Background: an optimization exercise with open tools, aiming at small area and a short achievable clock period. Do not read the settings as production practice. RTL that was checked went through simulation tests only; none was proved equivalent to the original. The series may have gaps, and a smaller design here may also do less where the tests do not look. For runs 1 and 12, only the layout was checked, not whether the RTL still works. No activity file was given, so power comes from the tool's default toggle rates.

`design/flow/config.mk`:
```
export PLATFORM = sky130hd
export DESIGN_NAME = ALU_TOP
export DESIGN_NICKNAME = ALU_TOP
export VERILOG_FILES = /design/flow/design.v
export SDC_FILE = /design/flow/constraint.sdc
export NUM_CORES = 4
export LEC_CHECK = 0
export ABC_AREA = 1
export CAP_MARGIN = 20
export CORE_MARGIN = 2
export CORE_UTILIZATION = 40
export SLEW_MARGIN = 20
```
`design/flow/constraint.sdc`:
```
create_clock -name core_clock -period 110.0 [get_ports {CLK}]
set_input_delay 22.0000 -clock core_clock [delete_from_list [all_inputs] [get_ports {CLK}]]
set_output_delay 22.0000 -clock core_clock [all_outputs]
set_load 0.01 [all_outputs]
```
`design/flow/design.v`:
```
module Decoder_Unit (
  input wire [1:0]ALU_FUN,
  output reg Arith_Enable,
  output reg Logic_Enable,
  output reg CMP_Enable,
  output reg Shift_Enable
  );
  always @(*)
    begin
      case(ALU_FUN)
        2'b00: {Arith_Enable, Logic_Enable, CMP_Enable, Shift_Enable} = 4'b1000;
        2'b01: {Arith_Enable, Logic_Enable, CMP_Enable, Shift_Enable} = 4'b0100;
        2'b10: {Arith_Enable, Logic_Enable, CMP_Enable, Shift_Enable} = 4'b0010;
        2'b11: {Arith_Enable, Logic_Enable, CMP_Enable, Shift_Enable} = 4'b0001;
        default: {Arith_Enable, Logic_Enable, CMP_Enable, Shift_Enable} = 4'b0000;
      endcase
    end
  endmodule
module ARITHMETIC_UNIT (
  input  wire [15:0] A,
  input  wire [15:0] B,
  input  wire [1:0]  ALU_FUN,
  input  wire        CLK,
  input  wire        RST,
  input  wire        Arith_Enable,
  input  wire        CMP_Enable,
  output wire [16:0] Diff,
  output reg  [31:0] Arith_OUT,
  output reg         Carry_OUT,
  output reg         Arith_flag
);
wire [16:0] ax = {A[15], A};
wire bn0 = B[1];
wire bo0 = B[0] ^ 1'b0;
wire bt0 = (B[1] & ~B[0] & ~1'b0) | (~B[1] & B[0] & 1'b0);
wire [16:0] pp0;
assign pp0[0] = ((bo0 & ax[0]) | (bt0 & 1'b0)) ^ bn0;
assign pp0[1] = ((bo0 & ax[1]) | (bt0 & ax[0])) ^ bn0;
assign pp0[2] = ((bo0 & ax[2]) | (bt0 & ax[1])) ^ bn0;
assign pp0[3] = ((bo0 & ax[3]) | (bt0 & ax[2])) ^ bn0;
assign pp0[4] = ((bo0 & ax[4]) | (bt0 & ax[3])) ^ bn0;
assign pp0[5] = ((bo0 & ax[5]) | (bt0 & ax[4])) ^ bn0;
assign pp0[6] = ((bo0 & ax[6]) | (bt0 & ax[5])) ^ bn0;
assign pp0[7] = ((bo0 & ax[7]) | (bt0 & ax[6])) ^ bn0;
assign pp0[8] = ((bo0 & ax[8]) | (bt0 & ax[7])) ^ bn0;
assign pp0[9] = ((bo0 & ax[9]) | (bt0 & ax[8])) ^ bn0;
assign pp0[10] = ((bo0 & ax[10]) | (bt0 & ax[9])) ^ bn0;
assign pp0[11] = ((bo0 & ax[11]) | (bt0 & ax[10])) ^ bn0;
assign pp0[12] = ((bo0 & ax[12]) | (bt0 & ax[11])) ^ bn0;
assign pp0[13] = ((bo0 & ax[13]) | (bt0 & ax[12])) ^ bn0;
assign pp0[14] = ((bo0 & ax[14]) | (bt0 & ax[13])) ^ bn0;
assign pp0[15] = ((bo0 & ax[15]) | (bt0 & ax[14])) ^ bn0;
assign pp0[16] = ((bo0 & ax[16]) | (bt0 & ax[15])) ^ bn0;
wire bn1 = B[3];
wire bo1 = B[2] ^ B[1];
wire bt1 = (B[3] & ~B[2] & ~B[1]) | (~B[3] & B[2] & B[1]);
wire [16:0] pp1;
assign pp1[0] = ((bo1 & ax[0]) | (bt1 & 1'b0)) ^ bn1;
assign pp1[1] = ((bo1 & ax[1]) | (bt1 & ax[0])) ^ bn1;
assign pp1[2] = ((bo1 & ax[2]) | (bt1 & ax[1])) ^ bn1;
assign pp1[3] = ((bo1 & ax[3]) | (bt1 & ax[2])) ^ bn1;
assign pp1[4] = ((bo1 & ax[4]) | (bt1 & ax[3])) ^ bn1;
assign pp1[5] = ((bo1 & ax[5]) | (bt1 & ax[4])) ^ bn1;
assign pp1[6] = ((bo1 & ax[6]) | (bt1 & ax[5])) ^ bn1;
assign pp1[7] = ((bo1 & ax[7]) | (bt1 & ax[6])) ^ bn1;
assign pp1[8] = ((bo1 & ax[8]) | (bt1 & ax[7])) ^ bn1;
assign pp1[9] = ((bo1 & ax[9]) | (bt1 & ax[8])) ^ bn1;
assign pp1[10] = ((bo1 & ax[10]) | (bt1 & ax[9])) ^ bn1;
assign pp1[11] = ((bo1 & ax[11]) | (bt1 & ax[10])) ^ bn1;
assign pp1[12] = ((bo1 & ax[12]) | (bt1 & ax[11])) ^ bn1;
assign pp1[13] = ((bo1 & ax[13]) | (bt1 & ax[12])) ^ bn1;
assign pp1[14] = ((bo1 & ax[14]) | (bt1 & ax[13])) ^ bn1;
assign pp1[15] = ((bo1 & ax[15]) | (bt1 & ax[14])) ^ bn1;
assign pp1[16] = ((bo1 & ax[16]) | (bt1 & ax[15])) ^ bn1;
wire bn2 = B[5];
wire bo2 = B[4] ^ B[3];
wire bt2 = (B[5] & ~B[4] & ~B[3]) | (~B[5] & B[4] & B[3]);
wire [16:0] pp2;
assign pp2[0] = ((bo2 & ax[0]) | (bt2 & 1'b0)) ^ bn2;
assign pp2[1] = ((bo2 & ax[1]) | (bt2 & ax[0])) ^ bn2;
assign pp2[2] = ((bo2 & ax[2]) | (bt2 & ax[1])) ^ bn2;
assign pp2[3] = ((bo2 & ax[3]) | (bt2 & ax[2])) ^ bn2;
assign pp2[4] = ((bo2 & ax[4]) | (bt2 & ax[3])) ^ bn2;
assign pp2[5] = ((bo2 & ax[5]) | (bt2 & ax[4])) ^ bn2;
assign pp2[6] = ((bo2 & ax[6]) | (bt2 & ax[5])) ^ bn2;
assign pp2[7] = ((bo2 & ax[7]) | (bt2 & ax[6])) ^ bn2;
assign pp2[8] = ((bo2 & ax[8]) | (bt2 & ax[7])) ^ bn2;
assign pp2[9] = ((bo2 & ax[9]) | (bt2 & ax[8])) ^ bn2;
assign pp2[10] = ((bo2 & ax[10]) | (bt2 & ax[9])) ^ bn2;
assign pp2[11] = ((bo2 & ax[11]) | (bt2 & ax[10])) ^ bn2;
assign pp2[12] = ((bo2 & ax[12]) | (bt2 & ax[11])) ^ bn2;
assign pp2[13] = ((bo2 & ax[13]) | (bt2 & ax[12])) ^ bn2;
assign pp2[14] = ((bo2 & ax[14]) | (bt2 & ax[13])) ^ bn2;
assign pp2[15] = ((bo2 & ax[15]) | (bt2 & ax[14])) ^ bn2;
assign pp2[16] = ((bo2 & ax[16]) | (bt2 & ax[15])) ^ bn2;
wire bn3 = B[7];
wire bo3 = B[6] ^ B[5];
wire bt3 = (B[7] & ~B[6] & ~B[5]) | (~B[7] & B[6] & B[5]);
wire [16:0] pp3;
assign pp3[0] = ((bo3 & ax[0]) | (bt3 & 1'b0)) ^ bn3;
assign pp3[1] = ((bo3 & ax[1]) | (bt3 & ax[0])) ^ bn3;
assign pp3[2] = ((bo3 & ax[2]) | (bt3 & ax[1])) ^ bn3;
assign pp3[3] = ((bo3 & ax[3]) | (bt3 & ax[2])) ^ bn3;
assign pp3[4] = ((bo3 & ax[4]) | (bt3 & ax[3])) ^ bn3;
assign pp3[5] = ((bo3 & ax[5]) | (bt3 & ax[4])) ^ bn3;
assign pp3[6] = ((bo3 & ax[6]) | (bt3 & ax[5])) ^ bn3;
assign pp3[7] = ((bo3 & ax[7]) | (bt3 & ax[6])) ^ bn3;
assign pp3[8] = ((bo3 & ax[8]) | (bt3 & ax[7])) ^ bn3;
assign pp3[9] = ((bo3 & ax[9]) | (bt3 & ax[8])) ^ bn3;
assign pp3[10] = ((bo3 & ax[10]) | (bt3 & ax[9])) ^ bn3;
assign pp3[11] = ((bo3 & ax[11]) | (bt3 & ax[10])) ^ bn3;
assign pp3[12] = ((bo3 & ax[12]) | (bt3 & ax[11])) ^ bn3;
assign pp3[13] = ((bo3 & ax[13]) | (bt3 & ax[12])) ^ bn3;
assign pp3[14] = ((bo3 & ax[14]) | (bt3 & ax[13])) ^ bn3;
assign pp3[15] = ((bo3 & ax[15]) | (bt3 & ax[14])) ^ bn3;
assign pp3[16] = ((bo3 & ax[16]) | (bt3 & ax[15])) ^ bn3;
wire bn4 = B[9];
wire bo4 = B[8] ^ B[7];
wire bt4 = (B[9] & ~B[8] & ~B[7]) | (~B[9] & B[8] & B[7]);
wire [16:0] pp4;
assign pp4[0] = ((bo4 & ax[0]) | (bt4 & 1'b0)) ^ bn4;
assign pp4[1] = ((bo4 & ax[1]) | (bt4 & ax[0])) ^ bn4;
assign pp4[2] = ((bo4 & ax[2]) | (bt4 & ax[1])) ^ bn4;
assign pp4[3] = ((bo4 & ax[3]) | (bt4 & ax[2])) ^ bn4;
assign pp4[4] = ((bo4 & ax[4]) | (bt4 & ax[3])) ^ bn4;
assign pp4[5] = ((bo4 & ax[5]) | (bt4 & ax[4])) ^ bn4;
assign pp4[6] = ((bo4 & ax[6]) | (bt4 & ax[5])) ^ bn4;
assign pp4[7] = ((bo4 & ax[7]) | (bt4 & ax[6])) ^ bn4;
assign pp4[8] = ((bo4 & ax[8]) | (bt4 & ax[7])) ^ bn4;
assign pp4[9] = ((bo4 & ax[9]) | (bt4 & ax[8])) ^ bn4;
assign pp4[10] = ((bo4 & ax[10]) | (bt4 & ax[9])) ^ bn4;
assign pp4[11] = ((bo4 & ax[11]) | (bt4 & ax[10])) ^ bn4;
assign pp4[12] = ((bo4 & ax[12]) | (bt4 & ax[11])) ^ bn4;
assign pp4[13] = ((bo4 & ax[13]) | (bt4 & ax[12])) ^ bn4;
assign pp4[14] = ((bo4 & ax[14]) | (bt4 & ax[13])) ^ bn4;
assign pp4[15] = ((bo4 & ax[15]) | (bt4 & ax[14])) ^ bn4;
assign pp4[16] = ((bo4 & ax[16]) | (bt4 & ax[15])) ^ bn4;
wire bn5 = B[11];
wire bo5 = B[10] ^ B[9];
wire bt5 = (B[11] & ~B[10] & ~B[9]) | (~B[11] & B[10] & B[9]);
wire [16:0] pp5;
assign pp5[0] = ((bo5 & ax[0]) | (bt5 & 1'b0)) ^ bn5;
assign pp5[1] = ((bo5 & ax[1]) | (bt5 & ax[0])) ^ bn5;
assign pp5[2] = ((bo5 & ax[2]) | (bt5 & ax[1])) ^ bn5;
assign pp5[3] = ((bo5 & ax[3]) | (bt5 & ax[2])) ^ bn5;
assign pp5[4] = ((bo5 & ax[4]) | (bt5 & ax[3])) ^ bn5;
assign pp5[5] = ((bo5 & ax[5]) | (bt5 & ax[4])) ^ bn5;
assign pp5[6] = ((bo5 & ax[6]) | (bt5 & ax[5])) ^ bn5;
assign pp5[7] = ((bo5 & ax[7]) | (bt5 & ax[6])) ^ bn5;
assign pp5[8] = ((bo5 & ax[8]) | (bt5 & ax[7])) ^ bn5;
assign pp5[9] = ((bo5 & ax[9]) | (bt5 & ax[8])) ^ bn5;
assign pp5[10] = ((bo5 & ax[10]) | (bt5 & ax[9])) ^ bn5;
assign pp5[11] = ((bo5 & ax[11]) | (bt5 & ax[10])) ^ bn5;
assign pp5[12] = ((bo5 & ax[12]) | (bt5 & ax[11])) ^ bn5;
assign pp5[13] = ((bo5 & ax[13]) | (bt5 & ax[12])) ^ bn5;
assign pp5[14] = ((bo5 & ax[14]) | (bt5 & ax[13])) ^ bn5;
assign pp5[15] = ((bo5 & ax[15]) | (bt5 & ax[14])) ^ bn5;
assign pp5[16] = ((bo5 & ax[16]) | (bt5 & ax[15])) ^ bn5;
wire bn6 = B[13];
wire bo6 = B[12] ^ B[11];
wire bt6 = (B[13] & ~B[12] & ~B[11]) | (~B[13] & B[12] & B[11]);
wire [16:0] pp6;
assign pp6[0] = ((bo6 & ax[0]) | (bt6 & 1'b0)) ^ bn6;
assign pp6[1] = ((bo6 & ax[1]) | (bt6 & ax[0])) ^ bn6;
assign pp6[2] = ((bo6 & ax[2]) | (bt6 & ax[1])) ^ bn6;
assign pp6[3] = ((bo6 & ax[3]) | (bt6 & ax[2])) ^ bn6;
assign pp6[4] = ((bo6 & ax[4]) | (bt6 & ax[3])) ^ bn6;
assign pp6[5] = ((bo6 & ax[5]) | (bt6 & ax[4])) ^ bn6;
assign pp6[6] = ((bo6 & ax[6]) | (bt6 & ax[5])) ^ bn6;
assign pp6[7] = ((bo6 & ax[7]) | (bt6 & ax[6])) ^ bn6;
assign pp6[8] = ((bo6 & ax[8]) | (bt6 & ax[7])) ^ bn6;
assign pp6[9] = ((bo6 & ax[9]) | (bt6 & ax[8])) ^ bn6;
assign pp6[10] = ((bo6 & ax[10]) | (bt6 & ax[9])) ^ bn6;
assign pp6[11] = ((bo6 & ax[11]) | (bt6 & ax[10])) ^ bn6;
assign pp6[12] = ((bo6 & ax[12]) | (bt6 & ax[11])) ^ bn6;
assign pp6[13] = ((bo6 & ax[13]) | (bt6 & ax[12])) ^ bn6;
assign pp6[14] = ((bo6 & ax[14]) | (bt6 & ax[13])) ^ bn6;
assign pp6[15] = ((bo6 & ax[15]) | (bt6 & ax[14])) ^ bn6;
assign pp6[16] = ((bo6 & ax[16]) | (bt6 & ax[15])) ^ bn6;
wire bn7 = B[15];
wire bo7 = B[14] ^ B[13];
wire bt7 = (B[15] & ~B[14] & ~B[13]) | (~B[15] & B[14] & B[13]);
wire [16:0] pp7;
assign pp7[0] = ((bo7 & ax[0]) | (bt7 & 1'b0)) ^ bn7;
assign pp7[1] = ((bo7 & ax[1]) | (bt7 & ax[0])) ^ bn7;
assign pp7[2] = ((bo7 & ax[2]) | (bt7 & ax[1])) ^ bn7;
assign pp7[3] = ((bo7 & ax[3]) | (bt7 & ax[2])) ^ bn7;
assign pp7[4] = ((bo7 & ax[4]) | (bt7 & ax[3])) ^ bn7;
assign pp7[5] = ((bo7 & ax[5]) | (bt7 & ax[4])) ^ bn7;
assign pp7[6] = ((bo7 & ax[6]) | (bt7 & ax[5])) ^ bn7;
assign pp7[7] = ((bo7 & ax[7]) | (bt7 & ax[6])) ^ bn7;
assign pp7[8] = ((bo7 & ax[8]) | (bt7 & ax[7])) ^ bn7;
assign pp7[9] = ((bo7 & ax[9]) | (bt7 & ax[8])) ^ bn7;
assign pp7[10] = ((bo7 & ax[10]) | (bt7 & ax[9])) ^ bn7;
assign pp7[11] = ((bo7 & ax[11]) | (bt7 & ax[10])) ^ bn7;
assign pp7[12] = ((bo7 & ax[12]) | (bt7 & ax[11])) ^ bn7;
assign pp7[13] = ((bo7 & ax[13]) | (bt7 & ax[12])) ^ bn7;
assign pp7[14] = ((bo7 & ax[14]) | (bt7 & ax[13])) ^ bn7;
assign pp7[15] = ((bo7 & ax[15]) | (bt7 & ax[14])) ^ bn7;
assign pp7[16] = ((bo7 & ax[16]) | (bt7 & ax[15])) ^ bn7;
wire hs1 = pp0[10] ^ pp1[8];
wire hc2 = pp0[10] & pp1[8];
wire hs3 = pp0[11] ^ pp1[9];
wire hc4 = pp0[11] & pp1[9];
wire fs5 = pp0[12] ^ pp1[10] ^ pp2[8];
wire fc6 = (pp0[12] & pp1[10]) | (pp0[12] & pp2[8]) | (pp1[10] & pp2[8]);
wire hs7 = pp3[6] ^ pp4[4];
wire hc8 = pp3[6] & pp4[4];
wire fs9 = pp0[13] ^ pp1[11] ^ pp2[9];
wire fc10 = (pp0[13] & pp1[11]) | (pp0[13] & pp2[9]) | (pp1[11] & pp2[9]);
wire hs11 = pp3[7] ^ pp4[5];
wire hc12 = pp3[7] & pp4[5];
wire fs13 = pp0[14] ^ pp1[12] ^ pp2[10];
wire fc14 = (pp0[14] & pp1[12]) | (pp0[14] & pp2[10]) | (pp1[12] & pp2[10]);
wire fs15 = pp3[8] ^ pp4[6] ^ pp5[4];
wire fc16 = (pp3[8] & pp4[6]) | (pp3[8] & pp5[4]) | (pp4[6] & pp5[4]);
wire hs17 = pp6[2] ^ pp7[0];
wire hc18 = pp6[2] & pp7[0];
wire fs19 = pp0[15] ^ pp1[13] ^ pp2[11];
wire fc20 = (pp0[15] & pp1[13]) | (pp0[15] & pp2[11]) | (pp1[13] & pp2[11]);
wire fs21 = pp3[9] ^ pp4[7] ^ pp5[5];
wire fc22 = (pp3[9] & pp4[7]) | (pp3[9] & pp5[5]) | (pp4[7] & pp5[5]);
wire hs23 = pp6[3] ^ pp7[1];
wire hc24 = pp6[3] & pp7[1];
wire fs25 = ~pp0[16] ^ pp1[14] ^ pp2[12];
wire fc26 = (~pp0[16] & pp1[14]) | (~pp0[16] & pp2[12]) | (pp1[14] & pp2[12]);
wire fs27 = pp3[10] ^ pp4[8] ^ pp5[6];
wire fc28 = (pp3[10] & pp4[8]) | (pp3[10] & pp5[6]) | (pp4[8] & pp5[6]);
wire fs29 = pp6[4] ^ pp7[2] ^ 1'b1;
wire fc30 = (pp6[4] & pp7[2]) | (pp6[4] & 1'b1) | (pp7[2] & 1'b1);
wire fs31 = pp1[15] ^ pp2[13] ^ pp3[11];
wire fc32 = (pp1[15] & pp2[13]) | (pp1[15] & pp3[11]) | (pp2[13] & pp3[11]);
wire fs33 = pp4[9] ^ pp5[7] ^ pp6[5];
wire fc34 = (pp4[9] & pp5[7]) | (pp4[9] & pp6[5]) | (pp5[7] & pp6[5]);
wire hs35 = pp7[3] ^ 1'b1;
wire hc36 = pp7[3] & 1'b1;
wire fs37 = ~pp1[16] ^ pp2[14] ^ pp3[12];
wire fc38 = (~pp1[16] & pp2[14]) | (~pp1[16] & pp3[12]) | (pp2[14] & pp3[12]);
wire fs39 = pp4[10] ^ pp5[8] ^ pp6[6];
wire fc40 = (pp4[10] & pp5[8]) | (pp4[10] & pp6[6]) | (pp5[8] & pp6[6]);
wire fs41 = pp2[15] ^ pp3[13] ^ pp4[11];
wire fc42 = (pp2[15] & pp3[13]) | (pp2[15] & pp4[11]) | (pp3[13] & pp4[11]);
wire hs43 = pp5[9] ^ pp6[7];
wire hc44 = pp5[9] & pp6[7];
wire fs45 = ~pp2[16] ^ pp3[14] ^ pp4[12];
wire fc46 = (~pp2[16] & pp3[14]) | (~pp2[16] & pp4[12]) | (pp3[14] & pp4[12]);
wire hs47 = pp3[15] ^ pp4[13];
wire hc48 = pp3[15] & pp4[13];
wire hs49 = pp0[6] ^ pp1[4];
wire hc50 = pp0[6] & pp1[4];
wire hs51 = pp0[7] ^ pp1[5];
wire hc52 = pp0[7] & pp1[5];
wire fs53 = pp0[8] ^ pp1[6] ^ pp2[4];
wire fc54 = (pp0[8] & pp1[6]) | (pp0[8] & pp2[4]) | (pp1[6] & pp2[4]);
wire hs55 = pp3[2] ^ pp4[0];
wire hc56 = pp3[2] & pp4[0];
wire fs57 = pp0[9] ^ pp1[7] ^ pp2[5];
wire fc58 = (pp0[9] & pp1[7]) | (pp0[9] & pp2[5]) | (pp1[7] & pp2[5]);
wire hs59 = pp3[3] ^ pp4[1];
wire hc60 = pp3[3] & pp4[1];
wire fs61 = pp2[6] ^ pp3[4] ^ pp4[2];
wire fc62 = (pp2[6] & pp3[4]) | (pp2[6] & pp4[2]) | (pp3[4] & pp4[2]);
wire fs63 = pp5[0] ^ bn5 ^ hs1;
wire fc64 = (pp5[0] & bn5) | (pp5[0] & hs1) | (bn5 & hs1);
wire fs65 = pp2[7] ^ pp3[5] ^ pp4[3];
wire fc66 = (pp2[7] & pp3[5]) | (pp2[7] & pp4[3]) | (pp3[5] & pp4[3]);
wire fs67 = pp5[1] ^ hc2 ^ hs3;
wire fc68 = (pp5[1] & hc2) | (pp5[1] & hs3) | (hc2 & hs3);
wire fs69 = pp5[2] ^ pp6[0] ^ bn6;
wire fc70 = (pp5[2] & pp6[0]) | (pp5[2] & bn6) | (pp6[0] & bn6);
wire fs71 = hc4 ^ fs5 ^ hs7;
wire fc72 = (hc4 & fs5) | (hc4 & hs7) | (fs5 & hs7);
wire fs73 = pp5[3] ^ pp6[1] ^ fc6;
wire fc74 = (pp5[3] & pp6[1]) | (pp5[3] & fc6) | (pp6[1] & fc6);
wire fs75 = hc8 ^ fs9 ^ hs11;
wire fc76 = (hc8 & fs9) | (hc8 & hs11) | (fs9 & hs11);
wire fs77 = bn7 ^ fc10 ^ hc12;
wire fc78 = (bn7 & fc10) | (bn7 & hc12) | (fc10 & hc12);
wire fs79 = fs13 ^ fs15 ^ hs17;
wire fc80 = (fs13 & fs15) | (fs13 & hs17) | (fs15 & hs17);
wire fs81 = fc14 ^ fc16 ^ hc18;
wire fc82 = (fc14 & fc16) | (fc14 & hc18) | (fc16 & hc18);
wire fs83 = fs19 ^ fs21 ^ hs23;
wire fc84 = (fs19 & fs21) | (fs19 & hs23) | (fs21 & hs23);
wire fs85 = fc20 ^ fc22 ^ hc24;
wire fc86 = (fc20 & fc22) | (fc20 & hc24) | (fc22 & hc24);
wire fs87 = fs25 ^ fs27 ^ fs29;
wire fc88 = (fs25 & fs27) | (fs25 & fs29) | (fs27 & fs29);
wire fs89 = fc26 ^ fc28 ^ fc30;
wire fc90 = (fc26 & fc28) | (fc26 & fc30) | (fc28 & fc30);
wire fs91 = fs31 ^ fs33 ^ hs35;
wire fc92 = (fs31 & fs33) | (fs31 & hs35) | (fs33 & hs35);
wire fs93 = pp7[4] ^ fc32 ^ fc34;
wire fc94 = (pp7[4] & fc32) | (pp7[4] & fc34) | (fc32 & fc34);
wire fs95 = hc36 ^ fs37 ^ fs39;
wire fc96 = (hc36 & fs37) | (hc36 & fs39) | (fs37 & fs39);
wire fs97 = pp7[5] ^ 1'b1 ^ fc38;
wire fc98 = (pp7[5] & 1'b1) | (pp7[5] & fc38) | (1'b1 & fc38);
wire fs99 = fc40 ^ fs41 ^ hs43;
wire fc100 = (fc40 & fs41) | (fc40 & hs43) | (fs41 & hs43);
wire fs101 = pp5[10] ^ pp6[8] ^ pp7[6];
wire fc102 = (pp5[10] & pp6[8]) | (pp5[10] & pp7[6]) | (pp6[8] & pp7[6]);
wire fs103 = fc42 ^ hc44 ^ fs45;
wire fc104 = (fc42 & hc44) | (fc42 & fs45) | (hc44 & fs45);
wire fs105 = pp5[11] ^ pp6[9] ^ pp7[7];
wire fc106 = (pp5[11] & pp6[9]) | (pp5[11] & pp7[7]) | (pp6[9] & pp7[7]);
wire fs107 = 1'b1 ^ fc46 ^ hs47;
wire fc108 = (1'b1 & fc46) | (1'b1 & hs47) | (fc46 & hs47);
wire fs109 = ~pp3[16] ^ pp4[14] ^ pp5[12];
wire fc110 = (~pp3[16] & pp4[14]) | (~pp3[16] & pp5[12]) | (pp4[14] & pp5[12]);
wire fs111 = pp6[10] ^ pp7[8] ^ hc48;
wire fc112 = (pp6[10] & pp7[8]) | (pp6[10] & hc48) | (pp7[8] & hc48);
wire fs113 = pp4[15] ^ pp5[13] ^ pp6[11];
wire fc114 = (pp4[15] & pp5[13]) | (pp4[15] & pp6[11]) | (pp5[13] & pp6[11]);
wire hs115 = pp7[9] ^ 1'b1;
wire hc116 = pp7[9] & 1'b1;
wire fs117 = ~pp4[16] ^ pp5[14] ^ pp6[12];
wire fc118 = (~pp4[16] & pp5[14]) | (~pp4[16] & pp6[12]) | (pp5[14] & pp6[12]);
wire hs119 = pp5[15] ^ pp6[13];
wire hc120 = pp5[15] & pp6[13];
wire hs121 = pp0[4] ^ pp1[2];
wire hc122 = pp0[4] & pp1[2];
wire hs123 = pp0[5] ^ pp1[3];
wire hc124 = pp0[5] & pp1[3];
wire fs125 = pp2[2] ^ pp3[0] ^ bn3;
wire fc126 = (pp2[2] & pp3[0]) | (pp2[2] & bn3) | (pp3[0] & bn3);
wire fs127 = pp2[3] ^ pp3[1] ^ hc50;
wire fc128 = (pp2[3] & pp3[1]) | (pp2[3] & hc50) | (pp3[1] & hc50);
wire fs129 = bn4 ^ hc52 ^ fs53;
wire fc130 = (bn4 & hc52) | (bn4 & fs53) | (hc52 & fs53);
wire fs131 = fc54 ^ hc56 ^ fs57;
wire fc132 = (fc54 & hc56) | (fc54 & fs57) | (hc56 & fs57);
wire fs133 = fc58 ^ hc60 ^ fs61;
wire fc134 = (fc58 & hc60) | (fc58 & fs61) | (hc60 & fs61);
wire fs135 = fc62 ^ fc64 ^ fs65;
wire fc136 = (fc62 & fc64) | (fc62 & fs65) | (fc64 & fs65);
wire fs137 = fc66 ^ fc68 ^ fs69;
wire fc138 = (fc66 & fc68) | (fc66 & fs69) | (fc68 & fs69);
wire fs139 = fc70 ^ fc72 ^ fs73;
wire fc140 = (fc70 & fc72) | (fc70 & fs73) | (fc72 & fs73);
wire fs141 = fc74 ^ fc76 ^ fs77;
wire fc142 = (fc74 & fc76) | (fc74 & fs77) | (fc76 & fs77);
wire fs143 = fc78 ^ fc80 ^ fs81;
wire fc144 = (fc78 & fc80) | (fc78 & fs81) | (fc80 & fs81);
wire fs145 = fc82 ^ fc84 ^ fs85;
wire fc146 = (fc82 & fc84) | (fc82 & fs85) | (fc84 & fs85);
wire fs147 = fc86 ^ fc88 ^ fs89;
wire fc148 = (fc86 & fc88) | (fc86 & fs89) | (fc88 & fs89);
wire fs149 = fc90 ^ fc92 ^ fs93;
wire fc150 = (fc90 & fc92) | (fc90 & fs93) | (fc92 & fs93);
wire fs151 = fc94 ^ fc96 ^ fs97;
wire fc152 = (fc94 & fc96) | (fc94 & fs97) | (fc96 & fs97);
wire fs153 = fc98 ^ fc100 ^ fs101;
wire fc154 = (fc98 & fc100) | (fc98 & fs101) | (fc100 & fs101);
wire fs155 = fc102 ^ fc104 ^ fs105;
wire fc156 = (fc102 & fc104) | (fc102 & fs105) | (fc104 & fs105);
wire fs157 = fc106 ^ fc108 ^ fs109;
wire fc158 = (fc106 & fc108) | (fc106 & fs109) | (fc108 & fs109);
wire fs159 = fc110 ^ fc112 ^ fs113;
wire fc160 = (fc110 & fc112) | (fc110 & fs113) | (fc112 & fs113);
wire fs161 = pp7[10] ^ fc114 ^ hc116;
wire fc162 = (pp7[10] & fc114) | (pp7[10] & hc116) | (fc114 & hc116);
wire fs163 = pp7[11] ^ 1'b1 ^ fc118;
wire fc164 = (pp7[11] & 1'b1) | (pp7[11] & fc118) | (1'b1 & fc118);
wire fs165 = ~pp5[16] ^ pp6[14] ^ pp7[12];
wire fc166 = (~pp5[16] & pp6[14]) | (~pp5[16] & pp7[12]) | (pp6[14] & pp7[12]);
wire hs167 = pp6[15] ^ pp7[13];
wire hc168 = pp6[15] & pp7[13];
wire hs169 = pp0[2] ^ pp1[0];
wire hc170 = pp0[2] & pp1[0];
wire hs171 = pp0[3] ^ pp1[1];
wire hc172 = pp0[3] & pp1[1];
wire fs173 = pp2[0] ^ bn2 ^ hs121;
wire fc174 = (pp2[0] & bn2) | (pp2[0] & hs121) | (bn2 & hs121);
wire fs175 = pp2[1] ^ hc122 ^ hs123;
wire fc176 = (pp2[1] & hc122) | (pp2[1] & hs123) | (hc122 & hs123);
wire fs177 = hs49 ^ hc124 ^ fs125;
wire fc178 = (hs49 & hc124) | (hs49 & fs125) | (hc124 & fs125);
wire fs179 = hs51 ^ fc126 ^ fs127;
wire fc180 = (hs51 & fc126) | (hs51 & fs127) | (fc126 & fs127);
wire fs181 = hs55 ^ fc128 ^ fs129;
wire fc182 = (hs55 & fc128) | (hs55 & fs129) | (fc128 & fs129);
wire fs183 = hs59 ^ fc130 ^ fs131;
wire fc184 = (hs59 & fc130) | (hs59 & fs131) | (fc130 & fs131);
wire fs185 = fs63 ^ fc132 ^ fs133;
wire fc186 = (fs63 & fc132) | (fs63 & fs133) | (fc132 & fs133);
wire fs187 = fs67 ^ fc134 ^ fs135;
wire fc188 = (fs67 & fc134) | (fs67 & fs135) | (fc134 & fs135);
wire fs189 = fs71 ^ fc136 ^ fs137;
wire fc190 = (fs71 & fc136) | (fs71 & fs137) | (fc136 & fs137);
wire fs191 = fs75 ^ fc138 ^ fs139;
wire fc192 = (fs75 & fc138) | (fs75 & fs139) | (fc138 & fs139);
wire fs193 = fs79 ^ fc140 ^ fs141;
wire fc194 = (fs79 & fc140) | (fs79 & fs141) | (fc140 & fs141);
wire fs195 = fs83 ^ fc142 ^ fs143;
wire fc196 = (fs83 & fc142) | (fs83 & fs143) | (fc142 & fs143);
wire fs197 = fs87 ^ fc144 ^ fs145;
wire fc198 = (fs87 & fc144) | (fs87 & fs145) | (fc144 & fs145);
wire fs199 = fs91 ^ fc146 ^ fs147;
wire fc200 = (fs91 & fc146) | (fs91 & fs147) | (fc146 & fs147);
wire fs201 = fs95 ^ fc148 ^ fs149;
wire fc202 = (fs95 & fc148) | (fs95 & fs149) | (fc148 & fs149);
wire fs203 = fs99 ^ fc150 ^ fs151;
wire fc204 = (fs99 & fc150) | (fs99 & fs151) | (fc150 & fs151);
wire fs205 = fs103 ^ fc152 ^ fs153;
wire fc206 = (fs103 & fc152) | (fs103 & fs153) | (fc152 & fs153);
wire fs207 = fs107 ^ fc154 ^ fs155;
wire fc208 = (fs107 & fc154) | (fs107 & fs155) | (fc154 & fs155);
wire fs209 = fs111 ^ fc156 ^ fs157;
wire fc210 = (fs111 & fc156) | (fs111 & fs157) | (fc156 & fs157);
wire fs211 = hs115 ^ fc158 ^ fs159;
wire fc212 = (hs115 & fc158) | (hs115 & fs159) | (fc158 & fs159);
wire fs213 = fs117 ^ fc160 ^ fs161;
wire fc214 = (fs117 & fc160) | (fs117 & fs161) | (fc160 & fs161);
wire fs215 = hs119 ^ fc162 ^ fs163;
wire fc216 = (hs119 & fc162) | (hs119 & fs163) | (fc162 & fs163);
wire fs217 = hc120 ^ fc164 ^ fs165;
wire fc218 = (hc120 & fc164) | (hc120 & fs165) | (fc164 & fs165);
wire fs219 = 1'b1 ^ fc166 ^ hs167;
wire fc220 = (1'b1 & fc166) | (1'b1 & hs167) | (fc166 & hs167);
wire fs221 = ~pp6[16] ^ pp7[14] ^ hc168;
wire fc222 = (~pp6[16] & pp7[14]) | (~pp6[16] & hc168) | (pp7[14] & hc168);
wire hs223 = pp7[15] ^ 1'b1;
wire hc224 = pp7[15] & 1'b1;
wire [31:0] mx, my;
assign mx[0] = pp0[0]; assign my[0] = bn0;
assign mx[1] = pp0[1]; assign my[1] = 1'b0;
assign mx[2] = bn1; assign my[2] = hs169;
assign mx[3] = hc170; assign my[3] = hs171;
assign mx[4] = hc172; assign my[4] = fs173;
assign mx[5] = fc174; assign my[5] = fs175;
assign mx[6] = fc176; assign my[6] = fs177;
assign mx[7] = fc178; assign my[7] = fs179;
assign mx[8] = fc180; assign my[8] = fs181;
assign mx[9] = fc182; assign my[9] = fs183;
assign mx[10] = fc184; assign my[10] = fs185;
assign mx[11] = fc186; assign my[11] = fs187;
assign mx[12] = fc188; assign my[12] = fs189;
assign mx[13] = fc190; assign my[13] = fs191;
assign mx[14] = fc192; assign my[14] = fs193;
assign mx[15] = fc194; assign my[15] = fs195;
assign mx[16] = fc196; assign my[16] = fs197;
assign mx[17] = fc198; assign my[17] = fs199;
assign mx[18] = fc200; assign my[18] = fs201;
assign mx[19] = fc202; assign my[19] = fs203;
assign mx[20] = fc204; assign my[20] = fs205;
assign mx[21] = fc206; assign my[21] = fs207;
assign mx[22] = fc208; assign my[22] = fs209;
assign mx[23] = fc210; assign my[23] = fs211;
assign mx[24] = fc212; assign my[24] = fs213;
assign mx[25] = fc214; assign my[25] = fs215;
assign mx[26] = fc216; assign my[26] = fs217;
assign mx[27] = fc218; assign my[27] = fs219;
assign mx[28] = fc220; assign my[28] = fs221;
assign mx[29] = fc222; assign my[29] = hs223;
assign mx[30] = ~pp7[16]; assign my[30] = hc224;
assign mx[31] = 1'b1; assign my[31] = 1'b0;
wire [32:0] mc; assign mc[0] = 1'b0;
wire [31:0] prod;
assign prod[0] = mx[0] ^ my[0] ^ mc[0];
assign mc[1] = (mx[0] & my[0]) | (mx[0] & mc[0]) | (my[0] & mc[0]);
assign prod[1] = mx[1] ^ my[1] ^ mc[1];
assign mc[2] = (mx[1] & my[1]) | (mx[1] & mc[1]) | (my[1] & mc[1]);
assign prod[2] = mx[2] ^ my[2] ^ mc[2];
assign mc[3] = (mx[2] & my[2]) | (mx[2] & mc[2]) | (my[2] & mc[2]);
assign prod[3] = mx[3] ^ my[3] ^ mc[3];
assign mc[4] = (mx[3] & my[3]) | (mx[3] & mc[3]) | (my[3] & mc[3]);
assign prod[4] = mx[4] ^ my[4] ^ mc[4];
assign mc[5] = (mx[4] & my[4]) | (mx[4] & mc[4]) | (my[4] & mc[4]);
assign prod[5] = mx[5] ^ my[5] ^ mc[5];
assign mc[6] = (mx[5] & my[5]) | (mx[5] & mc[5]) | (my[5] & mc[5]);
assign prod[6] = mx[6] ^ my[6] ^ mc[6];
assign mc[7] = (mx[6] & my[6]) | (mx[6] & mc[6]) | (my[6] & mc[6]);
assign prod[7] = mx[7] ^ my[7] ^ mc[7];
assign mc[8] = (mx[7] & my[7]) | (mx[7] & mc[7]) | (my[7] & mc[7]);
assign prod[8] = mx[8] ^ my[8] ^ mc[8];
assign mc[9] = (mx[8] & my[8]) | (mx[8] & mc[8]) | (my[8] & mc[8]);
assign prod[9] = mx[9] ^ my[9] ^ mc[9];
assign mc[10] = (mx[9] & my[9]) | (mx[9] & mc[9]) | (my[9] & mc[9]);
assign prod[10] = mx[10] ^ my[10] ^ mc[10];
assign mc[11] = (mx[10] & my[10]) | (mx[10] & mc[10]) | (my[10] & mc[10]);
assign prod[11] = mx[11] ^ my[11] ^ mc[11];
assign mc[12] = (mx[11] & my[11]) | (mx[11] & mc[11]) | (my[11] & mc[11]);
assign prod[12] = mx[12] ^ my[12] ^ mc[12];
assign mc[13] = (mx[12] & my[12]) | (mx[12] & mc[12]) | (my[12] & mc[12]);
assign prod[13] = mx[13] ^ my[13] ^ mc[13];
assign mc[14] = (mx[13] & my[13]) | (mx[13] & mc[13]) | (my[13] & mc[13]);
assign prod[14] = mx[14] ^ my[14] ^ mc[14];
assign mc[15] = (mx[14] & my[14]) | (mx[14] & mc[14]) | (my[14] & mc[14]);
assign prod[15] = mx[15] ^ my[15] ^ mc[15];
assign mc[16] = (mx[15] & my[15]) | (mx[15] & mc[15]) | (my[15] & mc[15]);
assign prod[16] = mx[16] ^ my[16] ^ mc[16];
assign mc[17] = (mx[16] & my[16]) | (mx[16] & mc[16]) | (my[16] & mc[16]);
assign prod[17] = mx[17] ^ my[17] ^ mc[17];
assign mc[18] = (mx[17] & my[17]) | (mx[17] & mc[17]) | (my[17] & mc[17]);
assign prod[18] = mx[18] ^ my[18] ^ mc[18];
assign mc[19] = (mx[18] & my[18]) | (mx[18] & mc[18]) | (my[18] & mc[18]);
assign prod[19] = mx[19] ^ my[19] ^ mc[19];
assign mc[20] = (mx[19] & my[19]) | (mx[19] & mc[19]) | (my[19] & mc[19]);
assign prod[20] = mx[20] ^ my[20] ^ mc[20];
assign mc[21] = (mx[20] & my[20]) | (mx[20] & mc[20]) | (my[20] & mc[20]);
assign prod[21] = mx[21] ^ my[21] ^ mc[21];
assign mc[22] = (mx[21] & my[21]) | (mx[21] & mc[21]) | (my[21] & mc[21]);
assign prod[22] = mx[22] ^ my[22] ^ mc[22];
assign mc[23] = (mx[22] & my[22]) | (mx[22] & mc[22]) | (my[22] & mc[22]);
assign prod[23] = mx[23] ^ my[23] ^ mc[23];
assign mc[24] = (mx[23] & my[23]) | (mx[23] & mc[23]) | (my[23] & mc[23]);
assign prod[24] = mx[24] ^ my[24] ^ mc[24];
assign mc[25] = (mx[24] & my[24]) | (mx[24] & mc[24]) | (my[24] & mc[24]);
assign prod[25] = mx[25] ^ my[25] ^ mc[25];
assign mc[26] = (mx[25] & my[25]) | (mx[25] & mc[25]) | (my[25] & mc[25]);
assign prod[26] = mx[26] ^ my[26] ^ mc[26];
assign mc[27] = (mx[26] & my[26]) | (mx[26] & mc[26]) | (my[26] & mc[26]);
assign prod[27] = mx[27] ^ my[27] ^ mc[27];
assign mc[28] = (mx[27] & my[27]) | (mx[27] & mc[27]) | (my[27] & mc[27]);
assign prod[28] = mx[28] ^ my[28] ^ mc[28];
assign mc[29] = (mx[28] & my[28]) | (mx[28] & mc[28]) | (my[28] & mc[28]);
assign prod[29] = mx[29] ^ my[29] ^ mc[29];
assign mc[30] = (mx[29] & my[29]) | (mx[29] & mc[29]) | (my[29] & mc[29]);
assign prod[30] = mx[30] ^ my[30] ^ mc[30];
assign mc[31] = (mx[30] & my[30]) | (mx[30] & mc[30]) | (my[30] & mc[30]);
assign prod[31] = mx[31] ^ my[31] ^ mc[31];
assign mc[32] = (mx[31] & my[31]) | (mx[31] & mc[31]) | (my[31] & mc[31]);
wire sa = A[15];
wire sb = B[15];
wire aor1_1 = A[1] | A[0];
wire aor1_3 = A[3] | A[2];
wire aor1_5 = A[5] | A[4];
wire aor1_7 = A[7] | A[6];
wire aor1_9 = A[9] | A[8];
wire aor1_11 = A[11] | A[10];
wire aor1_13 = A[13] | A[12];
wire aor2_2 = A[2] | aor1_1;
wire aor2_3 = aor1_3 | aor1_1;
wire aor2_6 = A[6] | aor1_5;
wire aor2_7 = aor1_7 | aor1_5;
wire aor2_10 = A[10] | aor1_9;
wire aor2_11 = aor1_11 | aor1_9;
wire aor2_14 = A[14] | aor1_13;
wire aor3_4 = A[4] | aor2_3;
wire aor3_5 = aor1_5 | aor2_3;
wire aor3_6 = aor2_6 | aor2_3;
wire aor3_7 = aor2_7 | aor2_3;
wire aor3_12 = A[12] | aor2_11;
wire aor3_13 = aor1_13 | aor2_11;
wire aor3_14 = aor2_14 | aor2_11;
wire aor4_8 = A[8] | aor3_7;
wire aor4_9 = aor1_9 | aor3_7;
wire aor4_10 = aor2_10 | aor3_7;
wire aor4_11 = aor2_11 | aor3_7;
wire aor4_12 = aor3_12 | aor3_7;
wire aor4_13 = aor3_13 | aor3_7;
wire aor4_14 = aor3_14 | aor3_7;
wire [15:0] ua;
assign ua[0] = A[0];
assign ua[1] = A[1] ^ (sa & A[0]);
assign ua[2] = A[2] ^ (sa & aor1_1);
assign ua[3] = A[3] ^ (sa & aor2_2);
assign ua[4] = A[4] ^ (sa & aor2_3);
assign ua[5] = A[5] ^ (sa & aor3_4);
assign ua[6] = A[6] ^ (sa & aor3_5);
assign ua[7] = A[7] ^ (sa & aor3_6);
assign ua[8] = A[8] ^ (sa & aor3_7);
assign ua[9] = A[9] ^ (sa & aor4_8);
assign ua[10] = A[10] ^ (sa & aor4_9);
assign ua[11] = A[11] ^ (sa & aor4_10);
assign ua[12] = A[12] ^ (sa & aor4_11);
assign ua[13] = A[13] ^ (sa & aor4_12);
assign ua[14] = A[14] ^ (sa & aor4_13);
assign ua[15] = A[15] ^ (sa & aor4_14);
wire [15:0] y = B ^ {16{~sb}};    
wire cin = ~sb;
wire [15:0] q;
wire [15:0] r16 = ua;
wire hz15 = sb ? ((&B[15:1]) & (|B[0:0])) : ~(|B[15:1]);
wire hz14 = sb ? ((&B[15:2]) & (|B[1:0])) : ~(|B[15:2]);
wire hz13 = sb ? ((&B[15:3]) & (|B[2:0])) : ~(|B[15:3]);
wire hz12 = sb ? ((&B[15:4]) & (|B[3:0])) : ~(|B[15:4]);
wire hz11 = sb ? ((&B[15:5]) & (|B[4:0])) : ~(|B[15:5]);
wire hz10 = sb ? ((&B[15:6]) & (|B[5:0])) : ~(|B[15:6]);
wire hz9 = sb ? ((&B[15:7]) & (|B[6:0])) : ~(|B[15:7]);
wire hz8 = sb ? ((&B[15:8]) & (|B[7:0])) : ~(|B[15:8]);
wire hz7 = sb ? ((&B[15:9]) & (|B[8:0])) : ~(|B[15:9]);
wire hz6 = sb ? ((&B[15:10]) & (|B[9:0])) : ~(|B[15:10]);
wire hz5 = sb ? ((&B[15:11]) & (|B[10:0])) : ~(|B[15:11]);
wire hz4 = sb ? ((&B[15:12]) & (|B[11:0])) : ~(|B[15:12]);
wire hz3 = sb ? ((&B[15:13]) & (|B[12:0])) : ~(|B[15:13]);
wire hz2 = sb ? ((&B[15:14]) & (|B[13:0])) : ~(|B[15:14]);
wire hz1 = sb ? ((&B[15:15]) & (|B[14:0])) : ~(|B[15:15]);
wire hz0 = 1'b1;
wire [17:0] b3 = {{2{B[15]}}, B} + {B[15], B, 1'b0};    
wire [17:0] y3 = b3 ^ {18{~sb}};
wire hz3_14 = sb ? ($signed(B) >= -16'sd1) : (B <= 16'd1);
wire hz3_12 = sb ? ($signed(B) >= -16'sd5) : (B <= 16'd5);
wire hz3_10 = sb ? ($signed(B) >= -16'sd21) : (B <= 16'd21);
wire hz3_8 = sb ? ($signed(B) >= -16'sd85) : (B <= 16'd85);
wire hz3_6 = sb ? ($signed(B) >= -16'sd341) : (B <= 16'd341);
wire hz3_4 = sb ? ($signed(B) >= -16'sd1365) : (B <= 16'd1365);
wire hz3_2 = sb ? ($signed(B) >= -16'sd5461) : (B <= 16'd5461);
wire hz3_0 = sb ? ($signed(B) >= -16'sd21845) : (B <= 16'd21845);
wire ra14_p0 = r16[15] ^ y[0];
wire ra14_g0 = (r16[15] & y[0]) | (ra14_p0 & cin);
wire ra14_s0 = ra14_p0 ^ cin;
wire rb14_p0 = r16[14] ^ y[0];
wire rb14_g0 = (r16[14] & y[0]) | (rb14_p0 & cin);
wire rb14_p1 = r16[15] ^ y[1];
wire rb14_g1 = r16[15] & y[1];
wire rb14_G1_1 = rb14_g1 | (rb14_p1 & rb14_g0);
wire rb14_P1_1 = rb14_p1 & rb14_p0;
wire rb14_s0 = rb14_p0 ^ cin;
wire rb14_s1 = rb14_p1 ^ rb14_g0;
wire rc14_p0 = r16[14] ^ y3[0];
wire rc14_g0 = (r16[14] & y3[0]) | (rc14_p0 & cin);
wire rc14_p1 = r16[15] ^ y3[1];
wire rc14_g1 = r16[15] & y3[1];
wire rc14_G1_1 = rc14_g1 | (rc14_p1 & rc14_g0);
wire rc14_P1_1 = rc14_p1 & rc14_p0;
wire rc14_s0 = rc14_p0 ^ cin;
wire rc14_s1 = rc14_p1 ^ rc14_g0;
assign q[15] = hz15 & ra14_g0;
assign q[14] = q[15] ? (hz3_14 & rc14_G1_1) : (hz14 & rb14_G1_1);
wire [1:0] e1_14 = {ra14_s0};
wire [1:0] e0_14 = {rb14_s1, rb14_s0};
wire [1:0] e3_14 = {rc14_s1, rc14_s0};
reg [1:0] n14;
always @(*)
  case (q[15:14])
    2'b00: n14 = r16[15:14];
    2'b01: n14 = e0_14;
    2'b10: n14 = {e1_14, r16[14]};
    default: n14 = e3_14;
  endcase
wire [15:0] r14 = {n14, r16[13:0]};
wire ra12_p0 = r14[13] ^ y[0];
wire ra12_g0 = (r14[13] & y[0]) | (ra12_p0 & cin);
wire ra12_p1 = r14[14] ^ y[1];
wire ra12_g1 = r14[14] & y[1];
wire ra12_p2 = r14[15] ^ y[2];
wire ra12_g2 = r14[15] & y[2];
wire ra12_G1_1 = ra12_g1 | (ra12_p1 & ra12_g0);
wire ra12_P1_1 = ra12_p1 & ra12_p0;
wire ra12_G2_2 = ra12_g2 | (ra12_p2 & ra12_G1_1);
wire ra12_P2_2 = ra12_p2 & ra12_P1_1;
wire ra12_s0 = ra12_p0 ^ cin;
wire ra12_s1 = ra12_p1 ^ ra12_g0;
wire ra12_s2 = ra12_p2 ^ ra12_G1_1;
wire rb12_p0 = r14[12] ^ y[0];
wire rb12_g0 = (r14[12] & y[0]) | (rb12_p0 & cin);
wire rb12_p1 = r14[13] ^ y[1];
wire rb12_g1 = r14[13] & y[1];
wire rb12_p2 = r14[14] ^ y[2];
wire rb12_g2 = r14[14] & y[2];
wire rb12_p3 = r14[15] ^ y[3];
wire rb12_g3 = r14[15] & y[3];
wire rb12_G1_1 = rb12_g1 | (rb12_p1 & rb12_g0);
wire rb12_P1_1 = rb12_p1 & rb12_p0;
wire rb12_G1_3 = rb12_g3 | (rb12_p3 & rb12_g2);
wire rb12_P1_3 = rb12_p3 & rb12_p2;
wire rb12_G2_2 = rb12_g2 | (rb12_p2 & rb12_G1_1);
wire rb12_P2_2 = rb12_p2 & rb12_P1_1;
wire rb12_G2_3 = rb12_G1_3 | (rb12_P1_3 & rb12_G1_1);
wire rb12_P2_3 = rb12_P1_3 & rb12_P1_1;
wire rb12_s0 = rb12_p0 ^ cin;
wire rb12_s1 = rb12_p1 ^ rb12_g0;
wire rb12_s2 = rb12_p2 ^ rb12_G1_1;
wire rb12_s3 = rb12_p3 ^ rb12_G2_2;
wire rc12_p0 = r14[12] ^ y3[0];
wire rc12_g0 = (r14[12] & y3[0]) | (rc12_p0 & cin);
wire rc12_p1 = r14[13] ^ y3[1];
wire rc12_g1 = r14[13] & y3[1];
wire rc12_p2 = r14[14] ^ y3[2];
wire rc12_g2 = r14[14] & y3[2];
wire rc12_p3 = r14[15] ^ y3[3];
wire rc12_g3 = r14[15] & y3[3];
wire rc12_G1_1 = rc12_g1 | (rc12_p1 & rc12_g0);
wire rc12_P1_1 = rc12_p1 & rc12_p0;
wire rc12_G1_3 = rc12_g3 | (rc12_p3 & rc12_g2);
wire rc12_P1_3 = rc12_p3 & rc12_p2;
wire rc12_G2_2 = rc12_g2 | (rc12_p2 & rc12_G1_1);
wire rc12_P2_2 = rc12_p2 & rc12_P1_1;
wire rc12_G2_3 = rc12_G1_3 | (rc12_P1_3 & rc12_G1_1);
wire rc12_P2_3 = rc12_P1_3 & rc12_P1_1;
wire rc12_s0 = rc12_p0 ^ cin;
wire rc12_s1 = rc12_p1 ^ rc12_g0;
wire rc12_s2 = rc12_p2 ^ rc12_G1_1;
wire rc12_s3 = rc12_p3 ^ rc12_G2_2;
assign q[13] = hz13 & ra12_G2_2;
assign q[12] = q[13] ? (hz3_12 & rc12_G2_3) : (hz12 & rb12_G2_3);
wire [3:0] e1_12 = {ra12_s2, ra12_s1, ra12_s0};
wire [3:0] e0_12 = {rb12_s3, rb12_s2, rb12_s1, rb12_s0};
wire [3:0] e3_12 = {rc12_s3, rc12_s2, rc12_s1, rc12_s0};
reg [3:0] n12;
always @(*)
  case (q[13:12])
    2'b00: n12 = r14[15:12];
    2'b01: n12 = e0_12;
    2'b10: n12 = {e1_12, r14[12]};
    default: n12 = e3_12;
  endcase
wire [15:0] r12 = {n12, r14[11:0]};
wire ra10_p0 = r12[11] ^ y[0];
wire ra10_g0 = (r12[11] & y[0]) | (ra10_p0 & cin);
wire ra10_p1 = r12[12] ^ y[1];
wire ra10_g1 = r12[12] & y[1];
wire ra10_p2 = r12[13] ^ y[2];
wire ra10_g2 = r12[13] & y[2];
wire ra10_p3 = r12[14] ^ y[3];
wire ra10_g3 = r12[14] & y[3];
wire ra10_p4 = r12[15] ^ y[4];
wire ra10_g4 = r12[15] & y[4];
wire ra10_G1_1 = ra10_g1 | (ra10_p1 & ra10_g0);
wire ra10_P1_1 = ra10_p1 & ra10_p0;
wire ra10_G1_3 = ra10_g3 | (ra10_p3 & ra10_g2);
wire ra10_P1_3 = ra10_p3 & ra10_p2;
wire ra10_G2_2 = ra10_g2 | (ra10_p2 & ra10_G1_1);
wire ra10_P2_2 = ra10_p2 & ra10_P1_1;
wire ra10_G2_3 = ra10_G1_3 | (ra10_P1_3 & ra10_G1_1);
wire ra10_P2_3 = ra10_P1_3 & ra10_P1_1;
wire ra10_G3_4 = ra10_g4 | (ra10_p4 & ra10_G2_3);
wire ra10_P3_4 = ra10_p4 & ra10_P2_3;
wire ra10_s0 = ra10_p0 ^ cin;
wire ra10_s1 = ra10_p1 ^ ra10_g0;
wire ra10_s2 = ra10_p2 ^ ra10_G1_1;
wire ra10_s3 = ra10_p3 ^ ra10_G2_2;
wire ra10_s4 = ra10_p4 ^ ra10_G2_3;
wire rb10_p0 = r12[10] ^ y[0];
wire rb10_g0 = (r12[10] & y[0]) | (rb10_p0 & cin);
wire rb10_p1 = r12[11] ^ y[1];
wire rb10_g1 = r12[11] & y[1];
wire rb10_p2 = r12[12] ^ y[2];
wire rb10_g2 = r12[12] & y[2];
wire rb10_p3 = r12[13] ^ y[3];
wire rb10_g3 = r12[13] & y[3];
wire rb10_p4 = r12[14] ^ y[4];
wire rb10_g4 = r12[14] & y[4];
wire rb10_p5 = r12[15] ^ y[5];
wire rb10_g5 = r12[15] & y[5];
wire rb10_G1_1 = rb10_g1 | (rb10_p1 & rb10_g0);
wire rb10_P1_1 = rb10_p1 & rb10_p0;
wire rb10_G1_3 = rb10_g3 | (rb10_p3 & rb10_g2);
wire rb10_P1_3 = rb10_p3 & rb10_p2;
wire rb10_G1_5 = rb10_g5 | (rb10_p5 & rb10_g4);
wire rb10_P1_5 = rb10_p5 & rb10_p4;
wire rb10_G2_2 = rb10_g2 | (rb10_p2 & rb10_G1_1);
wire rb10_P2_2 = rb10_p2 & rb10_P1_1;
wire rb10_G2_3 = rb10_G1_3 | (rb10_P1_3 & rb10_G1_1);
wire rb10_P2_3 = rb10_P1_3 & rb10_P1_1;
wire rb10_G3_4 = rb10_g4 | (rb10_p4 & rb10_G2_3);
wire rb10_P3_4 = rb10_p4 & rb10_P2_3;
wire rb10_G3_5 = rb10_G1_5 | (rb10_P1_5 & rb10_G2_3);
wire rb10_P3_5 = rb10_P1_5 & rb10_P2_3;
wire rb10_s0 = rb10_p0 ^ cin;
wire rb10_s1 = rb10_p1 ^ rb10_g0;
wire rb10_s2 = rb10_p2 ^ rb10_G1_1;
wire rb10_s3 = rb10_p3 ^ rb10_G2_2;
wire rb10_s4 = rb10_p4 ^ rb10_G2_3;
wire rb10_s5 = rb10_p5 ^ rb10_G3_4;
wire rc10_p0 = r12[10] ^ y3[0];
wire rc10_g0 = (r12[10] & y3[0]) | (rc10_p0 & cin);
wire rc10_p1 = r12[11] ^ y3[1];
wire rc10_g1 = r12[11] & y3[1];
wire rc10_p2 = r12[12] ^ y3[2];
wire rc10_g2 = r12[12] & y3[2];
wire rc10_p3 = r12[13] ^ y3[3];
wire rc10_g3 = r12[13] & y3[3];
wire rc10_p4 = r12[14] ^ y3[4];
wire rc10_g4 = r12[14] & y3[4];
wire rc10_p5 = r12[15] ^ y3[5];
wire rc10_g5 = r12[15] & y3[5];
wire rc10_G1_1 = rc10_g1 | (rc10_p1 & rc10_g0);
wire rc10_P1_1 = rc10_p1 & rc10_p0;
wire rc10_G1_3 = rc10_g3 | (rc10_p3 & rc10_g2);
wire rc10_P1_3 = rc10_p3 & rc10_p2;
wire rc10_G1_5 = rc10_g5 | (rc10_p5 & rc10_g4);
wire rc10_P1_5 = rc10_p5 & rc10_p4;
wire rc10_G2_2 = rc10_g2 | (rc10_p2 & rc10_G1_1);
wire rc10_P2_2 = rc10_p2 & rc10_P1_1;
wire rc10_G2_3 = rc10_G1_3 | (rc10_P1_3 & rc10_G1_1);
wire rc10_P2_3 = rc10_P1_3 & rc10_P1_1;
wire rc10_G3_4 = rc10_g4 | (rc10_p4 & rc10_G2_3);
wire rc10_P3_4 = rc10_p4 & rc10_P2_3;
wire rc10_G3_5 = rc10_G1_5 | (rc10_P1_5 & rc10_G2_3);
wire rc10_P3_5 = rc10_P1_5 & rc10_P2_3;
wire rc10_s0 = rc10_p0 ^ cin;
wire rc10_s1 = rc10_p1 ^ rc10_g0;
wire rc10_s2 = rc10_p2 ^ rc10_G1_1;
wire rc10_s3 = rc10_p3 ^ rc10_G2_2;
wire rc10_s4 = rc10_p4 ^ rc10_G2_3;
wire rc10_s5 = rc10_p5 ^ rc10_G3_4;
assign q[11] = hz11 & ra10_G3_4;
assign q[10] = q[11] ? (hz3_10 & rc10_G3_5) : (hz10 & rb10_G3_5);
wire [5:0] e1_10 = {ra10_s4, ra10_s3, ra10_s2, ra10_s1, ra10_s0};
wire [5:0] e0_10 = {rb10_s5, rb10_s4, rb10_s3, rb10_s2, rb10_s1, rb10_s0};
wire [5:0] e3_10 = {rc10_s5, rc10_s4, rc10_s3, rc10_s2, rc10_s1, rc10_s0};
reg [5:0] n10;
always @(*)
  case (q[11:10])
    2'b00: n10 = r12[15:10];
    2'b01: n10 = e0_10;
    2'b10: n10 = {e1_10, r12[10]};
    default: n10 = e3_10;
  endcase
wire [15:0] r10 = {n10, r12[9:0]};
wire ra8_p0 = r10[9] ^ y[0];
wire ra8_g0 = (r10[9] & y[0]) | (ra8_p0 & cin);
wire ra8_p1 = r10[10] ^ y[1];
wire ra8_g1 = r10[10] & y[1];
wire ra8_p2 = r10[11] ^ y[2];
wire ra8_g2 = r10[11] & y[2];
wire ra8_p3 = r10[12] ^ y[3];
wire ra8_g3 = r10[12] & y[3];
wire ra8_p4 = r10[13] ^ y[4];
wire ra8_g4 = r10[13] & y[4];
wire ra8_p5 = r10[14] ^ y[5];
wire ra8_g5 = r10[14] & y[5];
wire ra8_p6 = r10[15] ^ y[6];
wire ra8_g6 = r10[15] & y[6];
wire ra8_G1_1 = ra8_g1 | (ra8_p1 & ra8_g0);
wire ra8_P1_1 = ra8_p1 & ra8_p0;
wire ra8_G1_3 = ra8_g3 | (ra8_p3 & ra8_g2);
wire ra8_P1_3 = ra8_p3 & ra8_p2;
wire ra8_G1_5 = ra8_g5 | (ra8_p5 & ra8_g4);
wire ra8_P1_5 = ra8_p5 & ra8_p4;
wire ra8_G2_2 = ra8_g2 | (ra8_p2 & ra8_G1_1);
wire ra8_P2_2 = ra8_p2 & ra8_P1_1;
wire ra8_G2_3 = ra8_G1_3 | (ra8_P1_3 & ra8_G1_1);
wire ra8_P2_3 = ra8_P1_3 & ra8_P1_1;
wire ra8_G2_6 = ra8_g6 | (ra8_p6 & ra8_G1_5);
wire ra8_P2_6 = ra8_p6 & ra8_P1_5;
wire ra8_G3_4 = ra8_g4 | (ra8_p4 & ra8_G2_3);
wire ra8_P3_4 = ra8_p4 & ra8_P2_3;
wire ra8_G3_5 = ra8_G1_5 | (ra8_P1_5 & ra8_G2_3);
wire ra8_P3_5 = ra8_P1_5 & ra8_P2_3;
wire ra8_G3_6 = ra8_G2_6 | (ra8_P2_6 & ra8_G2_3);
wire ra8_P3_6 = ra8_P2_6 & ra8_P2_3;
wire ra8_s0 = ra8_p0 ^ cin;
wire ra8_s1 = ra8_p1 ^ ra8_g0;
wire ra8_s2 = ra8_p2 ^ ra8_G1_1;
wire ra8_s3 = ra8_p3 ^ ra8_G2_2;
wire ra8_s4 = ra8_p4 ^ ra8_G2_3;
wire ra8_s5 = ra8_p5 ^ ra8_G3_4;
wire ra8_s6 = ra8_p6 ^ ra8_G3_5;
wire rb8_p0 = r10[8] ^ y[0];
wire rb8_g0 = (r10[8] & y[0]) | (rb8_p0 & cin);
wire rb8_p1 = r10[9] ^ y[1];
wire rb8_g1 = r10[9] & y[1];
wire rb8_p2 = r10[10] ^ y[2];
wire rb8_g2 = r10[10] & y[2];
wire rb8_p3 = r10[11] ^ y[3];
wire rb8_g3 = r10[11] & y[3];
wire rb8_p4 = r10[12] ^ y[4];
wire rb8_g4 = r10[12] & y[4];
wire rb8_p5 = r10[13] ^ y[5];
wire rb8_g5 = r10[13] & y[5];
wire rb8_p6 = r10[14] ^ y[6];
wire rb8_g6 = r10[14] & y[6];
wire rb8_p7 = r10[15] ^ y[7];
wire rb8_g7 = r10[15] & y[7];
wire rb8_G1_1 = rb8_g1 | (rb8_p1 & rb8_g0);
wire rb8_P1_1 = rb8_p1 & rb8_p0;
wire rb8_G1_3 = rb8_g3 | (rb8_p3 & rb8_g2);
wire rb8_P1_3 = rb8_p3 & rb8_p2;
wire rb8_G1_5 = rb8_g5 | (rb8_p5 & rb8_g4);
wire rb8_P1_5 = rb8_p5 & rb8_p4;
wire rb8_G1_7 = rb8_g7 | (rb8_p7 & rb8_g6);
wire rb8_P1_7 = rb8_p7 & rb8_p6;
wire rb8_G2_2 = rb8_g2 | (rb8_p2 & rb8_G1_1);
wire rb8_P2_2 = rb8_p2 & rb8_P1_1;
wire rb8_G2_3 = rb8_G1_3 | (rb8_P1_3 & rb8_G1_1);
wire rb8_P2_3 = rb8_P1_3 & rb8_P1_1;
wire rb8_G2_6 = rb8_g6 | (rb8_p6 & rb8_G1_5);
wire rb8_P2_6 = rb8_p6 & rb8_P1_5;
wire rb8_G2_7 = rb8_G1_7 | (rb8_P1_7 & rb8_G1_5);
wire rb8_P2_7 = rb8_P1_7 & rb8_P1_5;
wire rb8_G3_4 = rb8_g4 | (rb8_p4 & rb8_G2_3);
wire rb8_P3_4 = rb8_p4 & rb8_P2_3;
wire rb8_G3_5 = rb8_G1_5 | (rb8_P1_5 & rb8_G2_3);
wire rb8_P3_5 = rb8_P1_5 & rb8_P2_3;
wire rb8_G3_6 = rb8_G2_6 | (rb8_P2_6 & rb8_G2_3);
wire rb8_P3_6 = rb8_P2_6 & rb8_P2_3;
wire rb8_G3_7 = rb8_G2_7 | (rb8_P2_7 & rb8_G2_3);
wire rb8_P3_7 = rb8_P2_7 & rb8_P2_3;
wire rb8_s0 = rb8_p0 ^ cin;
wire rb8_s1 = rb8_p1 ^ rb8_g0;
wire rb8_s2 = rb8_p2 ^ rb8_G1_1;
wire rb8_s3 = rb8_p3 ^ rb8_G2_2;
wire rb8_s4 = rb8_p4 ^ rb8_G2_3;
wire rb8_s5 = rb8_p5 ^ rb8_G3_4;
wire rb8_s6 = rb8_p6 ^ rb8_G3_5;
wire rb8_s7 = rb8_p7 ^ rb8_G3_6;
wire rc8_p0 = r10[8] ^ y3[0];
wire rc8_g0 = (r10[8] & y3[0]) | (rc8_p0 & cin);
wire rc8_p1 = r10[9] ^ y3[1];
wire rc8_g1 = r10[9] & y3[1];
wire rc8_p2 = r10[10] ^ y3[2];
wire rc8_g2 = r10[10] & y3[2];
wire rc8_p3 = r10[11] ^ y3[3];
wire rc8_g3 = r10[11] & y3[3];
wire rc8_p4 = r10[12] ^ y3[4];
wire rc8_g4 = r10[12] & y3[4];
wire rc8_p5 = r10[13] ^ y3[5];
wire rc8_g5 = r10[13] & y3[5];
wire rc8_p6 = r10[14] ^ y3[6];
wire rc8_g6 = r10[14] & y3[6];
wire rc8_p7 = r10[15] ^ y3[7];
wire rc8_g7 = r10[15] & y3[7];
wire rc8_G1_1 = rc8_g1 | (rc8_p1 & rc8_g0);
wire rc8_P1_1 = rc8_p1 & rc8_p0;
wire rc8_G1_3 = rc8_g3 | (rc8_p3 & rc8_g2);
wire rc8_P1_3 = rc8_p3 & rc8_p2;
wire rc8_G1_5 = rc8_g5 | (rc8_p5 & rc8_g4);
wire rc8_P1_5 = rc8_p5 & rc8_p4;
wire rc8_G1_7 = rc8_g7 | (rc8_p7 & rc8_g6);
wire rc8_P1_7 = rc8_p7 & rc8_p6;
wire rc8_G2_2 = rc8_g2 | (rc8_p2 & rc8_G1_1);
wire rc8_P2_2 = rc8_p2 & rc8_P1_1;
wire rc8_G2_3 = rc8_G1_3 | (rc8_P1_3 & rc8_G1_1);
wire rc8_P2_3 = rc8_P1_3 & rc8_P1_1;
wire rc8_G2_6 = rc8_g6 | (rc8_p6 & rc8_G1_5);
wire rc8_P2_6 = rc8_p6 & rc8_P1_5;
wire rc8_G2_7 = rc8_G1_7 | (rc8_P1_7 & rc8_G1_5);
wire rc8_P2_7 = rc8_P1_7 & rc8_P1_5;
wire rc8_G3_4 = rc8_g4 | (rc8_p4 & rc8_G2_3);
wire rc8_P3_4 = rc8_p4 & rc8_P2_3;
wire rc8_G3_5 = rc8_G1_5 | (rc8_P1_5 & rc8_G2_3);
wire rc8_P3_5 = rc8_P1_5 & rc8_P2_3;
wire rc8_G3_6 = rc8_G2_6 | (rc8_P2_6 & rc8_G2_3);
wire rc8_P3_6 = rc8_P2_6 & rc8_P2_3;
wire rc8_G3_7 = rc8_G2_7 | (rc8_P2_7 & rc8_G2_3);
wire rc8_P3_7 = rc8_P2_7 & rc8_P2_3;
wire rc8_s0 = rc8_p0 ^ cin;
wire rc8_s1 = rc8_p1 ^ rc8_g0;
wire rc8_s2 = rc8_p2 ^ rc8_G1_1;
wire rc8_s3 = rc8_p3 ^ rc8_G2_2;
wire rc8_s4 = rc8_p4 ^ rc8_G2_3;
wire rc8_s5 = rc8_p5 ^ rc8_G3_4;
wire rc8_s6 = rc8_p6 ^ rc8_G3_5;
wire rc8_s7 = rc8_p7 ^ rc8_G3_6;
assign q[9] = hz9 & ra8_G3_6;
assign q[8] = q[9] ? (hz3_8 & rc8_G3_7) : (hz8 & rb8_G3_7);
wire [7:0] e1_8 = {ra8_s6, ra8_s5, ra8_s4, ra8_s3, ra8_s2, ra8_s1, ra8_s0};
wire [7:0] e0_8 = {rb8_s7, rb8_s6, rb8_s5, rb8_s4, rb8_s3, rb8_s2, rb8_s1, rb8_s0};
wire [7:0] e3_8 = {rc8_s7, rc8_s6, rc8_s5, rc8_s4, rc8_s3, rc8_s2, rc8_s1, rc8_s0};
reg [7:0] n8;
always @(*)
  case (q[9:8])
    2'b00: n8 = r10[15:8];
    2'b01: n8 = e0_8;
    2'b10: n8 = {e1_8, r10[8]};
    default: n8 = e3_8;
  endcase
wire [15:0] r8 = {n8, r10[7:0]};
wire ra6_p0 = r8[7] ^ y[0];
wire ra6_g0 = (r8[7] & y[0]) | (ra6_p0 & cin);
wire ra6_p1 = r8[8] ^ y[1];
wire ra6_g1 = r8[8] & y[1];
wire ra6_p2 = r8[9] ^ y[2];
wire ra6_g2 = r8[9] & y[2];
wire ra6_p3 = r8[10] ^ y[3];
wire ra6_g3 = r8[10] & y[3];
wire ra6_p4 = r8[11] ^ y[4];
wire ra6_g4 = r8[11] & y[4];
wire ra6_p5 = r8[12] ^ y[5];
wire ra6_g5 = r8[12] & y[5];
wire ra6_p6 = r8[13] ^ y[6];
wire ra6_g6 = r8[13] & y[6];
wire ra6_p7 = r8[14] ^ y[7];
wire ra6_g7 = r8[14] & y[7];
wire ra6_p8 = r8[15] ^ y[8];
wire ra6_g8 = r8[15] & y[8];
wire ra6_G1_1 = ra6_g1 | (ra6_p1 & ra6_g0);
wire ra6_P1_1 = ra6_p1 & ra6_p0;
wire ra6_G1_3 = ra6_g3 | (ra6_p3 & ra6_g2);
wire ra6_P1_3 = ra6_p3 & ra6_p2;
wire ra6_G1_5 = ra6_g5 | (ra6_p5 & ra6_g4);
wire ra6_P1_5 = ra6_p5 & ra6_p4;
wire ra6_G1_7 = ra6_g7 | (ra6_p7 & ra6_g6);
wire ra6_P1_7 = ra6_p7 & ra6_p6;
wire ra6_G2_2 = ra6_g2 | (ra6_p2 & ra6_G1_1);
wire ra6_P2_2 = ra6_p2 & ra6_P1_1;
wire ra6_G2_3 = ra6_G1_3 | (ra6_P1_3 & ra6_G1_1);
wire ra6_P2_3 = ra6_P1_3 & ra6_P1_1;
wire ra6_G2_6 = ra6_g6 | (ra6_p6 & ra6_G1_5);
wire ra6_P2_6 = ra6_p6 & ra6_P1_5;
wire ra6_G2_7 = ra6_G1_7 | (ra6_P1_7 & ra6_G1_5);
wire ra6_P2_7 = ra6_P1_7 & ra6_P1_5;
wire ra6_G3_4 = ra6_g4 | (ra6_p4 & ra6_G2_3);
wire ra6_P3_4 = ra6_p4 & ra6_P2_3;
wire ra6_G3_5 = ra6_G1_5 | (ra6_P1_5 & ra6_G2_3);
wire ra6_P3_5 = ra6_P1_5 & ra6_P2_3;
wire ra6_G3_6 = ra6_G2_6 | (ra6_P2_6 & ra6_G2_3);
wire ra6_P3_6 = ra6_P2_6 & ra6_P2_3;
wire ra6_G3_7 = ra6_G2_7 | (ra6_P2_7 & ra6_G2_3);
wire ra6_P3_7 = ra6_P2_7 & ra6_P2_3;
wire ra6_G4_8 = ra6_g8 | (ra6_p8 & ra6_G3_7);
wire ra6_P4_8 = ra6_p8 & ra6_P3_7;
wire ra6_s0 = ra6_p0 ^ cin;
wire ra6_s1 = ra6_p1 ^ ra6_g0;
wire ra6_s2 = ra6_p2 ^ ra6_G1_1;
wire ra6_s3 = ra6_p3 ^ ra6_G2_2;
wire ra6_s4 = ra6_p4 ^ ra6_G2_3;
wire ra6_s5 = ra6_p5 ^ ra6_G3_4;
wire ra6_s6 = ra6_p6 ^ ra6_G3_5;
wire ra6_s7 = ra6_p7 ^ ra6_G3_6;
wire ra6_s8 = ra6_p8 ^ ra6_G3_7;
wire rb6_p0 = r8[6] ^ y[0];
wire rb6_g0 = (r8[6] & y[0]) | (rb6_p0 & cin);
wire rb6_p1 = r8[7] ^ y[1];
wire rb6_g1 = r8[7] & y[1];
wire rb6_p2 = r8[8] ^ y[2];
wire rb6_g2 = r8[8] & y[2];
wire rb6_p3 = r8[9] ^ y[3];
wire rb6_g3 = r8[9] & y[3];
wire rb6_p4 = r8[10] ^ y[4];
wire rb6_g4 = r8[10] & y[4];
wire rb6_p5 = r8[11] ^ y[5];
wire rb6_g5 = r8[11] & y[5];
wire rb6_p6 = r8[12] ^ y[6];
wire rb6_g6 = r8[12] & y[6];
wire rb6_p7 = r8[13] ^ y[7];
wire rb6_g7 = r8[13] & y[7];
wire rb6_p8 = r8[14] ^ y[8];
wire rb6_g8 = r8[14] & y[8];
wire rb6_p9 = r8[15] ^ y[9];
wire rb6_g9 = r8[15] & y[9];
wire rb6_G1_1 = rb6_g1 | (rb6_p1 & rb6_g0);
wire rb6_P1_1 = rb6_p1 & rb6_p0;
wire rb6_G1_3 = rb6_g3 | (rb6_p3 & rb6_g2);
wire rb6_P1_3 = rb6_p3 & rb6_p2;
wire rb6_G1_5 = rb6_g5 | (rb6_p5 & rb6_g4);
wire rb6_P1_5 = rb6_p5 & rb6_p4;
wire rb6_G1_7 = rb6_g7 | (rb6_p7 & rb6_g6);
wire rb6_P1_7 = rb6_p7 & rb6_p6;
wire rb6_G1_9 = rb6_g9 | (rb6_p9 & rb6_g8);
wire rb6_P1_9 = rb6_p9 & rb6_p8;
wire rb6_G2_2 = rb6_g2 | (rb6_p2 & rb6_G1_1);
wire rb6_P2_2 = rb6_p2 & rb6_P1_1;
wire rb6_G2_3 = rb6_G1_3 | (rb6_P1_3 & rb6_G1_1);
wire rb6_P2_3 = rb6_P1_3 & rb6_P1_1;
wire rb6_G2_6 = rb6_g6 | (rb6_p6 & rb6_G1_5);
wire rb6_P2_6 = rb6_p6 & rb6_P1_5;
wire rb6_G2_7 = rb6_G1_7 | (rb6_P1_7 & rb6_G1_5);
wire rb6_P2_7 = rb6_P1_7 & rb6_P1_5;
wire rb6_G3_4 = rb6_g4 | (rb6_p4 & rb6_G2_3);
wire rb6_P3_4 = rb6_p4 & rb6_P2_3;
wire rb6_G3_5 = rb6_G1_5 | (rb6_P1_5 & rb6_G2_3);
wire rb6_P3_5 = rb6_P1_5 & rb6_P2_3;
wire rb6_G3_6 = rb6_G2_6 | (rb6_P2_6 & rb6_G2_3);
wire rb6_P3_6 = rb6_P2_6 & rb6_P2_3;
wire rb6_G3_7 = rb6_G2_7 | (rb6_P2_7 & rb6_G2_3);
wire rb6_P3_7 = rb6_P2_7 & rb6_P2_3;
wire rb6_G4_8 = rb6_g8 | (rb6_p8 & rb6_G3_7);
wire rb6_P4_8 = rb6_p8 & rb6_P3_7;
wire rb6_G4_9 = rb6_G1_9 | (rb6_P1_9 & rb6_G3_7);
wire rb6_P4_9 = rb6_P1_9 & rb6_P3_7;
wire rb6_s0 = rb6_p0 ^ cin;
wire rb6_s1 = rb6_p1 ^ rb6_g0;
wire rb6_s2 = rb6_p2 ^ rb6_G1_1;
wire rb6_s3 = rb6_p3 ^ rb6_G2_2;
wire rb6_s4 = rb6_p4 ^ rb6_G2_3;
wire rb6_s5 = rb6_p5 ^ rb6_G3_4;
wire rb6_s6 = rb6_p6 ^ rb6_G3_5;
wire rb6_s7 = rb6_p7 ^ rb6_G3_6;
wire rb6_s8 = rb6_p8 ^ rb6_G3_7;
wire rb6_s9 = rb6_p9 ^ rb6_G4_8;
wire rc6_p0 = r8[6] ^ y3[0];
wire rc6_g0 = (r8[6] & y3[0]) | (rc6_p0 & cin);
wire rc6_p1 = r8[7] ^ y3[1];
wire rc6_g1 = r8[7] & y3[1];
wire rc6_p2 = r8[8] ^ y3[2];
wire rc6_g2 = r8[8] & y3[2];
wire rc6_p3 = r8[9] ^ y3[3];
wire rc6_g3 = r8[9] & y3[3];
wire rc6_p4 = r8[10] ^ y3[4];
wire rc6_g4 = r8[10] & y3[4];
wire rc6_p5 = r8[11] ^ y3[5];
wire rc6_g5 = r8[11] & y3[5];
wire rc6_p6 = r8[12] ^ y3[6];
wire rc6_g6 = r8[12] & y3[6];
wire rc6_p7 = r8[13] ^ y3[7];
wire rc6_g7 = r8[13] & y3[7];
wire rc6_p8 = r8[14] ^ y3[8];
wire rc6_g8 = r8[14] & y3[8];
wire rc6_p9 = r8[15] ^ y3[9];
wire rc6_g9 = r8[15] & y3[9];
wire rc6_G1_1 = rc6_g1 | (rc6_p1 & rc6_g0);
wire rc6_P1_1 = rc6_p1 & rc6_p0;
wire rc6_G1_3 = rc6_g3 | (rc6_p3 & rc6_g2);
wire rc6_P1_3 = rc6_p3 & rc6_p2;
wire rc6_G1_5 = rc6_g5 | (rc6_p5 & rc6_g4);
wire rc6_P1_5 = rc6_p5 & rc6_p4;
wire rc6_G1_7 = rc6_g7 | (rc6_p7 & rc6_g6);
wire rc6_P1_7 = rc6_p7 & rc6_p6;
wire rc6_G1_9 = rc6_g9 | (rc6_p9 & rc6_g8);
wire rc6_P1_9 = rc6_p9 & rc6_p8;
wire rc6_G2_2 = rc6_g2 | (rc6_p2 & rc6_G1_1);
wire rc6_P2_2 = rc6_p2 & rc6_P1_1;
wire rc6_G2_3 = rc6_G1_3 | (rc6_P1_3 & rc6_G1_1);
wire rc6_P2_3 = rc6_P1_3 & rc6_P1_1;
wire rc6_G2_6 = rc6_g6 | (rc6_p6 & rc6_G1_5);
wire rc6_P2_6 = rc6_p6 & rc6_P1_5;
wire rc6_G2_7 = rc6_G1_7 | (rc6_P1_7 & rc6_G1_5);
wire rc6_P2_7 = rc6_P1_7 & rc6_P1_5;
wire rc6_G3_4 = rc6_g4 | (rc6_p4 & rc6_G2_3);
wire rc6_P3_4 = rc6_p4 & rc6_P2_3;
wire rc6_G3_5 = rc6_G1_5 | (rc6_P1_5 & rc6_G2_3);
wire rc6_P3_5 = rc6_P1_5 & rc6_P2_3;
wire rc6_G3_6 = rc6_G2_6 | (rc6_P2_6 & rc6_G2_3);
wire rc6_P3_6 = rc6_P2_6 & rc6_P2_3;
wire rc6_G3_7 = rc6_G2_7 | (rc6_P2_7 & rc6_G2_3);
wire rc6_P3_7 = rc6_P2_7 & rc6_P2_3;
wire rc6_G4_8 = rc6_g8 | (rc6_p8 & rc6_G3_7);
wire rc6_P4_8 = rc6_p8 & rc6_P3_7;
wire rc6_G4_9 = rc6_G1_9 | (rc6_P1_9 & rc6_G3_7);
wire rc6_P4_9 = rc6_P1_9 & rc6_P3_7;
wire rc6_s0 = rc6_p0 ^ cin;
wire rc6_s1 = rc6_p1 ^ rc6_g0;
wire rc6_s2 = rc6_p2 ^ rc6_G1_1;
wire rc6_s3 = rc6_p3 ^ rc6_G2_2;
wire rc6_s4 = rc6_p4 ^ rc6_G2_3;
wire rc6_s5 = rc6_p5 ^ rc6_G3_4;
wire rc6_s6 = rc6_p6 ^ rc6_G3_5;
wire rc6_s7 = rc6_p7 ^ rc6_G3_6;
wire rc6_s8 = rc6_p8 ^ rc6_G3_7;
wire rc6_s9 = rc6_p9 ^ rc6_G4_8;
assign q[7] = hz7 & ra6_G4_8;
assign q[6] = q[7] ? (hz3_6 & rc6_G4_9) : (hz6 & rb6_G4_9);
wire [9:0] e1_6 = {ra6_s8, ra6_s7, ra6_s6, ra6_s5, ra6_s4, ra6_s3, ra6_s2, ra6_s1, ra6_s0};
wire [9:0] e0_6 = {rb6_s9, rb6_s8, rb6_s7, rb6_s6, rb6_s5, rb6_s4, rb6_s3, rb6_s2, rb6_s1, rb6_s0};
wire [9:0] e3_6 = {rc6_s9, rc6_s8, rc6_s7, rc6_s6, rc6_s5, rc6_s4, rc6_s3, rc6_s2, rc6_s1, rc6_s0};
reg [9:0] n6;
always @(*)
  case (q[7:6])
    2'b00: n6 = r8[15:6];
    2'b01: n6 = e0_6;
    2'b10: n6 = {e1_6, r8[6]};
    default: n6 = e3_6;
  endcase
wire [15:0] r6 = {n6, r8[5:0]};
wire ra4_p0 = r6[5] ^ y[0];
wire ra4_g0 = (r6[5] & y[0]) | (ra4_p0 & cin);
wire ra4_p1 = r6[6] ^ y[1];
wire ra4_g1 = r6[6] & y[1];
wire ra4_p2 = r6[7] ^ y[2];
wire ra4_g2 = r6[7] & y[2];
wire ra4_p3 = r6[8] ^ y[3];
wire ra4_g3 = r6[8] & y[3];
wire ra4_p4 = r6[9] ^ y[4];
wire ra4_g4 = r6[9] & y[4];
wire ra4_p5 = r6[10] ^ y[5];
wire ra4_g5 = r6[10] & y[5];
wire ra4_p6 = r6[11] ^ y[6];
wire ra4_g6 = r6[11] & y[6];
wire ra4_p7 = r6[12] ^ y[7];
wire ra4_g7 = r6[12] & y[7];
wire ra4_p8 = r6[13] ^ y[8];
wire ra4_g8 = r6[13] & y[8];
wire ra4_p9 = r6[14] ^ y[9];
wire ra4_g9 = r6[14] & y[9];
wire ra4_p10 = r6[15] ^ y[10];
wire ra4_g10 = r6[15] & y[10];
wire ra4_G1_1 = ra4_g1 | (ra4_p1 & ra4_g0);
wire ra4_P1_1 = ra4_p1 & ra4_p0;
wire ra4_G1_3 = ra4_g3 | (ra4_p3 & ra4_g2);
wire ra4_P1_3 = ra4_p3 & ra4_p2;
wire ra4_G1_5 = ra4_g5 | (ra4_p5 & ra4_g4);
wire ra4_P1_5 = ra4_p5 & ra4_p4;
wire ra4_G1_7 = ra4_g7 | (ra4_p7 & ra4_g6);
wire ra4_P1_7 = ra4_p7 & ra4_p6;
wire ra4_G1_9 = ra4_g9 | (ra4_p9 & ra4_g8);
wire ra4_P1_9 = ra4_p9 & ra4_p8;
wire ra4_G2_2 = ra4_g2 | (ra4_p2 & ra4_G1_1);
wire ra4_P2_2 = ra4_p2 & ra4_P1_1;
wire ra4_G2_3 = ra4_G1_3 | (ra4_P1_3 & ra4_G1_1);
wire ra4_P2_3 = ra4_P1_3 & ra4_P1_1;
wire ra4_G2_6 = ra4_g6 | (ra4_p6 & ra4_G1_5);
wire ra4_P2_6 = ra4_p6 & ra4_P1_5;
wire ra4_G2_7 = ra4_G1_7 | (ra4_P1_7 & ra4_G1_5);
wire ra4_P2_7 = ra4_P1_7 & ra4_P1_5;
wire ra4_G2_10 = ra4_g10 | (ra4_p10 & ra4_G1_9);
wire ra4_P2_10 = ra4_p10 & ra4_P1_9;
wire ra4_G3_4 = ra4_g4 | (ra4_p4 & ra4_G2_3);
wire ra4_P3_4 = ra4_p4 & ra4_P2_3;
wire ra4_G3_5 = ra4_G1_5 | (ra4_P1_5 & ra4_G2_3);
wire ra4_P3_5 = ra4_P1_5 & ra4_P2_3;
wire ra4_G3_6 = ra4_G2_6 | (ra4_P2_6 & ra4_G2_3);
wire ra4_P3_6 = ra4_P2_6 & ra4_P2_3;
wire ra4_G3_7 = ra4_G2_7 | (ra4_P2_7 & ra4_G2_3);
wire ra4_P3_7 = ra4_P2_7 & ra4_P2_3;
wire ra4_G4_8 = ra4_g8 | (ra4_p8 & ra4_G3_7);
wire ra4_P4_8 = ra4_p8 & ra4_P3_7;
wire ra4_G4_9 = ra4_G1_9 | (ra4_P1_9 & ra4_G3_7);
wire ra4_P4_9 = ra4_P1_9 & ra4_P3_7;
wire ra4_G4_10 = ra4_G2_10 | (ra4_P2_10 & ra4_G3_7);
wire ra4_P4_10 = ra4_P2_10 & ra4_P3_7;
wire ra4_s0 = ra4_p0 ^ cin;
wire ra4_s1 = ra4_p1 ^ ra4_g0;
wire ra4_s2 = ra4_p2 ^ ra4_G1_1;
wire ra4_s3 = ra4_p3 ^ ra4_G2_2;
wire ra4_s4 = ra4_p4 ^ ra4_G2_3;
wire ra4_s5 = ra4_p5 ^ ra4_G3_4;
wire ra4_s6 = ra4_p6 ^ ra4_G3_5;
wire ra4_s7 = ra4_p7 ^ ra4_G3_6;
wire ra4_s8 = ra4_p8 ^ ra4_G3_7;
wire ra4_s9 = ra4_p9 ^ ra4_G4_8;
wire ra4_s10 = ra4_p10 ^ ra4_G4_9;
wire rb4_p0 = r6[4] ^ y[0];
wire rb4_g0 = (r6[4] & y[0]) | (rb4_p0 & cin);
wire rb4_p1 = r6[5] ^ y[1];
wire rb4_g1 = r6[5] & y[1];
wire rb4_p2 = r6[6] ^ y[2];
wire rb4_g2 = r6[6] & y[2];
wire rb4_p3 = r6[7] ^ y[3];
wire rb4_g3 = r6[7] & y[3];
wire rb4_p4 = r6[8] ^ y[4];
wire rb4_g4 = r6[8] & y[4];
wire rb4_p5 = r6[9] ^ y[5];
wire rb4_g5 = r6[9] & y[5];
wire rb4_p6 = r6[10] ^ y[6];
wire rb4_g6 = r6[10] & y[6];
wire rb4_p7 = r6[11] ^ y[7];
wire rb4_g7 = r6[11] & y[7];
wire rb4_p8 = r6[12] ^ y[8];
wire rb4_g8 = r6[12] & y[8];
wire rb4_p9 = r6[13] ^ y[9];
wire rb4_g9 = r6[13] & y[9];
wire rb4_p10 = r6[14] ^ y[10];
wire rb4_g10 = r6[14] & y[10];
wire rb4_p11 = r6[15] ^ y[11];
wire rb4_g11 = r6[15] & y[11];
wire rb4_G1_1 = rb4_g1 | (rb4_p1 & rb4_g0);
wire rb4_P1_1 = rb4_p1 & rb4_p0;
wire rb4_G1_3 = rb4_g3 | (rb4_p3 & rb4_g2);
wire rb4_P1_3 = rb4_p3 & rb4_p2;
wire rb4_G1_5 = rb4_g5 | (rb4_p5 & rb4_g4);
wire rb4_P1_5 = rb4_p5 & rb4_p4;
wire rb4_G1_7 = rb4_g7 | (rb4_p7 & rb4_g6);
wire rb4_P1_7 = rb4_p7 & rb4_p6;
wire rb4_G1_9 = rb4_g9 | (rb4_p9 & rb4_g8);
wire rb4_P1_9 = rb4_p9 & rb4_p8;
wire rb4_G1_11 = rb4_g11 | (rb4_p11 & rb4_g10);
wire rb4_P1_11 = rb4_p11 & rb4_p10;
wire rb4_G2_2 = rb4_g2 | (rb4_p2 & rb4_G1_1);
wire rb4_P2_2 = rb4_p2 & rb4_P1_1;
wire rb4_G2_3 = rb4_G1_3 | (rb4_P1_3 & rb4_G1_1);
wire rb4_P2_3 = rb4_P1_3 & rb4_P1_1;
wire rb4_G2_6 = rb4_g6 | (rb4_p6 & rb4_G1_5);
wire rb4_P2_6 = rb4_p6 & rb4_P1_5;
wire rb4_G2_7 = rb4_G1_7 | (rb4_P1_7 & rb4_G1_5);
wire rb4_P2_7 = rb4_P1_7 & rb4_P1_5;
wire rb4_G2_10 = rb4_g10 | (rb4_p10 & rb4_G1_9);
wire rb4_P2_10 = rb4_p10 & rb4_P1_9;
wire rb4_G2_11 = rb4_G1_11 | (rb4_P1_11 & rb4_G1_9);
wire rb4_P2_11 = rb4_P1_11 & rb4_P1_9;
wire rb4_G3_4 = rb4_g4 | (rb4_p4 & rb4_G2_3);
wire rb4_P3_4 = rb4_p4 & rb4_P2_3;
wire rb4_G3_5 = rb4_G1_5 | (rb4_P1_5 & rb4_G2_3);
wire rb4_P3_5 = rb4_P1_5 & rb4_P2_3;
wire rb4_G3_6 = rb4_G2_6 | (rb4_P2_6 & rb4_G2_3);
wire rb4_P3_6 = rb4_P2_6 & rb4_P2_3;
wire rb4_G3_7 = rb4_G2_7 | (rb4_P2_7 & rb4_G2_3);
wire rb4_P3_7 = rb4_P2_7 & rb4_P2_3;
wire rb4_G4_8 = rb4_g8 | (rb4_p8 & rb4_G3_7);
wire rb4_P4_8 = rb4_p8 & rb4_P3_7;
wire rb4_G4_9 = rb4_G1_9 | (rb4_P1_9 & rb4_G3_7);
wire rb4_P4_9 = rb4_P1_9 & rb4_P3_7;
wire rb4_G4_10 = rb4_G2_10 | (rb4_P2_10 & rb4_G3_7);
wire rb4_P4_10 = rb4_P2_10 & rb4_P3_7;
wire rb4_G4_11 = rb4_G2_11 | (rb4_P2_11 & rb4_G3_7);
wire rb4_P4_11 = rb4_P2_11 & rb4_P3_7;
wire rb4_s0 = rb4_p0 ^ cin;
wire rb4_s1 = rb4_p1 ^ rb4_g0;
wire rb4_s2 = rb4_p2 ^ rb4_G1_1;
wire rb4_s3 = rb4_p3 ^ rb4_G2_2;
wire rb4_s4 = rb4_p4 ^ rb4_G2_3;
wire rb4_s5 = rb4_p5 ^ rb4_G3_4;
wire rb4_s6 = rb4_p6 ^ rb4_G3_5;
wire rb4_s7 = rb4_p7 ^ rb4_G3_6;
wire rb4_s8 = rb4_p8 ^ rb4_G3_7;
wire rb4_s9 = rb4_p9 ^ rb4_G4_8;
wire rb4_s10 = rb4_p10 ^ rb4_G4_9;
wire rb4_s11 = rb4_p11 ^ rb4_G4_10;
wire rc4_p0 = r6[4] ^ y3[0];
wire rc4_g0 = (r6[4] & y3[0]) | (rc4_p0 & cin);
wire rc4_p1 = r6[5] ^ y3[1];
wire rc4_g1 = r6[5] & y3[1];
wire rc4_p2 = r6[6] ^ y3[2];
wire rc4_g2 = r6[6] & y3[2];
wire rc4_p3 = r6[7] ^ y3[3];
wire rc4_g3 = r6[7] & y3[3];
wire rc4_p4 = r6[8] ^ y3[4];
wire rc4_g4 = r6[8] & y3[4];
wire rc4_p5 = r6[9] ^ y3[5];
wire rc4_g5 = r6[9] & y3[5];
wire rc4_p6 = r6[10] ^ y3[6];
wire rc4_g6 = r6[10] & y3[6];
wire rc4_p7 = r6[11] ^ y3[7];
wire rc4_g7 = r6[11] & y3[7];
wire rc4_p8 = r6[12] ^ y3[8];
wire rc4_g8 = r6[12] & y3[8];
wire rc4_p9 = r6[13] ^ y3[9];
wire rc4_g9 = r6[13] & y3[9];
wire rc4_p10 = r6[14] ^ y3[10];
wire rc4_g10 = r6[14] & y3[10];
wire rc4_p11 = r6[15] ^ y3[11];
wire rc4_g11 = r6[15] & y3[11];
wire rc4_G1_1 = rc4_g1 | (rc4_p1 & rc4_g0);
wire rc4_P1_1 = rc4_p1 & rc4_p0;
wire rc4_G1_3 = rc4_g3 | (rc4_p3 & rc4_g2);
wire rc4_P1_3 = rc4_p3 & rc4_p2;
wire rc4_G1_5 = rc4_g5 | (rc4_p5 & rc4_g4);
wire rc4_P1_5 = rc4_p5 & rc4_p4;
wire rc4_G1_7 = rc4_g7 | (rc4_p7 & rc4_g6);
wire rc4_P1_7 = rc4_p7 & rc4_p6;
wire rc4_G1_9 = rc4_g9 | (rc4_p9 & rc4_g8);
wire rc4_P1_9 = rc4_p9 & rc4_p8;
wire rc4_G1_11 = rc4_g11 | (rc4_p11 & rc4_g10);
wire rc4_P1_11 = rc4_p11 & rc4_p10;
wire rc4_G2_2 = rc4_g2 | (rc4_p2 & rc4_G1_1);
wire rc4_P2_2 = rc4_p2 & rc4_P1_1;
wire rc4_G2_3 = rc4_G1_3 | (rc4_P1_3 & rc4_G1_1);
wire rc4_P2_3 = rc4_P1_3 & rc4_P1_1;
wire rc4_G2_6 = rc4_g6 | (rc4_p6 & rc4_G1_5);
wire rc4_P2_6 = rc4_p6 & rc4_P1_5;
wire rc4_G2_7 = rc4_G1_7 | (rc4_P1_7 & rc4_G1_5);
wire rc4_P2_7 = rc4_P1_7 & rc4_P1_5;
wire rc4_G2_10 = rc4_g10 | (rc4_p10 & rc4_G1_9);
wire rc4_P2_10 = rc4_p10 & rc4_P1_9;
wire rc4_G2_11 = rc4_G1_11 | (rc4_P1_11 & rc4_G1_9);
wire rc4_P2_11 = rc4_P1_11 & rc4_P1_9;
wire rc4_G3_4 = rc4_g4 | (rc4_p4 & rc4_G2_3);
wire rc4_P3_4 = rc4_p4 & rc4_P2_3;
wire rc4_G3_5 = rc4_G1_5 | (rc4_P1_5 & rc4_G2_3);
wire rc4_P3_5 = rc4_P1_5 & rc4_P2_3;
wire rc4_G3_6 = rc4_G2_6 | (rc4_P2_6 & rc4_G2_3);
wire rc4_P3_6 = rc4_P2_6 & rc4_P2_3;
wire rc4_G3_7 = rc4_G2_7 | (rc4_P2_7 & rc4_G2_3);
wire rc4_P3_7 = rc4_P2_7 & rc4_P2_3;
wire rc4_G4_8 = rc4_g8 | (rc4_p8 & rc4_G3_7);
wire rc4_P4_8 = rc4_p8 & rc4_P3_7;
wire rc4_G4_9 = rc4_G1_9 | (rc4_P1_9 & rc4_G3_7);
wire rc4_P4_9 = rc4_P1_9 & rc4_P3_7;
wire rc4_G4_10 = rc4_G2_10 | (rc4_P2_10 & rc4_G3_7);
wire rc4_P4_10 = rc4_P2_10 & rc4_P3_7;
wire rc4_G4_11 = rc4_G2_11 | (rc4_P2_11 & rc4_G3_7);
wire rc4_P4_11 = rc4_P2_11 & rc4_P3_7;
wire rc4_s0 = rc4_p0 ^ cin;
wire rc4_s1 = rc4_p1 ^ rc4_g0;
wire rc4_s2 = rc4_p2 ^ rc4_G1_1;
wire rc4_s3 = rc4_p3 ^ rc4_G2_2;
wire rc4_s4 = rc4_p4 ^ rc4_G2_3;
wire rc4_s5 = rc4_p5 ^ rc4_G3_4;
wire rc4_s6 = rc4_p6 ^ rc4_G3_5;
wire rc4_s7 = rc4_p7 ^ rc4_G3_6;
wire rc4_s8 = rc4_p8 ^ rc4_G3_7;
wire rc4_s9 = rc4_p9 ^ rc4_G4_8;
wire rc4_s10 = rc4_p10 ^ rc4_G4_9;
wire rc4_s11 = rc4_p11 ^ rc4_G4_10;
assign q[5] = hz5 & ra4_G4_10;
assign q[4] = q[5] ? (hz3_4 & rc4_G4_11) : (hz4 & rb4_G4_11);
wire [11:0] e1_4 = {ra4_s10, ra4_s9, ra4_s8, ra4_s7, ra4_s6, ra4_s5, ra4_s4, ra4_s3, ra4_s2, ra4_s1, ra4_s0};
wire [11:0] e0_4 = {rb4_s11, rb4_s10, rb4_s9, rb4_s8, rb4_s7, rb4_s6, rb4_s5, rb4_s4, rb4_s3, rb4_s2, rb4_s1, rb4_s0};
wire [11:0] e3_4 = {rc4_s11, rc4_s10, rc4_s9, rc4_s8, rc4_s7, rc4_s6, rc4_s5, rc4_s4, rc4_s3, rc4_s2, rc4_s1, rc4_s0};
reg [11:0] n4;
always @(*)
  case (q[5:4])
    2'b00: n4 = r6[15:4];
    2'b01: n4 = e0_4;
    2'b10: n4 = {e1_4, r6[4]};
    default: n4 = e3_4;
  endcase
wire [15:0] r4 = {n4, r6[3:0]};
wire ra2_p0 = r4[3] ^ y[0];
wire ra2_g0 = (r4[3] & y[0]) | (ra2_p0 & cin);
wire ra2_p1 = r4[4] ^ y[1];
wire ra2_g1 = r4[4] & y[1];
wire ra2_p2 = r4[5] ^ y[2];
wire ra2_g2 = r4[5] & y[2];
wire ra2_p3 = r4[6] ^ y[3];
wire ra2_g3 = r4[6] & y[3];
wire ra2_p4 = r4[7] ^ y[4];
wire ra2_g4 = r4[7] & y[4];
wire ra2_p5 = r4[8] ^ y[5];
wire ra2_g5 = r4[8] & y[5];
wire ra2_p6 = r4[9] ^ y[6];
wire ra2_g6 = r4[9] & y[6];
wire ra2_p7 = r4[10] ^ y[7];
wire ra2_g7 = r4[10] & y[7];
wire ra2_p8 = r4[11] ^ y[8];
wire ra2_g8 = r4[11] & y[8];
wire ra2_p9 = r4[12] ^ y[9];
wire ra2_g9 = r4[12] & y[9];
wire ra2_p10 = r4[13] ^ y[10];
wire ra2_g10 = r4[13] & y[10];
wire ra2_p11 = r4[14] ^ y[11];
wire ra2_g11 = r4[14] & y[11];
wire ra2_p12 = r4[15] ^ y[12];
wire ra2_g12 = r4[15] & y[12];
wire ra2_G1_1 = ra2_g1 | (ra2_p1 & ra2_g0);
wire ra2_P1_1 = ra2_p1 & ra2_p0;
wire ra2_G1_3 = ra2_g3 | (ra2_p3 & ra2_g2);
wire ra2_P1_3 = ra2_p3 & ra2_p2;
wire ra2_G1_5 = ra2_g5 | (ra2_p5 & ra2_g4);
wire ra2_P1_5 = ra2_p5 & ra2_p4;
wire ra2_G1_7 = ra2_g7 | (ra2_p7 & ra2_g6);
wire ra2_P1_7 = ra2_p7 & ra2_p6;
wire ra2_G1_9 = ra2_g9 | (ra2_p9 & ra2_g8);
wire ra2_P1_9 = ra2_p9 & ra2_p8;
wire ra2_G1_11 = ra2_g11 | (ra2_p11 & ra2_g10);
wire ra2_P1_11 = ra2_p11 & ra2_p10;
wire ra2_G2_2 = ra2_g2 | (ra2_p2 & ra2_G1_1);
wire ra2_P2_2 = ra2_p2 & ra2_P1_1;
wire ra2_G2_3 = ra2_G1_3 | (ra2_P1_3 & ra2_G1_1);
wire ra2_P2_3 = ra2_P1_3 & ra2_P1_1;
wire ra2_G2_6 = ra2_g6 | (ra2_p6 & ra2_G1_5);
wire ra2_P2_6 = ra2_p6 & ra2_P1_5;
wire ra2_G2_7 = ra2_G1_7 | (ra2_P1_7 & ra2_G1_5);
wire ra2_P2_7 = ra2_P1_7 & ra2_P1_5;
wire ra2_G2_10 = ra2_g10 | (ra2_p10 & ra2_G1_9);
wire ra2_P2_10 = ra2_p10 & ra2_P1_9;
wire ra2_G2_11 = ra2_G1_11 | (ra2_P1_11 & ra2_G1_9);
wire ra2_P2_11 = ra2_P1_11 & ra2_P1_9;
wire ra2_G3_4 = ra2_g4 | (ra2_p4 & ra2_G2_3);
wire ra2_P3_4 = ra2_p4 & ra2_P2_3;
wire ra2_G3_5 = ra2_G1_5 | (ra2_P1_5 & ra2_G2_3);
wire ra2_P3_5 = ra2_P1_5 & ra2_P2_3;
wire ra2_G3_6 = ra2_G2_6 | (ra2_P2_6 & ra2_G2_3);
wire ra2_P3_6 = ra2_P2_6 & ra2_P2_3;
wire ra2_G3_7 = ra2_G2_7 | (ra2_P2_7 & ra2_G2_3);
wire ra2_P3_7 = ra2_P2_7 & ra2_P2_3;
wire ra2_G3_12 = ra2_g12 | (ra2_p12 & ra2_G2_11);
wire ra2_P3_12 = ra2_p12 & ra2_P2_11;
wire ra2_G4_8 = ra2_g8 | (ra2_p8 & ra2_G3_7);
wire ra2_P4_8 = ra2_p8 & ra2_P3_7;
wire ra2_G4_9 = ra2_G1_9 | (ra2_P1_9 & ra2_G3_7);
wire ra2_P4_9 = ra2_P1_9 & ra2_P3_7;
wire ra2_G4_10 = ra2_G2_10 | (ra2_P2_10 & ra2_G3_7);
wire ra2_P4_10 = ra2_P2_10 & ra2_P3_7;
wire ra2_G4_11 = ra2_G2_11 | (ra2_P2_11 & ra2_G3_7);
wire ra2_P4_11 = ra2_P2_11 & ra2_P3_7;
wire ra2_G4_12 = ra2_G3_12 | (ra2_P3_12 & ra2_G3_7);
wire ra2_P4_12 = ra2_P3_12 & ra2_P3_7;
wire ra2_s0 = ra2_p0 ^ cin;
wire ra2_s1 = ra2_p1 ^ ra2_g0;
wire ra2_s2 = ra2_p2 ^ ra2_G1_1;
wire ra2_s3 = ra2_p3 ^ ra2_G2_2;
wire ra2_s4 = ra2_p4 ^ ra2_G2_3;
wire ra2_s5 = ra2_p5 ^ ra2_G3_4;
wire ra2_s6 = ra2_p6 ^ ra2_G3_5;
wire ra2_s7 = ra2_p7 ^ ra2_G3_6;
wire ra2_s8 = ra2_p8 ^ ra2_G3_7;
wire ra2_s9 = ra2_p9 ^ ra2_G4_8;
wire ra2_s10 = ra2_p10 ^ ra2_G4_9;
wire ra2_s11 = ra2_p11 ^ ra2_G4_10;
wire ra2_s12 = ra2_p12 ^ ra2_G4_11;
wire rb2_p0 = r4[2] ^ y[0];
wire rb2_g0 = (r4[2] & y[0]) | (rb2_p0 & cin);
wire rb2_p1 = r4[3] ^ y[1];
wire rb2_g1 = r4[3] & y[1];
wire rb2_p2 = r4[4] ^ y[2];
wire rb2_g2 = r4[4] & y[2];
wire rb2_p3 = r4[5] ^ y[3];
wire rb2_g3 = r4[5] & y[3];
wire rb2_p4 = r4[6] ^ y[4];
wire rb2_g4 = r4[6] & y[4];
wire rb2_p5 = r4[7] ^ y[5];
wire rb2_g5 = r4[7] & y[5];
wire rb2_p6 = r4[8] ^ y[6];
wire rb2_g6 = r4[8] & y[6];
wire rb2_p7 = r4[9] ^ y[7];
wire rb2_g7 = r4[9] & y[7];
wire rb2_p8 = r4[10] ^ y[8];
wire rb2_g8 = r4[10] & y[8];
wire rb2_p9 = r4[11] ^ y[9];
wire rb2_g9 = r4[11] & y[9];
wire rb2_p10 = r4[12] ^ y[10];
wire rb2_g10 = r4[12] & y[10];
wire rb2_p11 = r4[13] ^ y[11];
wire rb2_g11 = r4[13] & y[11];
wire rb2_p12 = r4[14] ^ y[12];
wire rb2_g12 = r4[14] & y[12];
wire rb2_p13 = r4[15] ^ y[13];
wire rb2_g13 = r4[15] & y[13];
wire rb2_G1_1 = rb2_g1 | (rb2_p1 & rb2_g0);
wire rb2_P1_1 = rb2_p1 & rb2_p0;
wire rb2_G1_3 = rb2_g3 | (rb2_p3 & rb2_g2);
wire rb2_P1_3 = rb2_p3 & rb2_p2;
wire rb2_G1_5 = rb2_g5 | (rb2_p5 & rb2_g4);
wire rb2_P1_5 = rb2_p5 & rb2_p4;
wire rb2_G1_7 = rb2_g7 | (rb2_p7 & rb2_g6);
wire rb2_P1_7 = rb2_p7 & rb2_p6;
wire rb2_G1_9 = rb2_g9 | (rb2_p9 & rb2_g8);
wire rb2_P1_9 = rb2_p9 & rb2_p8;
wire rb2_G1_11 = rb2_g11 | (rb2_p11 & rb2_g10);
wire rb2_P1_11 = rb2_p11 & rb2_p10;
wire rb2_G1_13 = rb2_g13 | (rb2_p13 & rb2_g12);
wire rb2_P1_13 = rb2_p13 & rb2_p12;
wire rb2_G2_2 = rb2_g2 | (rb2_p2 & rb2_G1_1);
wire rb2_P2_2 = rb2_p2 & rb2_P1_1;
wire rb2_G2_3 = rb2_G1_3 | (rb2_P1_3 & rb2_G1_1);
wire rb2_P2_3 = rb2_P1_3 & rb2_P1_1;
wire rb2_G2_6 = rb2_g6 | (rb2_p6 & rb2_G1_5);
wire rb2_P2_6 = rb2_p6 & rb2_P1_5;
wire rb2_G2_7 = rb2_G1_7 | (rb2_P1_7 & rb2_G1_5);
wire rb2_P2_7 = rb2_P1_7 & rb2_P1_5;
wire rb2_G2_10 = rb2_g10 | (rb2_p10 & rb2_G1_9);
wire rb2_P2_10 = rb2_p10 & rb2_P1_9;
wire rb2_G2_11 = rb2_G1_11 | (rb2_P1_11 & rb2_G1_9);
wire rb2_P2_11 = rb2_P1_11 & rb2_P1_9;
wire rb2_G3_4 = rb2_g4 | (rb2_p4 & rb2_G2_3);
wire rb2_P3_4 = rb2_p4 & rb2_P2_3;
wire rb2_G3_5 = rb2_G1_5 | (rb2_P1_5 & rb2_G2_3);
wire rb2_P3_5 = rb2_P1_5 & rb2_P2_3;
wire rb2_G3_6 = rb2_G2_6 | (rb2_P2_6 & rb2_G2_3);
wire rb2_P3_6 = rb2_P2_6 & rb2_P2_3;
wire rb2_G3_7 = rb2_G2_7 | (rb2_P2_7 & rb2_G2_3);
wire rb2_P3_7 = rb2_P2_7 & rb2_P2_3;
wire rb2_G3_12 = rb2_g12 | (rb2_p12 & rb2_G2_11);
wire rb2_P3_12 = rb2_p12 & rb2_P2_11;
wire rb2_G3_13 = rb2_G1_13 | (rb2_P1_13 & rb2_G2_11);
wire rb2_P3_13 = rb2_P1_13 & rb2_P2_11;
wire rb2_G4_8 = rb2_g8 | (rb2_p8 & rb2_G3_7);
wire rb2_P4_8 = rb2_p8 & rb2_P3_7;
wire rb2_G4_9 = rb2_G1_9 | (rb2_P1_9 & rb2_G3_7);
wire rb2_P4_9 = rb2_P1_9 & rb2_P3_7;
wire rb2_G4_10 = rb2_G2_10 | (rb2_P2_10 & rb2_G3_7);
wire rb2_P4_10 = rb2_P2_10 & rb2_P3_7;
wire rb2_G4_11 = rb2_G2_11 | (rb2_P2_11 & rb2_G3_7);
wire rb2_P4_11 = rb2_P2_11 & rb2_P3_7;
wire rb2_G4_12 = rb2_G3_12 | (rb2_P3_12 & rb2_G3_7);
wire rb2_P4_12 = rb2_P3_12 & rb2_P3_7;
wire rb2_G4_13 = rb2_G3_13 | (rb2_P3_13 & rb2_G3_7);
wire rb2_P4_13 = rb2_P3_13 & rb2_P3_7;
wire rb2_s0 = rb2_p0 ^ cin;
wire rb2_s1 = rb2_p1 ^ rb2_g0;
wire rb2_s2 = rb2_p2 ^ rb2_G1_1;
wire rb2_s3 = rb2_p3 ^ rb2_G2_2;
wire rb2_s4 = rb2_p4 ^ rb2_G2_3;
wire rb2_s5 = rb2_p5 ^ rb2_G3_4;
wire rb2_s6 = rb2_p6 ^ rb2_G3_5;
wire rb2_s7 = rb2_p7 ^ rb2_G3_6;
wire rb2_s8 = rb2_p8 ^ rb2_G3_7;
wire rb2_s9 = rb2_p9 ^ rb2_G4_8;
wire rb2_s10 = rb2_p10 ^ rb2_G4_9;
wire rb2_s11 = rb2_p11 ^ rb2_G4_10;
wire rb2_s12 = rb2_p12 ^ rb2_G4_11;
wire rb2_s13 = rb2_p13 ^ rb2_G4_12;
wire rc2_p0 = r4[2] ^ y3[0];
wire rc2_g0 = (r4[2] & y3[0]) | (rc2_p0 & cin);
wire rc2_p1 = r4[3] ^ y3[1];
wire rc2_g1 = r4[3] & y3[1];
wire rc2_p2 = r4[4] ^ y3[2];
wire rc2_g2 = r4[4] & y3[2];
wire rc2_p3 = r4[5] ^ y3[3];
wire rc2_g3 = r4[5] & y3[3];
wire rc2_p4 = r4[6] ^ y3[4];
wire rc2_g4 = r4[6] & y3[4];
wire rc2_p5 = r4[7] ^ y3[5];
wire rc2_g5 = r4[7] & y3[5];
wire rc2_p6 = r4[8] ^ y3[6];
wire rc2_g6 = r4[8] & y3[6];
wire rc2_p7 = r4[9] ^ y3[7];
wire rc2_g7 = r4[9] & y3[7];
wire rc2_p8 = r4[10] ^ y3[8];
wire rc2_g8 = r4[10] & y3[8];
wire rc2_p9 = r4[11] ^ y3[9];
wire rc2_g9 = r4[11] & y3[9];
wire rc2_p10 = r4[12] ^ y3[10];
wire rc2_g10 = r4[12] & y3[10];
wire rc2_p11 = r4[13] ^ y3[11];
wire rc2_g11 = r4[13] & y3[11];
wire rc2_p12 = r4[14] ^ y3[12];
wire rc2_g12 = r4[14] & y3[12];
wire rc2_p13 = r4[15] ^ y3[13];
wire rc2_g13 = r4[15] & y3[13];
wire rc2_G1_1 = rc2_g1 | (rc2_p1 & rc2_g0);
wire rc2_P1_1 = rc2_p1 & rc2_p0;
wire rc2_G1_3 = rc2_g3 | (rc2_p3 & rc2_g2);
wire rc2_P1_3 = rc2_p3 & rc2_p2;
wire rc2_G1_5 = rc2_g5 | (rc2_p5 & rc2_g4);
wire rc2_P1_5 = rc2_p5 & rc2_p4;
wire rc2_G1_7 = rc2_g7 | (rc2_p7 & rc2_g6);
wire rc2_P1_7 = rc2_p7 & rc2_p6;
wire rc2_G1_9 = rc2_g9 | (rc2_p9 & rc2_g8);
wire rc2_P1_9 = rc2_p9 & rc2_p8;
wire rc2_G1_11 = rc2_g11 | (rc2_p11 & rc2_g10);
wire rc2_P1_11 = rc2_p11 & rc2_p10;
wire rc2_G1_13 = rc2_g13 | (rc2_p13 & rc2_g12);
wire rc2_P1_13 = rc2_p13 & rc2_p12;
wire rc2_G2_2 = rc2_g2 | (rc2_p2 & rc2_G1_1);
wire rc2_P2_2 = rc2_p2 & rc2_P1_1;
wire rc2_G2_3 = rc2_G1_3 | (rc2_P1_3 & rc2_G1_1);
wire rc2_P2_3 = rc2_P1_3 & rc2_P1_1;
wire rc2_G2_6 = rc2_g6 | (rc2_p6 & rc2_G1_5);
wire rc2_P2_6 = rc2_p6 & rc2_P1_5;
wire rc2_G2_7 = rc2_G1_7 | (rc2_P1_7 & rc2_G1_5);
wire rc2_P2_7 = rc2_P1_7 & rc2_P1_5;
wire rc2_G2_10 = rc2_g10 | (rc2_p10 & rc2_G1_9);
wire rc2_P2_10 = rc2_p10 & rc2_P1_9;
wire rc2_G2_11 = rc2_G1_11 | (rc2_P1_11 & rc2_G1_9);
wire rc2_P2_11 = rc2_P1_11 & rc2_P1_9;
wire rc2_G3_4 = rc2_g4 | (rc2_p4 & rc2_G2_3);
wire rc2_P3_4 = rc2_p4 & rc2_P2_3;
wire rc2_G3_5 = rc2_G1_5 | (rc2_P1_5 & rc2_G2_3);
wire rc2_P3_5 = rc2_P1_5 & rc2_P2_3;
wire rc2_G3_6 = rc2_G2_6 | (rc2_P2_6 & rc2_G2_3);
wire rc2_P3_6 = rc2_P2_6 & rc2_P2_3;
wire rc2_G3_7 = rc2_G2_7 | (rc2_P2_7 & rc2_G2_3);
wire rc2_P3_7 = rc2_P2_7 & rc2_P2_3;
wire rc2_G3_12 = rc2_g12 | (rc2_p12 & rc2_G2_11);
wire rc2_P3_12 = rc2_p12 & rc2_P2_11;
wire rc2_G3_13 = rc2_G1_13 | (rc2_P1_13 & rc2_G2_11);
wire rc2_P3_13 = rc2_P1_13 & rc2_P2_11;
wire rc2_G4_8 = rc2_g8 | (rc2_p8 & rc2_G3_7);
wire rc2_P4_8 = rc2_p8 & rc2_P3_7;
wire rc2_G4_9 = rc2_G1_9 | (rc2_P1_9 & rc2_G3_7);
wire rc2_P4_9 = rc2_P1_9 & rc2_P3_7;
wire rc2_G4_10 = rc2_G2_10 | (rc2_P2_10 & rc2_G3_7);
wire rc2_P4_10 = rc2_P2_10 & rc2_P3_7;
wire rc2_G4_11 = rc2_G2_11 | (rc2_P2_11 & rc2_G3_7);
wire rc2_P4_11 = rc2_P2_11 & rc2_P3_7;
wire rc2_G4_12 = rc2_G3_12 | (rc2_P3_12 & rc2_G3_7);
wire rc2_P4_12 = rc2_P3_12 & rc2_P3_7;
wire rc2_G4_13 = rc2_G3_13 | (rc2_P3_13 & rc2_G3_7);
wire rc2_P4_13 = rc2_P3_13 & rc2_P3_7;
wire rc2_s0 = rc2_p0 ^ cin;
wire rc2_s1 = rc2_p1 ^ rc2_g0;
wire rc2_s2 = rc2_p2 ^ rc2_G1_1;
wire rc2_s3 = rc2_p3 ^ rc2_G2_2;
wire rc2_s4 = rc2_p4 ^ rc2_G2_3;
wire rc2_s5 = rc2_p5 ^ rc2_G3_4;
wire rc2_s6 = rc2_p6 ^ rc2_G3_5;
wire rc2_s7 = rc2_p7 ^ rc2_G3_6;
wire rc2_s8 = rc2_p8 ^ rc2_G3_7;
wire rc2_s9 = rc2_p9 ^ rc2_G4_8;
wire rc2_s10 = rc2_p10 ^ rc2_G4_9;
wire rc2_s11 = rc2_p11 ^ rc2_G4_10;
wire rc2_s12 = rc2_p12 ^ rc2_G4_11;
wire rc2_s13 = rc2_p13 ^ rc2_G4_12;
assign q[3] = hz3 & ra2_G4_12;
assign q[2] = q[3] ? (hz3_2 & rc2_G4_13) : (hz2 & rb2_G4_13);
wire [13:0] e1_2 = {ra2_s12, ra2_s11, ra2_s10, ra2_s9, ra2_s8, ra2_s7, ra2_s6, ra2_s5, ra2_s4, ra2_s3, ra2_s2, ra2_s1, ra2_s0};
wire [13:0] e0_2 = {rb2_s13, rb2_s12, rb2_s11, rb2_s10, rb2_s9, rb2_s8, rb2_s7, rb2_s6, rb2_s5, rb2_s4, rb2_s3, rb2_s2, rb2_s1, rb2_s0};
wire [13:0] e3_2 = {rc2_s13, rc2_s12, rc2_s11, rc2_s10, rc2_s9, rc2_s8, rc2_s7, rc2_s6, rc2_s5, rc2_s4, rc2_s3, rc2_s2, rc2_s1, rc2_s0};
reg [13:0] n2;
always @(*)
  case (q[3:2])
    2'b00: n2 = r4[15:2];
    2'b01: n2 = e0_2;
    2'b10: n2 = {e1_2, r4[2]};
    default: n2 = e3_2;
  endcase
wire [15:0] r2 = {n2, r4[1:0]};
wire ra0_p0 = r2[1] ^ y[0];
wire ra0_g0 = (r2[1] & y[0]) | (ra0_p0 & cin);
wire ra0_p1 = r2[2] ^ y[1];
wire ra0_g1 = r2[2] & y[1];
wire ra0_p2 = r2[3] ^ y[2];
wire ra0_g2 = r2[3] & y[2];
wire ra0_p3 = r2[4] ^ y[3];
wire ra0_g3 = r2[4] & y[3];
wire ra0_p4 = r2[5] ^ y[4];
wire ra0_g4 = r2[5] & y[4];
wire ra0_p5 = r2[6] ^ y[5];
wire ra0_g5 = r2[6] & y[5];
wire ra0_p6 = r2[7] ^ y[6];
wire ra0_g6 = r2[7] & y[6];
wire ra0_p7 = r2[8] ^ y[7];
wire ra0_g7 = r2[8] & y[7];
wire ra0_p8 = r2[9] ^ y[8];
wire ra0_g8 = r2[9] & y[8];
wire ra0_p9 = r2[10] ^ y[9];
wire ra0_g9 = r2[10] & y[9];
wire ra0_p10 = r2[11] ^ y[10];
wire ra0_g10 = r2[11] & y[10];
wire ra0_p11 = r2[12] ^ y[11];
wire ra0_g11 = r2[12] & y[11];
wire ra0_p12 = r2[13] ^ y[12];
wire ra0_g12 = r2[13] & y[12];
wire ra0_p13 = r2[14] ^ y[13];
wire ra0_g13 = r2[14] & y[13];
wire ra0_p14 = r2[15] ^ y[14];
wire ra0_g14 = r2[15] & y[14];
wire ra0_G1_1 = ra0_g1 | (ra0_p1 & ra0_g0);
wire ra0_P1_1 = ra0_p1 & ra0_p0;
wire ra0_G1_3 = ra0_g3 | (ra0_p3 & ra0_g2);
wire ra0_P1_3 = ra0_p3 & ra0_p2;
wire ra0_G1_5 = ra0_g5 | (ra0_p5 & ra0_g4);
wire ra0_P1_5 = ra0_p5 & ra0_p4;
wire ra0_G1_7 = ra0_g7 | (ra0_p7 & ra0_g6);
wire ra0_P1_7 = ra0_p7 & ra0_p6;
wire ra0_G1_9 = ra0_g9 | (ra0_p9 & ra0_g8);
wire ra0_P1_9 = ra0_p9 & ra0_p8;
wire ra0_G1_11 = ra0_g11 | (ra0_p11 & ra0_g10);
wire ra0_P1_11 = ra0_p11 & ra0_p10;
wire ra0_G1_13 = ra0_g13 | (ra0_p13 & ra0_g12);
wire ra0_P1_13 = ra0_p13 & ra0_p12;
wire ra0_G2_2 = ra0_g2 | (ra0_p2 & ra0_G1_1);
wire ra0_P2_2 = ra0_p2 & ra0_P1_1;
wire ra0_G2_3 = ra0_G1_3 | (ra0_P1_3 & ra0_G1_1);
wire ra0_P2_3 = ra0_P1_3 & ra0_P1_1;
wire ra0_G2_6 = ra0_g6 | (ra0_p6 & ra0_G1_5);
wire ra0_P2_6 = ra0_p6 & ra0_P1_5;
wire ra0_G2_7 = ra0_G1_7 | (ra0_P1_7 & ra0_G1_5);
wire ra0_P2_7 = ra0_P1_7 & ra0_P1_5;
wire ra0_G2_10 = ra0_g10 | (ra0_p10 & ra0_G1_9);
wire ra0_P2_10 = ra0_p10 & ra0_P1_9;
wire ra0_G2_11 = ra0_G1_11 | (ra0_P1_11 & ra0_G1_9);
wire ra0_P2_11 = ra0_P1_11 & ra0_P1_9;
wire ra0_G2_14 = ra0_g14 | (ra0_p14 & ra0_G1_13);
wire ra0_P2_14 = ra0_p14 & ra0_P1_13;
wire ra0_G3_4 = ra0_g4 | (ra0_p4 & ra0_G2_3);
wire ra0_P3_4 = ra0_p4 & ra0_P2_3;
wire ra0_G3_5 = ra0_G1_5 | (ra0_P1_5 & ra0_G2_3);
wire ra0_P3_5 = ra0_P1_5 & ra0_P2_3;
wire ra0_G3_6 = ra0_G2_6 | (ra0_P2_6 & ra0_G2_3);
wire ra0_P3_6 = ra0_P2_6 & ra0_P2_3;
wire ra0_G3_7 = ra0_G2_7 | (ra0_P2_7 & ra0_G2_3);
wire ra0_P3_7 = ra0_P2_7 & ra0_P2_3;
wire ra0_G3_12 = ra0_g12 | (ra0_p12 & ra0_G2_11);
wire ra0_P3_12 = ra0_p12 & ra0_P2_11;
wire ra0_G3_13 = ra0_G1_13 | (ra0_P1_13 & ra0_G2_11);
wire ra0_P3_13 = ra0_P1_13 & ra0_P2_11;
wire ra0_G3_14 = ra0_G2_14 | (ra0_P2_14 & ra0_G2_11);
wire ra0_P3_14 = ra0_P2_14 & ra0_P2_11;
wire ra0_G4_8 = ra0_g8 | (ra0_p8 & ra0_G3_7);
wire ra0_P4_8 = ra0_p8 & ra0_P3_7;
wire ra0_G4_9 = ra0_G1_9 | (ra0_P1_9 & ra0_G3_7);
wire ra0_P4_9 = ra0_P1_9 & ra0_P3_7;
wire ra0_G4_10 = ra0_G2_10 | (ra0_P2_10 & ra0_G3_7);
wire ra0_P4_10 = ra0_P2_10 & ra0_P3_7;
wire ra0_G4_11 = ra0_G2_11 | (ra0_P2_11 & ra0_G3_7);
wire ra0_P4_11 = ra0_P2_11 & ra0_P3_7;
wire ra0_G4_12 = ra0_G3_12 | (ra0_P3_12 & ra0_G3_7);
wire ra0_P4_12 = ra0_P3_12 & ra0_P3_7;
wire ra0_G4_13 = ra0_G3_13 | (ra0_P3_13 & ra0_G3_7);
wire ra0_P4_13 = ra0_P3_13 & ra0_P3_7;
wire ra0_G4_14 = ra0_G3_14 | (ra0_P3_14 & ra0_G3_7);
wire ra0_P4_14 = ra0_P3_14 & ra0_P3_7;
wire ra0_s0 = ra0_p0 ^ cin;
wire ra0_s1 = ra0_p1 ^ ra0_g0;
wire ra0_s2 = ra0_p2 ^ ra0_G1_1;
wire ra0_s3 = ra0_p3 ^ ra0_G2_2;
wire ra0_s4 = ra0_p4 ^ ra0_G2_3;
wire ra0_s5 = ra0_p5 ^ ra0_G3_4;
wire ra0_s6 = ra0_p6 ^ ra0_G3_5;
wire ra0_s7 = ra0_p7 ^ ra0_G3_6;
wire ra0_s8 = ra0_p8 ^ ra0_G3_7;
wire ra0_s9 = ra0_p9 ^ ra0_G4_8;
wire ra0_s10 = ra0_p10 ^ ra0_G4_9;
wire ra0_s11 = ra0_p11 ^ ra0_G4_10;
wire ra0_s12 = ra0_p12 ^ ra0_G4_11;
wire ra0_s13 = ra0_p13 ^ ra0_G4_12;
wire ra0_s14 = ra0_p14 ^ ra0_G4_13;
wire rb0_p0 = r2[0] ^ y[0];
wire rb0_g0 = (r2[0] & y[0]) | (rb0_p0 & cin);
wire rb0_p1 = r2[1] ^ y[1];
wire rb0_g1 = r2[1] & y[1];
wire rb0_p2 = r2[2] ^ y[2];
wire rb0_g2 = r2[2] & y[2];
wire rb0_p3 = r2[3] ^ y[3];
wire rb0_g3 = r2[3] & y[3];
wire rb0_p4 = r2[4] ^ y[4];
wire rb0_g4 = r2[4] & y[4];
wire rb0_p5 = r2[5] ^ y[5];
wire rb0_g5 = r2[5] & y[5];
wire rb0_p6 = r2[6] ^ y[6];
wire rb0_g6 = r2[6] & y[6];
wire rb0_p7 = r2[7] ^ y[7];
wire rb0_g7 = r2[7] & y[7];
wire rb0_p8 = r2[8] ^ y[8];
wire rb0_g8 = r2[8] & y[8];
wire rb0_p9 = r2[9] ^ y[9];
wire rb0_g9 = r2[9] & y[9];
wire rb0_p10 = r2[10] ^ y[10];
wire rb0_g10 = r2[10] & y[10];
wire rb0_p11 = r2[11] ^ y[11];
wire rb0_g11 = r2[11] & y[11];
wire rb0_p12 = r2[12] ^ y[12];
wire rb0_g12 = r2[12] & y[12];
wire rb0_p13 = r2[13] ^ y[13];
wire rb0_g13 = r2[13] & y[13];
wire rb0_p14 = r2[14] ^ y[14];
wire rb0_g14 = r2[14] & y[14];
wire rb0_p15 = r2[15] ^ y[15];
wire rb0_g15 = r2[15] & y[15];
wire rb0_G1_1 = rb0_g1 | (rb0_p1 & rb0_g0);
wire rb0_P1_1 = rb0_p1 & rb0_p0;
wire rb0_G1_3 = rb0_g3 | (rb0_p3 & rb0_g2);
wire rb0_P1_3 = rb0_p3 & rb0_p2;
wire rb0_G1_5 = rb0_g5 | (rb0_p5 & rb0_g4);
wire rb0_P1_5 = rb0_p5 & rb0_p4;
wire rb0_G1_7 = rb0_g7 | (rb0_p7 & rb0_g6);
wire rb0_P1_7 = rb0_p7 & rb0_p6;
wire rb0_G1_9 = rb0_g9 | (rb0_p9 & rb0_g8);
wire rb0_P1_9 = rb0_p9 & rb0_p8;
wire rb0_G1_11 = rb0_g11 | (rb0_p11 & rb0_g10);
wire rb0_P1_11 = rb0_p11 & rb0_p10;
wire rb0_G1_13 = rb0_g13 | (rb0_p13 & rb0_g12);
wire rb0_P1_13 = rb0_p13 & rb0_p12;
wire rb0_G1_15 = rb0_g15 | (rb0_p15 & rb0_g14);
wire rb0_P1_15 = rb0_p15 & rb0_p14;
wire rb0_G2_2 = rb0_g2 | (rb0_p2 & rb0_G1_1);
wire rb0_P2_2 = rb0_p2 & rb0_P1_1;
wire rb0_G2_3 = rb0_G1_3 | (rb0_P1_3 & rb0_G1_1);
wire rb0_P2_3 = rb0_P1_3 & rb0_P1_1;
wire rb0_G2_6 = rb0_g6 | (rb0_p6 & rb0_G1_5);
wire rb0_P2_6 = rb0_p6 & rb0_P1_5;
wire rb0_G2_7 = rb0_G1_7 | (rb0_P1_7 & rb0_G1_5);
wire rb0_P2_7 = rb0_P1_7 & rb0_P1_5;
wire rb0_G2_10 = rb0_g10 | (rb0_p10 & rb0_G1_9);
wire rb0_P2_10 = rb0_p10 & rb0_P1_9;
wire rb0_G2_11 = rb0_G1_11 | (rb0_P1_11 & rb0_G1_9);
wire rb0_P2_11 = rb0_P1_11 & rb0_P1_9;
wire rb0_G2_14 = rb0_g14 | (rb0_p14 & rb0_G1_13);
wire rb0_P2_14 = rb0_p14 & rb0_P1_13;
wire rb0_G2_15 = rb0_G1_15 | (rb0_P1_15 & rb0_G1_13);
wire rb0_P2_15 = rb0_P1_15 & rb0_P1_13;
wire rb0_G3_4 = rb0_g4 | (rb0_p4 & rb0_G2_3);
wire rb0_P3_4 = rb0_p4 & rb0_P2_3;
wire rb0_G3_5 = rb0_G1_5 | (rb0_P1_5 & rb0_G2_3);
wire rb0_P3_5 = rb0_P1_5 & rb0_P2_3;
wire rb0_G3_6 = rb0_G2_6 | (rb0_P2_6 & rb0_G2_3);
wire rb0_P3_6 = rb0_P2_6 & rb0_P2_3;
wire rb0_G3_7 = rb0_G2_7 | (rb0_P2_7 & rb0_G2_3);
wire rb0_P3_7 = rb0_P2_7 & rb0_P2_3;
wire rb0_G3_12 = rb0_g12 | (rb0_p12 & rb0_G2_11);
wire rb0_P3_12 = rb0_p12 & rb0_P2_11;
wire rb0_G3_13 = rb0_G1_13 | (rb0_P1_13 & rb0_G2_11);
wire rb0_P3_13 = rb0_P1_13 & rb0_P2_11;
wire rb0_G3_14 = rb0_G2_14 | (rb0_P2_14 & rb0_G2_11);
wire rb0_P3_14 = rb0_P2_14 & rb0_P2_11;
wire rb0_G3_15 = rb0_G2_15 | (rb0_P2_15 & rb0_G2_11);
wire rb0_P3_15 = rb0_P2_15 & rb0_P2_11;
wire rb0_G4_8 = rb0_g8 | (rb0_p8 & rb0_G3_7);
wire rb0_P4_8 = rb0_p8 & rb0_P3_7;
wire rb0_G4_9 = rb0_G1_9 | (rb0_P1_9 & rb0_G3_7);
wire rb0_P4_9 = rb0_P1_9 & rb0_P3_7;
wire rb0_G4_10 = rb0_G2_10 | (rb0_P2_10 & rb0_G3_7);
wire rb0_P4_10 = rb0_P2_10 & rb0_P3_7;
wire rb0_G4_11 = rb0_G2_11 | (rb0_P2_11 & rb0_G3_7);
wire rb0_P4_11 = rb0_P2_11 & rb0_P3_7;
wire rb0_G4_12 = rb0_G3_12 | (rb0_P3_12 & rb0_G3_7);
wire rb0_P4_12 = rb0_P3_12 & rb0_P3_7;
wire rb0_G4_13 = rb0_G3_13 | (rb0_P3_13 & rb0_G3_7);
wire rb0_P4_13 = rb0_P3_13 & rb0_P3_7;
wire rb0_G4_14 = rb0_G3_14 | (rb0_P3_14 & rb0_G3_7);
wire rb0_P4_14 = rb0_P3_14 & rb0_P3_7;
wire rb0_G4_15 = rb0_G3_15 | (rb0_P3_15 & rb0_G3_7);
wire rb0_P4_15 = rb0_P3_15 & rb0_P3_7;
wire rb0_s0 = rb0_p0 ^ cin;
wire rb0_s1 = rb0_p1 ^ rb0_g0;
wire rb0_s2 = rb0_p2 ^ rb0_G1_1;
wire rb0_s3 = rb0_p3 ^ rb0_G2_2;
wire rb0_s4 = rb0_p4 ^ rb0_G2_3;
wire rb0_s5 = rb0_p5 ^ rb0_G3_4;
wire rb0_s6 = rb0_p6 ^ rb0_G3_5;
wire rb0_s7 = rb0_p7 ^ rb0_G3_6;
wire rb0_s8 = rb0_p8 ^ rb0_G3_7;
wire rb0_s9 = rb0_p9 ^ rb0_G4_8;
wire rb0_s10 = rb0_p10 ^ rb0_G4_9;
wire rb0_s11 = rb0_p11 ^ rb0_G4_10;
wire rb0_s12 = rb0_p12 ^ rb0_G4_11;
wire rb0_s13 = rb0_p13 ^ rb0_G4_12;
wire rb0_s14 = rb0_p14 ^ rb0_G4_13;
wire rb0_s15 = rb0_p15 ^ rb0_G4_14;
wire rc0_p0 = r2[0] ^ y3[0];
wire rc0_g0 = (r2[0] & y3[0]) | (rc0_p0 & cin);
wire rc0_p1 = r2[1] ^ y3[1];
wire rc0_g1 = r2[1] & y3[1];
wire rc0_p2 = r2[2] ^ y3[2];
wire rc0_g2 = r2[2] & y3[2];
wire rc0_p3 = r2[3] ^ y3[3];
wire rc0_g3 = r2[3] & y3[3];
wire rc0_p4 = r2[4] ^ y3[4];
wire rc0_g4 = r2[4] & y3[4];
wire rc0_p5 = r2[5] ^ y3[5];
wire rc0_g5 = r2[5] & y3[5];
wire rc0_p6 = r2[6] ^ y3[6];
wire rc0_g6 = r2[6] & y3[6];
wire rc0_p7 = r2[7] ^ y3[7];
wire rc0_g7 = r2[7] & y3[7];
wire rc0_p8 = r2[8] ^ y3[8];
wire rc0_g8 = r2[8] & y3[8];
wire rc0_p9 = r2[9] ^ y3[9];
wire rc0_g9 = r2[9] & y3[9];
wire rc0_p10 = r2[10] ^ y3[10];
wire rc0_g10 = r2[10] & y3[10];
wire rc0_p11 = r2[11] ^ y3[11];
wire rc0_g11 = r2[11] & y3[11];
wire rc0_p12 = r2[12] ^ y3[12];
wire rc0_g12 = r2[12] & y3[12];
wire rc0_p13 = r2[13] ^ y3[13];
wire rc0_g13 = r2[13] & y3[13];
wire rc0_p14 = r2[14] ^ y3[14];
wire rc0_g14 = r2[14] & y3[14];
wire rc0_p15 = r2[15] ^ y3[15];
wire rc0_g15 = r2[15] & y3[15];
wire rc0_G1_1 = rc0_g1 | (rc0_p1 & rc0_g0);
wire rc0_P1_1 = rc0_p1 & rc0_p0;
wire rc0_G1_3 = rc0_g3 | (rc0_p3 & rc0_g2);
wire rc0_P1_3 = rc0_p3 & rc0_p2;
wire rc0_G1_5 = rc0_g5 | (rc0_p5 & rc0_g4);
wire rc0_P1_5 = rc0_p5 & rc0_p4;
wire rc0_G1_7 = rc0_g7 | (rc0_p7 & rc0_g6);
wire rc0_P1_7 = rc0_p7 & rc0_p6;
wire rc0_G1_9 = rc0_g9 | (rc0_p9 & rc0_g8);
wire rc0_P1_9 = rc0_p9 & rc0_p8;
wire rc0_G1_11 = rc0_g11 | (rc0_p11 & rc0_g10);
wire rc0_P1_11 = rc0_p11 & rc0_p10;
wire rc0_G1_13 = rc0_g13 | (rc0_p13 & rc0_g12);
wire rc0_P1_13 = rc0_p13 & rc0_p12;
wire rc0_G1_15 = rc0_g15 | (rc0_p15 & rc0_g14);
wire rc0_P1_15 = rc0_p15 & rc0_p14;
wire rc0_G2_2 = rc0_g2 | (rc0_p2 & rc0_G1_1);
wire rc0_P2_2 = rc0_p2 & rc0_P1_1;
wire rc0_G2_3 = rc0_G1_3 | (rc0_P1_3 & rc0_G1_1);
wire rc0_P2_3 = rc0_P1_3 & rc0_P1_1;
wire rc0_G2_6 = rc0_g6 | (rc0_p6 & rc0_G1_5);
wire rc0_P2_6 = rc0_p6 & rc0_P1_5;
wire rc0_G2_7 = rc0_G1_7 | (rc0_P1_7 & rc0_G1_5);
wire rc0_P2_7 = rc0_P1_7 & rc0_P1_5;
wire rc0_G2_10 = rc0_g10 | (rc0_p10 & rc0_G1_9);
wire rc0_P2_10 = rc0_p10 & rc0_P1_9;
wire rc0_G2_11 = rc0_G1_11 | (rc0_P1_11 & rc0_G1_9);
wire rc0_P2_11 = rc0_P1_11 & rc0_P1_9;
wire rc0_G2_14 = rc0_g14 | (rc0_p14 & rc0_G1_13);
wire rc0_P2_14 = rc0_p14 & rc0_P1_13;
wire rc0_G2_15 = rc0_G1_15 | (rc0_P1_15 & rc0_G1_13);
wire rc0_P2_15 = rc0_P1_15 & rc0_P1_13;
wire rc0_G3_4 = rc0_g4 | (rc0_p4 & rc0_G2_3);
wire rc0_P3_4 = rc0_p4 & rc0_P2_3;
wire rc0_G3_5 = rc0_G1_5 | (rc0_P1_5 & rc0_G2_3);
wire rc0_P3_5 = rc0_P1_5 & rc0_P2_3;
wire rc0_G3_6 = rc0_G2_6 | (rc0_P2_6 & rc0_G2_3);
wire rc0_P3_6 = rc0_P2_6 & rc0_P2_3;
wire rc0_G3_7 = rc0_G2_7 | (rc0_P2_7 & rc0_G2_3);
wire rc0_P3_7 = rc0_P2_7 & rc0_P2_3;
wire rc0_G3_12 = rc0_g12 | (rc0_p12 & rc0_G2_11);
wire rc0_P3_12 = rc0_p12 & rc0_P2_11;
wire rc0_G3_13 = rc0_G1_13 | (rc0_P1_13 & rc0_G2_11);
wire rc0_P3_13 = rc0_P1_13 & rc0_P2_11;
wire rc0_G3_14 = rc0_G2_14 | (rc0_P2_14 & rc0_G2_11);
wire rc0_P3_14 = rc0_P2_14 & rc0_P2_11;
wire rc0_G3_15 = rc0_G2_15 | (rc0_P2_15 & rc0_G2_11);
wire rc0_P3_15 = rc0_P2_15 & rc0_P2_11;
wire rc0_G4_8 = rc0_g8 | (rc0_p8 & rc0_G3_7);
wire rc0_P4_8 = rc0_p8 & rc0_P3_7;
wire rc0_G4_9 = rc0_G1_9 | (rc0_P1_9 & rc0_G3_7);
wire rc0_P4_9 = rc0_P1_9 & rc0_P3_7;
wire rc0_G4_10 = rc0_G2_10 | (rc0_P2_10 & rc0_G3_7);
wire rc0_P4_10 = rc0_P2_10 & rc0_P3_7;
wire rc0_G4_11 = rc0_G2_11 | (rc0_P2_11 & rc0_G3_7);
wire rc0_P4_11 = rc0_P2_11 & rc0_P3_7;
wire rc0_G4_12 = rc0_G3_12 | (rc0_P3_12 & rc0_G3_7);
wire rc0_P4_12 = rc0_P3_12 & rc0_P3_7;
wire rc0_G4_13 = rc0_G3_13 | (rc0_P3_13 & rc0_G3_7);
wire rc0_P4_13 = rc0_P3_13 & rc0_P3_7;
wire rc0_G4_14 = rc0_G3_14 | (rc0_P3_14 & rc0_G3_7);
wire rc0_P4_14 = rc0_P3_14 & rc0_P3_7;
wire rc0_G4_15 = rc0_G3_15 | (rc0_P3_15 & rc0_G3_7);
wire rc0_P4_15 = rc0_P3_15 & rc0_P3_7;
wire rc0_s0 = rc0_p0 ^ cin;
wire rc0_s1 = rc0_p1 ^ rc0_g0;
wire rc0_s2 = rc0_p2 ^ rc0_G1_1;
wire rc0_s3 = rc0_p3 ^ rc0_G2_2;
wire rc0_s4 = rc0_p4 ^ rc0_G2_3;
wire rc0_s5 = rc0_p5 ^ rc0_G3_4;
wire rc0_s6 = rc0_p6 ^ rc0_G3_5;
wire rc0_s7 = rc0_p7 ^ rc0_G3_6;
wire rc0_s8 = rc0_p8 ^ rc0_G3_7;
wire rc0_s9 = rc0_p9 ^ rc0_G4_8;
wire rc0_s10 = rc0_p10 ^ rc0_G4_9;
wire rc0_s11 = rc0_p11 ^ rc0_G4_10;
wire rc0_s12 = rc0_p12 ^ rc0_G4_11;
wire rc0_s13 = rc0_p13 ^ rc0_G4_12;
wire rc0_s14 = rc0_p14 ^ rc0_G4_13;
wire rc0_s15 = rc0_p15 ^ rc0_G4_14;
assign q[1] = hz1 & ra0_G4_14;
assign q[0] = q[1] ? (hz3_0 & rc0_G4_15) : (hz0 & rb0_G4_15);
wire bz = ~|B;
wire qor1_1 = q[3] | q[2];
wire qor1_3 = q[5] | q[4];
wire qor1_5 = q[7] | q[6];
wire qor1_7 = q[9] | q[8];
wire qor1_9 = q[11] | q[10];
wire qor1_11 = q[13] | q[12];
wire qor1_13 = q[15] | q[14];
wire qor2_2 = q[4] | qor1_1;
wire qor2_3 = qor1_3 | qor1_1;
wire qor2_6 = q[8] | qor1_5;
wire qor2_7 = qor1_7 | qor1_5;
wire qor2_10 = q[12] | qor1_9;
wire qor2_11 = qor1_11 | qor1_9;
wire qor3_4 = q[6] | qor2_3;
wire qor3_5 = qor1_5 | qor2_3;
wire qor3_6 = qor2_6 | qor2_3;
wire qor3_7 = qor2_7 | qor2_3;
wire qor3_12 = q[14] | qor2_11;
wire qor3_13 = qor1_13 | qor2_11;
wire qor4_8 = q[10] | qor3_7;
wire qor4_9 = qor1_9 | qor3_7;
wire qor4_10 = qor2_10 | qor3_7;
wire qor4_11 = qor2_11 | qor3_7;
wire qor4_12 = qor3_12 | qor3_7;
wire qor4_13 = qor3_13 | qor3_7;
wire qneg = sa ^ sb;
wire [16:0] quo;
assign quo[0] = q[0];
assign quo[1] = q[1] ^ (qneg & q[0]);
assign quo[2] = q[2] ^ (qneg & (q[1] | q[0]));
assign quo[3] = q[3] ^ (qneg & (q[2] | q[1] | q[0]));
assign quo[4] = q[4] ^ (qneg & (qor1_1 | q[1] | q[0]));
assign quo[5] = q[5] ^ (qneg & (qor2_2 | q[1] | q[0]));
assign quo[6] = q[6] ^ (qneg & (qor2_3 | q[1] | q[0]));
assign quo[7] = q[7] ^ (qneg & (qor3_4 | q[1] | q[0]));
assign quo[8] = q[8] ^ (qneg & (qor3_5 | q[1] | q[0]));
assign quo[9] = q[9] ^ (qneg & (qor3_6 | q[1] | q[0]));
assign quo[10] = q[10] ^ (qneg & (qor3_7 | q[1] | q[0]));
assign quo[11] = q[11] ^ (qneg & (qor4_8 | q[1] | q[0]));
assign quo[12] = q[12] ^ (qneg & (qor4_9 | q[1] | q[0]));
assign quo[13] = q[13] ^ (qneg & (qor4_10 | q[1] | q[0]));
assign quo[14] = q[14] ^ (qneg & (qor4_11 | q[1] | q[0]));
assign quo[15] = q[15] ^ (qneg & (qor4_12 | q[1] | q[0]));
assign quo[16] = 1'b0 ^ (qneg & (qor4_13 | q[1] | q[0]));
wire sub = ALU_FUN[0] | CMP_Enable;
wire [16:0] as = {A[15], A} + ({B[15], B} ^ {17{sub}}) + {16'd0, sub};
assign Diff = as;
wire [31:0] res = ALU_FUN[1] ? (ALU_FUN[0] ? ({{15{quo[16]}}, quo} & {32{~bz}}) : prod)
                            : {{15{as[16]}}, as};
always @(posedge CLK or negedge RST)
begin
  if (!RST)
    begin
      Arith_OUT  <= 32'd0;
      Arith_flag <= 1'b0;
      Carry_OUT  <= 1'b0;
    end
  else
    begin
      Arith_OUT  <= Arith_Enable ? res : 32'd0;
      Carry_OUT  <= Arith_Enable & res[31];
      Arith_flag <= Arith_Enable;
    end
end
endmodule
module LOGIC_UNIT
  #(parameter WIDTH = 16) 
  (
  input wire signed [WIDTH - 1 : 0] A, B,
  input wire [1:0] ALU_FUN,
  input CLK,
  input RST,
  input Logic_Enable,
  output reg signed [WIDTH - 1 : 0] Logic_OUT,
  output reg  Logic_Flag
  );
reg signed [WIDTH - 1 : 0] Logic_OUT_comb;
reg Logic_Flag_comb;
always @(posedge CLK or negedge RST)
begin
  if (!RST)
    begin
      Logic_OUT <= 'b0;
      Logic_Flag <= 1'b0;
    end
  else
    begin
      Logic_OUT <= Logic_OUT_comb;
      Logic_Flag <= Logic_Flag_comb;
    end
end
always @(*)
begin
  Logic_Flag_comb = 1'b0;
  Logic_OUT_comb = 'b0;
  if(Logic_Enable)
    begin
      case(ALU_FUN)
        2'b00: 
            begin
                Logic_OUT_comb = A & B;
                Logic_Flag_comb = 1'b1;          
            end
        2'b01: 
            begin
                Logic_OUT_comb = A | B;
                Logic_Flag_comb = 1'b1; 
            end
        2'b10: 
            begin
                Logic_OUT_comb = ~(A & B);
                Logic_Flag_comb = 1'b1; 
            end
        2'b11: 
            begin
                Logic_OUT_comb = ~(A | B);
                Logic_Flag_comb = 1'b1;           
            end      
        default: 
                begin
                  Logic_Flag_comb = 1'b0;
                  Logic_OUT_comb = 'b0;
                end
      endcase
    end
    else
        begin
            Logic_Flag_comb = 1'b0;
            Logic_OUT_comb = 'b0;
        end
end
endmodule
module CMP_UNIT (
  input  wire [16:0] Diff,
  input  wire [1:0]  ALU_FUN,
  input  wire        CLK, RST,
  input  wire        CMP_Enable,
  output reg  [1:0]  CMP_OUT,
  output reg         CMP_Flag
);
wire lt = Diff[16];
wire eq = ~|Diff[15:0];
wire gt = ~lt & ~eq;
always @(posedge CLK or negedge RST)
  begin
    if (!RST)
      begin
        CMP_OUT  <= 2'b00;
        CMP_Flag <= 1'b0;
      end
    else
      begin
        CMP_OUT[1] <= CMP_Enable & ALU_FUN[1] & (ALU_FUN[0] ? lt : gt);
        CMP_OUT[0] <= CMP_Enable & ALU_FUN[0] & (ALU_FUN[1] ? lt : eq);
        CMP_Flag   <= CMP_Enable;
      end
  end
endmodule
module SHIFT_UNIT 
#(parameter WIDTH = 16)
(
  input wire signed [WIDTH - 1 : 0] A, B,
  input wire [1:0] ALU_FUN,
  input CLK,
  input RST,
  input Shift_Enable,
  output reg signed [WIDTH - 1 : 0] SHIFT_OUT,
  output reg  SHIFT_Flag
);
reg signed [WIDTH - 1 : 0] SHIFT_OUT_comb;
reg SHIFT_Flag_comb;
always @(posedge CLK or negedge RST)
begin
  if (!RST)
    begin
      SHIFT_OUT <= 'b0;
      SHIFT_Flag <= 1'b0;
    end
  else
    begin
      SHIFT_OUT <= SHIFT_OUT_comb;
      SHIFT_Flag <= SHIFT_Flag_comb;
    end
end
always @(*)
begin
      SHIFT_OUT_comb = 'b0;
      SHIFT_Flag_comb = 1'b0;
  if(Shift_Enable)
    begin
      case(ALU_FUN)      
        2'b00:
             begin
                SHIFT_OUT_comb = A >> 1;
                SHIFT_Flag_comb = 1'b1;
             end
        2'b01:
             begin
                SHIFT_OUT_comb = A << 1;
                SHIFT_Flag_comb = 1'b1;            
             end
        2'b10:
             begin
                SHIFT_OUT_comb = B >> 1;
                SHIFT_Flag_comb = 1'b1;             
             end                    
        2'b11:
              begin
                SHIFT_OUT_comb = B << 1;
                SHIFT_Flag_comb = 1'b1;
              end   
        default:
              begin
                SHIFT_OUT_comb = 'b0;
                SHIFT_Flag_comb = 1'b0;
              end        
      endcase
    end
else
  begin
          SHIFT_OUT_comb = 'b0;
          SHIFT_Flag_comb = 1'b0;
  end
end
endmodule
module ALU_TOP
#(parameter WIDTH = 16)
(
  input wire [WIDTH - 1 : 0]A, B,
  input wire [3 : 0]ALU_FUN,
  input wire CLK, RST,
  output wire [2*WIDTH - 1 : 0]Arith_OUT,
  output wire Carry_OUT,
  output wire Arith_Flag,
  output wire [WIDTH - 1 : 0]Logic_OUT,
  output wire Logic_Flag,
  output wire [1:0]CMP_OUT,
  output wire CMP_Flag,
  output wire [WIDTH - 1 : 0]SHIFT_OUT,
  output wire SHIFT_Flag
);
wire Arth_enable, Logic_enable, CMP_enable, shft_enable;
wire [16:0] diff;
Decoder_Unit decoder (
  .ALU_FUN(ALU_FUN[3:2]),
  .Arith_Enable(Arth_enable),
  .Logic_Enable(Logic_enable),
  .CMP_Enable(CMP_enable),
  .Shift_Enable(shft_enable)
  );
ARITHMETIC_UNIT arth_unit (
        .A(A),
        .B(B),
        .ALU_FUN(ALU_FUN[1:0]),
        .CLK(CLK),
        .RST(RST),
        .Arith_Enable(Arth_enable),
        .CMP_Enable(CMP_enable),
        .Diff(diff),
        .Arith_OUT(Arith_OUT),
        .Carry_OUT(Carry_OUT),
        .Arith_flag(Arith_Flag)
);
LOGIC_UNIT #(.WIDTH(WIDTH)) logic_unit (
  .A(A),
  .B(B),
  .ALU_FUN(ALU_FUN[1:0]),
  .CLK(CLK),
  .RST(RST),
  .Logic_Enable(Logic_enable),
  .Logic_OUT(Logic_OUT),
  .Logic_Flag(Logic_Flag)
);
CMP_UNIT cmp_unit(
  .Diff(diff),
  .ALU_FUN(ALU_FUN[1 : 0]),
  .CLK(CLK),
  .RST(RST),
  .CMP_Enable(CMP_enable),
  .CMP_OUT(CMP_OUT),
  .CMP_Flag(CMP_Flag)
);
SHIFT_UNIT #(.WIDTH(WIDTH)) shft_unit (
  .A(A),
  .B(B),
  .ALU_FUN(ALU_FUN[1:0]),
  .CLK(CLK),
  .RST(RST),
  .Shift_Enable(shft_enable),
  .SHIFT_OUT(SHIFT_OUT),
  .SHIFT_Flag(SHIFT_Flag)
);
endmodule
```
`design/flow/run.sh`:
```
#!/bin/bash
# synth_recipe.tcl (not shown) runs the flow's synth.tcl, then flattens the netlist and writes it again
# the make line also repeats each setting of config.mk as NAME=value (left out here)
make -C /OpenROAD-flow-scripts/flow DESIGN_CONFIG=/design/flow/config.mk WORK_HOME=/design/flow/orfs CLKGATE_MAP_FILE= SYNTH_SCRIPT=/design/flow/synth_recipe.tcl finish
```
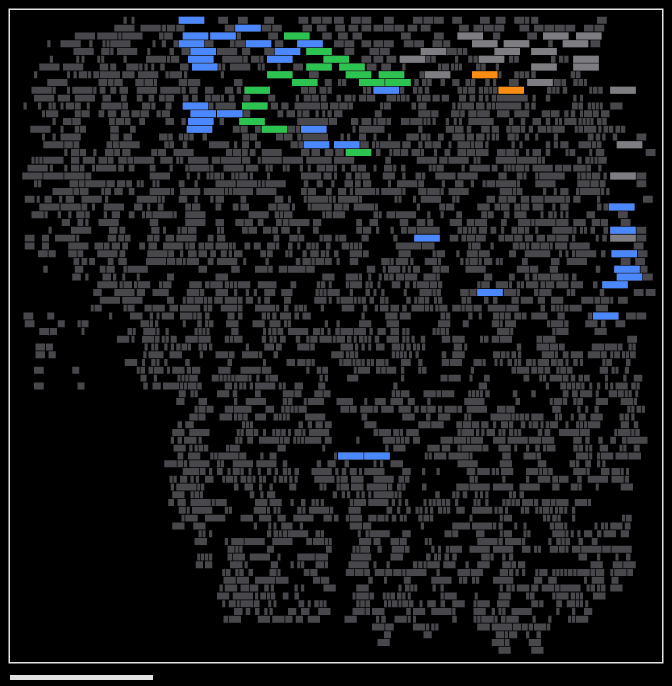
**Above:** run 1 (where the registers sit).
Bar = 50 um.
shft_unit.SHIFT_OUT -> green  # sequential cells 16, where top centre
arth_unit.Arith_OUT -> blue  # sequential cells 32
cmp_unit.CMP_OUT -> orange  # sequential cells 2
fin util: 0.448
sequential cell power: 31.8 uW

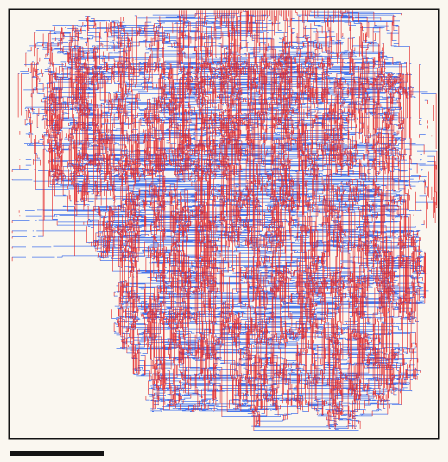
**Above:** run 1 (metal layers overlaid).
Bar = 50 um. Only two layers are drawn.
metal 1 -> blue  # wire length 33.5 mm
metal 2 -> red  # wire length 34.5 mm

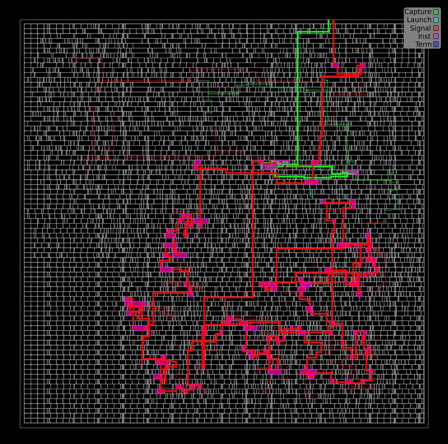
**Above:** run 1 (path with the least slack).
Setup WS post-layout: 65.29 ns
Setup TNS Final: 0 ns
Tmin final: 44.71 ns
Final Non-Filler Cells: 3372

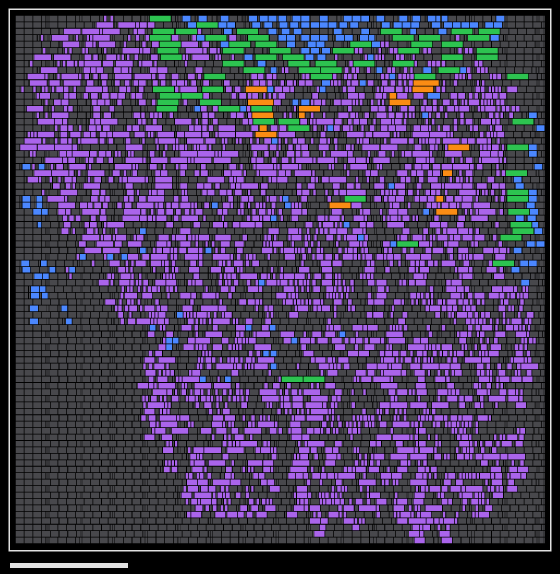
**Above:** run 1 (cells coloured by class).
Bar = 50 um. Fill, decap, tap and diode cells in grey.
combinational and other logic -> purple  # cells 2445, share of their area 83%
flops -> green  # cells 70, share of their area 8.1%
other buffers and delay cells -> blue  # cells 169, share of their area 7.1%
clock drivers and dummy loads -> orange  # cells 16, share of their area 1.5%

==> run summary, run 1 <==
mux cell area share after synthesis=0.00150; initial antenna violation count=0; WS Path Type=in2reg; final setup violation count=0; Worst VDD drop=0.0402 mV; chip width=228 um; Filler cells=5112; CTS tree=yes; Worst Hold Class=in2async; max incr delay on CP=0.64 ns; Root Buffer=clkbuf_16; power consumption=386 uW; Max-Cap Viols=0; Simple-Gate Fraction of Synth Area=0.156; area occupied by multi-input gates=16300 um2; Num CTS Buffers=9; postcts setup bufs=0; Clock transition at path regs=0.09 ns; Rel. slew slack=0.276; CP max-delay cell=o21ai_0; syn nets=3097; post-DR vias/cell=5.77; Synth Area in Adders=0.333; Most common cell on crit path=nand2_1; FFs w/ async S/R, synth=1.00; first-pass GRT wire length=117 mm; sequential share of the synthesized area=0.0873; Die Ht=228 um; Port Buffers=108; Least-Margin Pin Slew=1.08 ns; Req. time, crit path=110.28 ns; gr ovfl total=0; Slew Viols, Final=0; Synth Instances=2629; die area=52000 um2; final count of hold timing violations=0; P_leak=0.0109 uW; Worst setup EP type=flop; Compound-Gate Fraction of Synth Area=0.199; RSZ-0062 raised after global routing=no; hpwl dp=59.8 mm; GRT Total Usage=0.294; status=complete, no violations; number of global-route vias before repair=19300; Vias=19500; largest net degree at the start of global routing=71; clk buf depth=2; most frequent cells in the layout=inv_1, nand2_1, ha_1, xor2_1, a21oi_1; Synth area leader=fa_1; wire per inst=23.0 um; DRT Pass-1 Iters=7; crit path max fanout=20; Area contributors post-synth=fa_1, ha_1, xor2_1; Initial Util=0.403; Power Density=17.3 nW/um2; antenna-violating nets left=0; DRT iter0 DRCs=1859; Top Ports=109; row count=82; largest family of logic cells by synthesized area=adder cells; Netlist cell types=75; routability congestion estimate=0.967; period utilization=0.406; Yosys warnings=5; TritonCTS Sinks=70; Synth Cell Area=20100 um2; core area=49900 um2; Remaining DRCs=0; # resized after CTS=0; H-tree depth=3; Avg Inst Size Synth=7.64 um2; Area Overhead vs Synth=11.4%; Worst Path Arrival=44.99 ns; share of the synthesized area in the top cell type=0.175; post-cts hold buffer count=0; fmax=22.4 MHz; XOR/XNOR Fraction of Synth Area=0.119; most common cell in the synthesized netlist=inv_1; share of layout cells above drive strength 1=0.0926; layout net count=3163; ANT cells=0; synthesis-stage register bit count=70; Routed WL=77.6 mm; commonest non-fill, non-tap cell in the layout=inv_1; ys flop type=dfrtp_1; Post-synth EDFFs=0; critical path startpoint category=input port; FF+latch area=1750 um2; Synth top cells by count=inv_1, nand2_1, ha_1
run 1: worst paths after layout:
path	from	end	slack, ns	depth (start not counted)
worst max-delay path	A[7]	arth_unit.Arith_OUT[9]	65.29	122
worst min-delay path	RST	arth_unit.Arith_OUT[8]	21.88	2
max in group asynchronous	RST	arth_unit.Arith_OUT[15]	87.49	2
min in group core_clock	ALU_FUN[3]	cmp_unit.CMP_OUT[0]	22.38	3
run 1: kinds of logic (layout without fill, tap and decap cells):
group	after synthesis	in the layout
AND/OR/NAND/NOR	678	678
flip-flops	70	70
buffers and inverters	538	609
XOR/XNOR	271	271
AO/OA/AOI/OAI	639	639
multiplexers	3	3
adder cells (fa/ha/maj)	430	430
run 1: worst max-delay path, delay by kind of cell:
kind	cells	cell delay, ns
XOR/XNOR	6	2.33
adder cells (fa/ha/maj)	11	4.31
AND/OR/NAND/NOR	62	8.13
AO/OA/AOI/OAI	27	5.04
buffers and inverters	16	3.14
run 1: area by class of cell:
type                    instances  area share
clock inverters                 7     0.00470
multi-input cells            2021       0.729
flip-flops and latches         70      0.0783
repair buffers                169      0.0687
clock buffers                   9      0.0101
well taps                     672      0.0376
inverters                     424      0.0718
run 1: registers in the layout (all words and copies together), names as in the netlist:
signal / cells
cmp_unit.CMP_Flag: 1
arth_unit.Arith_OUT: 32
logic_unit.Logic_Flag: 1
shft_unit.SHIFT_Flag: 1
cmp_unit.CMP_OUT: 2
logic_unit.Logic_OUT: 16
shft_unit.SHIFT_OUT: 16
arth_unit.Arith_flag: 1
run 1: through the flow:
step | setup slack, ns | instance area [um2] | hold slack [ns] | instances
floorplan | 69.07 | 20100 | 21.70 | 2629
global placement | 65.87 | 22000 | 22.28 | 3355
detailed placement | 65.27 | 22000 | 22.29 | 3355
CTS | 65.53 | 22300 | 21.90 | 3371
global route | 63.14 | 22400 | 21.95 | 3372
finish | 65.29 | 22400 | 21.88 | 3372
run 1: routing by layer:
layer  part of all wire  GRT usage
met5                  0          0
met4              0.036     0.0982
met3              0.087     0.0505
met2               0.44      0.467
met1               0.43      0.405
run 1: power breakdown:
group / internal (uW) / total, uW / switching [uW] / leakage [uW]
combinational: 125 / 319 / 194 / 0.00979
clock: 20.3 / 35.4 / 15.1 / 0.000159
sequential: 29.3 / 31.8 / 2.57 / 0.000939
total: 175 / 386 / 211 / 0.0109
**Run 1: congestion heat map**

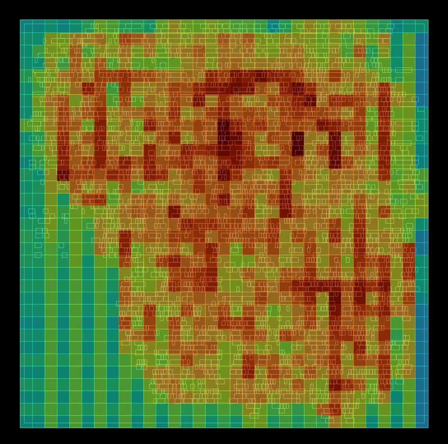

==> run 1 -> run 2 <==
--- a/design/flow/design.v
+++ b/design/flow/design.v
@@ -589,15 +589,16 @@
 wire hz1 = sb ? ((&B[15:15]) & (|B[14:0])) : ~(|B[15:15]);
 wire hz0 = 1'b1;
 wire [17:0] b3 = {{2{B[15]}}, B} + {B[15], B, 1'b0};    
+wire signed [15:0] bsg = B;
 wire [17:0] y3 = b3 ^ {18{~sb}};
-wire hz3_14 = sb ? ($signed(B) >= -16'sd1) : (B <= 16'd1);
-wire hz3_12 = sb ? ($signed(B) >= -16'sd5) : (B <= 16'd5);
-wire hz3_10 = sb ? ($signed(B) >= -16'sd21) : (B <= 16'd21);
-wire hz3_8 = sb ? ($signed(B) >= -16'sd85) : (B <= 16'd85);
-wire hz3_6 = sb ? ($signed(B) >= -16'sd341) : (B <= 16'd341);
-wire hz3_4 = sb ? ($signed(B) >= -16'sd1365) : (B <= 16'd1365);
-wire hz3_2 = sb ? ($signed(B) >= -16'sd5461) : (B <= 16'd5461);
-wire hz3_0 = sb ? ($signed(B) >= -16'sd21845) : (B <= 16'd21845);
+wire hz3_14 = sb ? (bsg >= -16'sd1) : (B <= 16'd1);
+wire hz3_12 = sb ? (bsg >= -16'sd5) : (B <= 16'd5);
+wire hz3_10 = sb ? (bsg >= -16'sd21) : (B <= 16'd21);
+wire hz3_8 = sb ? (bsg >= -16'sd85) : (B <= 16'd85);
+wire hz3_6 = sb ? (bsg >= -16'sd341) : (B <= 16'd341);
+wire hz3_4 = sb ? (bsg >= -16'sd1365) : (B <= 16'd1365);
+wire hz3_2 = sb ? (bsg >= -16'sd5461) : (B <= 16'd5461);
+wire hz3_0 = sb ? (bsg >= -16'sd21845) : (B <= 16'd21845);
 wire ra14_p0 = r16[15] ^ y[0];
 wire ra14_g0 = (r16[15] & y[0]) | (ra14_p0 & cin);
 wire ra14_s0 = ra14_p0 ^ cin;
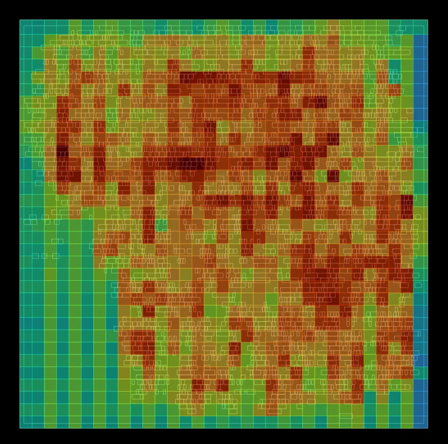
**Above:** run 2 (congestion heat map).
met3 Use GR: 0.0504
GRT Total Usage: 0.307
Top Usage Layer GRT: met2

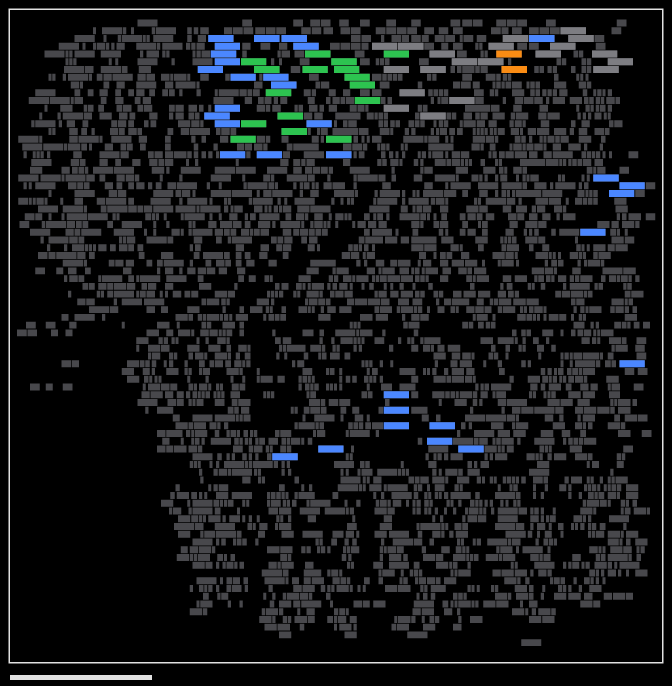
**Above:** run 2 (where the registers sit).
Bar = 50 um.
arth_unit.Arith_OUT -> blue  # sequential cells 32
cmp_unit.CMP_OUT -> orange  # sequential cells 2
shft_unit.SHIFT_OUT -> green  # sequential cells 16, where top centre
not coloured = 20

==> run summary, run 2 <==
Power Density=17.4 nW/um2 (+0.99%); ys flop type=dfrtp_1; status=complete, no violations; # placed instances=3371 (+0.48%); Synth Instances=2655 (+0.99%); CTS tree=yes; P_leak=0.0109 uW (about the same); max incr delay on CP=0.79 ns (+0.15 ns); Biggest register=arth_unit.Arith_OUT; synthesis-stage register bit count=70 (unchanged); Worst VDD drop=0.0308 mV (-23%); Netlist cell types=76 (+1.3%); wire per inst=24.1 um (+4.6%); die area=52400 um2 (+0.85%); Yosys warnings=5 (unchanged); share of layout cells above drive strength 1=0.0917 (-0.000880); FF+latch area=1750 um2 (unchanged); Root Buffer=clkbuf_16; clk buf depth=2 (unchanged); Initial Util=0.404 (+0.00182); Num CTS Buffers=9 (unchanged); DRT iter0 DRCs=2169 (+17%); Worst setup EP type=flop; Worst Hold Class=in2async; Area contributors post-synth=fa_1, ha_1, xor2_1; number of global-route vias before repair=19700 (+2.5%); WS Path Type=in2reg; row count=82 (unchanged); Most common cell on crit path=nand2_1; fin area=22400 um2 (+0.16%); Area Overhead vs Synth=10.6%; largest net degree at the start of global routing=71 (unchanged); Max-Cap Viols=0 (unchanged); gr ovfl total=0 (unchanged); Setup TNS Final=0 ns (unchanged); Least-Margin Pin Slew=1.19 ns (+0.103 ns); initial antenna violation count=1 (+1); Worst Path Arrival=45.87 ns (+0.88 ns); fmax=21.9 MHz (-2.1%); hold slack=21.80 ns (-0.0812 ns); # resized after CTS=0 (unchanged); Synth Cell Area=20200 um2 (+0.87%); Post-synth EDFFs=0 (unchanged); chip width=229 um (+0.43%); TritonCTS Sinks=70 (unchanged); Clock transition at path regs=0.09 ns (about the same); Vias=19700 (+1.3%); Slew Viols, Final=0 (unchanged); Remaining DRCs=0 (unchanged); Req. time, crit path=110.21 ns (-0.07 ns)
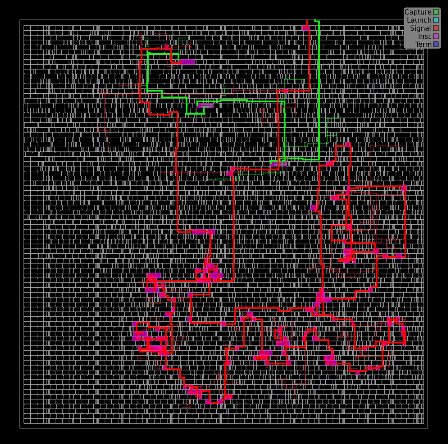
**Above:** run 2 (path with the least slack).
Setup WS post-layout: 64.34 ns
fin util: 0.447
Final Non-Filler Cells: 3388
Tmin final: 45.66 ns

## run 2: how the worst max path moves through the flow
stage | startpoint | to | slack, ns | cells after the start
after global placement | B[9] | arth_unit.Arith_OUT[20] | 65.24 | 120
after floorplan | B[15] | arth_unit.Arith_OUT[21] | 68.58 | 124
after CTS | A[15] | arth_unit.Arith_OUT[31] | 64.73 | 121
final | A[15] | arth_unit.Arith_OUT[31] | 64.34 | 121
after detailed placement | A[15] | arth_unit.Arith_OUT[31] | 64.41 | 121
after global routing | A[15] | arth_unit.Arith_OUT[31] | 62.37 | 119
## run 2: cell families (layout without fill, tap and decap cells)
logic type	after synthesis	in the layout	share of synthesized area
flip-flops	70	70	0.0865
other	0	1	0
XOR/XNOR	277	277	0.121
multiplexers	2	2	0.000989
buffers and inverters	534	594	0.102
AO/OA/AOI/OAI	649	649	0.198
adder cells (fa/ha/maj)	430	430	0.331
AND/OR/NAND/NOR	693	693	0.161
## run 2: power breakdown
| group | switching [uW] | total [uW] | internal [uW] |
|---|---|---|---|
| Clock | 16.6 | 32.6 | 16.0 |
| Sequential | 2.82 | 32.0 | 29.2 |
| Combinational | 199 | 326 | 127 |
| Total | 218 | 391 | 173 |
## run 2: final cells by class
| class | count | area share |
|---|---|---|
| flip-flops and latches | 70 | 0.0782 |
| clock buffers | 9 | 0.0101 |
| inverters | 420 | 0.0706 |
| multi-input cells | 2051 | 0.736 |
| diodes | 1 | 0.000112 |
| repair buffers | 158 | 0.0648 |
| clock inverters | 7 | 0.00285 |
| well taps | 672 | 0.0375 |
## run 2: through the flow
step / setup slack, ns / utilization / total power, uW
final: 64.34 / 0.447 / 391
after CTS: 64.73 / 0.447 / 389
after detailed placement: 64.41 / 0.441 / 356
after global routing: 62.37 / 0.447 / 431
after global placement: 65.24 / 0.441 / 352
after floorplan: 68.58 / - / 238
## run 2: metal layers
| layer | vias up | share of wire | GRT usage | routed length (um) |
|---|---|---|---|---|
| li1 | 8912 | - | - | - |
| met1 | 9542 | 0.42 | 0.422 | 34500 |
| met2 | 1054 | 0.44 | 0.474 | 35600 |
| met3 | 216 | 0.089 | 0.0504 | 7260 |
| met4 | 0 | 0.050 | 0.132 | 4100 |
| met5 | - | 0 | 0.00276 | 0 |
## run 2: critical path, delay by kind of cell
kind	cells	cell delay, ns
fa+ha+maj	11	4.21
xor+xnor	6	2.33
compound gates	32	5.96
simple gates	56	7.58
buf+inv	16	3.70
**Run 2: cells coloured by class**

Bar = 50 um. Fill, decap, tap and diode cells in grey.
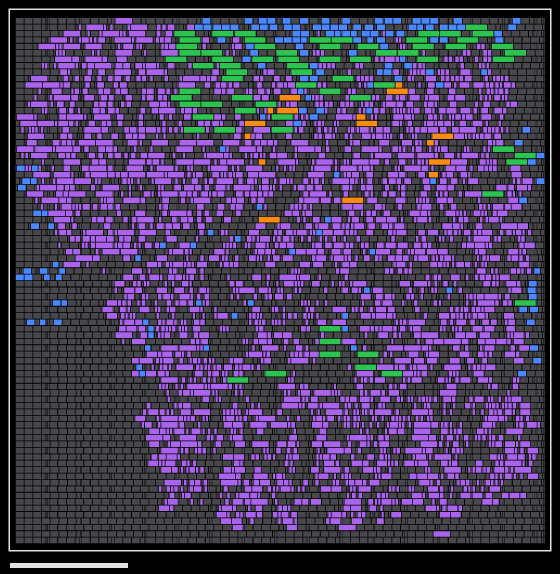

## Run 3: large edit since run 2, in outline
design/flow/design.v: 2275 -> 2130 lines; modules unchanged: 5
  ARITHMETIC_UNIT: edited, 2029 -> 1884 lines
==> design/flow/flow/run.sh (new file) <==
#!/bin/bash
# Layout flow: the standard synthesis and layout, with the resizer's setup
# margin raised so that repair_timing shortens the longest (divider) paths even
# though the clock period is met. Constraints (constraint.sdc) are unchanged.
set -uo pipefail
MARGIN=75
bash standard.sh synth > synth.log 2>&1 || exit 1
bash standard.sh SETUP_SLACK_MARGIN=$MARGIN finish > layout.log 2>&1 || exit 1
==> design/flow/standard.sh (new file) <==
#!/bin/bash
# synth_recipe.tcl (not shown) runs the flow's synth.tcl, then flattens the netlist and writes it again
# the make line also repeats each setting of config.mk as NAME=value (left out here)
make -C /OpenROAD-flow-scripts/flow DESIGN_CONFIG=/design/flow/config.mk WORK_HOME=/design/flow/orfs CLKGATE_MAP_FILE= SYNTH_SCRIPT=/design/flow/synth_recipe.tcl "${@:-finish}"
removed: design/flow/run.sh
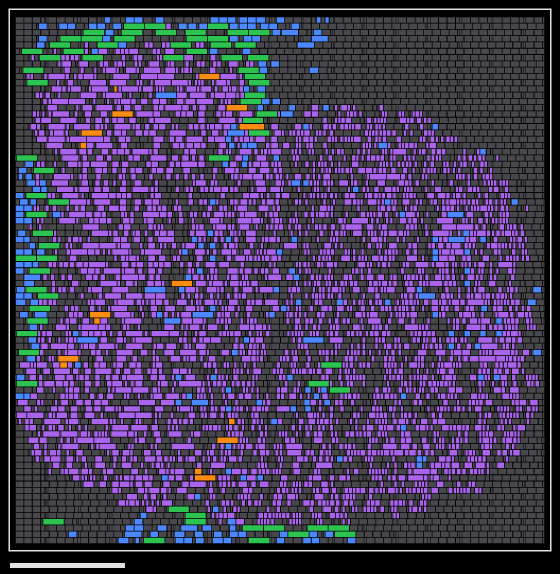
**Above:** run 3 (cells coloured by class).
Bar = 50 um. Fill, decap, tap and diode cells in grey.
clock drivers and dummy loads -> orange  # cells 16, share of their area 1.3%
flops -> green  # cells 70, share of their area 7.4%
other buffers and delay cells -> blue  # cells 240, share of their area 9.8%
combinational and other logic -> purple  # cells 3233, share of their area 82%
core area: 52400 um2
sequential share of cell area: 0.0710
row count: 84

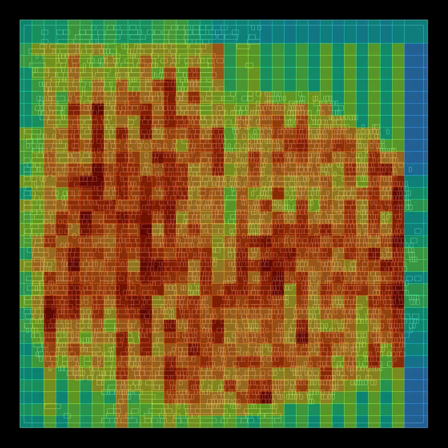
**Above:** run 3 (congestion heat map).
GRT Total Usage: 0.317
fin util: 0.470
wire per inst: 21.2 um
met3 Use GR: 0.0395
GRT met1 Usage: 0.418

==> run summary, run 3 <==
status=complete, no violations; largest net degree at the start of global routing=71 (unchanged); Power Density=16.9 nW/um2 (-3.2%); fin area=24700 um2 (+10%); Worst setup EP type=flop; met3 WL=7.71 mm (+6.1%); WL met2=40.5 mm (+14%); Biggest register=arth_unit.Arith_OUT; Synth Instances=3428 (+29%); CP Launch Point=A[5]; DRT iter0 DRCs=2958 (+36%); Root Buffer=clkbuf_16; Tmin final=34.27 ns (-11.39 ns); Worst VDD drop=0.0295 mV (-4.0%); Placed Instance Area=22900 um2; Post-synth EDFFs=0 (unchanged); Post-Route M1 WL=36.8 mm (+6.7%); # placed instances=4146 (+23%); Initial Util=0.404 (about the same); fmax=29.2 MHz (+33%); Synth Cell Area=21200 um2 (+4.7%); post-DR vias/cell=5.69; Clock transition at path regs=0.08 ns (about the same); share of layout cells above drive strength 1=0.124 (+0.0325); Max-Cap Viols=0 (unchanged); top routing layer used=met4; TritonCTS Sinks=70 (unchanged); max incr delay on CP=0.79 ns (about the same); Avg Inst Size Synth=6.18 um2; Vias=24200 (+23%); Netlist cell types=72 (-5.3%); ys flop type=dfrtp_1; P_leak=0.0125 uW (+15%); Req. time, crit path=110.28 ns (+0.07 ns); Worst Hold Class=in2async; Num CTS Buffers=9 (unchanged); Slew Viols, Final=0 (unchanged); most common cell in the synthesized netlist=nand2_1; number of global-route vias before repair=22300 (+13%); Area Overhead vs Synth=16.4%; Area contributors post-synth=nand2_1, xor2_1, fa_1; Worst Path Arrival=34.55 ns (-11.32 ns); Most common cell on crit path=nand2_1; Global Route met2 Usage=0.514 (+0.0399); most frequent cells in the layout=nand2_1, inv_1, nand3_1, xor2_1, a21oi_1; Remaining DRCs=0 (unchanged); Yosys warnings=5 (unchanged); synthesis-stage register bit count=70 (unchanged); top flop regs=arth_unit.Arith_OUT (32), logic_unit.Logic_OUT (16), shft_unit.SHIFT_OUT (16); gr ovfl total=0 (unchanged); RSZ-0062 raised after global routing=no; Setup WS post-layout=75.73 ns (+11.39 ns); clk buf depth=2 (unchanged); Final Non-Filler Cells=4247 (+25%); Least-Margin Pin Slew=1.05 ns (-0.135 ns); chip width=234 um (+2.3%); ANT cells=0 (-1); layout net count=3804; CTS tree=yes; initial antenna violation count=1 (unchanged); worst slack, placed=73.59 ns (+9.18 ns); Top Usage Layer GRT=met2; die area=54800 um2 (+4.6%); Setup TNS Final=0 ns (unchanged); WS Path Type=in2reg
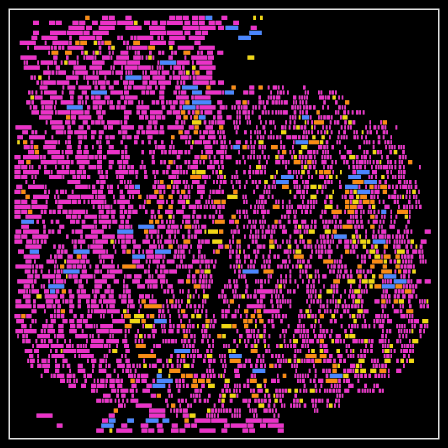
**Above:** run 3 (cells by drive strength).
_2 cells -> yellow  # cells 203
_6 and larger -> blue  # cells 55
_0 and _1 cells -> magenta  # cells 3117
_3 and _4 cells -> orange  # cells 184

-- run 3: changes by cell type in the layout (fill, tap and decap cells not counted), moves of 17 or more --
cell and change:
buf_4 +55, nor2_1 +45, inv_1 +19, a211oi_1 -31, o21ai_0 +30, ha_1 -145
nand2_2 +47, xor2_1 +62, xnor2_1 -43, nand3_1 +288, nand2_1 +498, o21ai_1 +17
fa_1 -75
-- run 3: area by class of cell --
type	count	area (um2)	share of cell area
Timing Repair Buffer	240	2340	0.0948
Clock inverter	6	70.1	0.00284
Multi-Input combinational cell	2766	17600	0.713
Clock buffer	10	229	0.00929
Sequential cell	70	1750	0.0710
Inverter	467	1820	0.0738
Tap cell	688	861	0.0349
-- run 3: worst max-delay path, delay by kind of cell --
family / cells / cell delay [ns]
xor gates and xnor gates: 1 / 0.31
and+or+nand+nor: 67 / 8.06
AOI/OAI and AO/OA: 13 / 2.60
buffers and inverters: 7 / 1.55
-- run 3: worst max path at each step --
stage                                         end  slack (ns)
final                      arth_unit.Arith_OUT[7]       75.73
after global routing      arth_unit.Arith_OUT[26]       74.81
after CTS                 arth_unit.Arith_OUT[15]       75.03
after detailed placement   arth_unit.Arith_OUT[2]       73.59
after global placement     arth_unit.Arith_OUT[2]       73.84
after floorplan           arth_unit.Arith_OUT[24]       77.17
-- run 3: where the power goes --
part           leakage, uW  internal, uW  total [uW]  switching (uW)
sequential        0.000940          28.9        30.2            1.24
combinational       0.0114           134         354             220
clock             0.000136          17.7        32.1            14.3
total               0.0125           181         416             235
-- run 3: kinds of logic after synthesis --
| logic type | after synthesis | share of synthesized area |
|---|---|---|
| xor gates and xnor gates | 296 | 0.124 |
| buffers and inverters | 602 | 0.118 |
| adders and majority gates | 212 | 0.161 |
| and+or+nand+nor | 1629 | 0.345 |
| DFF | 70 | 0.0826 |
| muxes | 1 | 0.000472 |
| AOI/OAI and AO/OA | 618 | 0.169 |
-- run 3: timing repair --
item	CTS	global route
hold buffers	0	0
gates cloned	0	15
pin swaps	2	28
setup endpoints to repair	32	32
resized for setup	34	165
setup buffers	8	61
-- run 3: through the flow --
| stage | total power [uW] | utilization | hold slack, ns |
|---|---|---|---|
| after CTS | 404 | 0.445 | 21.82 |
| final | 416 | 0.470 | 21.79 |
| after detailed placement | 368 | 0.436 | 22.22 |
| after global routing | 460 | 0.470 | 21.87 |
| after floorplan | 271 | - | 21.70 |
| after global placement | 368 | 0.436 | 22.23 |
**Run 3: where the registers sit**

Bar = 50 um.
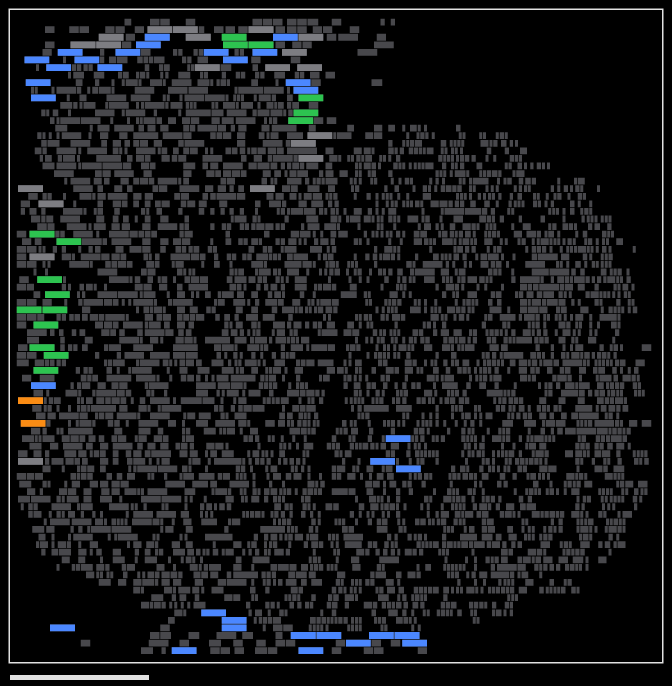

==> run 3 -> run 4 <==
==> design/flow/run.sh (new file) <==
#!/bin/bash
# synth_recipe.tcl (not shown) runs the flow's synth.tcl, then flattens the netlist and writes it again
# the make line also repeats each setting of config.mk as NAME=value (left out here)
make -C /OpenROAD-flow-scripts/flow DESIGN_CONFIG=/design/flow/config.mk WORK_HOME=/design/flow/orfs CLKGATE_MAP_FILE= SYNTH_SCRIPT=/design/flow/synth_recipe.tcl finish
removed: design/flow/flow/run.sh
removed: design/flow/standard.sh
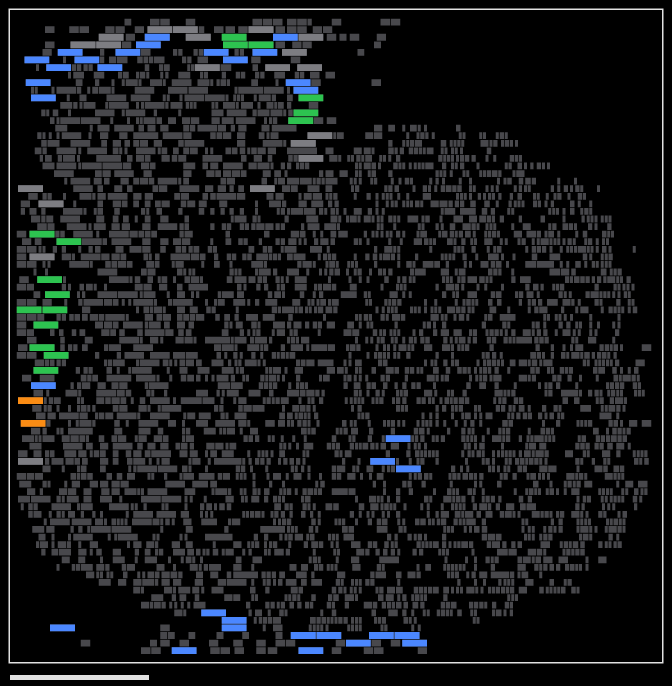
**Above:** run 4 (where the registers sit).
Bar = 50 um.
arth_unit.Arith_OUT -> blue  # sequential cells 32
shft_unit.SHIFT_OUT -> green  # sequential cells 16
cmp_unit.CMP_OUT -> orange  # sequential cells 2
not coloured = 20
FF+latch area: 1750 um2
sequential share of cell area: 0.0756
fin util: 0.442

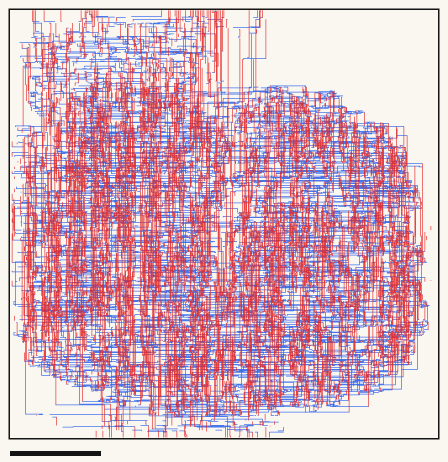
**Above:** run 4 (metal layers overlaid).
Bar = 50 um. Only two layers are drawn.
metal 1 -> blue  # wire length 36.2 mm
metal 2 -> red  # wire length 39.1 mm

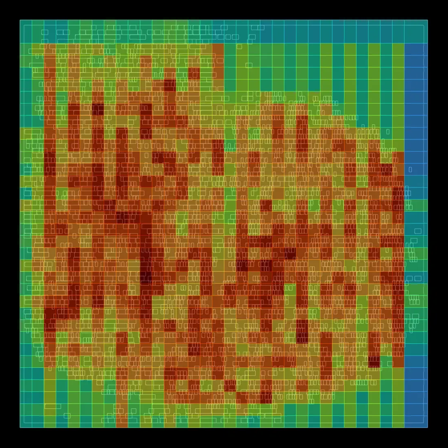
**Above:** run 4 (congestion heat map).
met3 Use GR: 0.0379
Global Route met2 Usage: 0.514

==> run summary, run 4 <==
synthesis-stage register bit count=70 (unchanged); final setup violation count=0; hold slack=21.78 ns (-0.00560 ns); Synth Cell Area=21200 um2 (unchanged); Tmin final=36.51 ns (+2.24 ns); Routed WL=86.9 mm; clk buf depth=2 (unchanged); WL met2=39.1 mm (-3.4%); row count=84 (unchanged); die area=54800 um2 (unchanged); Max-Cap Viols=0 (unchanged); first-pass GRT wire length=132 mm; Avg Inst Size Synth=6.18 um2 (unchanged); Synth top cells by count=nand2_1, inv_1, nand3_1; Remaining DRCs=0 (unchanged); Port Buffers=108; Largest register FFs=32; Initial Util=0.404 (unchanged); Synth area leader=nand2_1; DRT iter0 DRCs=2738 (-7.4%); most common cell in the synthesized netlist=nand2_1; DRT Pass-1 Iters=6; Post-synth EDFFs=0 (unchanged); Req. time, crit path=110.31 ns (+0.03 ns); FFs w/ async S/R, synth=1.00; core area=52400 um2 (unchanged); initial antenna violation count=1 (unchanged); top routing layer used=met4; area occupied by multi-input gates=17000 um2 (-3.4%); final count of hold timing violations=0; P_leak=0.0119 uW (-4.7%); number of global-route vias before repair=22200 (-0.49%); largest net degree at the start of global routing=71 (unchanged); gr ovfl total=0 (unchanged); Yosys warnings=5 (unchanged); GRT Total Usage=0.315 (-0.00150); Netlist cell types=72 (unchanged); max incr delay on CP=0.90 ns (+0.11 ns); routability congestion estimate=0.983; most frequent cells in the layout=nand2_1, inv_1, nand3_1, xor2_1, a21oi_1; Setup WS post-layout=73.49 ns (-2.24 ns); Setup TNS Final=0 ns (unchanged); worst slack, placed=73.59 ns (unchanged); chip width=234 um (unchanged); Rel. slew slack=0.296; Area Overhead vs Synth=9.37%; commonest non-fill, non-tap cell in the layout=nand2_1; share of layout cells above drive strength 1=0.0788 (-0.0453); CTS tree=yes; Num CTS Buffers=9 (unchanged); antenna-violating nets left=0; # resized after CTS=0 (-100%); Biggest register=arth_unit.Arith_OUT; Vias=23700 (-2.0%); Clock transition at path regs=0.07 ns (about the same); Worst VDD drop=0.0297 mV (+0.80%); TritonCTS Sinks=70 (unchanged); Most common cell on crit path=nand2_1; hpwl dp=66.6 mm; period utilization=0.332; post-DR vias/cell=5.69 (about the same); met3 WL=7.11 mm (-7.7%); critical path startpoint category=input port; postcts setup bufs=0 (-8); Die Ht=234 um; # placed instances=4146 (unchanged); sequential share of the synthesized area=0.0826; Filler cells=5676; post-cts hold buffer count=0 (unchanged); Slew Viols, Final=0 (unchanged); RSZ-0062 raised after global routing=no; Post-Route M1 WL=36.2 mm (-1.8%); wire per inst=20.9 um (-1.5%); Least-Margin Pin Slew=1.05 ns (+0.00202 ns); fmax=27.4 MHz (-6.1%); Worst setup EP type=flop; syn nets=3678; Power Density=17.5 nW/um2 (+3.7%); Worst Path Arrival=36.82 ns (+2.27 ns); status=complete, no violations; Final Non-Filler Cells=4164 (-2.0%); layout net count=3720 (-2.2%); CP Launch Point=B[12]; share of the synthesized area in the top cell type=0.160; crit path max fanout=18; CP max-delay cell=clkdlybuf4s50_1; Worst Hold Class=in2async; WS Path Type=in2reg; Top Ports=109; Root Buffer=clkbuf_16; Area contributors post-synth=nand2_1, xor2_1, fa_1; top flop regs=arth_unit.Arith_OUT (32), logic_unit.Logic_OUT (16), shft_unit.SHIFT_OUT (16); Synth Instances=3428 (unchanged); H-tree depth=3; ys flop type=dfrtp_1
run 4: cell type report:
cell class | count | share of cell area
Inverter | 467 | 0.0759
Clock inverter | 6 | 0.00302
Multi-Input combinational cell | 2756 | 0.733
Clock buffer | 10 | 0.00988
Timing Repair Buffer | 166 | 0.0652
Antenna cell | 1 | 0.000108
Sequential cell | 70 | 0.0756
Tap cell | 688 | 0.0371
run 4: critical path, delay by kind of cell:
family,cells,cell delay (ns)
simple gates,78,9.93
compound gates,9,2.68
buf+inv,8,1.85
fa+ha+maj,1,0.31
run 4: kinds of logic (layout without fill, tap and decap cells):
| family | Yosys count | after routing | share of synthesized area |
|---|---|---|---|
| compound gates | 618 | 618 | 0.169 |
| mux | 1 | 1 | 0.000472 |
| simple gates | 1629 | 1629 | 0.345 |
| other cells | 0 | 1 | 0 |
| xor+xnor | 296 | 296 | 0.124 |
| fa+ha+maj | 212 | 212 | 0.161 |
| flops | 70 | 70 | 0.0826 |
| buf+inv | 602 | 649 | 0.118 |
run 4: power by group:
| part | internal (uW) | total, uW | switching, uW |
|---|---|---|---|
| sequential | 28.9 | 30.2 | 1.25 |
| clock | 17.7 | 32.1 | 14.4 |
| combinational | 129 | 343 | 215 |
run 4: path summary, 6_finish.rpt:
kind | to | cells after the start
worst min-delay path | logic_unit.Logic_OUT[3] | 1
min in group core_clock | logic_unit.Logic_OUT[0] | 3
worst max-delay path | arth_unit.Arith_OUT[2] | 96
max in group asynchronous | arth_unit.Arith_OUT[9] | 1
run 4: stage by stage:
step | power (uW) | area (um2)
2_1_floorplan | 271 | 21200
3_3_place_gp | 368 | 22900
3_5_place_dp | 368 | 22900
4_1_cts | 403 | 23200
5_1_grt | 449 | 23200
6_report | 406 | 23200
run 4: per-layer routing:
metal  vias up  GRT usage
met5         -          0
met4         0      0.142
met3       259     0.0379
met2      1238      0.514
met1     11000      0.417
li1      11200          -
**Run 4: cells by drive strength**

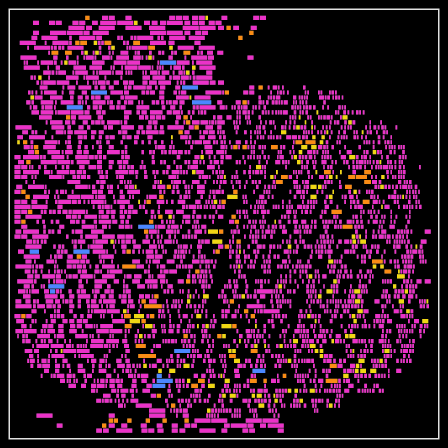

==> run 4 -> run 5 <==
--- a/design/flow/design.v
+++ b/design/flow/design.v
@@ -689,9 +689,125 @@
 wire hz2 = sb ? ((&B[15:14]) & (|B[13:0])) : ~(|B[15:14]);
 wire hz1 = sb ? ((&B[15:15]) & (|B[14:0])) : ~(|B[15:15]);
 wire hz0 = 1'b1;
-wire [17:0] b3 = {{2{B[15]}}, B} + {B[15], B, 1'b0};    
 wire signed [15:0] bsg = B;
-wire [17:0] y3 = b3 ^ {18{~sb}};
+wire b3c_g0 = (B[1] & B[0]) | ((B[1] | B[0]) & 1'b0);
+wire b3c_g1 = B[2] & B[1];
+wire b3c_t1 = B[2] | B[1];
+wire b3c_g2 = B[3] & B[2];
+wire b3c_t2 = B[3] | B[2];
+wire b3c_g3 = B[4] & B[3];
+wire b3c_t3 = B[4] | B[3];
+wire b3c_g4 = B[5] & B[4];
+wire b3c_t4 = B[5] | B[4];
+wire b3c_g5 = B[6] & B[5];
+wire b3c_t5 = B[6] | B[5];
+wire b3c_g6 = B[7] & B[6];
+wire b3c_t6 = B[7] | B[6];
+wire b3c_g7 = B[8] & B[7];
+wire b3c_t7 = B[8] | B[7];
+wire b3c_g8 = B[9] & B[8];
+wire b3c_t8 = B[9] | B[8];
+wire b3c_g9 = B[10] & B[9];
+wire b3c_t9 = B[10] | B[9];
+wire b3c_g10 = B[11] & B[10];
+wire b3c_t10 = B[11] | B[10];
+wire b3c_g11 = B[12] & B[11];
+wire b3c_t11 = B[12] | B[11];
+wire b3c_g12 = B[13] & B[12];
+wire b3c_t12 = B[13] | B[12];
+wire b3c_g13 = B[14] & B[13];
+wire b3c_t13 = B[14] | B[13];
+wire b3c_g14 = B[15] & B[14];
+wire b3c_t14 = B[15] | B[14];
+wire b3c_g15 = B[15] & B[15];
+wire b3c_t15 = B[15] | B[15];
+wire b3c_g16 = B[15] & B[15];
+wire b3c_t16 = B[15] | B[15];
+wire b3c_G1_1 = b3c_g1 | (b3c_t1 & b3c_g0);
+wire b3c_T1_1 = b3c_t1 & 1'b0;
+wire b3c_G1_3 = b3c_g3 | (b3c_t3 & b3c_g2);
+wire b3c_T1_3 = b3c_t3 & b3c_t2;
+wire b3c_G1_5 = b3c_g5 | (b3c_t5 & b3c_g4);
+wire b3c_T1_5 = b3c_t5 & b3c_t4;
+wire b3c_G1_7 = b3c_g7 | (b3c_t7 & b3c_g6);
+wire b3c_T1_7 = b3c_t7 & b3c_t6;
+wire b3c_G1_9 = b3c_g9 | (b3c_t9 & b3c_g8);
+wire b3c_T1_9 = b3c_t9 & b3c_t8;
+wire b3c_G1_11 = b3c_g11 | (b3c_t11 & b3c_g10);
+wire b3c_T1_11 = b3c_t11 & b3c_t10;
+wire b3c_G1_13 = b3c_g13 | (b3c_t13 & b3c_g12);
+wire b3c_T1_13 = b3c_t13 & b3c_t12;
+wire b3c_G1_15 = b3c_g15 | (b3c_t15 & b3c_g14);
+wire b3c_T1_15 = b3c_t15 & b3c_t14;
+wire b3c_G2_2 = b3c_g2 | (b3c_t2 & b3c_G1_1);
+wire b3c_T2_2 = b3c_t2 & b3c_T1_1;
+wire b3c_G2_3 = b3c_G1_3 | (b3c_T1_3 & b3c_G1_1);
+wire b3c_T2_3 = b3c_T1_3 & b3c_T1_1;
+wire b3c_G2_6 = b3c_g6 | (b3c_t6 & b3c_G1_5);
+wire b3c_T2_6 = b3c_t6 & b3c_T1_5;
+wire b3c_G2_7 = b3c_G1_7 | (b3c_T1_7 & b3c_G1_5);
+wire b3c_T2_7 = b3c_T1_7 & b3c_T1_5;
+wire b3c_G2_10 = b3c_g10 | (b3c_t10 & b3c_G1_9);
+wire b3c_T2_10 = b3c_t10 & b3c_T1_9;
+wire b3c_G2_11 = b3c_G1_11 | (b3c_T1_11 & b3c_G1_9);
+wire b3c_T2_11 = b3c_T1_11 & b3c_T1_9;
+wire b3c_G2_14 = b3c_g14 | (b3c_t14 & b3c_G1_13);
+wire b3c_T2_14 = b3c_t14 & b3c_T1_13;
+wire b3c_G2_15 = b3c_G1_15 | (b3c_T1_15 & b3c_G1_13);
+wire b3c_T2_15 = b3c_T1_15 & b3c_T1_13;
+wire b3c_G3_4 = b3c_g4 | (b3c_t4 & b3c_G2_3);
+wire b3c_T3_4 = b3c_t4 & b3c_T2_3;
+wire b3c_G3_5 = b3c_G1_5 | (b3c_T1_5 & b3c_G2_3);
+wire b3c_T3_5 = b3c_T1_5 & b3c_T2_3;
+wire b3c_G3_6 = b3c_G2_6 | (b3c_T2_6 & b3c_G2_3);
+wire b3c_T3_6 = b3c_T2_6 & b3c_T2_3;
+wire b3c_G3_7 = b3c_G2_7 | (b3c_T2_7 & b3c_G2_3);
+wire b3c_T3_7 = b3c_T2_7 & b3c_T2_3;
+wire b3c_G3_12 = b3c_g12 | (b3c_t12 & b3c_G2_11);
+wire b3c_T3_12 = b3c_t12 & b3c_T2_11;
+wire b3c_G3_13 = b3c_G1_13 | (b3c_T1_13 & b3c_G2_11);
+wire b3c_T3_13 = b3c_T1_13 & b3c_T2_11;
+wire b3c_G3_14 = b3c_G2_14 | (b3c_T2_14 & b3c_G2_11);
+wire b3c_T3_14 = b3c_T2_14 & b3c_T2_11;
+wire b3c_G3_15 = b3c_G2_15 | (b3c_T2_15 & b3c_G2_11);
+wire b3c_T3_15 = b3c_T2_15 & b3c_T2_11;
+wire b3c_G4_8 = b3c_g8 | (b3c_t8 & b3c_G3_7);
+wire b3c_T4_8 = b3c_t8 & b3c_T3_7;
+wire b3c_G4_9 = b3c_G1_9 | (b3c_T1_9 & b3c_G3_7);
+wire b3c_T4_9 = b3c_T1_9 & b3c_T3_7;
+wire b3c_G4_10 = b3c_G2_10 | (b3c_T2_10 & b3c_G3_7);
+wire b3c_T4_10 = b3c_T2_10 & b3c_T3_7;
+wire b3c_G4_11 = b3c_G2_11 | (b3c_T2_11 & b3c_G3_7);
+wire b3c_T4_11 = b3c_T2_11 & b3c_T3_7;
+wire b3c_G4_12 = b3c_G3_12 | (b3c_T3_12 & b3c_G3_7);
+wire b3c_T4_12 = b3c_T3_12 & b3c_T3_7;
+wire b3c_G4_13 = b3c_G3_13 | (b3c_T3_13 & b3c_G3_7);
+wire b3c_T4_13 = b3c_T3_13 & b3c_T3_7;
+wire b3c_G4_14 = b3c_G3_14 | (b3c_T3_14 & b3c_G3_7);
+wire b3c_T4_14 = b3c_T3_14 & b3c_T3_7;
+wire b3c_G4_15 = b3c_G3_15 | (b3c_T3_15 & b3c_G3_7);
+wire b3c_T4_15 = b3c_T3_15 & b3c_T3_7;
+wire b3c_G5_16 = b3c_g16 | (b3c_t16 & b3c_G4_15);
+wire b3c_T5_16 = b3c_t16 & b3c_T4_15;
+wire [17:0] y3;
+assign y3[0] = B[0] ^ ~sb;
+assign y3[1] = (B[1] ^ ~sb) ^ (B[0] ^ 1'b0);
+assign y3[2] = (B[2] ^ ~sb) ^ (B[1] ^ b3c_g0);
+assign y3[3] = (B[3] ^ ~sb) ^ (B[2] ^ b3c_G1_1);
+assign y3[4] = (B[4] ^ ~sb) ^ (B[3] ^ b3c_G2_2);
+assign y3[5] = (B[5] ^ ~sb) ^ (B[4] ^ b3c_G2_3);
+assign y3[6] = (B[6] ^ ~sb) ^ (B[5] ^ b3c_G3_4);
+assign y3[7] = (B[7] ^ ~sb) ^ (B[6] ^ b3c_G3_5);
+assign y3[8] = (B[8] ^ ~sb) ^ (B[7] ^ b3c_G3_6);
+assign y3[9] = (B[9] ^ ~sb) ^ (B[8] ^ b3c_G3_7);
+assign y3[10] = (B[10] ^ ~sb) ^ (B[9] ^ b3c_G4_8);
+assign y3[11] = (B[11] ^ ~sb) ^ (B[10] ^ b3c_G4_9);
+assign y3[12] = (B[12] ^ ~sb) ^ (B[11] ^ b3c_G4_10);
+assign y3[13] = (B[13] ^ ~sb) ^ (B[12] ^ b3c_G4_11);
+assign y3[14] = (B[14] ^ ~sb) ^ (B[13] ^ b3c_G4_12);
+assign y3[15] = (B[15] ^ ~sb) ^ (B[14] ^ b3c_G4_13);
+assign y3[16] = (B[15] ^ ~sb) ^ (B[15] ^ b3c_G4_14);
+assign y3[17] = (B[15] ^ ~sb) ^ (B[15] ^ b3c_G4_15);
 wire hz3_14 = sb ? (bsg >= -16'sd1) : (B <= 16'd1);
 wire hz3_12 = sb ? (bsg >= -16'sd5) : (B <= 16'd5);
 wire hz3_10 = sb ? (bsg >= -16'sd21) : (B <= 16'd21);
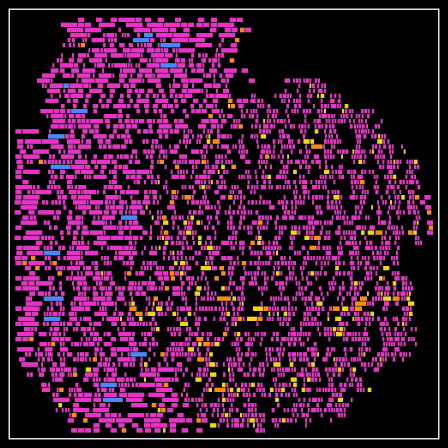
**Above:** run 5 (cells by drive strength).
_3 and _4 cells -> orange  # cells 75
_2 cells -> yellow  # cells 158
_0 and _1 cells -> magenta  # cells 3182
_6 and larger -> blue  # cells 15

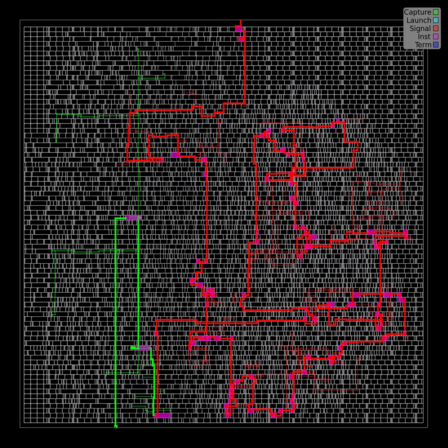
**Above:** run 5 (path with the least slack).
Final Non-Filler Cells: 4102
fin util: 0.446
Setup WS post-layout: 73.25 ns
Tmin final: 36.75 ns

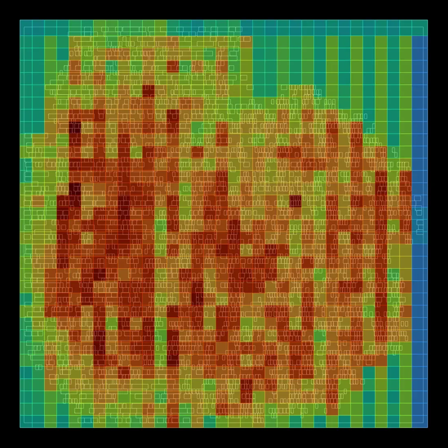
**Above:** run 5 (congestion heat map).
GRT Total Usage: 0.310
met3 Use GR: 0.0448
GRT met1 Usage: 0.402

==> run summary, run 5 <==
initial antenna violation count=0 (-1); DRT Pass-1 Iters=6 (unchanged); Filler cells=5492 (-3.2%); Most common cell on crit path=nand2_1; largest net degree at the start of global routing=56 (-21%); period utilization=0.334 (+0.00218); Avg Inst Size Synth=5.98 um2 (-3.2%); wire per inst=20.2 um (-3.1%); Setup TNS Final=0 ns (unchanged); Top Ports=109 (unchanged); crit path max fanout=23 (+5); top flop regs=arth_unit.Arith_OUT (32), logic_unit.Logic_OUT (16), shft_unit.SHIFT_OUT (16); ANT cells=0 (-1); crit-path leading delay family=simple AND/OR/NAND/NOR gates; ys flop type=dfrtp_1; TritonCTS Sinks=70 (unchanged); CP max-delay cell=clkinv_1; Slew Viols, Final=0 (unchanged); Area contributors post-synth=nand2_1, xor2_1, fa_1; Least-Margin Pin Slew=1.05 ns (-0.00233 ns); antenna-violating nets left=0 (unchanged); most frequent cells in the layout=nand2_1, inv_1, nand3_1, xor2_1, a21oi_1; critical path startpoint category=input port; Power Density=17.7 nW/um2 (+1.2%); Area Overhead vs Synth=9.90%; clk buf depth=2 (unchanged); Worst VDD drop=0.0204 mV (-32%); Num CTS Buffers=9 (unchanged); syn nets=3622 (-1.5%); chip width=230 um (-1.9%); Worst Path Arrival=37.02 ns (+0.20 ns); routability congestion estimate=1.01 (+2.9%); power consumption=397 uW (-2.2%); sequential share of the synthesized area=0.0860 (+0.00332); status=complete, no violations; Post-synth EDFFs=0 (unchanged); worst slack, placed=73.21 ns (-0.379 ns); RSZ-0062 raised after global routing=no; buffer and inverter count on the worst path=7 (-1); max incr delay on CP=0.55 ns (-0.35 ns); Vias=23400 (-1.3%)
[run 5: layer usage]
layer  vias to the layer above  GRT usage  share of wire
met3                       216     0.0448          0.076
met5                         -          0              0
li1                      11100          -              -
met2                      1067      0.507           0.45
met1                     11000      0.402           0.42
met4                         0      0.146          0.049
[run 5: layout make-up]
class,instances,area [um2],area share
inverters,447,1680,0.0749
clock inverters,5,129,0.00576
multi-input cells,2733,16300,0.726
clock buffers,11,243,0.0108
well taps,672,841,0.0376
flip-flops and latches,70,1750,0.0782
repair buffers,164,1490,0.0665
[run 5: cells by family (layout without fill, tap and decap cells)]
kind of cell | Yosys count | count (layout) | share of synthesized area
fa+ha+maj | 179 | 179 | 0.146
buf+inv | 602 | 627 | 0.118
compound gates | 626 | 626 | 0.176
xor+xnor | 276 | 276 | 0.119
flops | 70 | 70 | 0.0860
simple gates | 1652 | 1652 | 0.355
[run 5: where the power goes]
group	leakage [uW]	internal (uW)	total, uW	switching, uW
sequential	0.000940	29.1	30.1	0.958
clock	0.000180	25.1	37.5	12.4
combinational	0.0103	127	329	202
total	0.0115	182	397	215
[run 5: worst paths after layout]
kind | startpoint | cells past startpoint | end | slack, ns
max in group asynchronous | RST | 2 | arth_unit.Arith_OUT[29] | 87.56
max | B[13] | 101 | arth_unit.Arith_OUT[7] | 73.25
min in group core_clock | ALU_FUN[3] | 3 | cmp_unit.CMP_Flag | 22.28
min | RST | 1 | arth_unit.Arith_OUT[14] | 21.47
[run 5: per-stage QoR]
stage,instances,utilization,hold WS [ns],area [um2]
CTS,4102,0.446,21.46,22400
detailed placement,4086,0.439,21.86,22000
floorplan,3405,-,21.70,20400
global route,4102,0.446,21.49,22400
finish,4102,0.446,21.47,22400
global placement,4086,0.439,21.87,22000
**Run 5: where the registers sit**

Bar = 50 um.
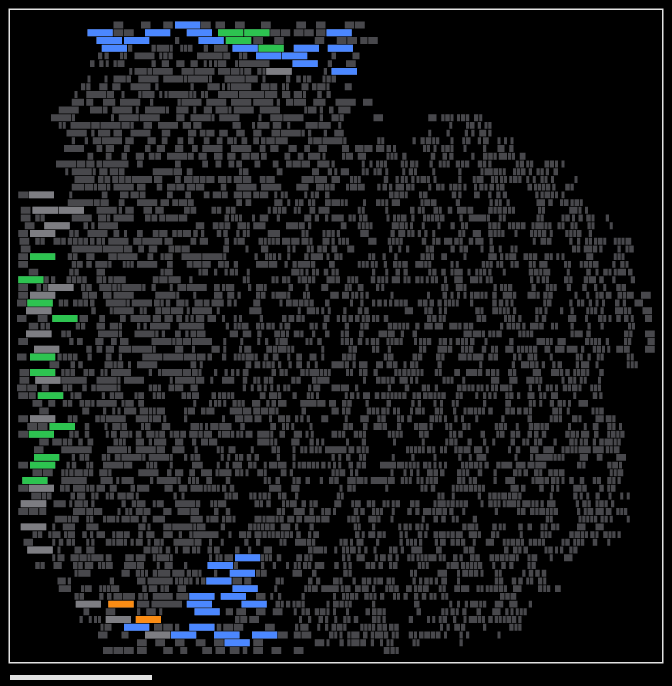

==> run 5 -> run 6 <==
==> design/flow/flow/run.sh (new file) <==
#!/bin/bash
# Layout flow: the standard synthesis and layout (standard.sh), except that
# the port buffers that global placement inserts use the smallest buffer
# (buf_1) instead of the default pick; every input and output still gets its
# own buffer. Each step's full output goes to a log file in this folder.
set -uo pipefail
bash standard.sh synth > synth.log 2>&1 || exit 1
bash standard.sh "BUFFER_PORTS_ARGS=-buffer_cell sky130_fd_sc_hd__buf_1" finish > layout.log 2>&1 || exit 1
==> design/flow/standard.sh (new file) <==
#!/bin/bash
# synth_recipe.tcl (not shown) runs the flow's synth.tcl, then flattens the netlist and writes it again
# the make line also repeats each setting of config.mk as NAME=value (left out here)
make -C /OpenROAD-flow-scripts/flow DESIGN_CONFIG=/design/flow/config.mk WORK_HOME=/design/flow/orfs CLKGATE_MAP_FILE= SYNTH_SCRIPT=/design/flow/synth_recipe.tcl "${@:-finish}"
removed: design/flow/run.sh
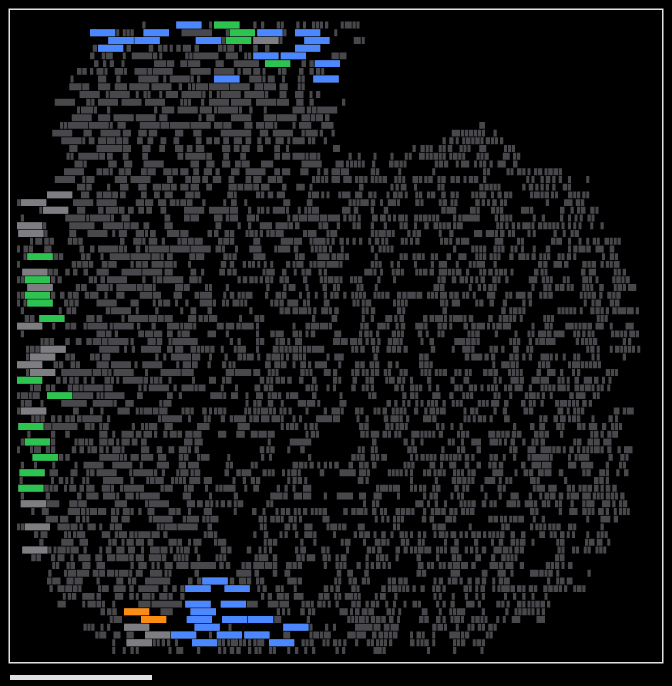
**Above:** run 6 (where the registers sit).
Bar = 50 um.
shft_unit.SHIFT_OUT -> green  # sequential cells 16
cmp_unit.CMP_OUT -> orange  # sequential cells 2
arth_unit.Arith_OUT -> blue  # sequential cells 32
fin util: 0.434
sequential cell power: 30.1 uW
sequential share of cell area: 0.0804

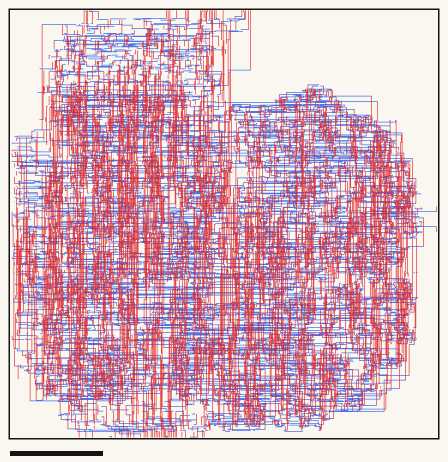
**Above:** run 6 (metal layers overlaid).
Bar = 50 um. Only two layers are drawn.
metal 1 -> blue  # wire length 34.6 mm
metal 2 -> red  # wire length 37.2 mm
Routed WL: 83.4 mm
wire per inst: 20.3 um
GRT Total Usage: 0.310
Vias: 23300

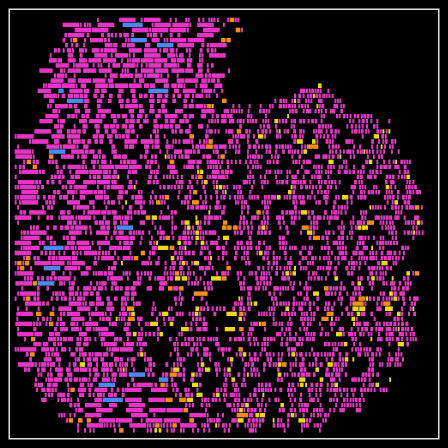
**Above:** run 6 (cells by drive strength).
_2 cells -> yellow  # cells 158
_6 and larger -> blue  # cells 15
_0 and _1 cells -> magenta  # cells 3181
_3 and _4 cells -> orange  # cells 81
Area Overhead vs Synth: 6.93%
bufs w/o clock: 169

==> run summary, run 6 <==
Max-Cap Viols=0; antenna-violating nets left=0 (unchanged); final count of hold timing violations=0; H-tree depth=3; Post-synth EDFFs=0 (unchanged); Worst Path Arrival=36.81 ns (-0.21 ns); fin area=21800 um2 (-2.7%); DRT iter0 DRCs=2447; Num CTS Buffers=9 (unchanged); Worst setup EP type=flop; Power Density=18.0 nW/um2 (+1.8%); TritonCTS Sinks=70 (unchanged); share of the synthesized area in the top cell type=0.177; max incr delay on CP=0.54 ns (about the same); CP max-delay cell=o21ai_0; status=complete, no violations; Setup TNS Final=0 ns (unchanged); Avg Inst Size Synth=5.98 um2 (unchanged); initial antenna violation count=2 (+2); clk buf depth=2 (unchanged); Placed Instance Area=21400 um2 (-2.8%); Req. time, crit path=110.20 ns; gr ovfl total=0; Rel. slew slack=0.209; Most common cell on crit path=nand2_1; crit path max fanout=33 (+43%); Least-Margin Pin Slew=1.19 ns (+0.136 ns); Top Ports=109 (unchanged); WS Path Type=in2reg; top flop regs=arth_unit.Arith_OUT (32), logic_unit.Logic_OUT (16), shft_unit.SHIFT_OUT (16); RSZ-0062 raised after global routing=no; most frequent cells in the layout=nand2_1, inv_1, nand3_1, xor2_1, a21oi_1; Worst Hold Class=in2async; ys flop type=dfrtp_1; P_leak=0.0112 uW; Clock transition at path regs=0.06 ns; Area contributors post-synth=nand2_1, xor2_1, fa_1; sequential share of the synthesized area=0.0860 (unchanged); post-cts hold buffer count=0; routability congestion estimate=1.02 (+0.57%); chip width=230 um (unchanged); largest net degree at the start of global routing=50 (-11%); Largest register FFs=32; final setup violation count=0; critical path startpoint category=input port; DRT Pass-1 Iters=9 (+3); Worst VDD drop=0.0222 mV (+8.8%); Tmin final=36.60 ns (-0.147 ns); Slew Viols, Final=0 (unchanged); Netlist cell types=64; period utilization=0.333 (-0.00134); first-pass GRT wire length=128 mm; Die Ht=230 um; syn nets=3622 (unchanged)
-- run 6: where the power goes --
part	switching [uW]	total (uW)	internal, uW
Sequential	1.00	30.1	29.1
Combinational	203	326	122
Clock	12.8	37.3	24.5
-- run 6: cell type report --
cell class	count	area, um2
Sequential cell	70	1750
Antenna cell	1	2.50
Clock buffer	9	225
Tap cell	672	841
Fill cell	5488	28400
Multi-Input combinational cell	2733	16300
Timing Repair Buffer	169	877
Inverter	447	1680
Clock inverter	7	145
-- run 6: stage by stage --
stage | instances | power [uW] | utilization | setup WS [ns] | hold slack, ns
2_1_floorplan | 3405 | 260 | - | 77.31 | 21.70
3_3_place_gp | 4089 | 351 | 0.426 | 73.58 | 21.93
3_5_place_dp | 4089 | 350 | 0.426 | 73.45 | 21.93
4_1_cts | 4105 | 390 | 0.434 | 73.82 | 21.53
5_1_grt | 4107 | 433 | 0.434 | 71.96 | 21.55
6_report | 4108 | 393 | 0.434 | 73.40 | 21.53
-- run 6: cell families after synthesis --
family,synth area share
simple gates,0.355
compound gates,0.176
buf+inv,0.118
xor+xnor,0.119
fa+ha+maj,0.146
flops,0.0860
-- run 6: final timing paths --
kind	slack, ns	end	depth (start not counted)	start
max	73.40	arth_unit.Arith_OUT[4]	96	B[15]
min	21.53	arth_unit.Arith_OUT[6]	1	RST
max in group asynchronous	87.50	arth_unit.Arith_OUT[30]	2	RST
min in group core_clock	21.89	cmp_unit.CMP_Flag	3	ALU_FUN[3]
-- run 6: layer usage --
| layer | global-route usage | up-vias | share of wire |
|---|---|---|---|
| li1 | - | 11100 | - |
| met1 | 0.407 | 10800 | 0.42 |
| met2 | 0.504 | 1151 | 0.45 |
| met3 | 0.0409 | 215 | 0.087 |
| met4 | 0.146 | 2 | 0.051 |
| met5 | 0 | - | 0.00014 |
-- run 6: critical path: cells and delay by family --
kind	cells	cell delay, ns
AO/OA/AOI/OAI	7	1.74
buffers and inverters	6	1.65
AND/OR/NAND/NOR	82	10.94
XOR/XNOR	1	0.40
**Run 6: congestion heat map**

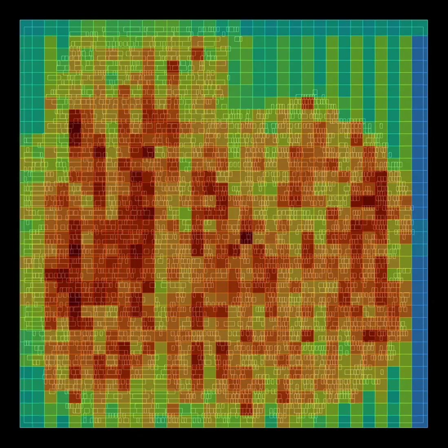

==> run 6 -> run 7 <==
==> design/flow/flow/run.sh (replaced) <==
#!/bin/bash
# Layout flow: the standard synthesis and layout (standard.sh), except that
# - the port buffers that global placement inserts use the smallest buffer
#   (buf_1) instead of the default pick; every input and output still gets its
#   own buffer;
# - the repair_timing run after clock tree synthesis is given a setup margin,
#   so it shortens the longest (divider) paths though the period is met.
# Constraints (constraint.sdc) are unchanged. Each step's output goes to a log
# file in this folder.
set -uo pipefail
BUF="BUFFER_PORTS_ARGS=-buffer_cell sky130_fd_sc_hd__buf_1"
bash standard.sh synth > synth.log 2>&1 || exit 1
bash standard.sh "$BUF" place > place.log 2>&1 || exit 1
bash standard.sh "$BUF" SETUP_SLACK_MARGIN=75 cts > cts.log 2>&1 || exit 1
bash standard.sh "$BUF" finish > finish.log 2>&1 || exit 1
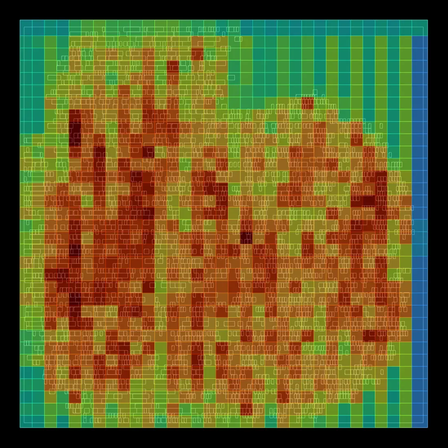
**Above:** run 7 (congestion heat map).
Global Route met2 Usage: 0.508
GRT Total Usage: 0.310
fin util: 0.436
GRT met1 Usage: 0.409
met3 Use GR: 0.0378

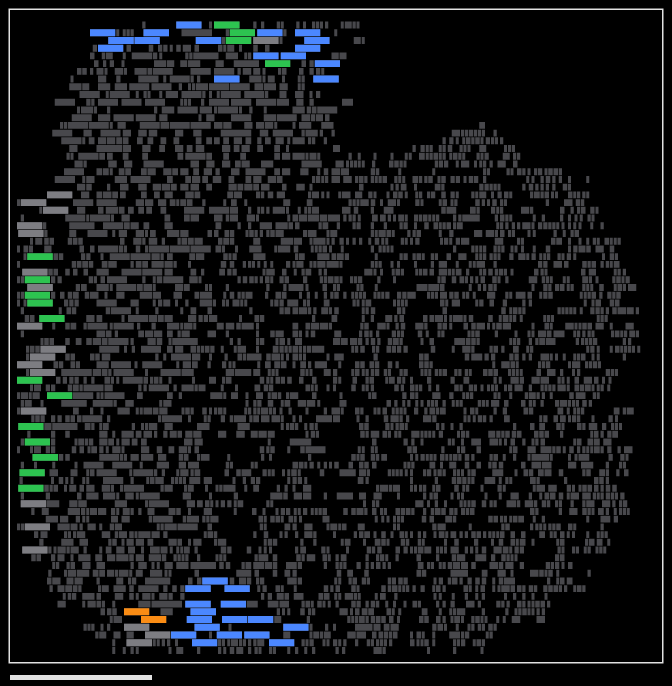
**Above:** run 7 (where the registers sit).
Bar = 50 um.
cmp_unit.CMP_OUT -> orange  # sequential cells 2
shft_unit.SHIFT_OUT -> green  # sequential cells 16
arth_unit.Arith_OUT -> blue  # sequential cells 32
sequential share of cell area: 0.0800

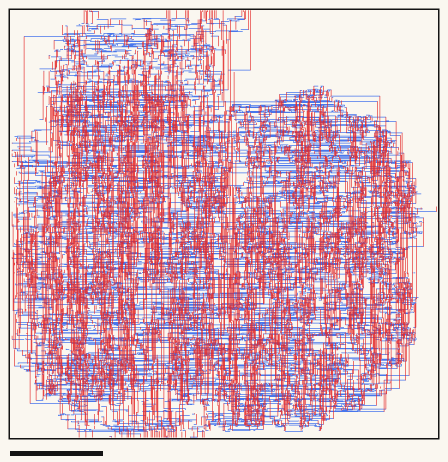
**Above:** run 7 (metal layers overlaid).
Bar = 50 um. Only two layers are drawn.
metal 1 -> blue  # wire length 34.7 mm
metal 2 -> red  # wire length 37.6 mm

==> run summary, run 7 <==
# placed instances=4089 (unchanged); CP max-delay cell=clkdlybuf4s15_2; wire per inst=20.3 um (about the same); fin area=21900 um2 (+0.45%); Filler cells=5479 (-0.16%); period utilization=0.321 (-0.0117); TritonCTS Sinks=70 (unchanged); Placed Instance Area=21400 um2 (unchanged); Req. time, crit path=110.27 ns (+0.07 ns); Largest register FFs=32 (unchanged); post-cts hold buffer count=0 (unchanged); Most common cell on crit path=nand2_1; ANT cells=0 (-1); Gate power share=0.829 (about the same); Pint=177 uW (+0.38%); Top Ports=109 (unchanged); DRT iter0 DRCs=2586 (+5.7%); largest net degree at the start of global routing=50 (unchanged); Num CTS Buffers=9 (unchanged); DRT Pass-1 Iters=8 (-1); Clock transition at path regs=0.07 ns (about the same); chip width=230 um (unchanged); Area contributors post-synth=nand2_1, xor2_1, fa_1; final count of hold timing violations=0 (unchanged); crit path max fanout=19 (-42%); Worst VDD drop=0.0220 mV (-0.51%); sw frac=0.551 (-0.000915); clk buf depth=2 (unchanged); share of the synthesized area in the top cell type=0.177 (unchanged); Psw=217 uW (about the same); Avg Inst Size Synth=5.98 um2 (unchanged); clock network power share=0.095 (about the same); routability congestion estimate=1.02 (unchanged); sequential share of the synthesized area=0.0860 (unchanged); Worst Hold Class=in2async; Vias=23400 (+0.36%); WS Path Type=in2reg; final setup violation count=0 (unchanged); Tmin final=35.32 ns (-1.28 ns); Worst Path Arrival=35.59 ns (-1.22 ns); Worst setup EP type=flop; top flop regs=arth_unit.Arith_OUT (32), logic_unit.Logic_OUT (16), shft_unit.SHIFT_OUT (16); Netlist cell types=64 (unchanged); H-tree depth=3 (unchanged); Least-Margin Pin Slew=1.02 ns (-0.164 ns); RSZ-0062 raised after global routing=no; most frequent cells in the layout=nand2_1, inv_1, nand3_1, xor2_1, a21oi_1; status=complete, no violations; Die Ht=230 um (unchanged)
==> run 7: metrics by stage <==
stage	util	total power, uW	setup slack (ns)	hold WS (ns)
final	0.436	394	74.68	21.52
after global routing	0.436	434	73.27	21.55
after CTS	0.436	391	75.05	21.53
after detailed placement	0.426	350	73.45	21.93
after global placement	0.426	351	73.58	21.93
after floorplan	-	260	77.31	21.70
==> run 7: area by class of cell <==
class	count	area [um2]	share of cell area
Multi-Input combinational cell	2733	16300	0.745
Clock inverter	7	145	0.00663
Timing Repair Buffer	170	922	0.0421
Clock buffer	9	225	0.0103
Inverter	447	1690	0.0771
Sequential cell	70	1750	0.0800
Tap cell	672	841	0.0384
==> run 7: critical path, delay by kind of cell <==
kind	cells	cell delay [ns]
buffers and inverters	7	1.27
adder cells (fa/ha/maj)	1	0.27
AND/OR/NAND/NOR	85	10.76
AO/OA/AOI/OAI	4	1.27
==> run 7: logic make-up after synthesis <==
kind of cell,count (synthesis),share of synthesized area
simple gates,1652,0.355
compound gates,626,0.176
buf+inv,602,0.118
xor+xnor,276,0.119
fa+ha+maj,179,0.146
flops,70,0.0860
==> run 7: power groups by stage <==
stage / logic (uW) / registers [uW] / clock network (uW)
6_report: 326 / 30.1 / 37.4
2_1_floorplan: 227 / 32.4 / 0
3_5_place_dp: 319 / 30.6 / 0
5_1_grt: 364 / 30.5 / 38.9
4_1_cts: 323 / 30.2 / 38.0
3_3_place_gp: 320 / 30.6 / 0
==> run 7: worst paths after layout <==
| path | startpoint | end | slack (ns) |
|---|---|---|---|
| worst min-delay path | RST | arth_unit.Arith_OUT[6] | 21.52 |
| max in group asynchronous | RST | arth_unit.Arith_OUT[30] | 87.50 |
| worst max-delay path | B[12] | arth_unit.Arith_OUT[7] | 74.68 |
| min in group core_clock | ALU_FUN[3] | cmp_unit.CMP_Flag | 21.89 |
==> run 7: repair_timing <==
action	4_1_cts	5_1_grt
buffers inserted	1	0
resized for setup	21	0
endpoints found under the setup margin	32	0
==> run 7: routing by layer <==
layer / vias to the layer above / global-route usage / share of wire
met4: 2 / 0.140 / 0.051
met1: 10900 / 0.409 / 0.42
met3: 221 / 0.0378 / 0.083
li1: 11200 / - / -
met2: 1147 / 0.508 / 0.45
met5: - / 0 / 0.00016
**Run 7: cells by drive strength**

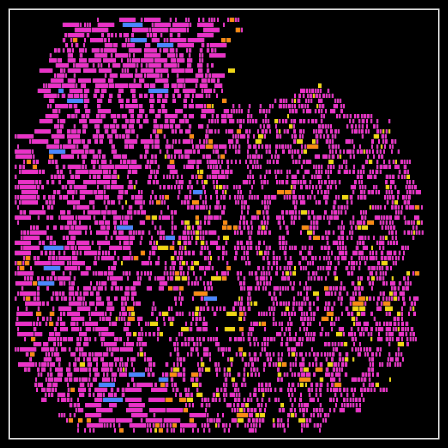

==> run 7 -> run 8 <==
--- a/design/flow/flow/run.sh
+++ b/design/flow/flow/run.sh
@@ -12,4 +12,4 @@
 bash standard.sh synth > synth.log 2>&1 || exit 1
 bash standard.sh "$BUF" place > place.log 2>&1 || exit 1
 bash standard.sh "$BUF" SETUP_SLACK_MARGIN=75 cts > cts.log 2>&1 || exit 1
-bash standard.sh "$BUF" finish > finish.log 2>&1 || exit 1
+bash standard.sh "$BUF" SETUP_SLACK_MARGIN=74 finish > finish.log 2>&1 || exit 1
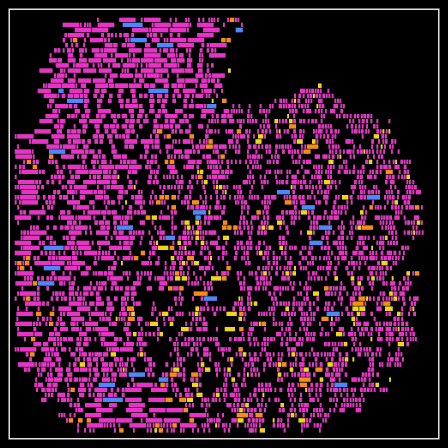
**Above:** run 8 (cells by drive strength).
_3 and _4 cells -> orange  # cells 92
_2 cells -> yellow  # cells 157
_6 and larger -> blue  # cells 28
_0 and _1 cells -> magenta  # cells 3162

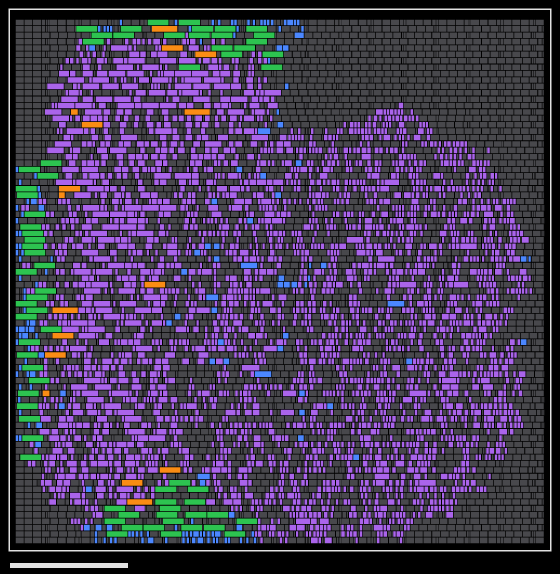
**Above:** run 8 (cells coloured by class).
Bar = 50 um. Fill, decap, tap and diode cells in grey.
other buffers and delay cells -> blue  # cells 173, share of their area 4.6%
clock drivers and dummy loads -> orange  # cells 16, share of their area 1.7%
combinational and other logic -> purple  # cells 3180, share of their area 85%
flops -> green  # cells 70, share of their area 8.3%
row count: 82
fin area: 22100 um2
sequential share of cell area: 0.0794
core area: 50200 um2

==> run summary, run 8 <==
status=complete, no violations; commonest non-fill, non-tap cell in the layout=nand2_1; FF+latch area=1750 um2 (unchanged); DRT Pass-1 Iters=8 (unchanged); wire per inst=20.3 um (+0.12%); RSZ-0062 raised after global routing=no; Worst Path Arrival=35.15 ns (-0.44 ns); Routed WL=83.6 mm; share of the synthesized area in the top cell type=0.177 (unchanged); CP max-delay cell=nor2_1; Rel. slew slack=0.0900; Remaining DRCs=0; Area contributors post-synth=nand2_1, xor2_1, fa_1; WS Path Type=in2reg; syn nets=3622; DRT iter0 DRCs=2316 (-10%); final count of hold timing violations=0 (unchanged); top flop regs=arth_unit.Arith_OUT (32), logic_unit.Logic_OUT (16), shft_unit.SHIFT_OUT (16); Synth Instances=3405; Netlist cell types=64 (unchanged); chip width=230 um (unchanged); ANT cells=0 (unchanged); TritonCTS Sinks=70 (unchanged); routability congestion estimate=1.02 (unchanged); Area Overhead vs Synth=8.30%; Req. time, crit path=110.27 ns (about the same); Tmin final=34.87 ns (-0.446 ns); Die Ht=230 um (unchanged); Least-Margin Pin Slew=1.35 ns (+0.328 ns); # placed instances=4089 (unchanged); clk buf depth=2 (unchanged); Synth area leader=nand2_1; sequential share of the synthesized area=0.0860 (unchanged); largest net degree at the start of global routing=50 (unchanged); Largest register FFs=32 (unchanged); Yosys warnings=5; Top Ports=109 (unchanged); Worst Hold Class=in2async; area occupied by multi-input gates=16400 um2 (+0.74%); GRT Total Usage=0.310 (unchanged); most frequent cells in the layout=nand2_1, inv_1, nand3_1, xor2_1, a21oi_1; Final Non-Filler Cells=4111; Port Buffers=108; Clock transition at path regs=0.07 ns (about the same); Worst VDD drop=0.0221 mV (+0.20%); Filler cells=5475 (-0.073%); Vias=23300 (-0.28%); Max-Cap Viols=0; gr ovfl total=0; Most common cell on crit path=nand2_1; Worst setup EP type=flop; Num CTS Buffers=9 (unchanged); hold slack=21.52 ns (+0.00150 ns); number of global-route vias before repair=21700; Power Density=17.9 nW/um2; final setup violation count=0 (unchanged); H-tree depth=3 (unchanged); crit path max fanout=33 (+14); period utilization=0.317 (-0.00405); max incr delay on CP=0.47 ns; Avg Inst Size Synth=5.98 um2 (unchanged); Post-synth EDFFs=0; layout net count=3651; post-cts hold buffer count=0 (unchanged)
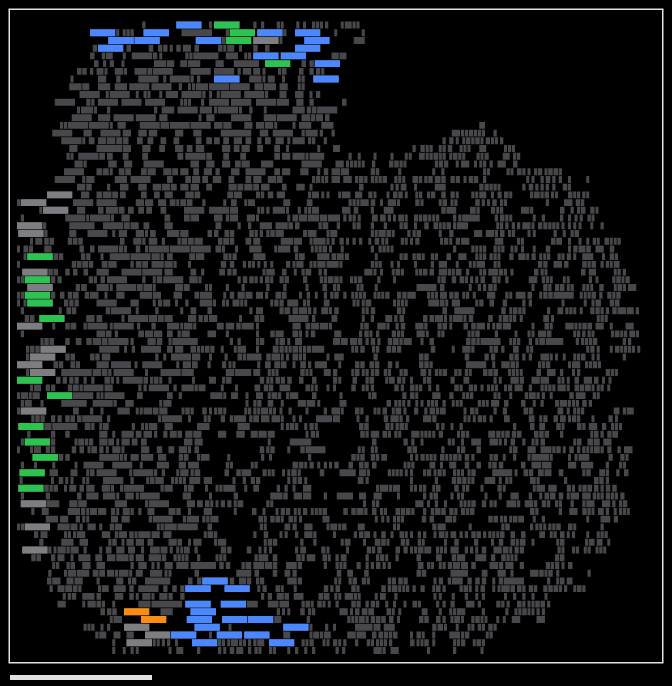
**Above:** run 8 (where the registers sit).
Bar = 50 um.
shft_unit.SHIFT_OUT -> green  # sequential cells 16
cmp_unit.CMP_OUT -> orange  # sequential cells 2
arth_unit.Arith_OUT -> blue  # sequential cells 32
not coloured = 20
fin util: 0.440

[run 8: cell count changes in the layout (fill, tap and decap cells not counted), sizes merged]
cell and change:
buf +4, clkinvlp +2, inv -2, clkdlybuf4s15 -1
[run 8: stage by stage]
stage,util,power (uW),worst slack [ns],cell area (um2)
3_5_place_dp,0.426,350,73.45,21400
4_1_cts,0.436,391,75.05,21900
3_3_place_gp,0.426,351,73.58,21400
6_report,0.440,395,75.13,22100
5_1_grt,0.440,435,74.00,22100
2_1_floorplan,-,260,77.31,20400
[run 8: per-layer routing]
metal | global-route usage | vias to the layer above | wire length (um)
met4 | 0.140 | 2 | 4130
li1 | - | 11200 | -
met1 | 0.409 | 10900 | 35000
met2 | 0.508 | 1114 | 37700
met5 | 0 | - | 13
met3 | 0.0378 | 204 | 6810
[run 8: logic make-up after synthesis]
kind of cell,Yosys count,share of synthesized area
AOI/OAI and AO/OA,626,0.176
DFF,70,0.0860
buffers and inverters,602,0.118
xor gates and xnor gates,276,0.119
and+or+nand+nor,1652,0.355
adders and majority gates,179,0.146
[run 8: timing repair]
item                       in CTS  in global routing
resized for setup              21                 35
setup endpoints to repair      32                 32
setup buffers                   1                  3
pin swaps                       1                  4
[run 8: final cells by class]
type | count | share of cell area
Clock buffer | 9 | 0.0102
Clock inverter | 7 | 0.00658
Inverter | 447 | 0.0771
Multi-Input combinational cell | 2733 | 0.745
Sequential cell | 70 | 0.0794
Tap cell | 672 | 0.0381
Timing Repair Buffer | 173 | 0.0438
[run 8: worst max-delay path, delay by kind of cell]
kind,cells,cell delay [ns]
AO/OA/AOI/OAI,6,1.39
buffers and inverters,8,1.50
AND/OR/NAND/NOR,83,10.20
[run 8: power breakdown]
part	internal (uW)	switching [uW]
clock network	24.5	12.8
logic	124	204
registers	29.1	0.999
total	177	218
[run 8: worst max-delay path by stage]
| stage | from | end | slack, ns | depth (start not counted) |
|---|---|---|---|---|
| 3_3_place_gp | B[15] | arth_unit.Arith_OUT[7] | 73.58 | 96 |
| 4_1_cts | B[15] | arth_unit.Arith_OUT[7] | 75.05 | 107 |
| 3_5_place_dp | B[15] | arth_unit.Arith_OUT[4] | 73.45 | 96 |
| 5_1_grt | B[15] | arth_unit.Arith_OUT[7] | 74.00 | 105 |
| 6_report | B[15] | arth_unit.Arith_OUT[7] | 75.13 | 97 |
| 2_1_floorplan | B[15] | arth_unit.Arith_OUT[21] | 77.31 | 104 |
==> run 8 -> run 9 <==
--- a/design/flow/flow/run.sh
+++ b/design/flow/flow/run.sh
@@ -3,7 +3,8 @@
 # - the port buffers that global placement inserts use the smallest buffer
 #   (buf_1) instead of the default pick; every input and output still gets its
 #   own buffer;
-# - the repair_timing run after clock tree synthesis is given a setup margin,
+# - the repair_timing runs after clock tree synthesis and after global routing
+#   are given a setup margin,
 #   so it shortens the longest (divider) paths though the period is met.
 # Constraints (constraint.sdc) are unchanged. Each step's output goes to a log
 # file in this folder.
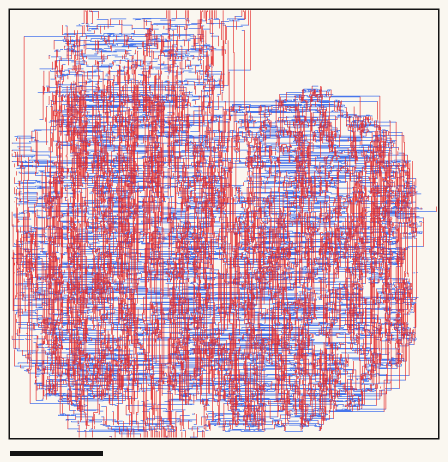
**Above:** run 9 (metal layers overlaid).
Bar = 50 um. Only two layers are drawn.
metal 2 -> red  # wire length 37.7 mm
metal 1 -> blue  # wire length 35.0 mm

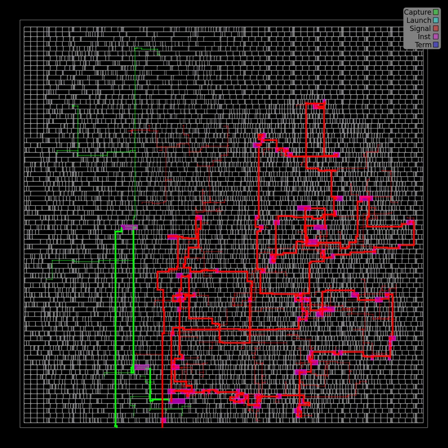
**Above:** run 9 (path with the least slack).
Final Non-Filler Cells: 4111
Setup WS post-layout: 75.13 ns
Tmin final: 34.87 ns

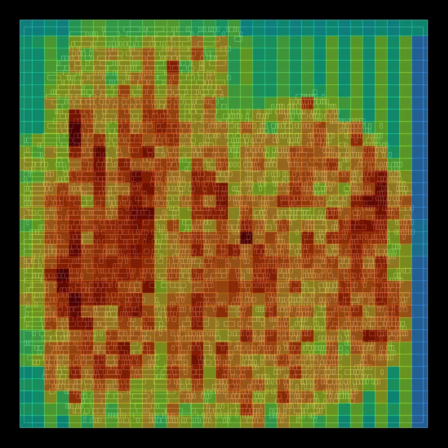
**Above:** run 9 (congestion heat map).
wire per inst: 20.3 um

==> run summary, run 9 <==
status=complete, no violations; fmax=28.7 MHz; WS Path Type=in2reg; H-tree depth=3 (unchanged); Area contributors post-synth=nand2_1, xor2_1, fa_1; crit-path leading delay family=simple AND/OR/NAND/NOR gates; crit path max fanout=33 (unchanged); sequential power share=0.076 (about the same); Rel. slew slack=0.0900 (unchanged); Setup TNS Final=0 ns; Post-synth EDFFs=0 (unchanged); TritonCTS Sinks=70 (unchanged); FFs w/ async S/R, synth=1.00; Synth top cells by count=nand2_1, inv_1, nand3_1; largest net degree at the start of global routing=50 (unchanged); Num CTS Buffers=9 (unchanged); share of layout cells above drive strength 1=0.0805; Psw=218 uW (unchanged); post-cts hold buffer count=0 (unchanged); routability congestion estimate=1.02 (unchanged); layout net count=3651 (unchanged); CP max-delay cell=nor2_1; clock network power share=0.094 (about the same); Synth Cell Area=20400 um2; final setup violation count=0 (unchanged); Vias=23300 (unchanged); synthesis-stage register bit count=70; critical path startpoint category=input port; Remaining DRCs=0 (unchanged); sw frac=0.552 (unchanged); Area Overhead vs Synth=8.30% (unchanged); P_leak=0.0113 uW; Clock transition at path regs=0.07 ns (about the same); antenna-violating nets left=0; Port Buffers=108 (unchanged); Die Ht=230 um (unchanged); buffer and inverter count on the worst path=8 (unchanged); GRT Total Usage=0.310 (unchanged); share of the synthesized area in the top cell type=0.177 (unchanged); post-DR vias/cell=5.68; Synth area leader=nand2_1; Avg Inst Size Synth=5.98 um2 (unchanged); initial antenna violation count=1; CTS tree=yes; Biggest register=arth_unit.Arith_OUT; # placed instances=4089 (unchanged); commonest non-fill, non-tap cell in the layout=nand2_1; final count of hold timing violations=0 (unchanged); Top Ports=109 (unchanged); most common cell in the synthesized netlist=nand2_1; Netlist cell types=64 (unchanged); sequential share of the synthesized area=0.0860 (unchanged); die area=52800 um2; ANT cells=0 (unchanged); Worst Hold Class=in2async; Worst VDD drop=0.0221 mV (unchanged); Synth Instances=3405 (unchanged); number of global-route vias before repair=21700 (unchanged); power consumption=395 uW (unchanged); Gate power share=0.829 (about the same); DRT iter0 DRCs=2316 (unchanged); clk buf depth=2 (unchanged); Crit. path cell count=97 (unchanged); Req. time, crit path=110.27 ns (about the same); RSZ-0062 raised after global routing=no; Yosys warnings=5 (unchanged); hpwl dp=64.2 mm; most frequent cells in the layout=nand2_1, inv_1, nand3_1, xor2_1, a21oi_1; ys flop type=dfrtp_1; first-pass GRT wire length=128 mm; DRT Pass-1 Iters=8 (unchanged); syn nets=3622 (unchanged); row count=82 (unchanged); Largest register FFs=32 (unchanged); Power Density=17.9 nW/um2 (unchanged); top flop regs=arth_unit.Arith_OUT (32), logic_unit.Logic_OUT (16), shft_unit.SHIFT_OUT (16); Worst setup EP type=flop; Most common cell on crit path=nand2_1; gr ovfl total=0 (unchanged); CP Launch Point=B[15]; chip width=230 um (unchanged); period utilization=0.317 (unchanged); Worst Setup EP=arth_unit.Arith_OUT[7]; Max-Cap Viols=0 (unchanged); Routed WL=83.6 mm (unchanged); Least-Margin Pin Slew=1.35 ns (unchanged); max incr delay on CP=0.47 ns (about the same); Slew Viols, Final=0; Root Buffer=clkbuf_16; Pint=177 uW (unchanged); Worst Path Arrival=35.15 ns (about the same); core area=50200 um2 (unchanged); Initial Util=0.406
[run 9: cell counts after synthesis]
No cell type changed its count.
[run 9: worst min-delay path by stage]
stage	from	endpoint	cells past startpoint
after detailed placement	RST	arth_unit.Arith_flag	1
after global placement	RST	arth_unit.Arith_flag	1
after floorplan	RST	arth_unit.Arith_OUT[0]	0
final	RST	arth_unit.Arith_OUT[6]	1
after global routing	RST	arth_unit.Arith_OUT[6]	1
after CTS	RST	arth_unit.Arith_OUT[6]	1
[run 9: routing by layer]
| metal | vias to the layer above | global-route usage | routed length [um] |
|---|---|---|---|
| met4 | 2 | 0.140 | 4130 |
| met3 | 204 | 0.0378 | 6810 |
| li1 | 11200 | - | - |
| met2 | 1114 | 0.508 | 37700 |
| met5 | - | 0 | 13 |
| met1 | 10900 | 0.409 | 35000 |
[run 9: layout make-up]
| class | count | area (um2) |
|---|---|---|
| multi-input cells | 2733 | 16400 |
| repair buffers | 173 | 967 |
| well taps | 672 | 841 |
| clock buffers | 9 | 225 |
| clock inverters | 7 | 145 |
| fillers | 5475 | 28100 |
| flip-flops and latches | 70 | 1750 |
| inverters | 447 | 1700 |
[run 9: repair_timing]
item,in CTS,in global routing
setup buffers,1,3
endpoints found under the setup margin,32,32
gates resized for setup,21,35
hold endpoints to repair,0,0
pin swaps,1,4
[run 9: metrics by stage]
stage / setup slack (ns) / cell area, um2 / util / hold WS [ns]
finish: 75.13 / 22100 / 0.440 / 21.52
global route: 74.00 / 22100 / 0.440 / 21.55
CTS: 75.05 / 21900 / 0.436 / 21.53
detailed placement: 73.45 / 21400 / 0.426 / 21.93
global placement: 73.58 / 21400 / 0.426 / 21.93
floorplan: 77.31 / 20400 / - / 21.70
[run 9: kinds of logic (layout without fill, tap and decap cells)]
kind of cell	count (synthesis)	after routing	share of synthesized area
fa+ha+maj	179	179	0.146
simple gates	1652	1652	0.355
xor+xnor	276	276	0.119
buf+inv	602	636	0.118
compound gates	626	626	0.176
flops	70	70	0.0860
[run 9: power groups by stage]
| stage | clock (uW) | sequential (uW) | combinational, uW |
|---|---|---|---|
| finish | 37.4 | 30.1 | 328 |
| global route | 38.9 | 30.5 | 366 |
| CTS | 38.0 | 30.2 | 323 |
| detailed placement | 0 | 30.6 | 319 |
| global placement | 0 | 30.6 | 320 |
| floorplan | 0 | 32.4 | 227 |
==> run 9 -> run 10 <==
==> design/flow/flow/run.sh (replaced) <==
#!/bin/bash
# Layout flow: the standard synthesis and layout (standard.sh), except that
# - the port buffers that global placement inserts use the smallest buffer
#   (buf_1) instead of the default pick; every input and output still gets its
#   own buffer;
# - the repair_timing run after clock tree synthesis is given a setup margin,
#   so it shortens the longest (divider) paths though the period is met.
# Constraints (constraint.sdc) are unchanged. Each step's output goes to a log
# file in this folder.
set -uo pipefail
BUF="BUFFER_PORTS_ARGS=-buffer_cell sky130_fd_sc_hd__buf_1"
bash standard.sh synth > synth.log 2>&1 || exit 1
bash standard.sh "$BUF" place > place.log 2>&1 || exit 1
bash standard.sh "$BUF" SETUP_SLACK_MARGIN=78 cts > cts.log 2>&1 || exit 1
bash standard.sh "$BUF" finish > finish.log 2>&1 || exit 1
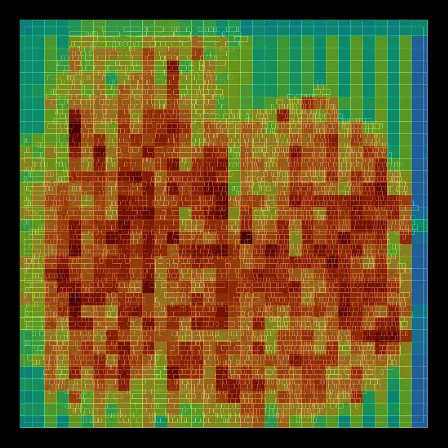
**Above:** run 10 (congestion heat map).
fin util: 0.523
wire per inst: 21.0 um
GRT met1 Usage: 0.432
Global Route met2 Usage: 0.549

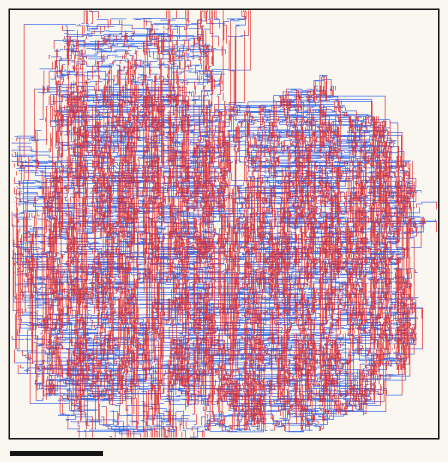
**Above:** run 10 (metal layers overlaid).
Bar = 50 um. Only two layers are drawn.
metal 2 -> red  # wire length 41.3 mm
metal 1 -> blue  # wire length 36.3 mm

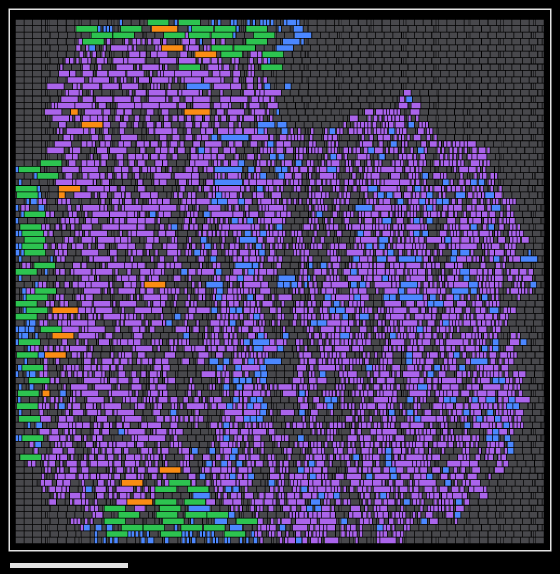
**Above:** run 10 (cells coloured by class).
Bar = 50 um. Fill, decap, tap and diode cells in grey.
clock drivers and dummy loads -> orange  # cells 16, share of their area 1.5%
flops -> green  # cells 70, share of their area 6.9%
combinational and other logic -> purple  # cells 3189, share of their area 79%
other buffers and delay cells -> blue  # cells 403, share of their area 12%
sequential share of cell area: 0.0668
fin area: 26200 um2

==> run summary, run 10 <==
commonest non-fill, non-tap cell in the layout=nand2_1; Area contributors post-synth=nand2_1, xor2_1, fa_1; syn nets=3622 (unchanged); status=complete, no violations; Num CTS Buffers=9 (unchanged); most frequent cells in the layout=nand2_1, inv_1, xor2_1, nand3_1, buf_4; initial antenna violation count=1 (unchanged); final setup violation count=0 (unchanged); final count of hold timing violations=0 (unchanged); Largest register FFs=32 (unchanged); largest net degree at the start of global routing=50 (unchanged); Clock transition at path regs=0.06 ns (about the same); Placed Instance Area=21400 um2 (unchanged); gr ovfl total=0 (unchanged); RSZ-0062 raised after global routing=no; Setup TNS Final=0 ns (unchanged); Worst VDD drop=0.0221 mV (+0.22%); power consumption=438 uW (+11%); period utilization=0.300 (-0.0173); ys flop type=dfrtp_1; layout net count=3890 (+6.5%); Req. time, crit path=110.29 ns (+0.02 ns); CP max-delay cell=ha_1; WS Path Type=in2reg; chip width=230 um (unchanged); Worst setup EP type=flop; TritonCTS Sinks=70 (unchanged); share of the synthesized area in the top cell type=0.177 (unchanged); Most common cell on crit path=nand2_2; Worst Path Arrival=33.27 ns (-1.88 ns); critical path startpoint category=input port; DRT Pass-1 Iters=8 (unchanged); clk buf depth=2 (unchanged); crit path max fanout=8 (-76%); Post-synth EDFFs=0 (unchanged); routability congestion estimate=1.02 (unchanged); Root Buffer=clkbuf_16; post-cts hold buffer count=0 (unchanged); sequential share of the synthesized area=0.0860 (unchanged); max incr delay on CP=0.28 ns (-0.19 ns); post-DR vias/cell=5.81 (+2.3%); Final Non-Filler Cells=4351 (+5.8%); synthesis-stage register bit count=70 (unchanged); H-tree depth=3 (unchanged); Synth area leader=nand2_1; most common cell in the synthesized netlist=nand2_1; Worst Hold Class=in2async; hpwl dp=64.2 mm (unchanged); first-pass GRT wire length=141 mm (+10%); share of layout cells above drive strength 1=0.240 (+0.159); row count=82 (unchanged); Synth top cells by count=nand2_1, inv_1, nand3_1; Yosys warnings=5 (unchanged); GRT Total Usage=0.341 (+0.0310); Top Ports=109 (unchanged); Port Buffers=108 (unchanged); Least-Margin Pin Slew=1.16 ns (-0.188 ns); Netlist cell types=64 (unchanged); Slew Viols, Final=0 (unchanged); Synth Instances=3405 (unchanged); core area=50200 um2 (unchanged); Biggest register=arth_unit.Arith_OUT; number of global-route vias before repair=24500 (+13%); die area=52800 um2 (unchanged); Synth Cell Area=20400 um2 (unchanged); Initial Util=0.406 (unchanged); Die Ht=230 um (unchanged); Tmin final=32.97 ns (-1.90 ns); Rel. slew slack=0.225 (+0.135); FFs w/ async S/R, synth=1.00 (unchanged); CTS tree=yes; antenna-violating nets left=0 (unchanged); Max-Cap Viols=0 (unchanged); Routed WL=91.5 mm (+9.5%); Remaining DRCs=0 (unchanged); Power Density=16.7 nW/um2 (-6.9%); DRT iter0 DRCs=2878 (+24%); Vias=25300 (+8.3%); Area Overhead vs Synth=28.7%; # placed instances=4089 (unchanged); P_leak=0.0130 uW (+15%); fmax=30.3 MHz (+5.8%)
==> run 10: changes by cell type in the layout (fill, tap and decap cells not counted), sizes merged <==
cell and delta:
nand2 +7, buf +227, diode +1, inv -4
nand3 +2, clkinv -1, clkinvlp +5, bufbuf +3
==> run 10: path summary, 6_finish.rpt <==
path | from | depth (start not counted) | end
worst min-delay path | RST | 1 | arth_unit.Arith_OUT[6]
min in group core_clock | ALU_FUN[3] | 3 | cmp_unit.CMP_Flag
max in group asynchronous | RST | 2 | arth_unit.Arith_OUT[30]
worst max-delay path | B[6] | 96 | arth_unit.Arith_OUT[8]
==> run 10: cells by family (layout without fill, tap and decap cells) <==
kind of cell / after synthesis / count (layout) / share of synthesized area
flip-flops: 70 / 70 / 0.0860
buffers and inverters: 602 / 866 / 0.118
other: 0 / 1 / 0
AO/OA/AOI/OAI: 626 / 626 / 0.176
adder cells (fa/ha/maj): 179 / 179 / 0.146
XOR/XNOR: 276 / 276 / 0.119
AND/OR/NAND/NOR: 1652 / 1661 / 0.355
==> run 10: where the power goes <==
part           internal, uW  switching (uW)  total, uW  leakage (uW)
Clock                  24.5            12.8       37.3      0.000176
Sequential             29.1            1.00       30.1      0.000940
Combinational           146             225        370        0.0119
Total                   199             239        438        0.0130
==> run 10: stage by stage <==
step                setup slack (ns)  hold WS (ns)
CTS                            77.66         21.53
floorplan                      77.31         21.70
detailed placement             73.45         21.93
global placement               73.58         21.93
finish                         77.03         21.53
global route                   76.21         21.55
==> run 10: cell type report <==
type / count / area [um2]
Fill cell: 5022 / 23900
Multi-Input combinational cell: 2742 / 18400
Tap cell: 672 / 841
Clock buffer: 9 / 225
Timing Repair Buffer: 403 / 3110
Sequential cell: 70 / 1750
Clock inverter: 7 / 145
Antenna cell: 1 / 2.50
Inverter: 447 / 1800
==> run 10: layer usage <==
layer,GRT usage,vias up,part of all wire
met5,0,-,0
met4,0.207,0,0.065
met3,0.0500,349,0.087
met2,0.549,1448,0.45
met1,0.432,11800,0.40
li1,-,11700,-
==> run 10: worst max-delay path: cells and delay by family <==
kind	cells	cell delay [ns]
AND/OR/NAND/NOR	71	7.48
buffers and inverters	14	1.72
AO/OA/AOI/OAI	10	1.72
adder cells (fa/ha/maj)	1	0.28
==> run 10: repair_timing <==
action                                  CTS  global route
endpoints found under the setup margin   32             0
resized for setup                       621             0
setup buffers                           230             0
**Run 10: where the registers sit**

Bar = 50 um.
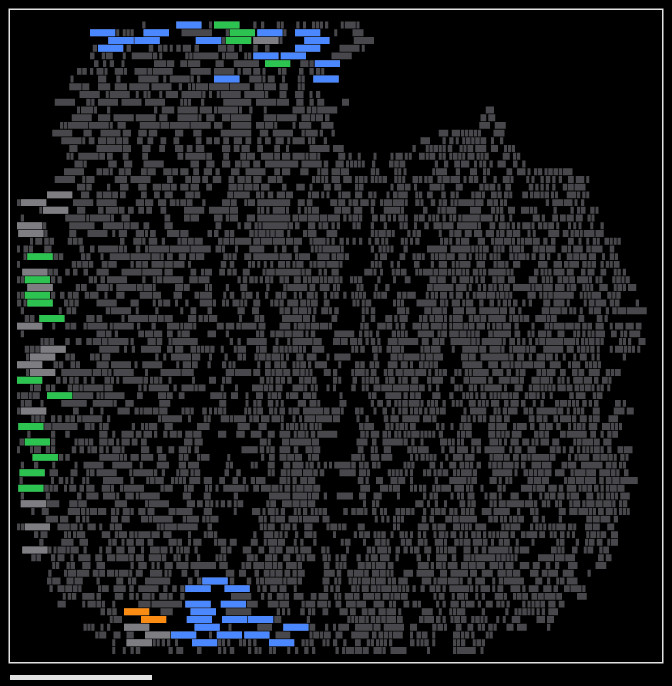

==> run 10 -> run 11 <==
--- a/design/flow/flow/run.sh
+++ b/design/flow/flow/run.sh
@@ -11,5 +11,5 @@
 BUF="BUFFER_PORTS_ARGS=-buffer_cell sky130_fd_sc_hd__buf_1"
 bash standard.sh synth > synth.log 2>&1 || exit 1
 bash standard.sh "$BUF" place > place.log 2>&1 || exit 1
-bash standard.sh "$BUF" SETUP_SLACK_MARGIN=78 cts > cts.log 2>&1 || exit 1
-bash standard.sh "$BUF" finish > finish.log 2>&1 || exit 1
+bash standard.sh "$BUF" SETUP_SLACK_MARGIN=76 cts > cts.log 2>&1 || exit 1
+bash standard.sh "$BUF" SETUP_SLACK_MARGIN=75 finish > finish.log 2>&1 || exit 1
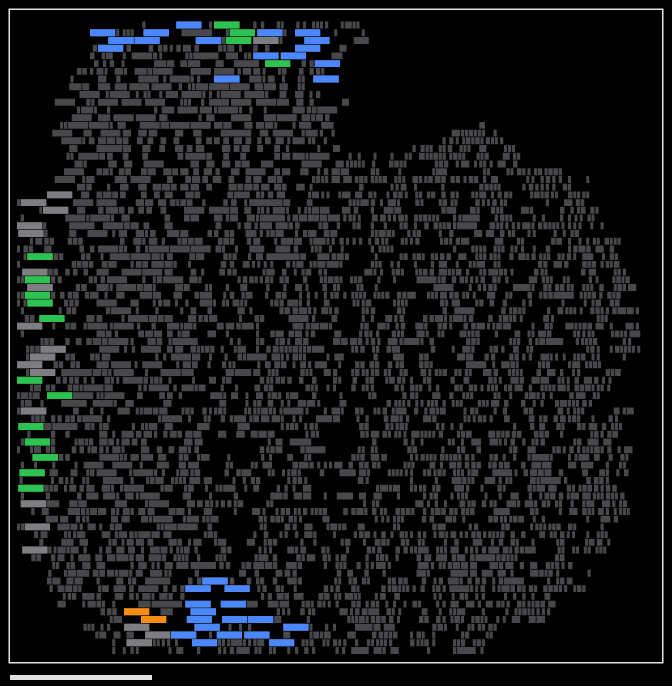
**Above:** run 11 (where the registers sit).
Bar = 50 um.
arth_unit.Arith_OUT -> blue  # sequential cells 32
shft_unit.SHIFT_OUT -> green  # sequential cells 16
cmp_unit.CMP_OUT -> orange  # sequential cells 2
not coloured = 20

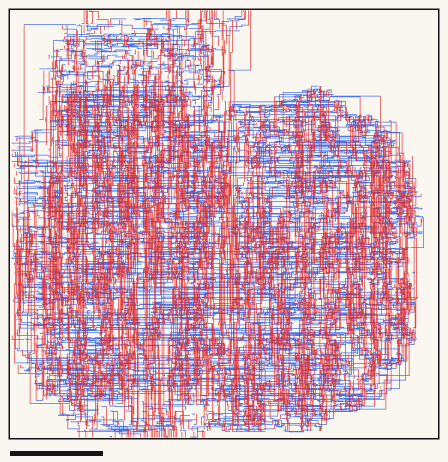
**Above:** run 11 (metal layers overlaid).
Bar = 50 um. Only two layers are drawn.
metal 2 -> red  # wire length 38.5 mm
metal 1 -> blue  # wire length 35.1 mm
wire per inst: 20.5 um
Routed WL: 84.8 mm
GRT Total Usage: 0.314

==> run summary, run 11 <==
sw frac=0.552 (+0.00699); Compound-Gate Fraction of Synth Area=0.176 (unchanged); Die Ht=230 um (unchanged); WS Path Type=in2reg; post-DR vias/cell=5.70 (-1.8%); Synth Area in Adders=0.146 (unchanged); TritonCTS Sinks=70 (unchanged); Area Overhead vs Synth=11.0%; syn nets=3622 (unchanged); Simple-Gate Fraction of Synth Area=0.355 (unchanged); Synth area leader=nand2_1; max incr delay on CP=0.40 ns (+0.12 ns); Max-Cap Viols=0 (unchanged); Rel. slew slack=0.213 (-0.0117); Remaining DRCs=0 (unchanged); Worst setup EP type=flop; core area=50200 um2 (unchanged); clock-cell share of area=0.0164 (+0.00226); period utilization=0.309 (+0.00919); row count=82 (unchanged); Area contributors post-synth=nand2_1, xor2_1, fa_1; routability congestion estimate=1.02 (unchanged); antenna-violating nets left=0 (unchanged); CP max-delay cell=a21boi_1; die area=52800 um2 (unchanged); Pint=179 uW (-9.9%); Largest register FFs=32 (unchanged); hpwl dp=64.2 mm (unchanged); gr ovfl total=0 (unchanged); Root Buffer=clkbuf_16; Power Density=17.7 nW/um2 (+6.1%); Synth Cell Area=20400 um2 (unchanged); inverter count=447 (unchanged); Top Ports=109 (unchanged); critical path startpoint category=input port; Worst Hold Class=in2async; RSZ-0062 raised after global routing=no; Num CTS Buffers=9 (unchanged); Most common cell on crit path=nand2_1; crit-path leading delay family=simple AND/OR/NAND/NOR gates; Psw=221 uW (-7.3%); sequential share of cell area=0.0775 (+0.0107); Synth Instances=3405 (unchanged); chip width=230 um (unchanged); Synth top cells by count=nand2_1, inv_1, nand3_1; FF+latch area=1750 um2 (unchanged); Least-Margin Pin Slew=1.18 ns (+0.0175 ns); initial antenna violation count=0 (-1); clock network power share=0.093 (+0.008); largest net degree at the start of global routing=50 (unchanged); FFs w/ async S/R, synth=1.00 (unchanged); Port Buffers=108 (unchanged); DRT Pass-1 Iters=6 (-2); number of global-route vias before repair=21900 (-11%); power consumption=401 uW (-8.5%); area occupied by multi-input gates=16700 um2 (-8.9%); num sequential=70 (unchanged); sequential power share=0.075 (+0.006); P_leak=0.0115 uW (-11%); commonest non-fill, non-tap cell in the layout=nand2_1; synthesis-stage register bit count=70 (unchanged); Slew Viols, Final=0 (unchanged); comb_multi_in=2736 (-0.22%); Worst Path Arrival=34.27 ns (+1.00 ns); mux cell area share after synthesis=0 (unchanged); sequential share of the synthesized area=0.0860 (unchanged); Non-clock buffers, area share=0.0525 (-0.0660); crit path max fanout=19 (+11); Vias=23600 (-6.6%); Largest area class, layout=multi-input gates; Yosys warnings=5 (unchanged); Netlist cell types=64 (unchanged); Req. time, crit path=110.29 ns (about the same); bufs w/o clock=194 (-52%); Clock transition at path regs=0.06 ns (about the same); Worst VDD drop=0.0221 mV (-0.15%); buffer and inverter count on the worst path=10 (-4); DRT iter0 DRCs=2530 (-12%); Post-synth EDFFs=0 (unchanged); tap cells=672 (unchanged); ys flop type=dfrtp_1; multi-input logic portion of the cell area=0.740 (+0.0399); ANT cells=2 (+1); layout net count=3675 (-5.5%); hold slack=21.53 ns (+0.000700 ns); final setup violation count=0 (unchanged); fmax=29.4 MHz (-3.0%); XOR/XNOR Fraction of Synth Area=0.119 (unchanged); share of layout cells above drive strength 1=0.0979 (-0.142); status=complete, no violations; Tmin final=33.98 ns (+1.01 ns); Biggest register=arth_unit.Arith_OUT; clk buf depth=2 (unchanged); share of the synthesized area in the top cell type=0.177 (unchanged); final count of hold timing violations=0 (unchanged); Initial Util=0.406 (unchanged); most frequent cells in the layout=nand2_1, inv_1, nand3_1, xor2_1, a21oi_1; CLK BUF=9 (unchanged); largest family of logic cells by synthesized area=simple AND/OR/NAND/NOR gates; Gate power share=0.832 (-0.014); most common cell in the synthesized netlist=nand2_1
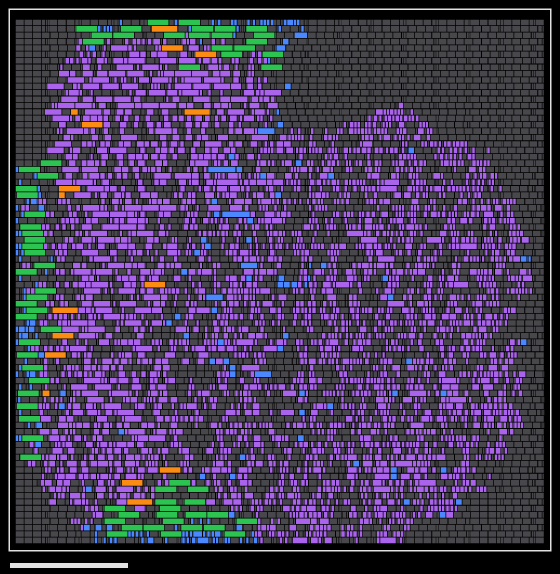
**Above:** run 11 (cells coloured by class).
Bar = 50 um. Fill, decap, tap and diode cells in grey.
combinational and other logic -> purple  # cells 3183, share of their area 85%
flops -> green  # cells 70, share of their area 8.0%
other buffers and delay cells -> blue  # cells 194, share of their area 5.4%
clock drivers and dummy loads -> orange  # cells 16, share of their area 1.7%

## run 11: cell count changes in the layout (fill, tap and decap cells not counted), sizes merged
cell / previous run / this run
bufbuf: 3 / 2
buf: 397 / 189
diode: 1 / 2
nand3: 371 / 370
inv: 419 / 421
nand2: 1024 / 1019
clkinvlp: 8 / 6
## run 11: what timing repair did
action / 4_1_cts / 5_1_grt
buffers inserted: 13 / 11
pin swaps: 11 / 9
hold buffers: 0 / 0
endpoints found under the setup margin: 32 / 32
gates resized for setup: 94 / 35
cloned: 4 / 1
## run 11: worst max path at each step
stage | start | to | slack (ns) | cells past startpoint
2_1_floorplan | B[15] | arth_unit.Arith_OUT[21] | 77.31 | 104
3_3_place_gp | B[15] | arth_unit.Arith_OUT[7] | 73.58 | 96
3_5_place_dp | B[15] | arth_unit.Arith_OUT[4] | 73.45 | 96
4_1_cts | B[11] | arth_unit.Arith_OUT[15] | 76.02 | 101
5_1_grt | B[15] | arth_unit.Arith_OUT[25] | 74.98 | 105
6_report | B[15] | arth_unit.Arith_OUT[15] | 76.02 | 103
## run 11: cell families (layout without fill, tap and decap cells)
| family | count (synthesis) | after routing |
|---|---|---|
| other | 0 | 2 |
| AO/OA/AOI/OAI | 626 | 626 |
| buffers and inverters | 602 | 657 |
| XOR/XNOR | 276 | 276 |
| flip-flops | 70 | 70 |
| AND/OR/NAND/NOR | 1652 | 1655 |
| adder cells (fa/ha/maj) | 179 | 179 |
## run 11: routing by layer
metal | vias up | wire [um] | track usage
li1 | 11200 | - | -
met1 | 11000 | 35100 | 0.414
met2 | 1181 | 38500 | 0.512
met3 | 210 | 7100 | 0.0377
met4 | 0 | 4050 | 0.147
met5 | - | 0 | 0
## run 11: through the flow
| stage | utilization | cell area, um2 | std cells | setup slack [ns] |
|---|---|---|---|---|
| final | 0.451 | 22600 | 4137 | 76.02 |
| after global routing | 0.451 | 22600 | 4135 | 74.98 |
| after CTS | 0.446 | 22400 | 4122 | 76.02 |
| after detailed placement | 0.426 | 21400 | 4089 | 73.45 |
| after global placement | 0.426 | 21400 | 4089 | 73.58 |
| after floorplan | - | 20400 | 3405 | 77.31 |
## run 11: power by group through the flow
stage	Clock, uW	Sequential [uW]	Combinational, uW
after floorplan	0	32.4	227
after global placement	0	30.6	320
after detailed placement	0	30.6	319
after CTS	38.0	30.2	328
after global routing	38.8	30.5	371
final	37.3	30.1	333
**Run 11: congestion heat map**

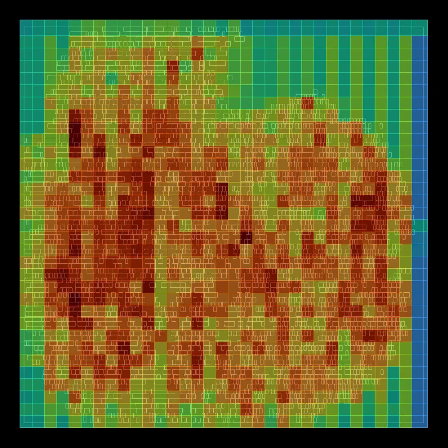

==> run 11 -> run 12 <==
--- a/design/flow/design.v
+++ b/design/flow/design.v
@@ -455,7 +455,7 @@
 assign mx[29] = fc222; assign my[29] = hs223;
 assign mx[30] = ~pp7[16]; assign my[30] = hc224;
 assign mx[31] = 1'b1; assign my[31] = 1'b0;
-wire [12:0] mc; assign mc[0] = 1'b0;
+wire [20:0] mc; assign mc[0] = 1'b0;
 wire [31:0] prod;
 assign prod[0] = mx[0] ^ my[0] ^ mc[0];
 assign mc[1] = (mx[0] & my[0]) | (mx[0] & mc[0]) | (my[0] & mc[0]);
@@ -481,46 +481,46 @@
 assign mc[11] = (mx[10] & my[10]) | (mx[10] & mc[10]) | (my[10] & mc[10]);
 assign prod[11] = mx[11] ^ my[11] ^ mc[11];
 assign mc[12] = (mx[11] & my[11]) | (mx[11] & mc[11]) | (my[11] & mc[11]);
-wire mf_p0 = mx[12] ^ my[12];
-wire mf_g0 = (mx[12] & my[12]) | (mf_p0 & mc[12]);
-wire mf_p1 = mx[13] ^ my[13];
-wire mf_g1 = mx[13] & my[13];
-wire mf_p2 = mx[14] ^ my[14];
-wire mf_g2 = mx[14] & my[14];
-wire mf_p3 = mx[15] ^ my[15];
-wire mf_g3 = mx[15] & my[15];
-wire mf_p4 = mx[16] ^ my[16];
-wire mf_g4 = mx[16] & my[16];
-wire mf_p5 = mx[17] ^ my[17];
-wire mf_g5 = mx[17] & my[17];
-wire mf_p6 = mx[18] ^ my[18];
-wire mf_g6 = mx[18] & my[18];
-wire mf_p7 = mx[19] ^ my[19];
-wire mf_g7 = mx[19] & my[19];
-wire mf_p8 = mx[20] ^ my[20];
-wire mf_g8 = mx[20] & my[20];
-wire mf_p9 = mx[21] ^ my[21];
-wire mf_g9 = mx[21] & my[21];
-wire mf_p10 = mx[22] ^ my[22];
-wire mf_g10 = mx[22] & my[22];
-wire mf_p11 = mx[23] ^ my[23];
-wire mf_g11 = mx[23] & my[23];
-wire mf_p12 = mx[24] ^ my[24];
-wire mf_g12 = mx[24] & my[24];
-wire mf_p13 = mx[25] ^ my[25];
-wire mf_g13 = mx[25] & my[25];
-wire mf_p14 = mx[26] ^ my[26];
-wire mf_g14 = mx[26] & my[26];
-wire mf_p15 = mx[27] ^ my[27];
-wire mf_g15 = mx[27] & my[27];
-wire mf_p16 = mx[28] ^ my[28];
-wire mf_g16 = mx[28] & my[28];
-wire mf_p17 = mx[29] ^ my[29];
-wire mf_g17 = mx[29] & my[29];
-wire mf_p18 = mx[30] ^ my[30];
-wire mf_g18 = mx[30] & my[30];
-wire mf_p19 = mx[31] ^ my[31];
-wire mf_g19 = mx[31] & my[31];
+assign prod[12] = mx[12] ^ my[12] ^ mc[12];
+assign mc[13] = (mx[12] & my[12]) | (mx[12] & mc[12]) | (my[12] & mc[12]);
+assign prod[13] = mx[13] ^ my[13] ^ mc[13];
+assign mc[14] = (mx[13] & my[13]) | (mx[13] & mc[13]) | (my[13] & mc[13]);
+assign prod[14] = mx[14] ^ my[14] ^ mc[14];
+assign mc[15] = (mx[14] & my[14]) | (mx[14] & mc[14]) | (my[14] & mc[14]);
+assign prod[15] = mx[15] ^ my[15] ^ mc[15];
+assign mc[16] = (mx[15] & my[15]) | (mx[15] & mc[15]) | (my[15] & mc[15]);
+assign prod[16] = mx[16] ^ my[16] ^ mc[16];
+assign mc[17] = (mx[16] & my[16]) | (mx[16] & mc[16]) | (my[16] & mc[16]);
+assign prod[17] = mx[17] ^ my[17] ^ mc[17];
+assign mc[18] = (mx[17] & my[17]) | (mx[17] & mc[17]) | (my[17] & mc[17]);
+assign prod[18] = mx[18] ^ my[18] ^ mc[18];
+assign mc[19] = (mx[18] & my[18]) | (mx[18] & mc[18]) | (my[18] & mc[18]);
+assign prod[19] = mx[19] ^ my[19] ^ mc[19];
+assign mc[20] = (mx[19] & my[19]) | (mx[19] & mc[19]) | (my[19] & mc[19]);
+wire mf_p0 = mx[20] ^ my[20];
+wire mf_g0 = (mx[20] & my[20]) | (mf_p0 & mc[20]);
+wire mf_p1 = mx[21] ^ my[21];
+wire mf_g1 = mx[21] & my[21];
+wire mf_p2 = mx[22] ^ my[22];
+wire mf_g2 = mx[22] & my[22];
+wire mf_p3 = mx[23] ^ my[23];
+wire mf_g3 = mx[23] & my[23];
+wire mf_p4 = mx[24] ^ my[24];
+wire mf_g4 = mx[24] & my[24];
+wire mf_p5 = mx[25] ^ my[25];
+wire mf_g5 = mx[25] & my[25];
+wire mf_p6 = mx[26] ^ my[26];
+wire mf_g6 = mx[26] & my[26];
+wire mf_p7 = mx[27] ^ my[27];
+wire mf_g7 = mx[27] & my[27];
+wire mf_p8 = mx[28] ^ my[28];
+wire mf_g8 = mx[28] & my[28];
+wire mf_p9 = mx[29] ^ my[29];
+wire mf_g9 = mx[29] & my[29];
+wire mf_p10 = mx[30] ^ my[30];
+wire mf_g10 = mx[30] & my[30];
+wire mf_p11 = mx[31] ^ my[31];
+wire mf_g11 = mx[31] & my[31];
 wire mf_G1_1 = mf_g1 | (mf_p1 & mf_g0);
 wire mf_P1_1 = mf_p1 & mf_p0;
 wire mf_G1_3 = mf_g3 | (mf_p3 & mf_g2);
@@ -533,14 +533,6 @@
 wire mf_P1_9 = mf_p9 & mf_p8;
 wire mf_G1_11 = mf_g11 | (mf_p11 & mf_g10);
 wire mf_P1_11 = mf_p11 & mf_p10;
-wire mf_G1_13 = mf_g13 | (mf_p13 & mf_g12);
-wire mf_P1_13 = mf_p13 & mf_p12;
-wire mf_G1_15 = mf_g15 | (mf_p15 & mf_g14);
-wire mf_P1_15 = mf_p15 & mf_p14;
-wire mf_G1_17 = mf_g17 | (mf_p17 & mf_g16);
-wire mf_P1_17 = mf_p17 & mf_p16;
-wire mf_G1_19 = mf_g19 | (mf_p19 & mf_g18);
-wire mf_P1_19 = mf_p19 & mf_p18;
 wire mf_G2_2 = mf_g2 | (mf_p2 & mf_G1_1);
 wire mf_P2_2 = mf_p2 & mf_P1_1;
 wire mf_G2_3 = mf_G1_3 | (mf_P1_3 & mf_G1_1);
@@ -553,14 +545,6 @@
 wire mf_P2_10 = mf_p10 & mf_P1_9;
 wire mf_G2_11 = mf_G1_11 | (mf_P1_11 & mf_G1_9);
 wire mf_P2_11 = mf_P1_11 & mf_P1_9;
-wire mf_G2_14 = mf_g14 | (mf_p14 & mf_G1_13);
-wire mf_P2_14 = mf_p14 & mf_P1_13;
-wire mf_G2_15 = mf_G1_15 | (mf_P1_15 & mf_G1_13);
-wire mf_P2_15 = mf_P1_15 & mf_P1_13;
-wire mf_G2_18 = mf_g18 | (mf_p18 & mf_G1_17);
-wire mf_P2_18 = mf_p18 & mf_P1_17;
-wire mf_G2_19 = mf_G1_19 | (mf_P1_19 & mf_G1_17);
-wire mf_P2_19 = mf_P1_19 & mf_P1_17;
 wire mf_G3_4 = mf_g4 | (mf_p4 & mf_G2_3);
 wire mf_P3_4 = mf_p4 & mf_P2_3;
 wire mf_G3_5 = mf_G1_5 | (mf_P1_5 & mf_G2_3);
@@ -569,14 +553,6 @@
 wire mf_P3_6 = mf_P2_6 & mf_P2_3;
 wire mf_G3_7 = mf_G2_7 | (mf_P2_7 & mf_G2_3);
 wire mf_P3_7 = mf_P2_7 & mf_P2_3;
-wire mf_G3_12 = mf_g12 | (mf_p12 & mf_G2_11);
-wire mf_P3_12 = mf_p12 & mf_P2_11;
-wire mf_G3_13 = mf_G1_13 | (mf_P1_13 & mf_G2_11);
-wire mf_P3_13 = mf_P1_13 & mf_P2_11;
-wire mf_G3_14 = mf_G2_14 | (mf_P2_14 & mf_G2_11);
-wire mf_P3_14 = mf_P2_14 & mf_P2_11;
-wire mf_G3_15 = mf_G2_15 | (mf_P2_15 & mf_G2_11);
-wire mf_P3_15 = mf_P2_15 & mf_P2_11;
 wire mf_G4_8 = mf_g8 | (mf_p8 & mf_G3_7);
 wire mf_P4_8 = mf_p8 & mf_P3_7;
 wire mf_G4_9 = mf_G1_9 | (mf_P1_9 & mf_G3_7);
@@ -585,23 +561,7 @@
 wire mf_P4_10 = mf_P2_10 & mf_P3_7;
 wire mf_G4_11 = mf_G2_11 | (mf_P2_11 & mf_G3_7);
 wire mf_P4_11 = mf_P2_11 & mf_P3_7;
-wire mf_G4_12 = mf_G3_12 | (mf_P3_12 & mf_G3_7);
-wire mf_P4_12 = mf_P3_12 & mf_P3_7;
-wire mf_G4_13 = mf_G3_13 | (mf_P3_13 & mf_G3_7);
-wire mf_P4_13 = mf_P3_13 & mf_P3_7;
-wire mf_G4_14 = mf_G3_14 | (mf_P3_14 & mf_G3_7);
-wire mf_P4_14 = mf_P3_14 & mf_P3_7;
-wire mf_G4_15 = mf_G3_15 | (mf_P3_15 & mf_G3_7);
-wire mf_P4_15 = mf_P3_15 & mf_P3_7;
-wire mf_G5_16 = mf_g16 | (mf_p16 & mf_G4_15);
-wire mf_P5_16 = mf_p16 & mf_P4_15;
-wire mf_G5_17 = mf_G1_17 | (mf_P1_17 & mf_G4_15);
-wire mf_P5_17 = mf_P1_17 & mf_P4_15;
-wire mf_G5_18 = mf_G2_18 | (mf_P2_18 & mf_G4_15);
-wire mf_P5_18 = mf_P2_18 & mf_P4_15;
-wire mf_G5_19 = mf_G2_19 | (mf_P2_19 & mf_G4_15);
-wire mf_P5_19 = mf_P2_19 & mf_P4_15;
-wire mf_s0 = mf_p0 ^ mc[12];
+wire mf_s0 = mf_p0 ^ mc[20];
 wire mf_s1 = mf_p1 ^ mf_g0;
 wire mf_s2 = mf_p2 ^ mf_G1_1;
 wire mf_s3 = mf_p3 ^ mf_G2_2;
@@ -613,15 +573,7 @@
 wire mf_s9 = mf_p9 ^ mf_G4_8;
 wire mf_s10 = mf_p10 ^ mf_G4_9;
 wire mf_s11 = mf_p11 ^ mf_G4_10;
-wire mf_s12 = mf_p12 ^ mf_G4_11;
-wire mf_s13 = mf_p13 ^ mf_G4_12;
-wire mf_s14 = mf_p14 ^ mf_G4_13;
-wire mf_s15 = mf_p15 ^ mf_G4_14;
-wire mf_s16 = mf_p16 ^ mf_G4_15;
-wire mf_s17 = mf_p17 ^ mf_G5_16;
-wire mf_s18 = mf_p18 ^ mf_G5_17;
-wire mf_s19 = mf_p19 ^ mf_G5_18;
-assign prod[31:12] = {mf_s19, mf_s18, mf_s17, mf_s16, mf_s15, mf_s14, mf_s13, mf_s12, mf_s11, mf_s10, mf_s9, mf_s8, mf_s7, mf_s6, mf_s5, mf_s4, mf_s3, mf_s2, mf_s1, mf_s0};
+assign prod[31:20] = {mf_s11, mf_s10, mf_s9, mf_s8, mf_s7, mf_s6, mf_s5, mf_s4, mf_s3, mf_s2, mf_s1, mf_s0};
 wire sa = A[15];
 wire sb = B[15];
 wire aor1_1 = A[1] | A[0];
==> design/flow/flow/run.sh (replaced) <==
#!/bin/bash
# Layout flow: the standard synthesis and layout (standard.sh), except that
# the port buffers that global placement inserts use the smallest buffer
# (buf_1) instead of the default pick; every input and output still gets its
# own buffer. Each step's full output goes to a log file in this folder.
set -uo pipefail
bash standard.sh synth > synth.log 2>&1 || exit 1
bash standard.sh "BUFFER_PORTS_ARGS=-buffer_cell sky130_fd_sc_hd__buf_1" finish > layout.log 2>&1 || exit 1
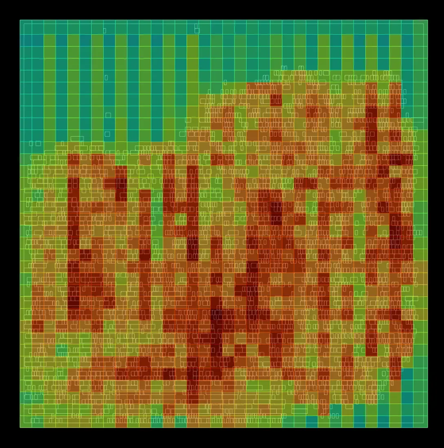
**Above:** run 12 (congestion heat map).
met3 Use GR: 0.0454
Global Route met2 Usage: 0.480
fin util: 0.421

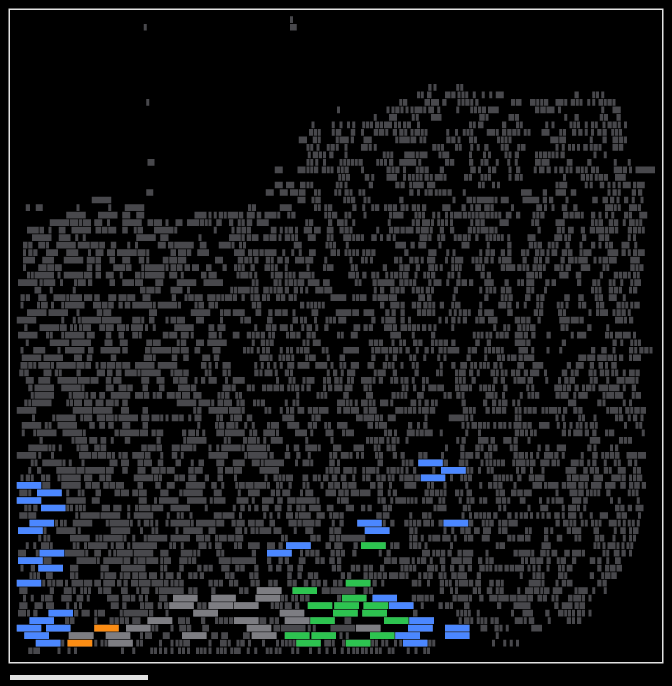
**Above:** run 12 (where the registers sit).
Bar = 50 um.
shft_unit.SHIFT_OUT -> green  # sequential cells 16, where bottom centre
arth_unit.Arith_OUT -> blue  # sequential cells 32, where a band across the bottom
cmp_unit.CMP_OUT -> orange  # sequential cells 2
sequential share of cell area: 0.0778
sequential cell power: 30.3 uW

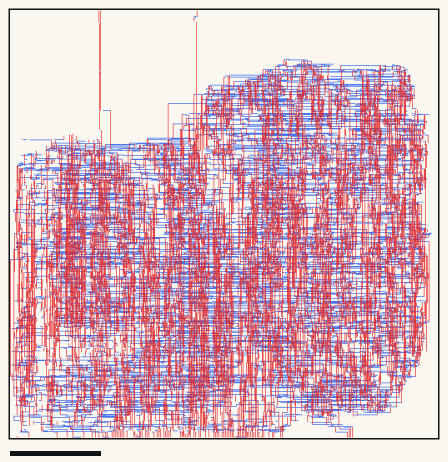
**Above:** run 12 (metal layers overlaid).
Bar = 50 um. Only two layers are drawn.
metal 1 -> blue  # wire length 35.4 mm
metal 2 -> red  # wire length 38.0 mm
Vias: 23600
GRT Total Usage: 0.299
wire per inst: 20.6 um

==> run summary, run 12 <==
status=complete, no violations; DRT Pass-1 Iters=8 (+2); buffer and inverter count on the worst path=8 (-2); die area=55700 um2 (+5.6%); max incr delay on CP=0.73 ns (+0.33 ns); layout net count=3656 (-0.52%); synthesis-stage register bit count=70 (unchanged); Remaining DRCs=0 (unchanged); Worst setup EP type=flop; Max-Cap Viols=0 (unchanged); WS Path Type=in2reg; TritonCTS Sinks=70 (unchanged); Req. time, crit path=110.27 ns (-0.02 ns); hold slack=21.85 ns (+0.322 ns); Most common cell on crit path=nand2_1; gr ovfl total=0 (unchanged); crit path max fanout=49 (+30); most frequent cells in the layout=nand2_1, inv_1, nand3_1, xor2_1, a21oi_1; number of global-route vias before repair=22200 (+1.5%); crit-path leading delay family=simple AND/OR/NAND/NOR gates; Yosys warnings=5 (unchanged); post-cts hold buffer count=0 (unchanged); area occupied by multi-input gates=16900 um2 (+1.3%); final count of hold timing violations=0 (unchanged); Slew Viols, Final=0 (unchanged); Initial Util=0.403 (-0.00337); hpwl dp=65.6 mm (+2.1%); Synth Cell Area=21500 um2 (+5.7%); fmax=27.1 MHz (-7.9%); sequential share of the synthesized area=0.0813 (-0.00467); post-DR vias/cell=5.70 (about the same); FFs w/ async S/R, synth=1.00 (unchanged); core area=53500 um2 (+6.6%); Port Buffers=108 (unchanged); Routed WL=85.2 mm (+0.52%); Die Ht=236 um (+2.8%); XOR/XNOR Fraction of Synth Area=0.111 (-0.00731); Setup WS post-layout=73.10 ns (-2.92 ns); Biggest register=arth_unit.Arith_OUT; Root Buffer=clkbuf_16; Worst Hold Class=in2async; largest net degree at the start of global routing=71 (+42%); Largest register FFs=32 (unchanged); fin area=22500 um2 (-0.43%); final setup violation count=0 (unchanged); Area contributors post-synth=nand2_1, xor2_1, fa_1; Synth Area in Adders=0.140 (-0.00609); period utilization=0.335 (+0.0266); antenna-violating nets left=0 (unchanged); Num CTS Buffers=9 (unchanged); Simple-Gate Fraction of Synth Area=0.360 (+0.00540); Tmin final=36.90 ns (+2.92 ns); Area Overhead vs Synth=4.51%; share of the synthesized area in the top cell type=0.142 (-0.0352); Clock transition at path regs=0.07 ns (about the same); routability congestion estimate=1.01 (-0.27%); Placed Instance Area=22200 um2 (+3.8%); Synth top cells by count=nand2_1, inv_1, nand3_1; clk buf depth=2 (unchanged); DRT iter0 DRCs=2687 (+6.2%); CP max-delay cell=a21oi_2; largest family of logic cells by synthesized area=simple AND/OR/NAND/NOR gates; critical path startpoint category=input port; most common cell in the synthesized netlist=nand2_1; Compound-Gate Fraction of Synth Area=0.173 (-0.00337); Least-Margin Pin Slew=1.16 ns (-0.0187 ns); # resized after CTS=0 (-100%); commonest non-fill, non-tap cell in the layout=nand2_1; Synth Instances=3421 (+0.47%); Post-synth EDFFs=0 (unchanged); row count=85 (+3.7%); Synth area leader=nand2_1; postcts setup bufs=0 (-13); RSZ-0062 raised after global routing=no; syn nets=3637 (+0.41%); chip width=236 um (+2.8%); FF+latch area=1750 um2 (unchanged); Rel. slew slack=0.223 (+0.0101); share of layout cells above drive strength 1=0.116 (+0.0185); Worst VDD drop=0.0633 mV (+190%); Worst Path Arrival=37.18 ns (+2.91 ns); worst slack, placed=73.00 ns (-0.451 ns); Top Ports=109 (unchanged); mux cell area share after synthesis=0 (unchanged); Power Density=16.8 nW/um2 (-5.4%)
-- run 12: cell count changes in the layout (fill, tap and decap cells not counted), sizes merged, moves of 8 or more --
cell / change
inv: +37
o21ai: +16
xor2: +9
ha: -8
nand3: +31
buf: -28
nor2: -22
nand2: -52
xnor2: -12
-- run 12: final cells by class --
| cell class | instances | share of cell area |
|---|---|---|
| clock buffers | 9 | 0.0100 |
| repair buffers | 164 | 0.0369 |
| clock inverters | 7 | 0.00295 |
| diodes | 1 | 0.000111 |
| multi-input cells | 2712 | 0.753 |
| inverters | 483 | 0.0810 |
| flip-flops and latches | 70 | 0.0778 |
| well taps | 696 | 0.0387 |
-- run 12: kinds of logic after synthesis --
logic type / count (synthesis)
compound gates: 643
flops: 70
buf+inv: 639
xor+xnor: 273
fa+ha+maj: 178
simple gates: 1618
-- run 12: final timing paths --
kind	startpoint	cells after the start	end
setup / recovery	B[15]	103	arth_unit.Arith_OUT[6]
hold / removal	RST	2	arth_unit.Arith_OUT[30]
max in group asynchronous	RST	2	shft_unit.SHIFT_OUT[11]
min in group core_clock	ALU_FUN[3]	3	cmp_unit.CMP_Flag
-- run 12: routing by layer --
layer,vias up,global-route usage,part of all wire
li1,11200,-,-
met5,-,0,0.00015
met2,1180,0.480,0.45
met3,251,0.0454,0.088
met1,11000,0.397,0.41
met4,2,0.130,0.050
-- run 12: stage by stage --
step / util / power (uW) / cells
CTS: 0.421 / 378 / 4141
global placement: 0.415 / 349 / 4125
finish: 0.421 / 377 / 4142
global route: 0.421 / 415 / 4141
detailed placement: 0.415 / 347 / 4125
floorplan: - / 242 / 3421
-- run 12: power breakdown --
| part | switching, uW | internal [uW] |
|---|---|---|
| registers | 1.27 | 29.1 |
| clock network | 13.0 | 15.7 |
| logic | 205 | 113 |
| total | 220 | 157 |

Re-timed with assumed drivers on the ports (clkbuf_16 on the clock, buf_2 on other inputs), run 12 has 73.112 ns of setup slack against 73.095 ns with ideal ports, and 72.735 ns once port delays also move by the mid clock arrival of 0.377 ns.
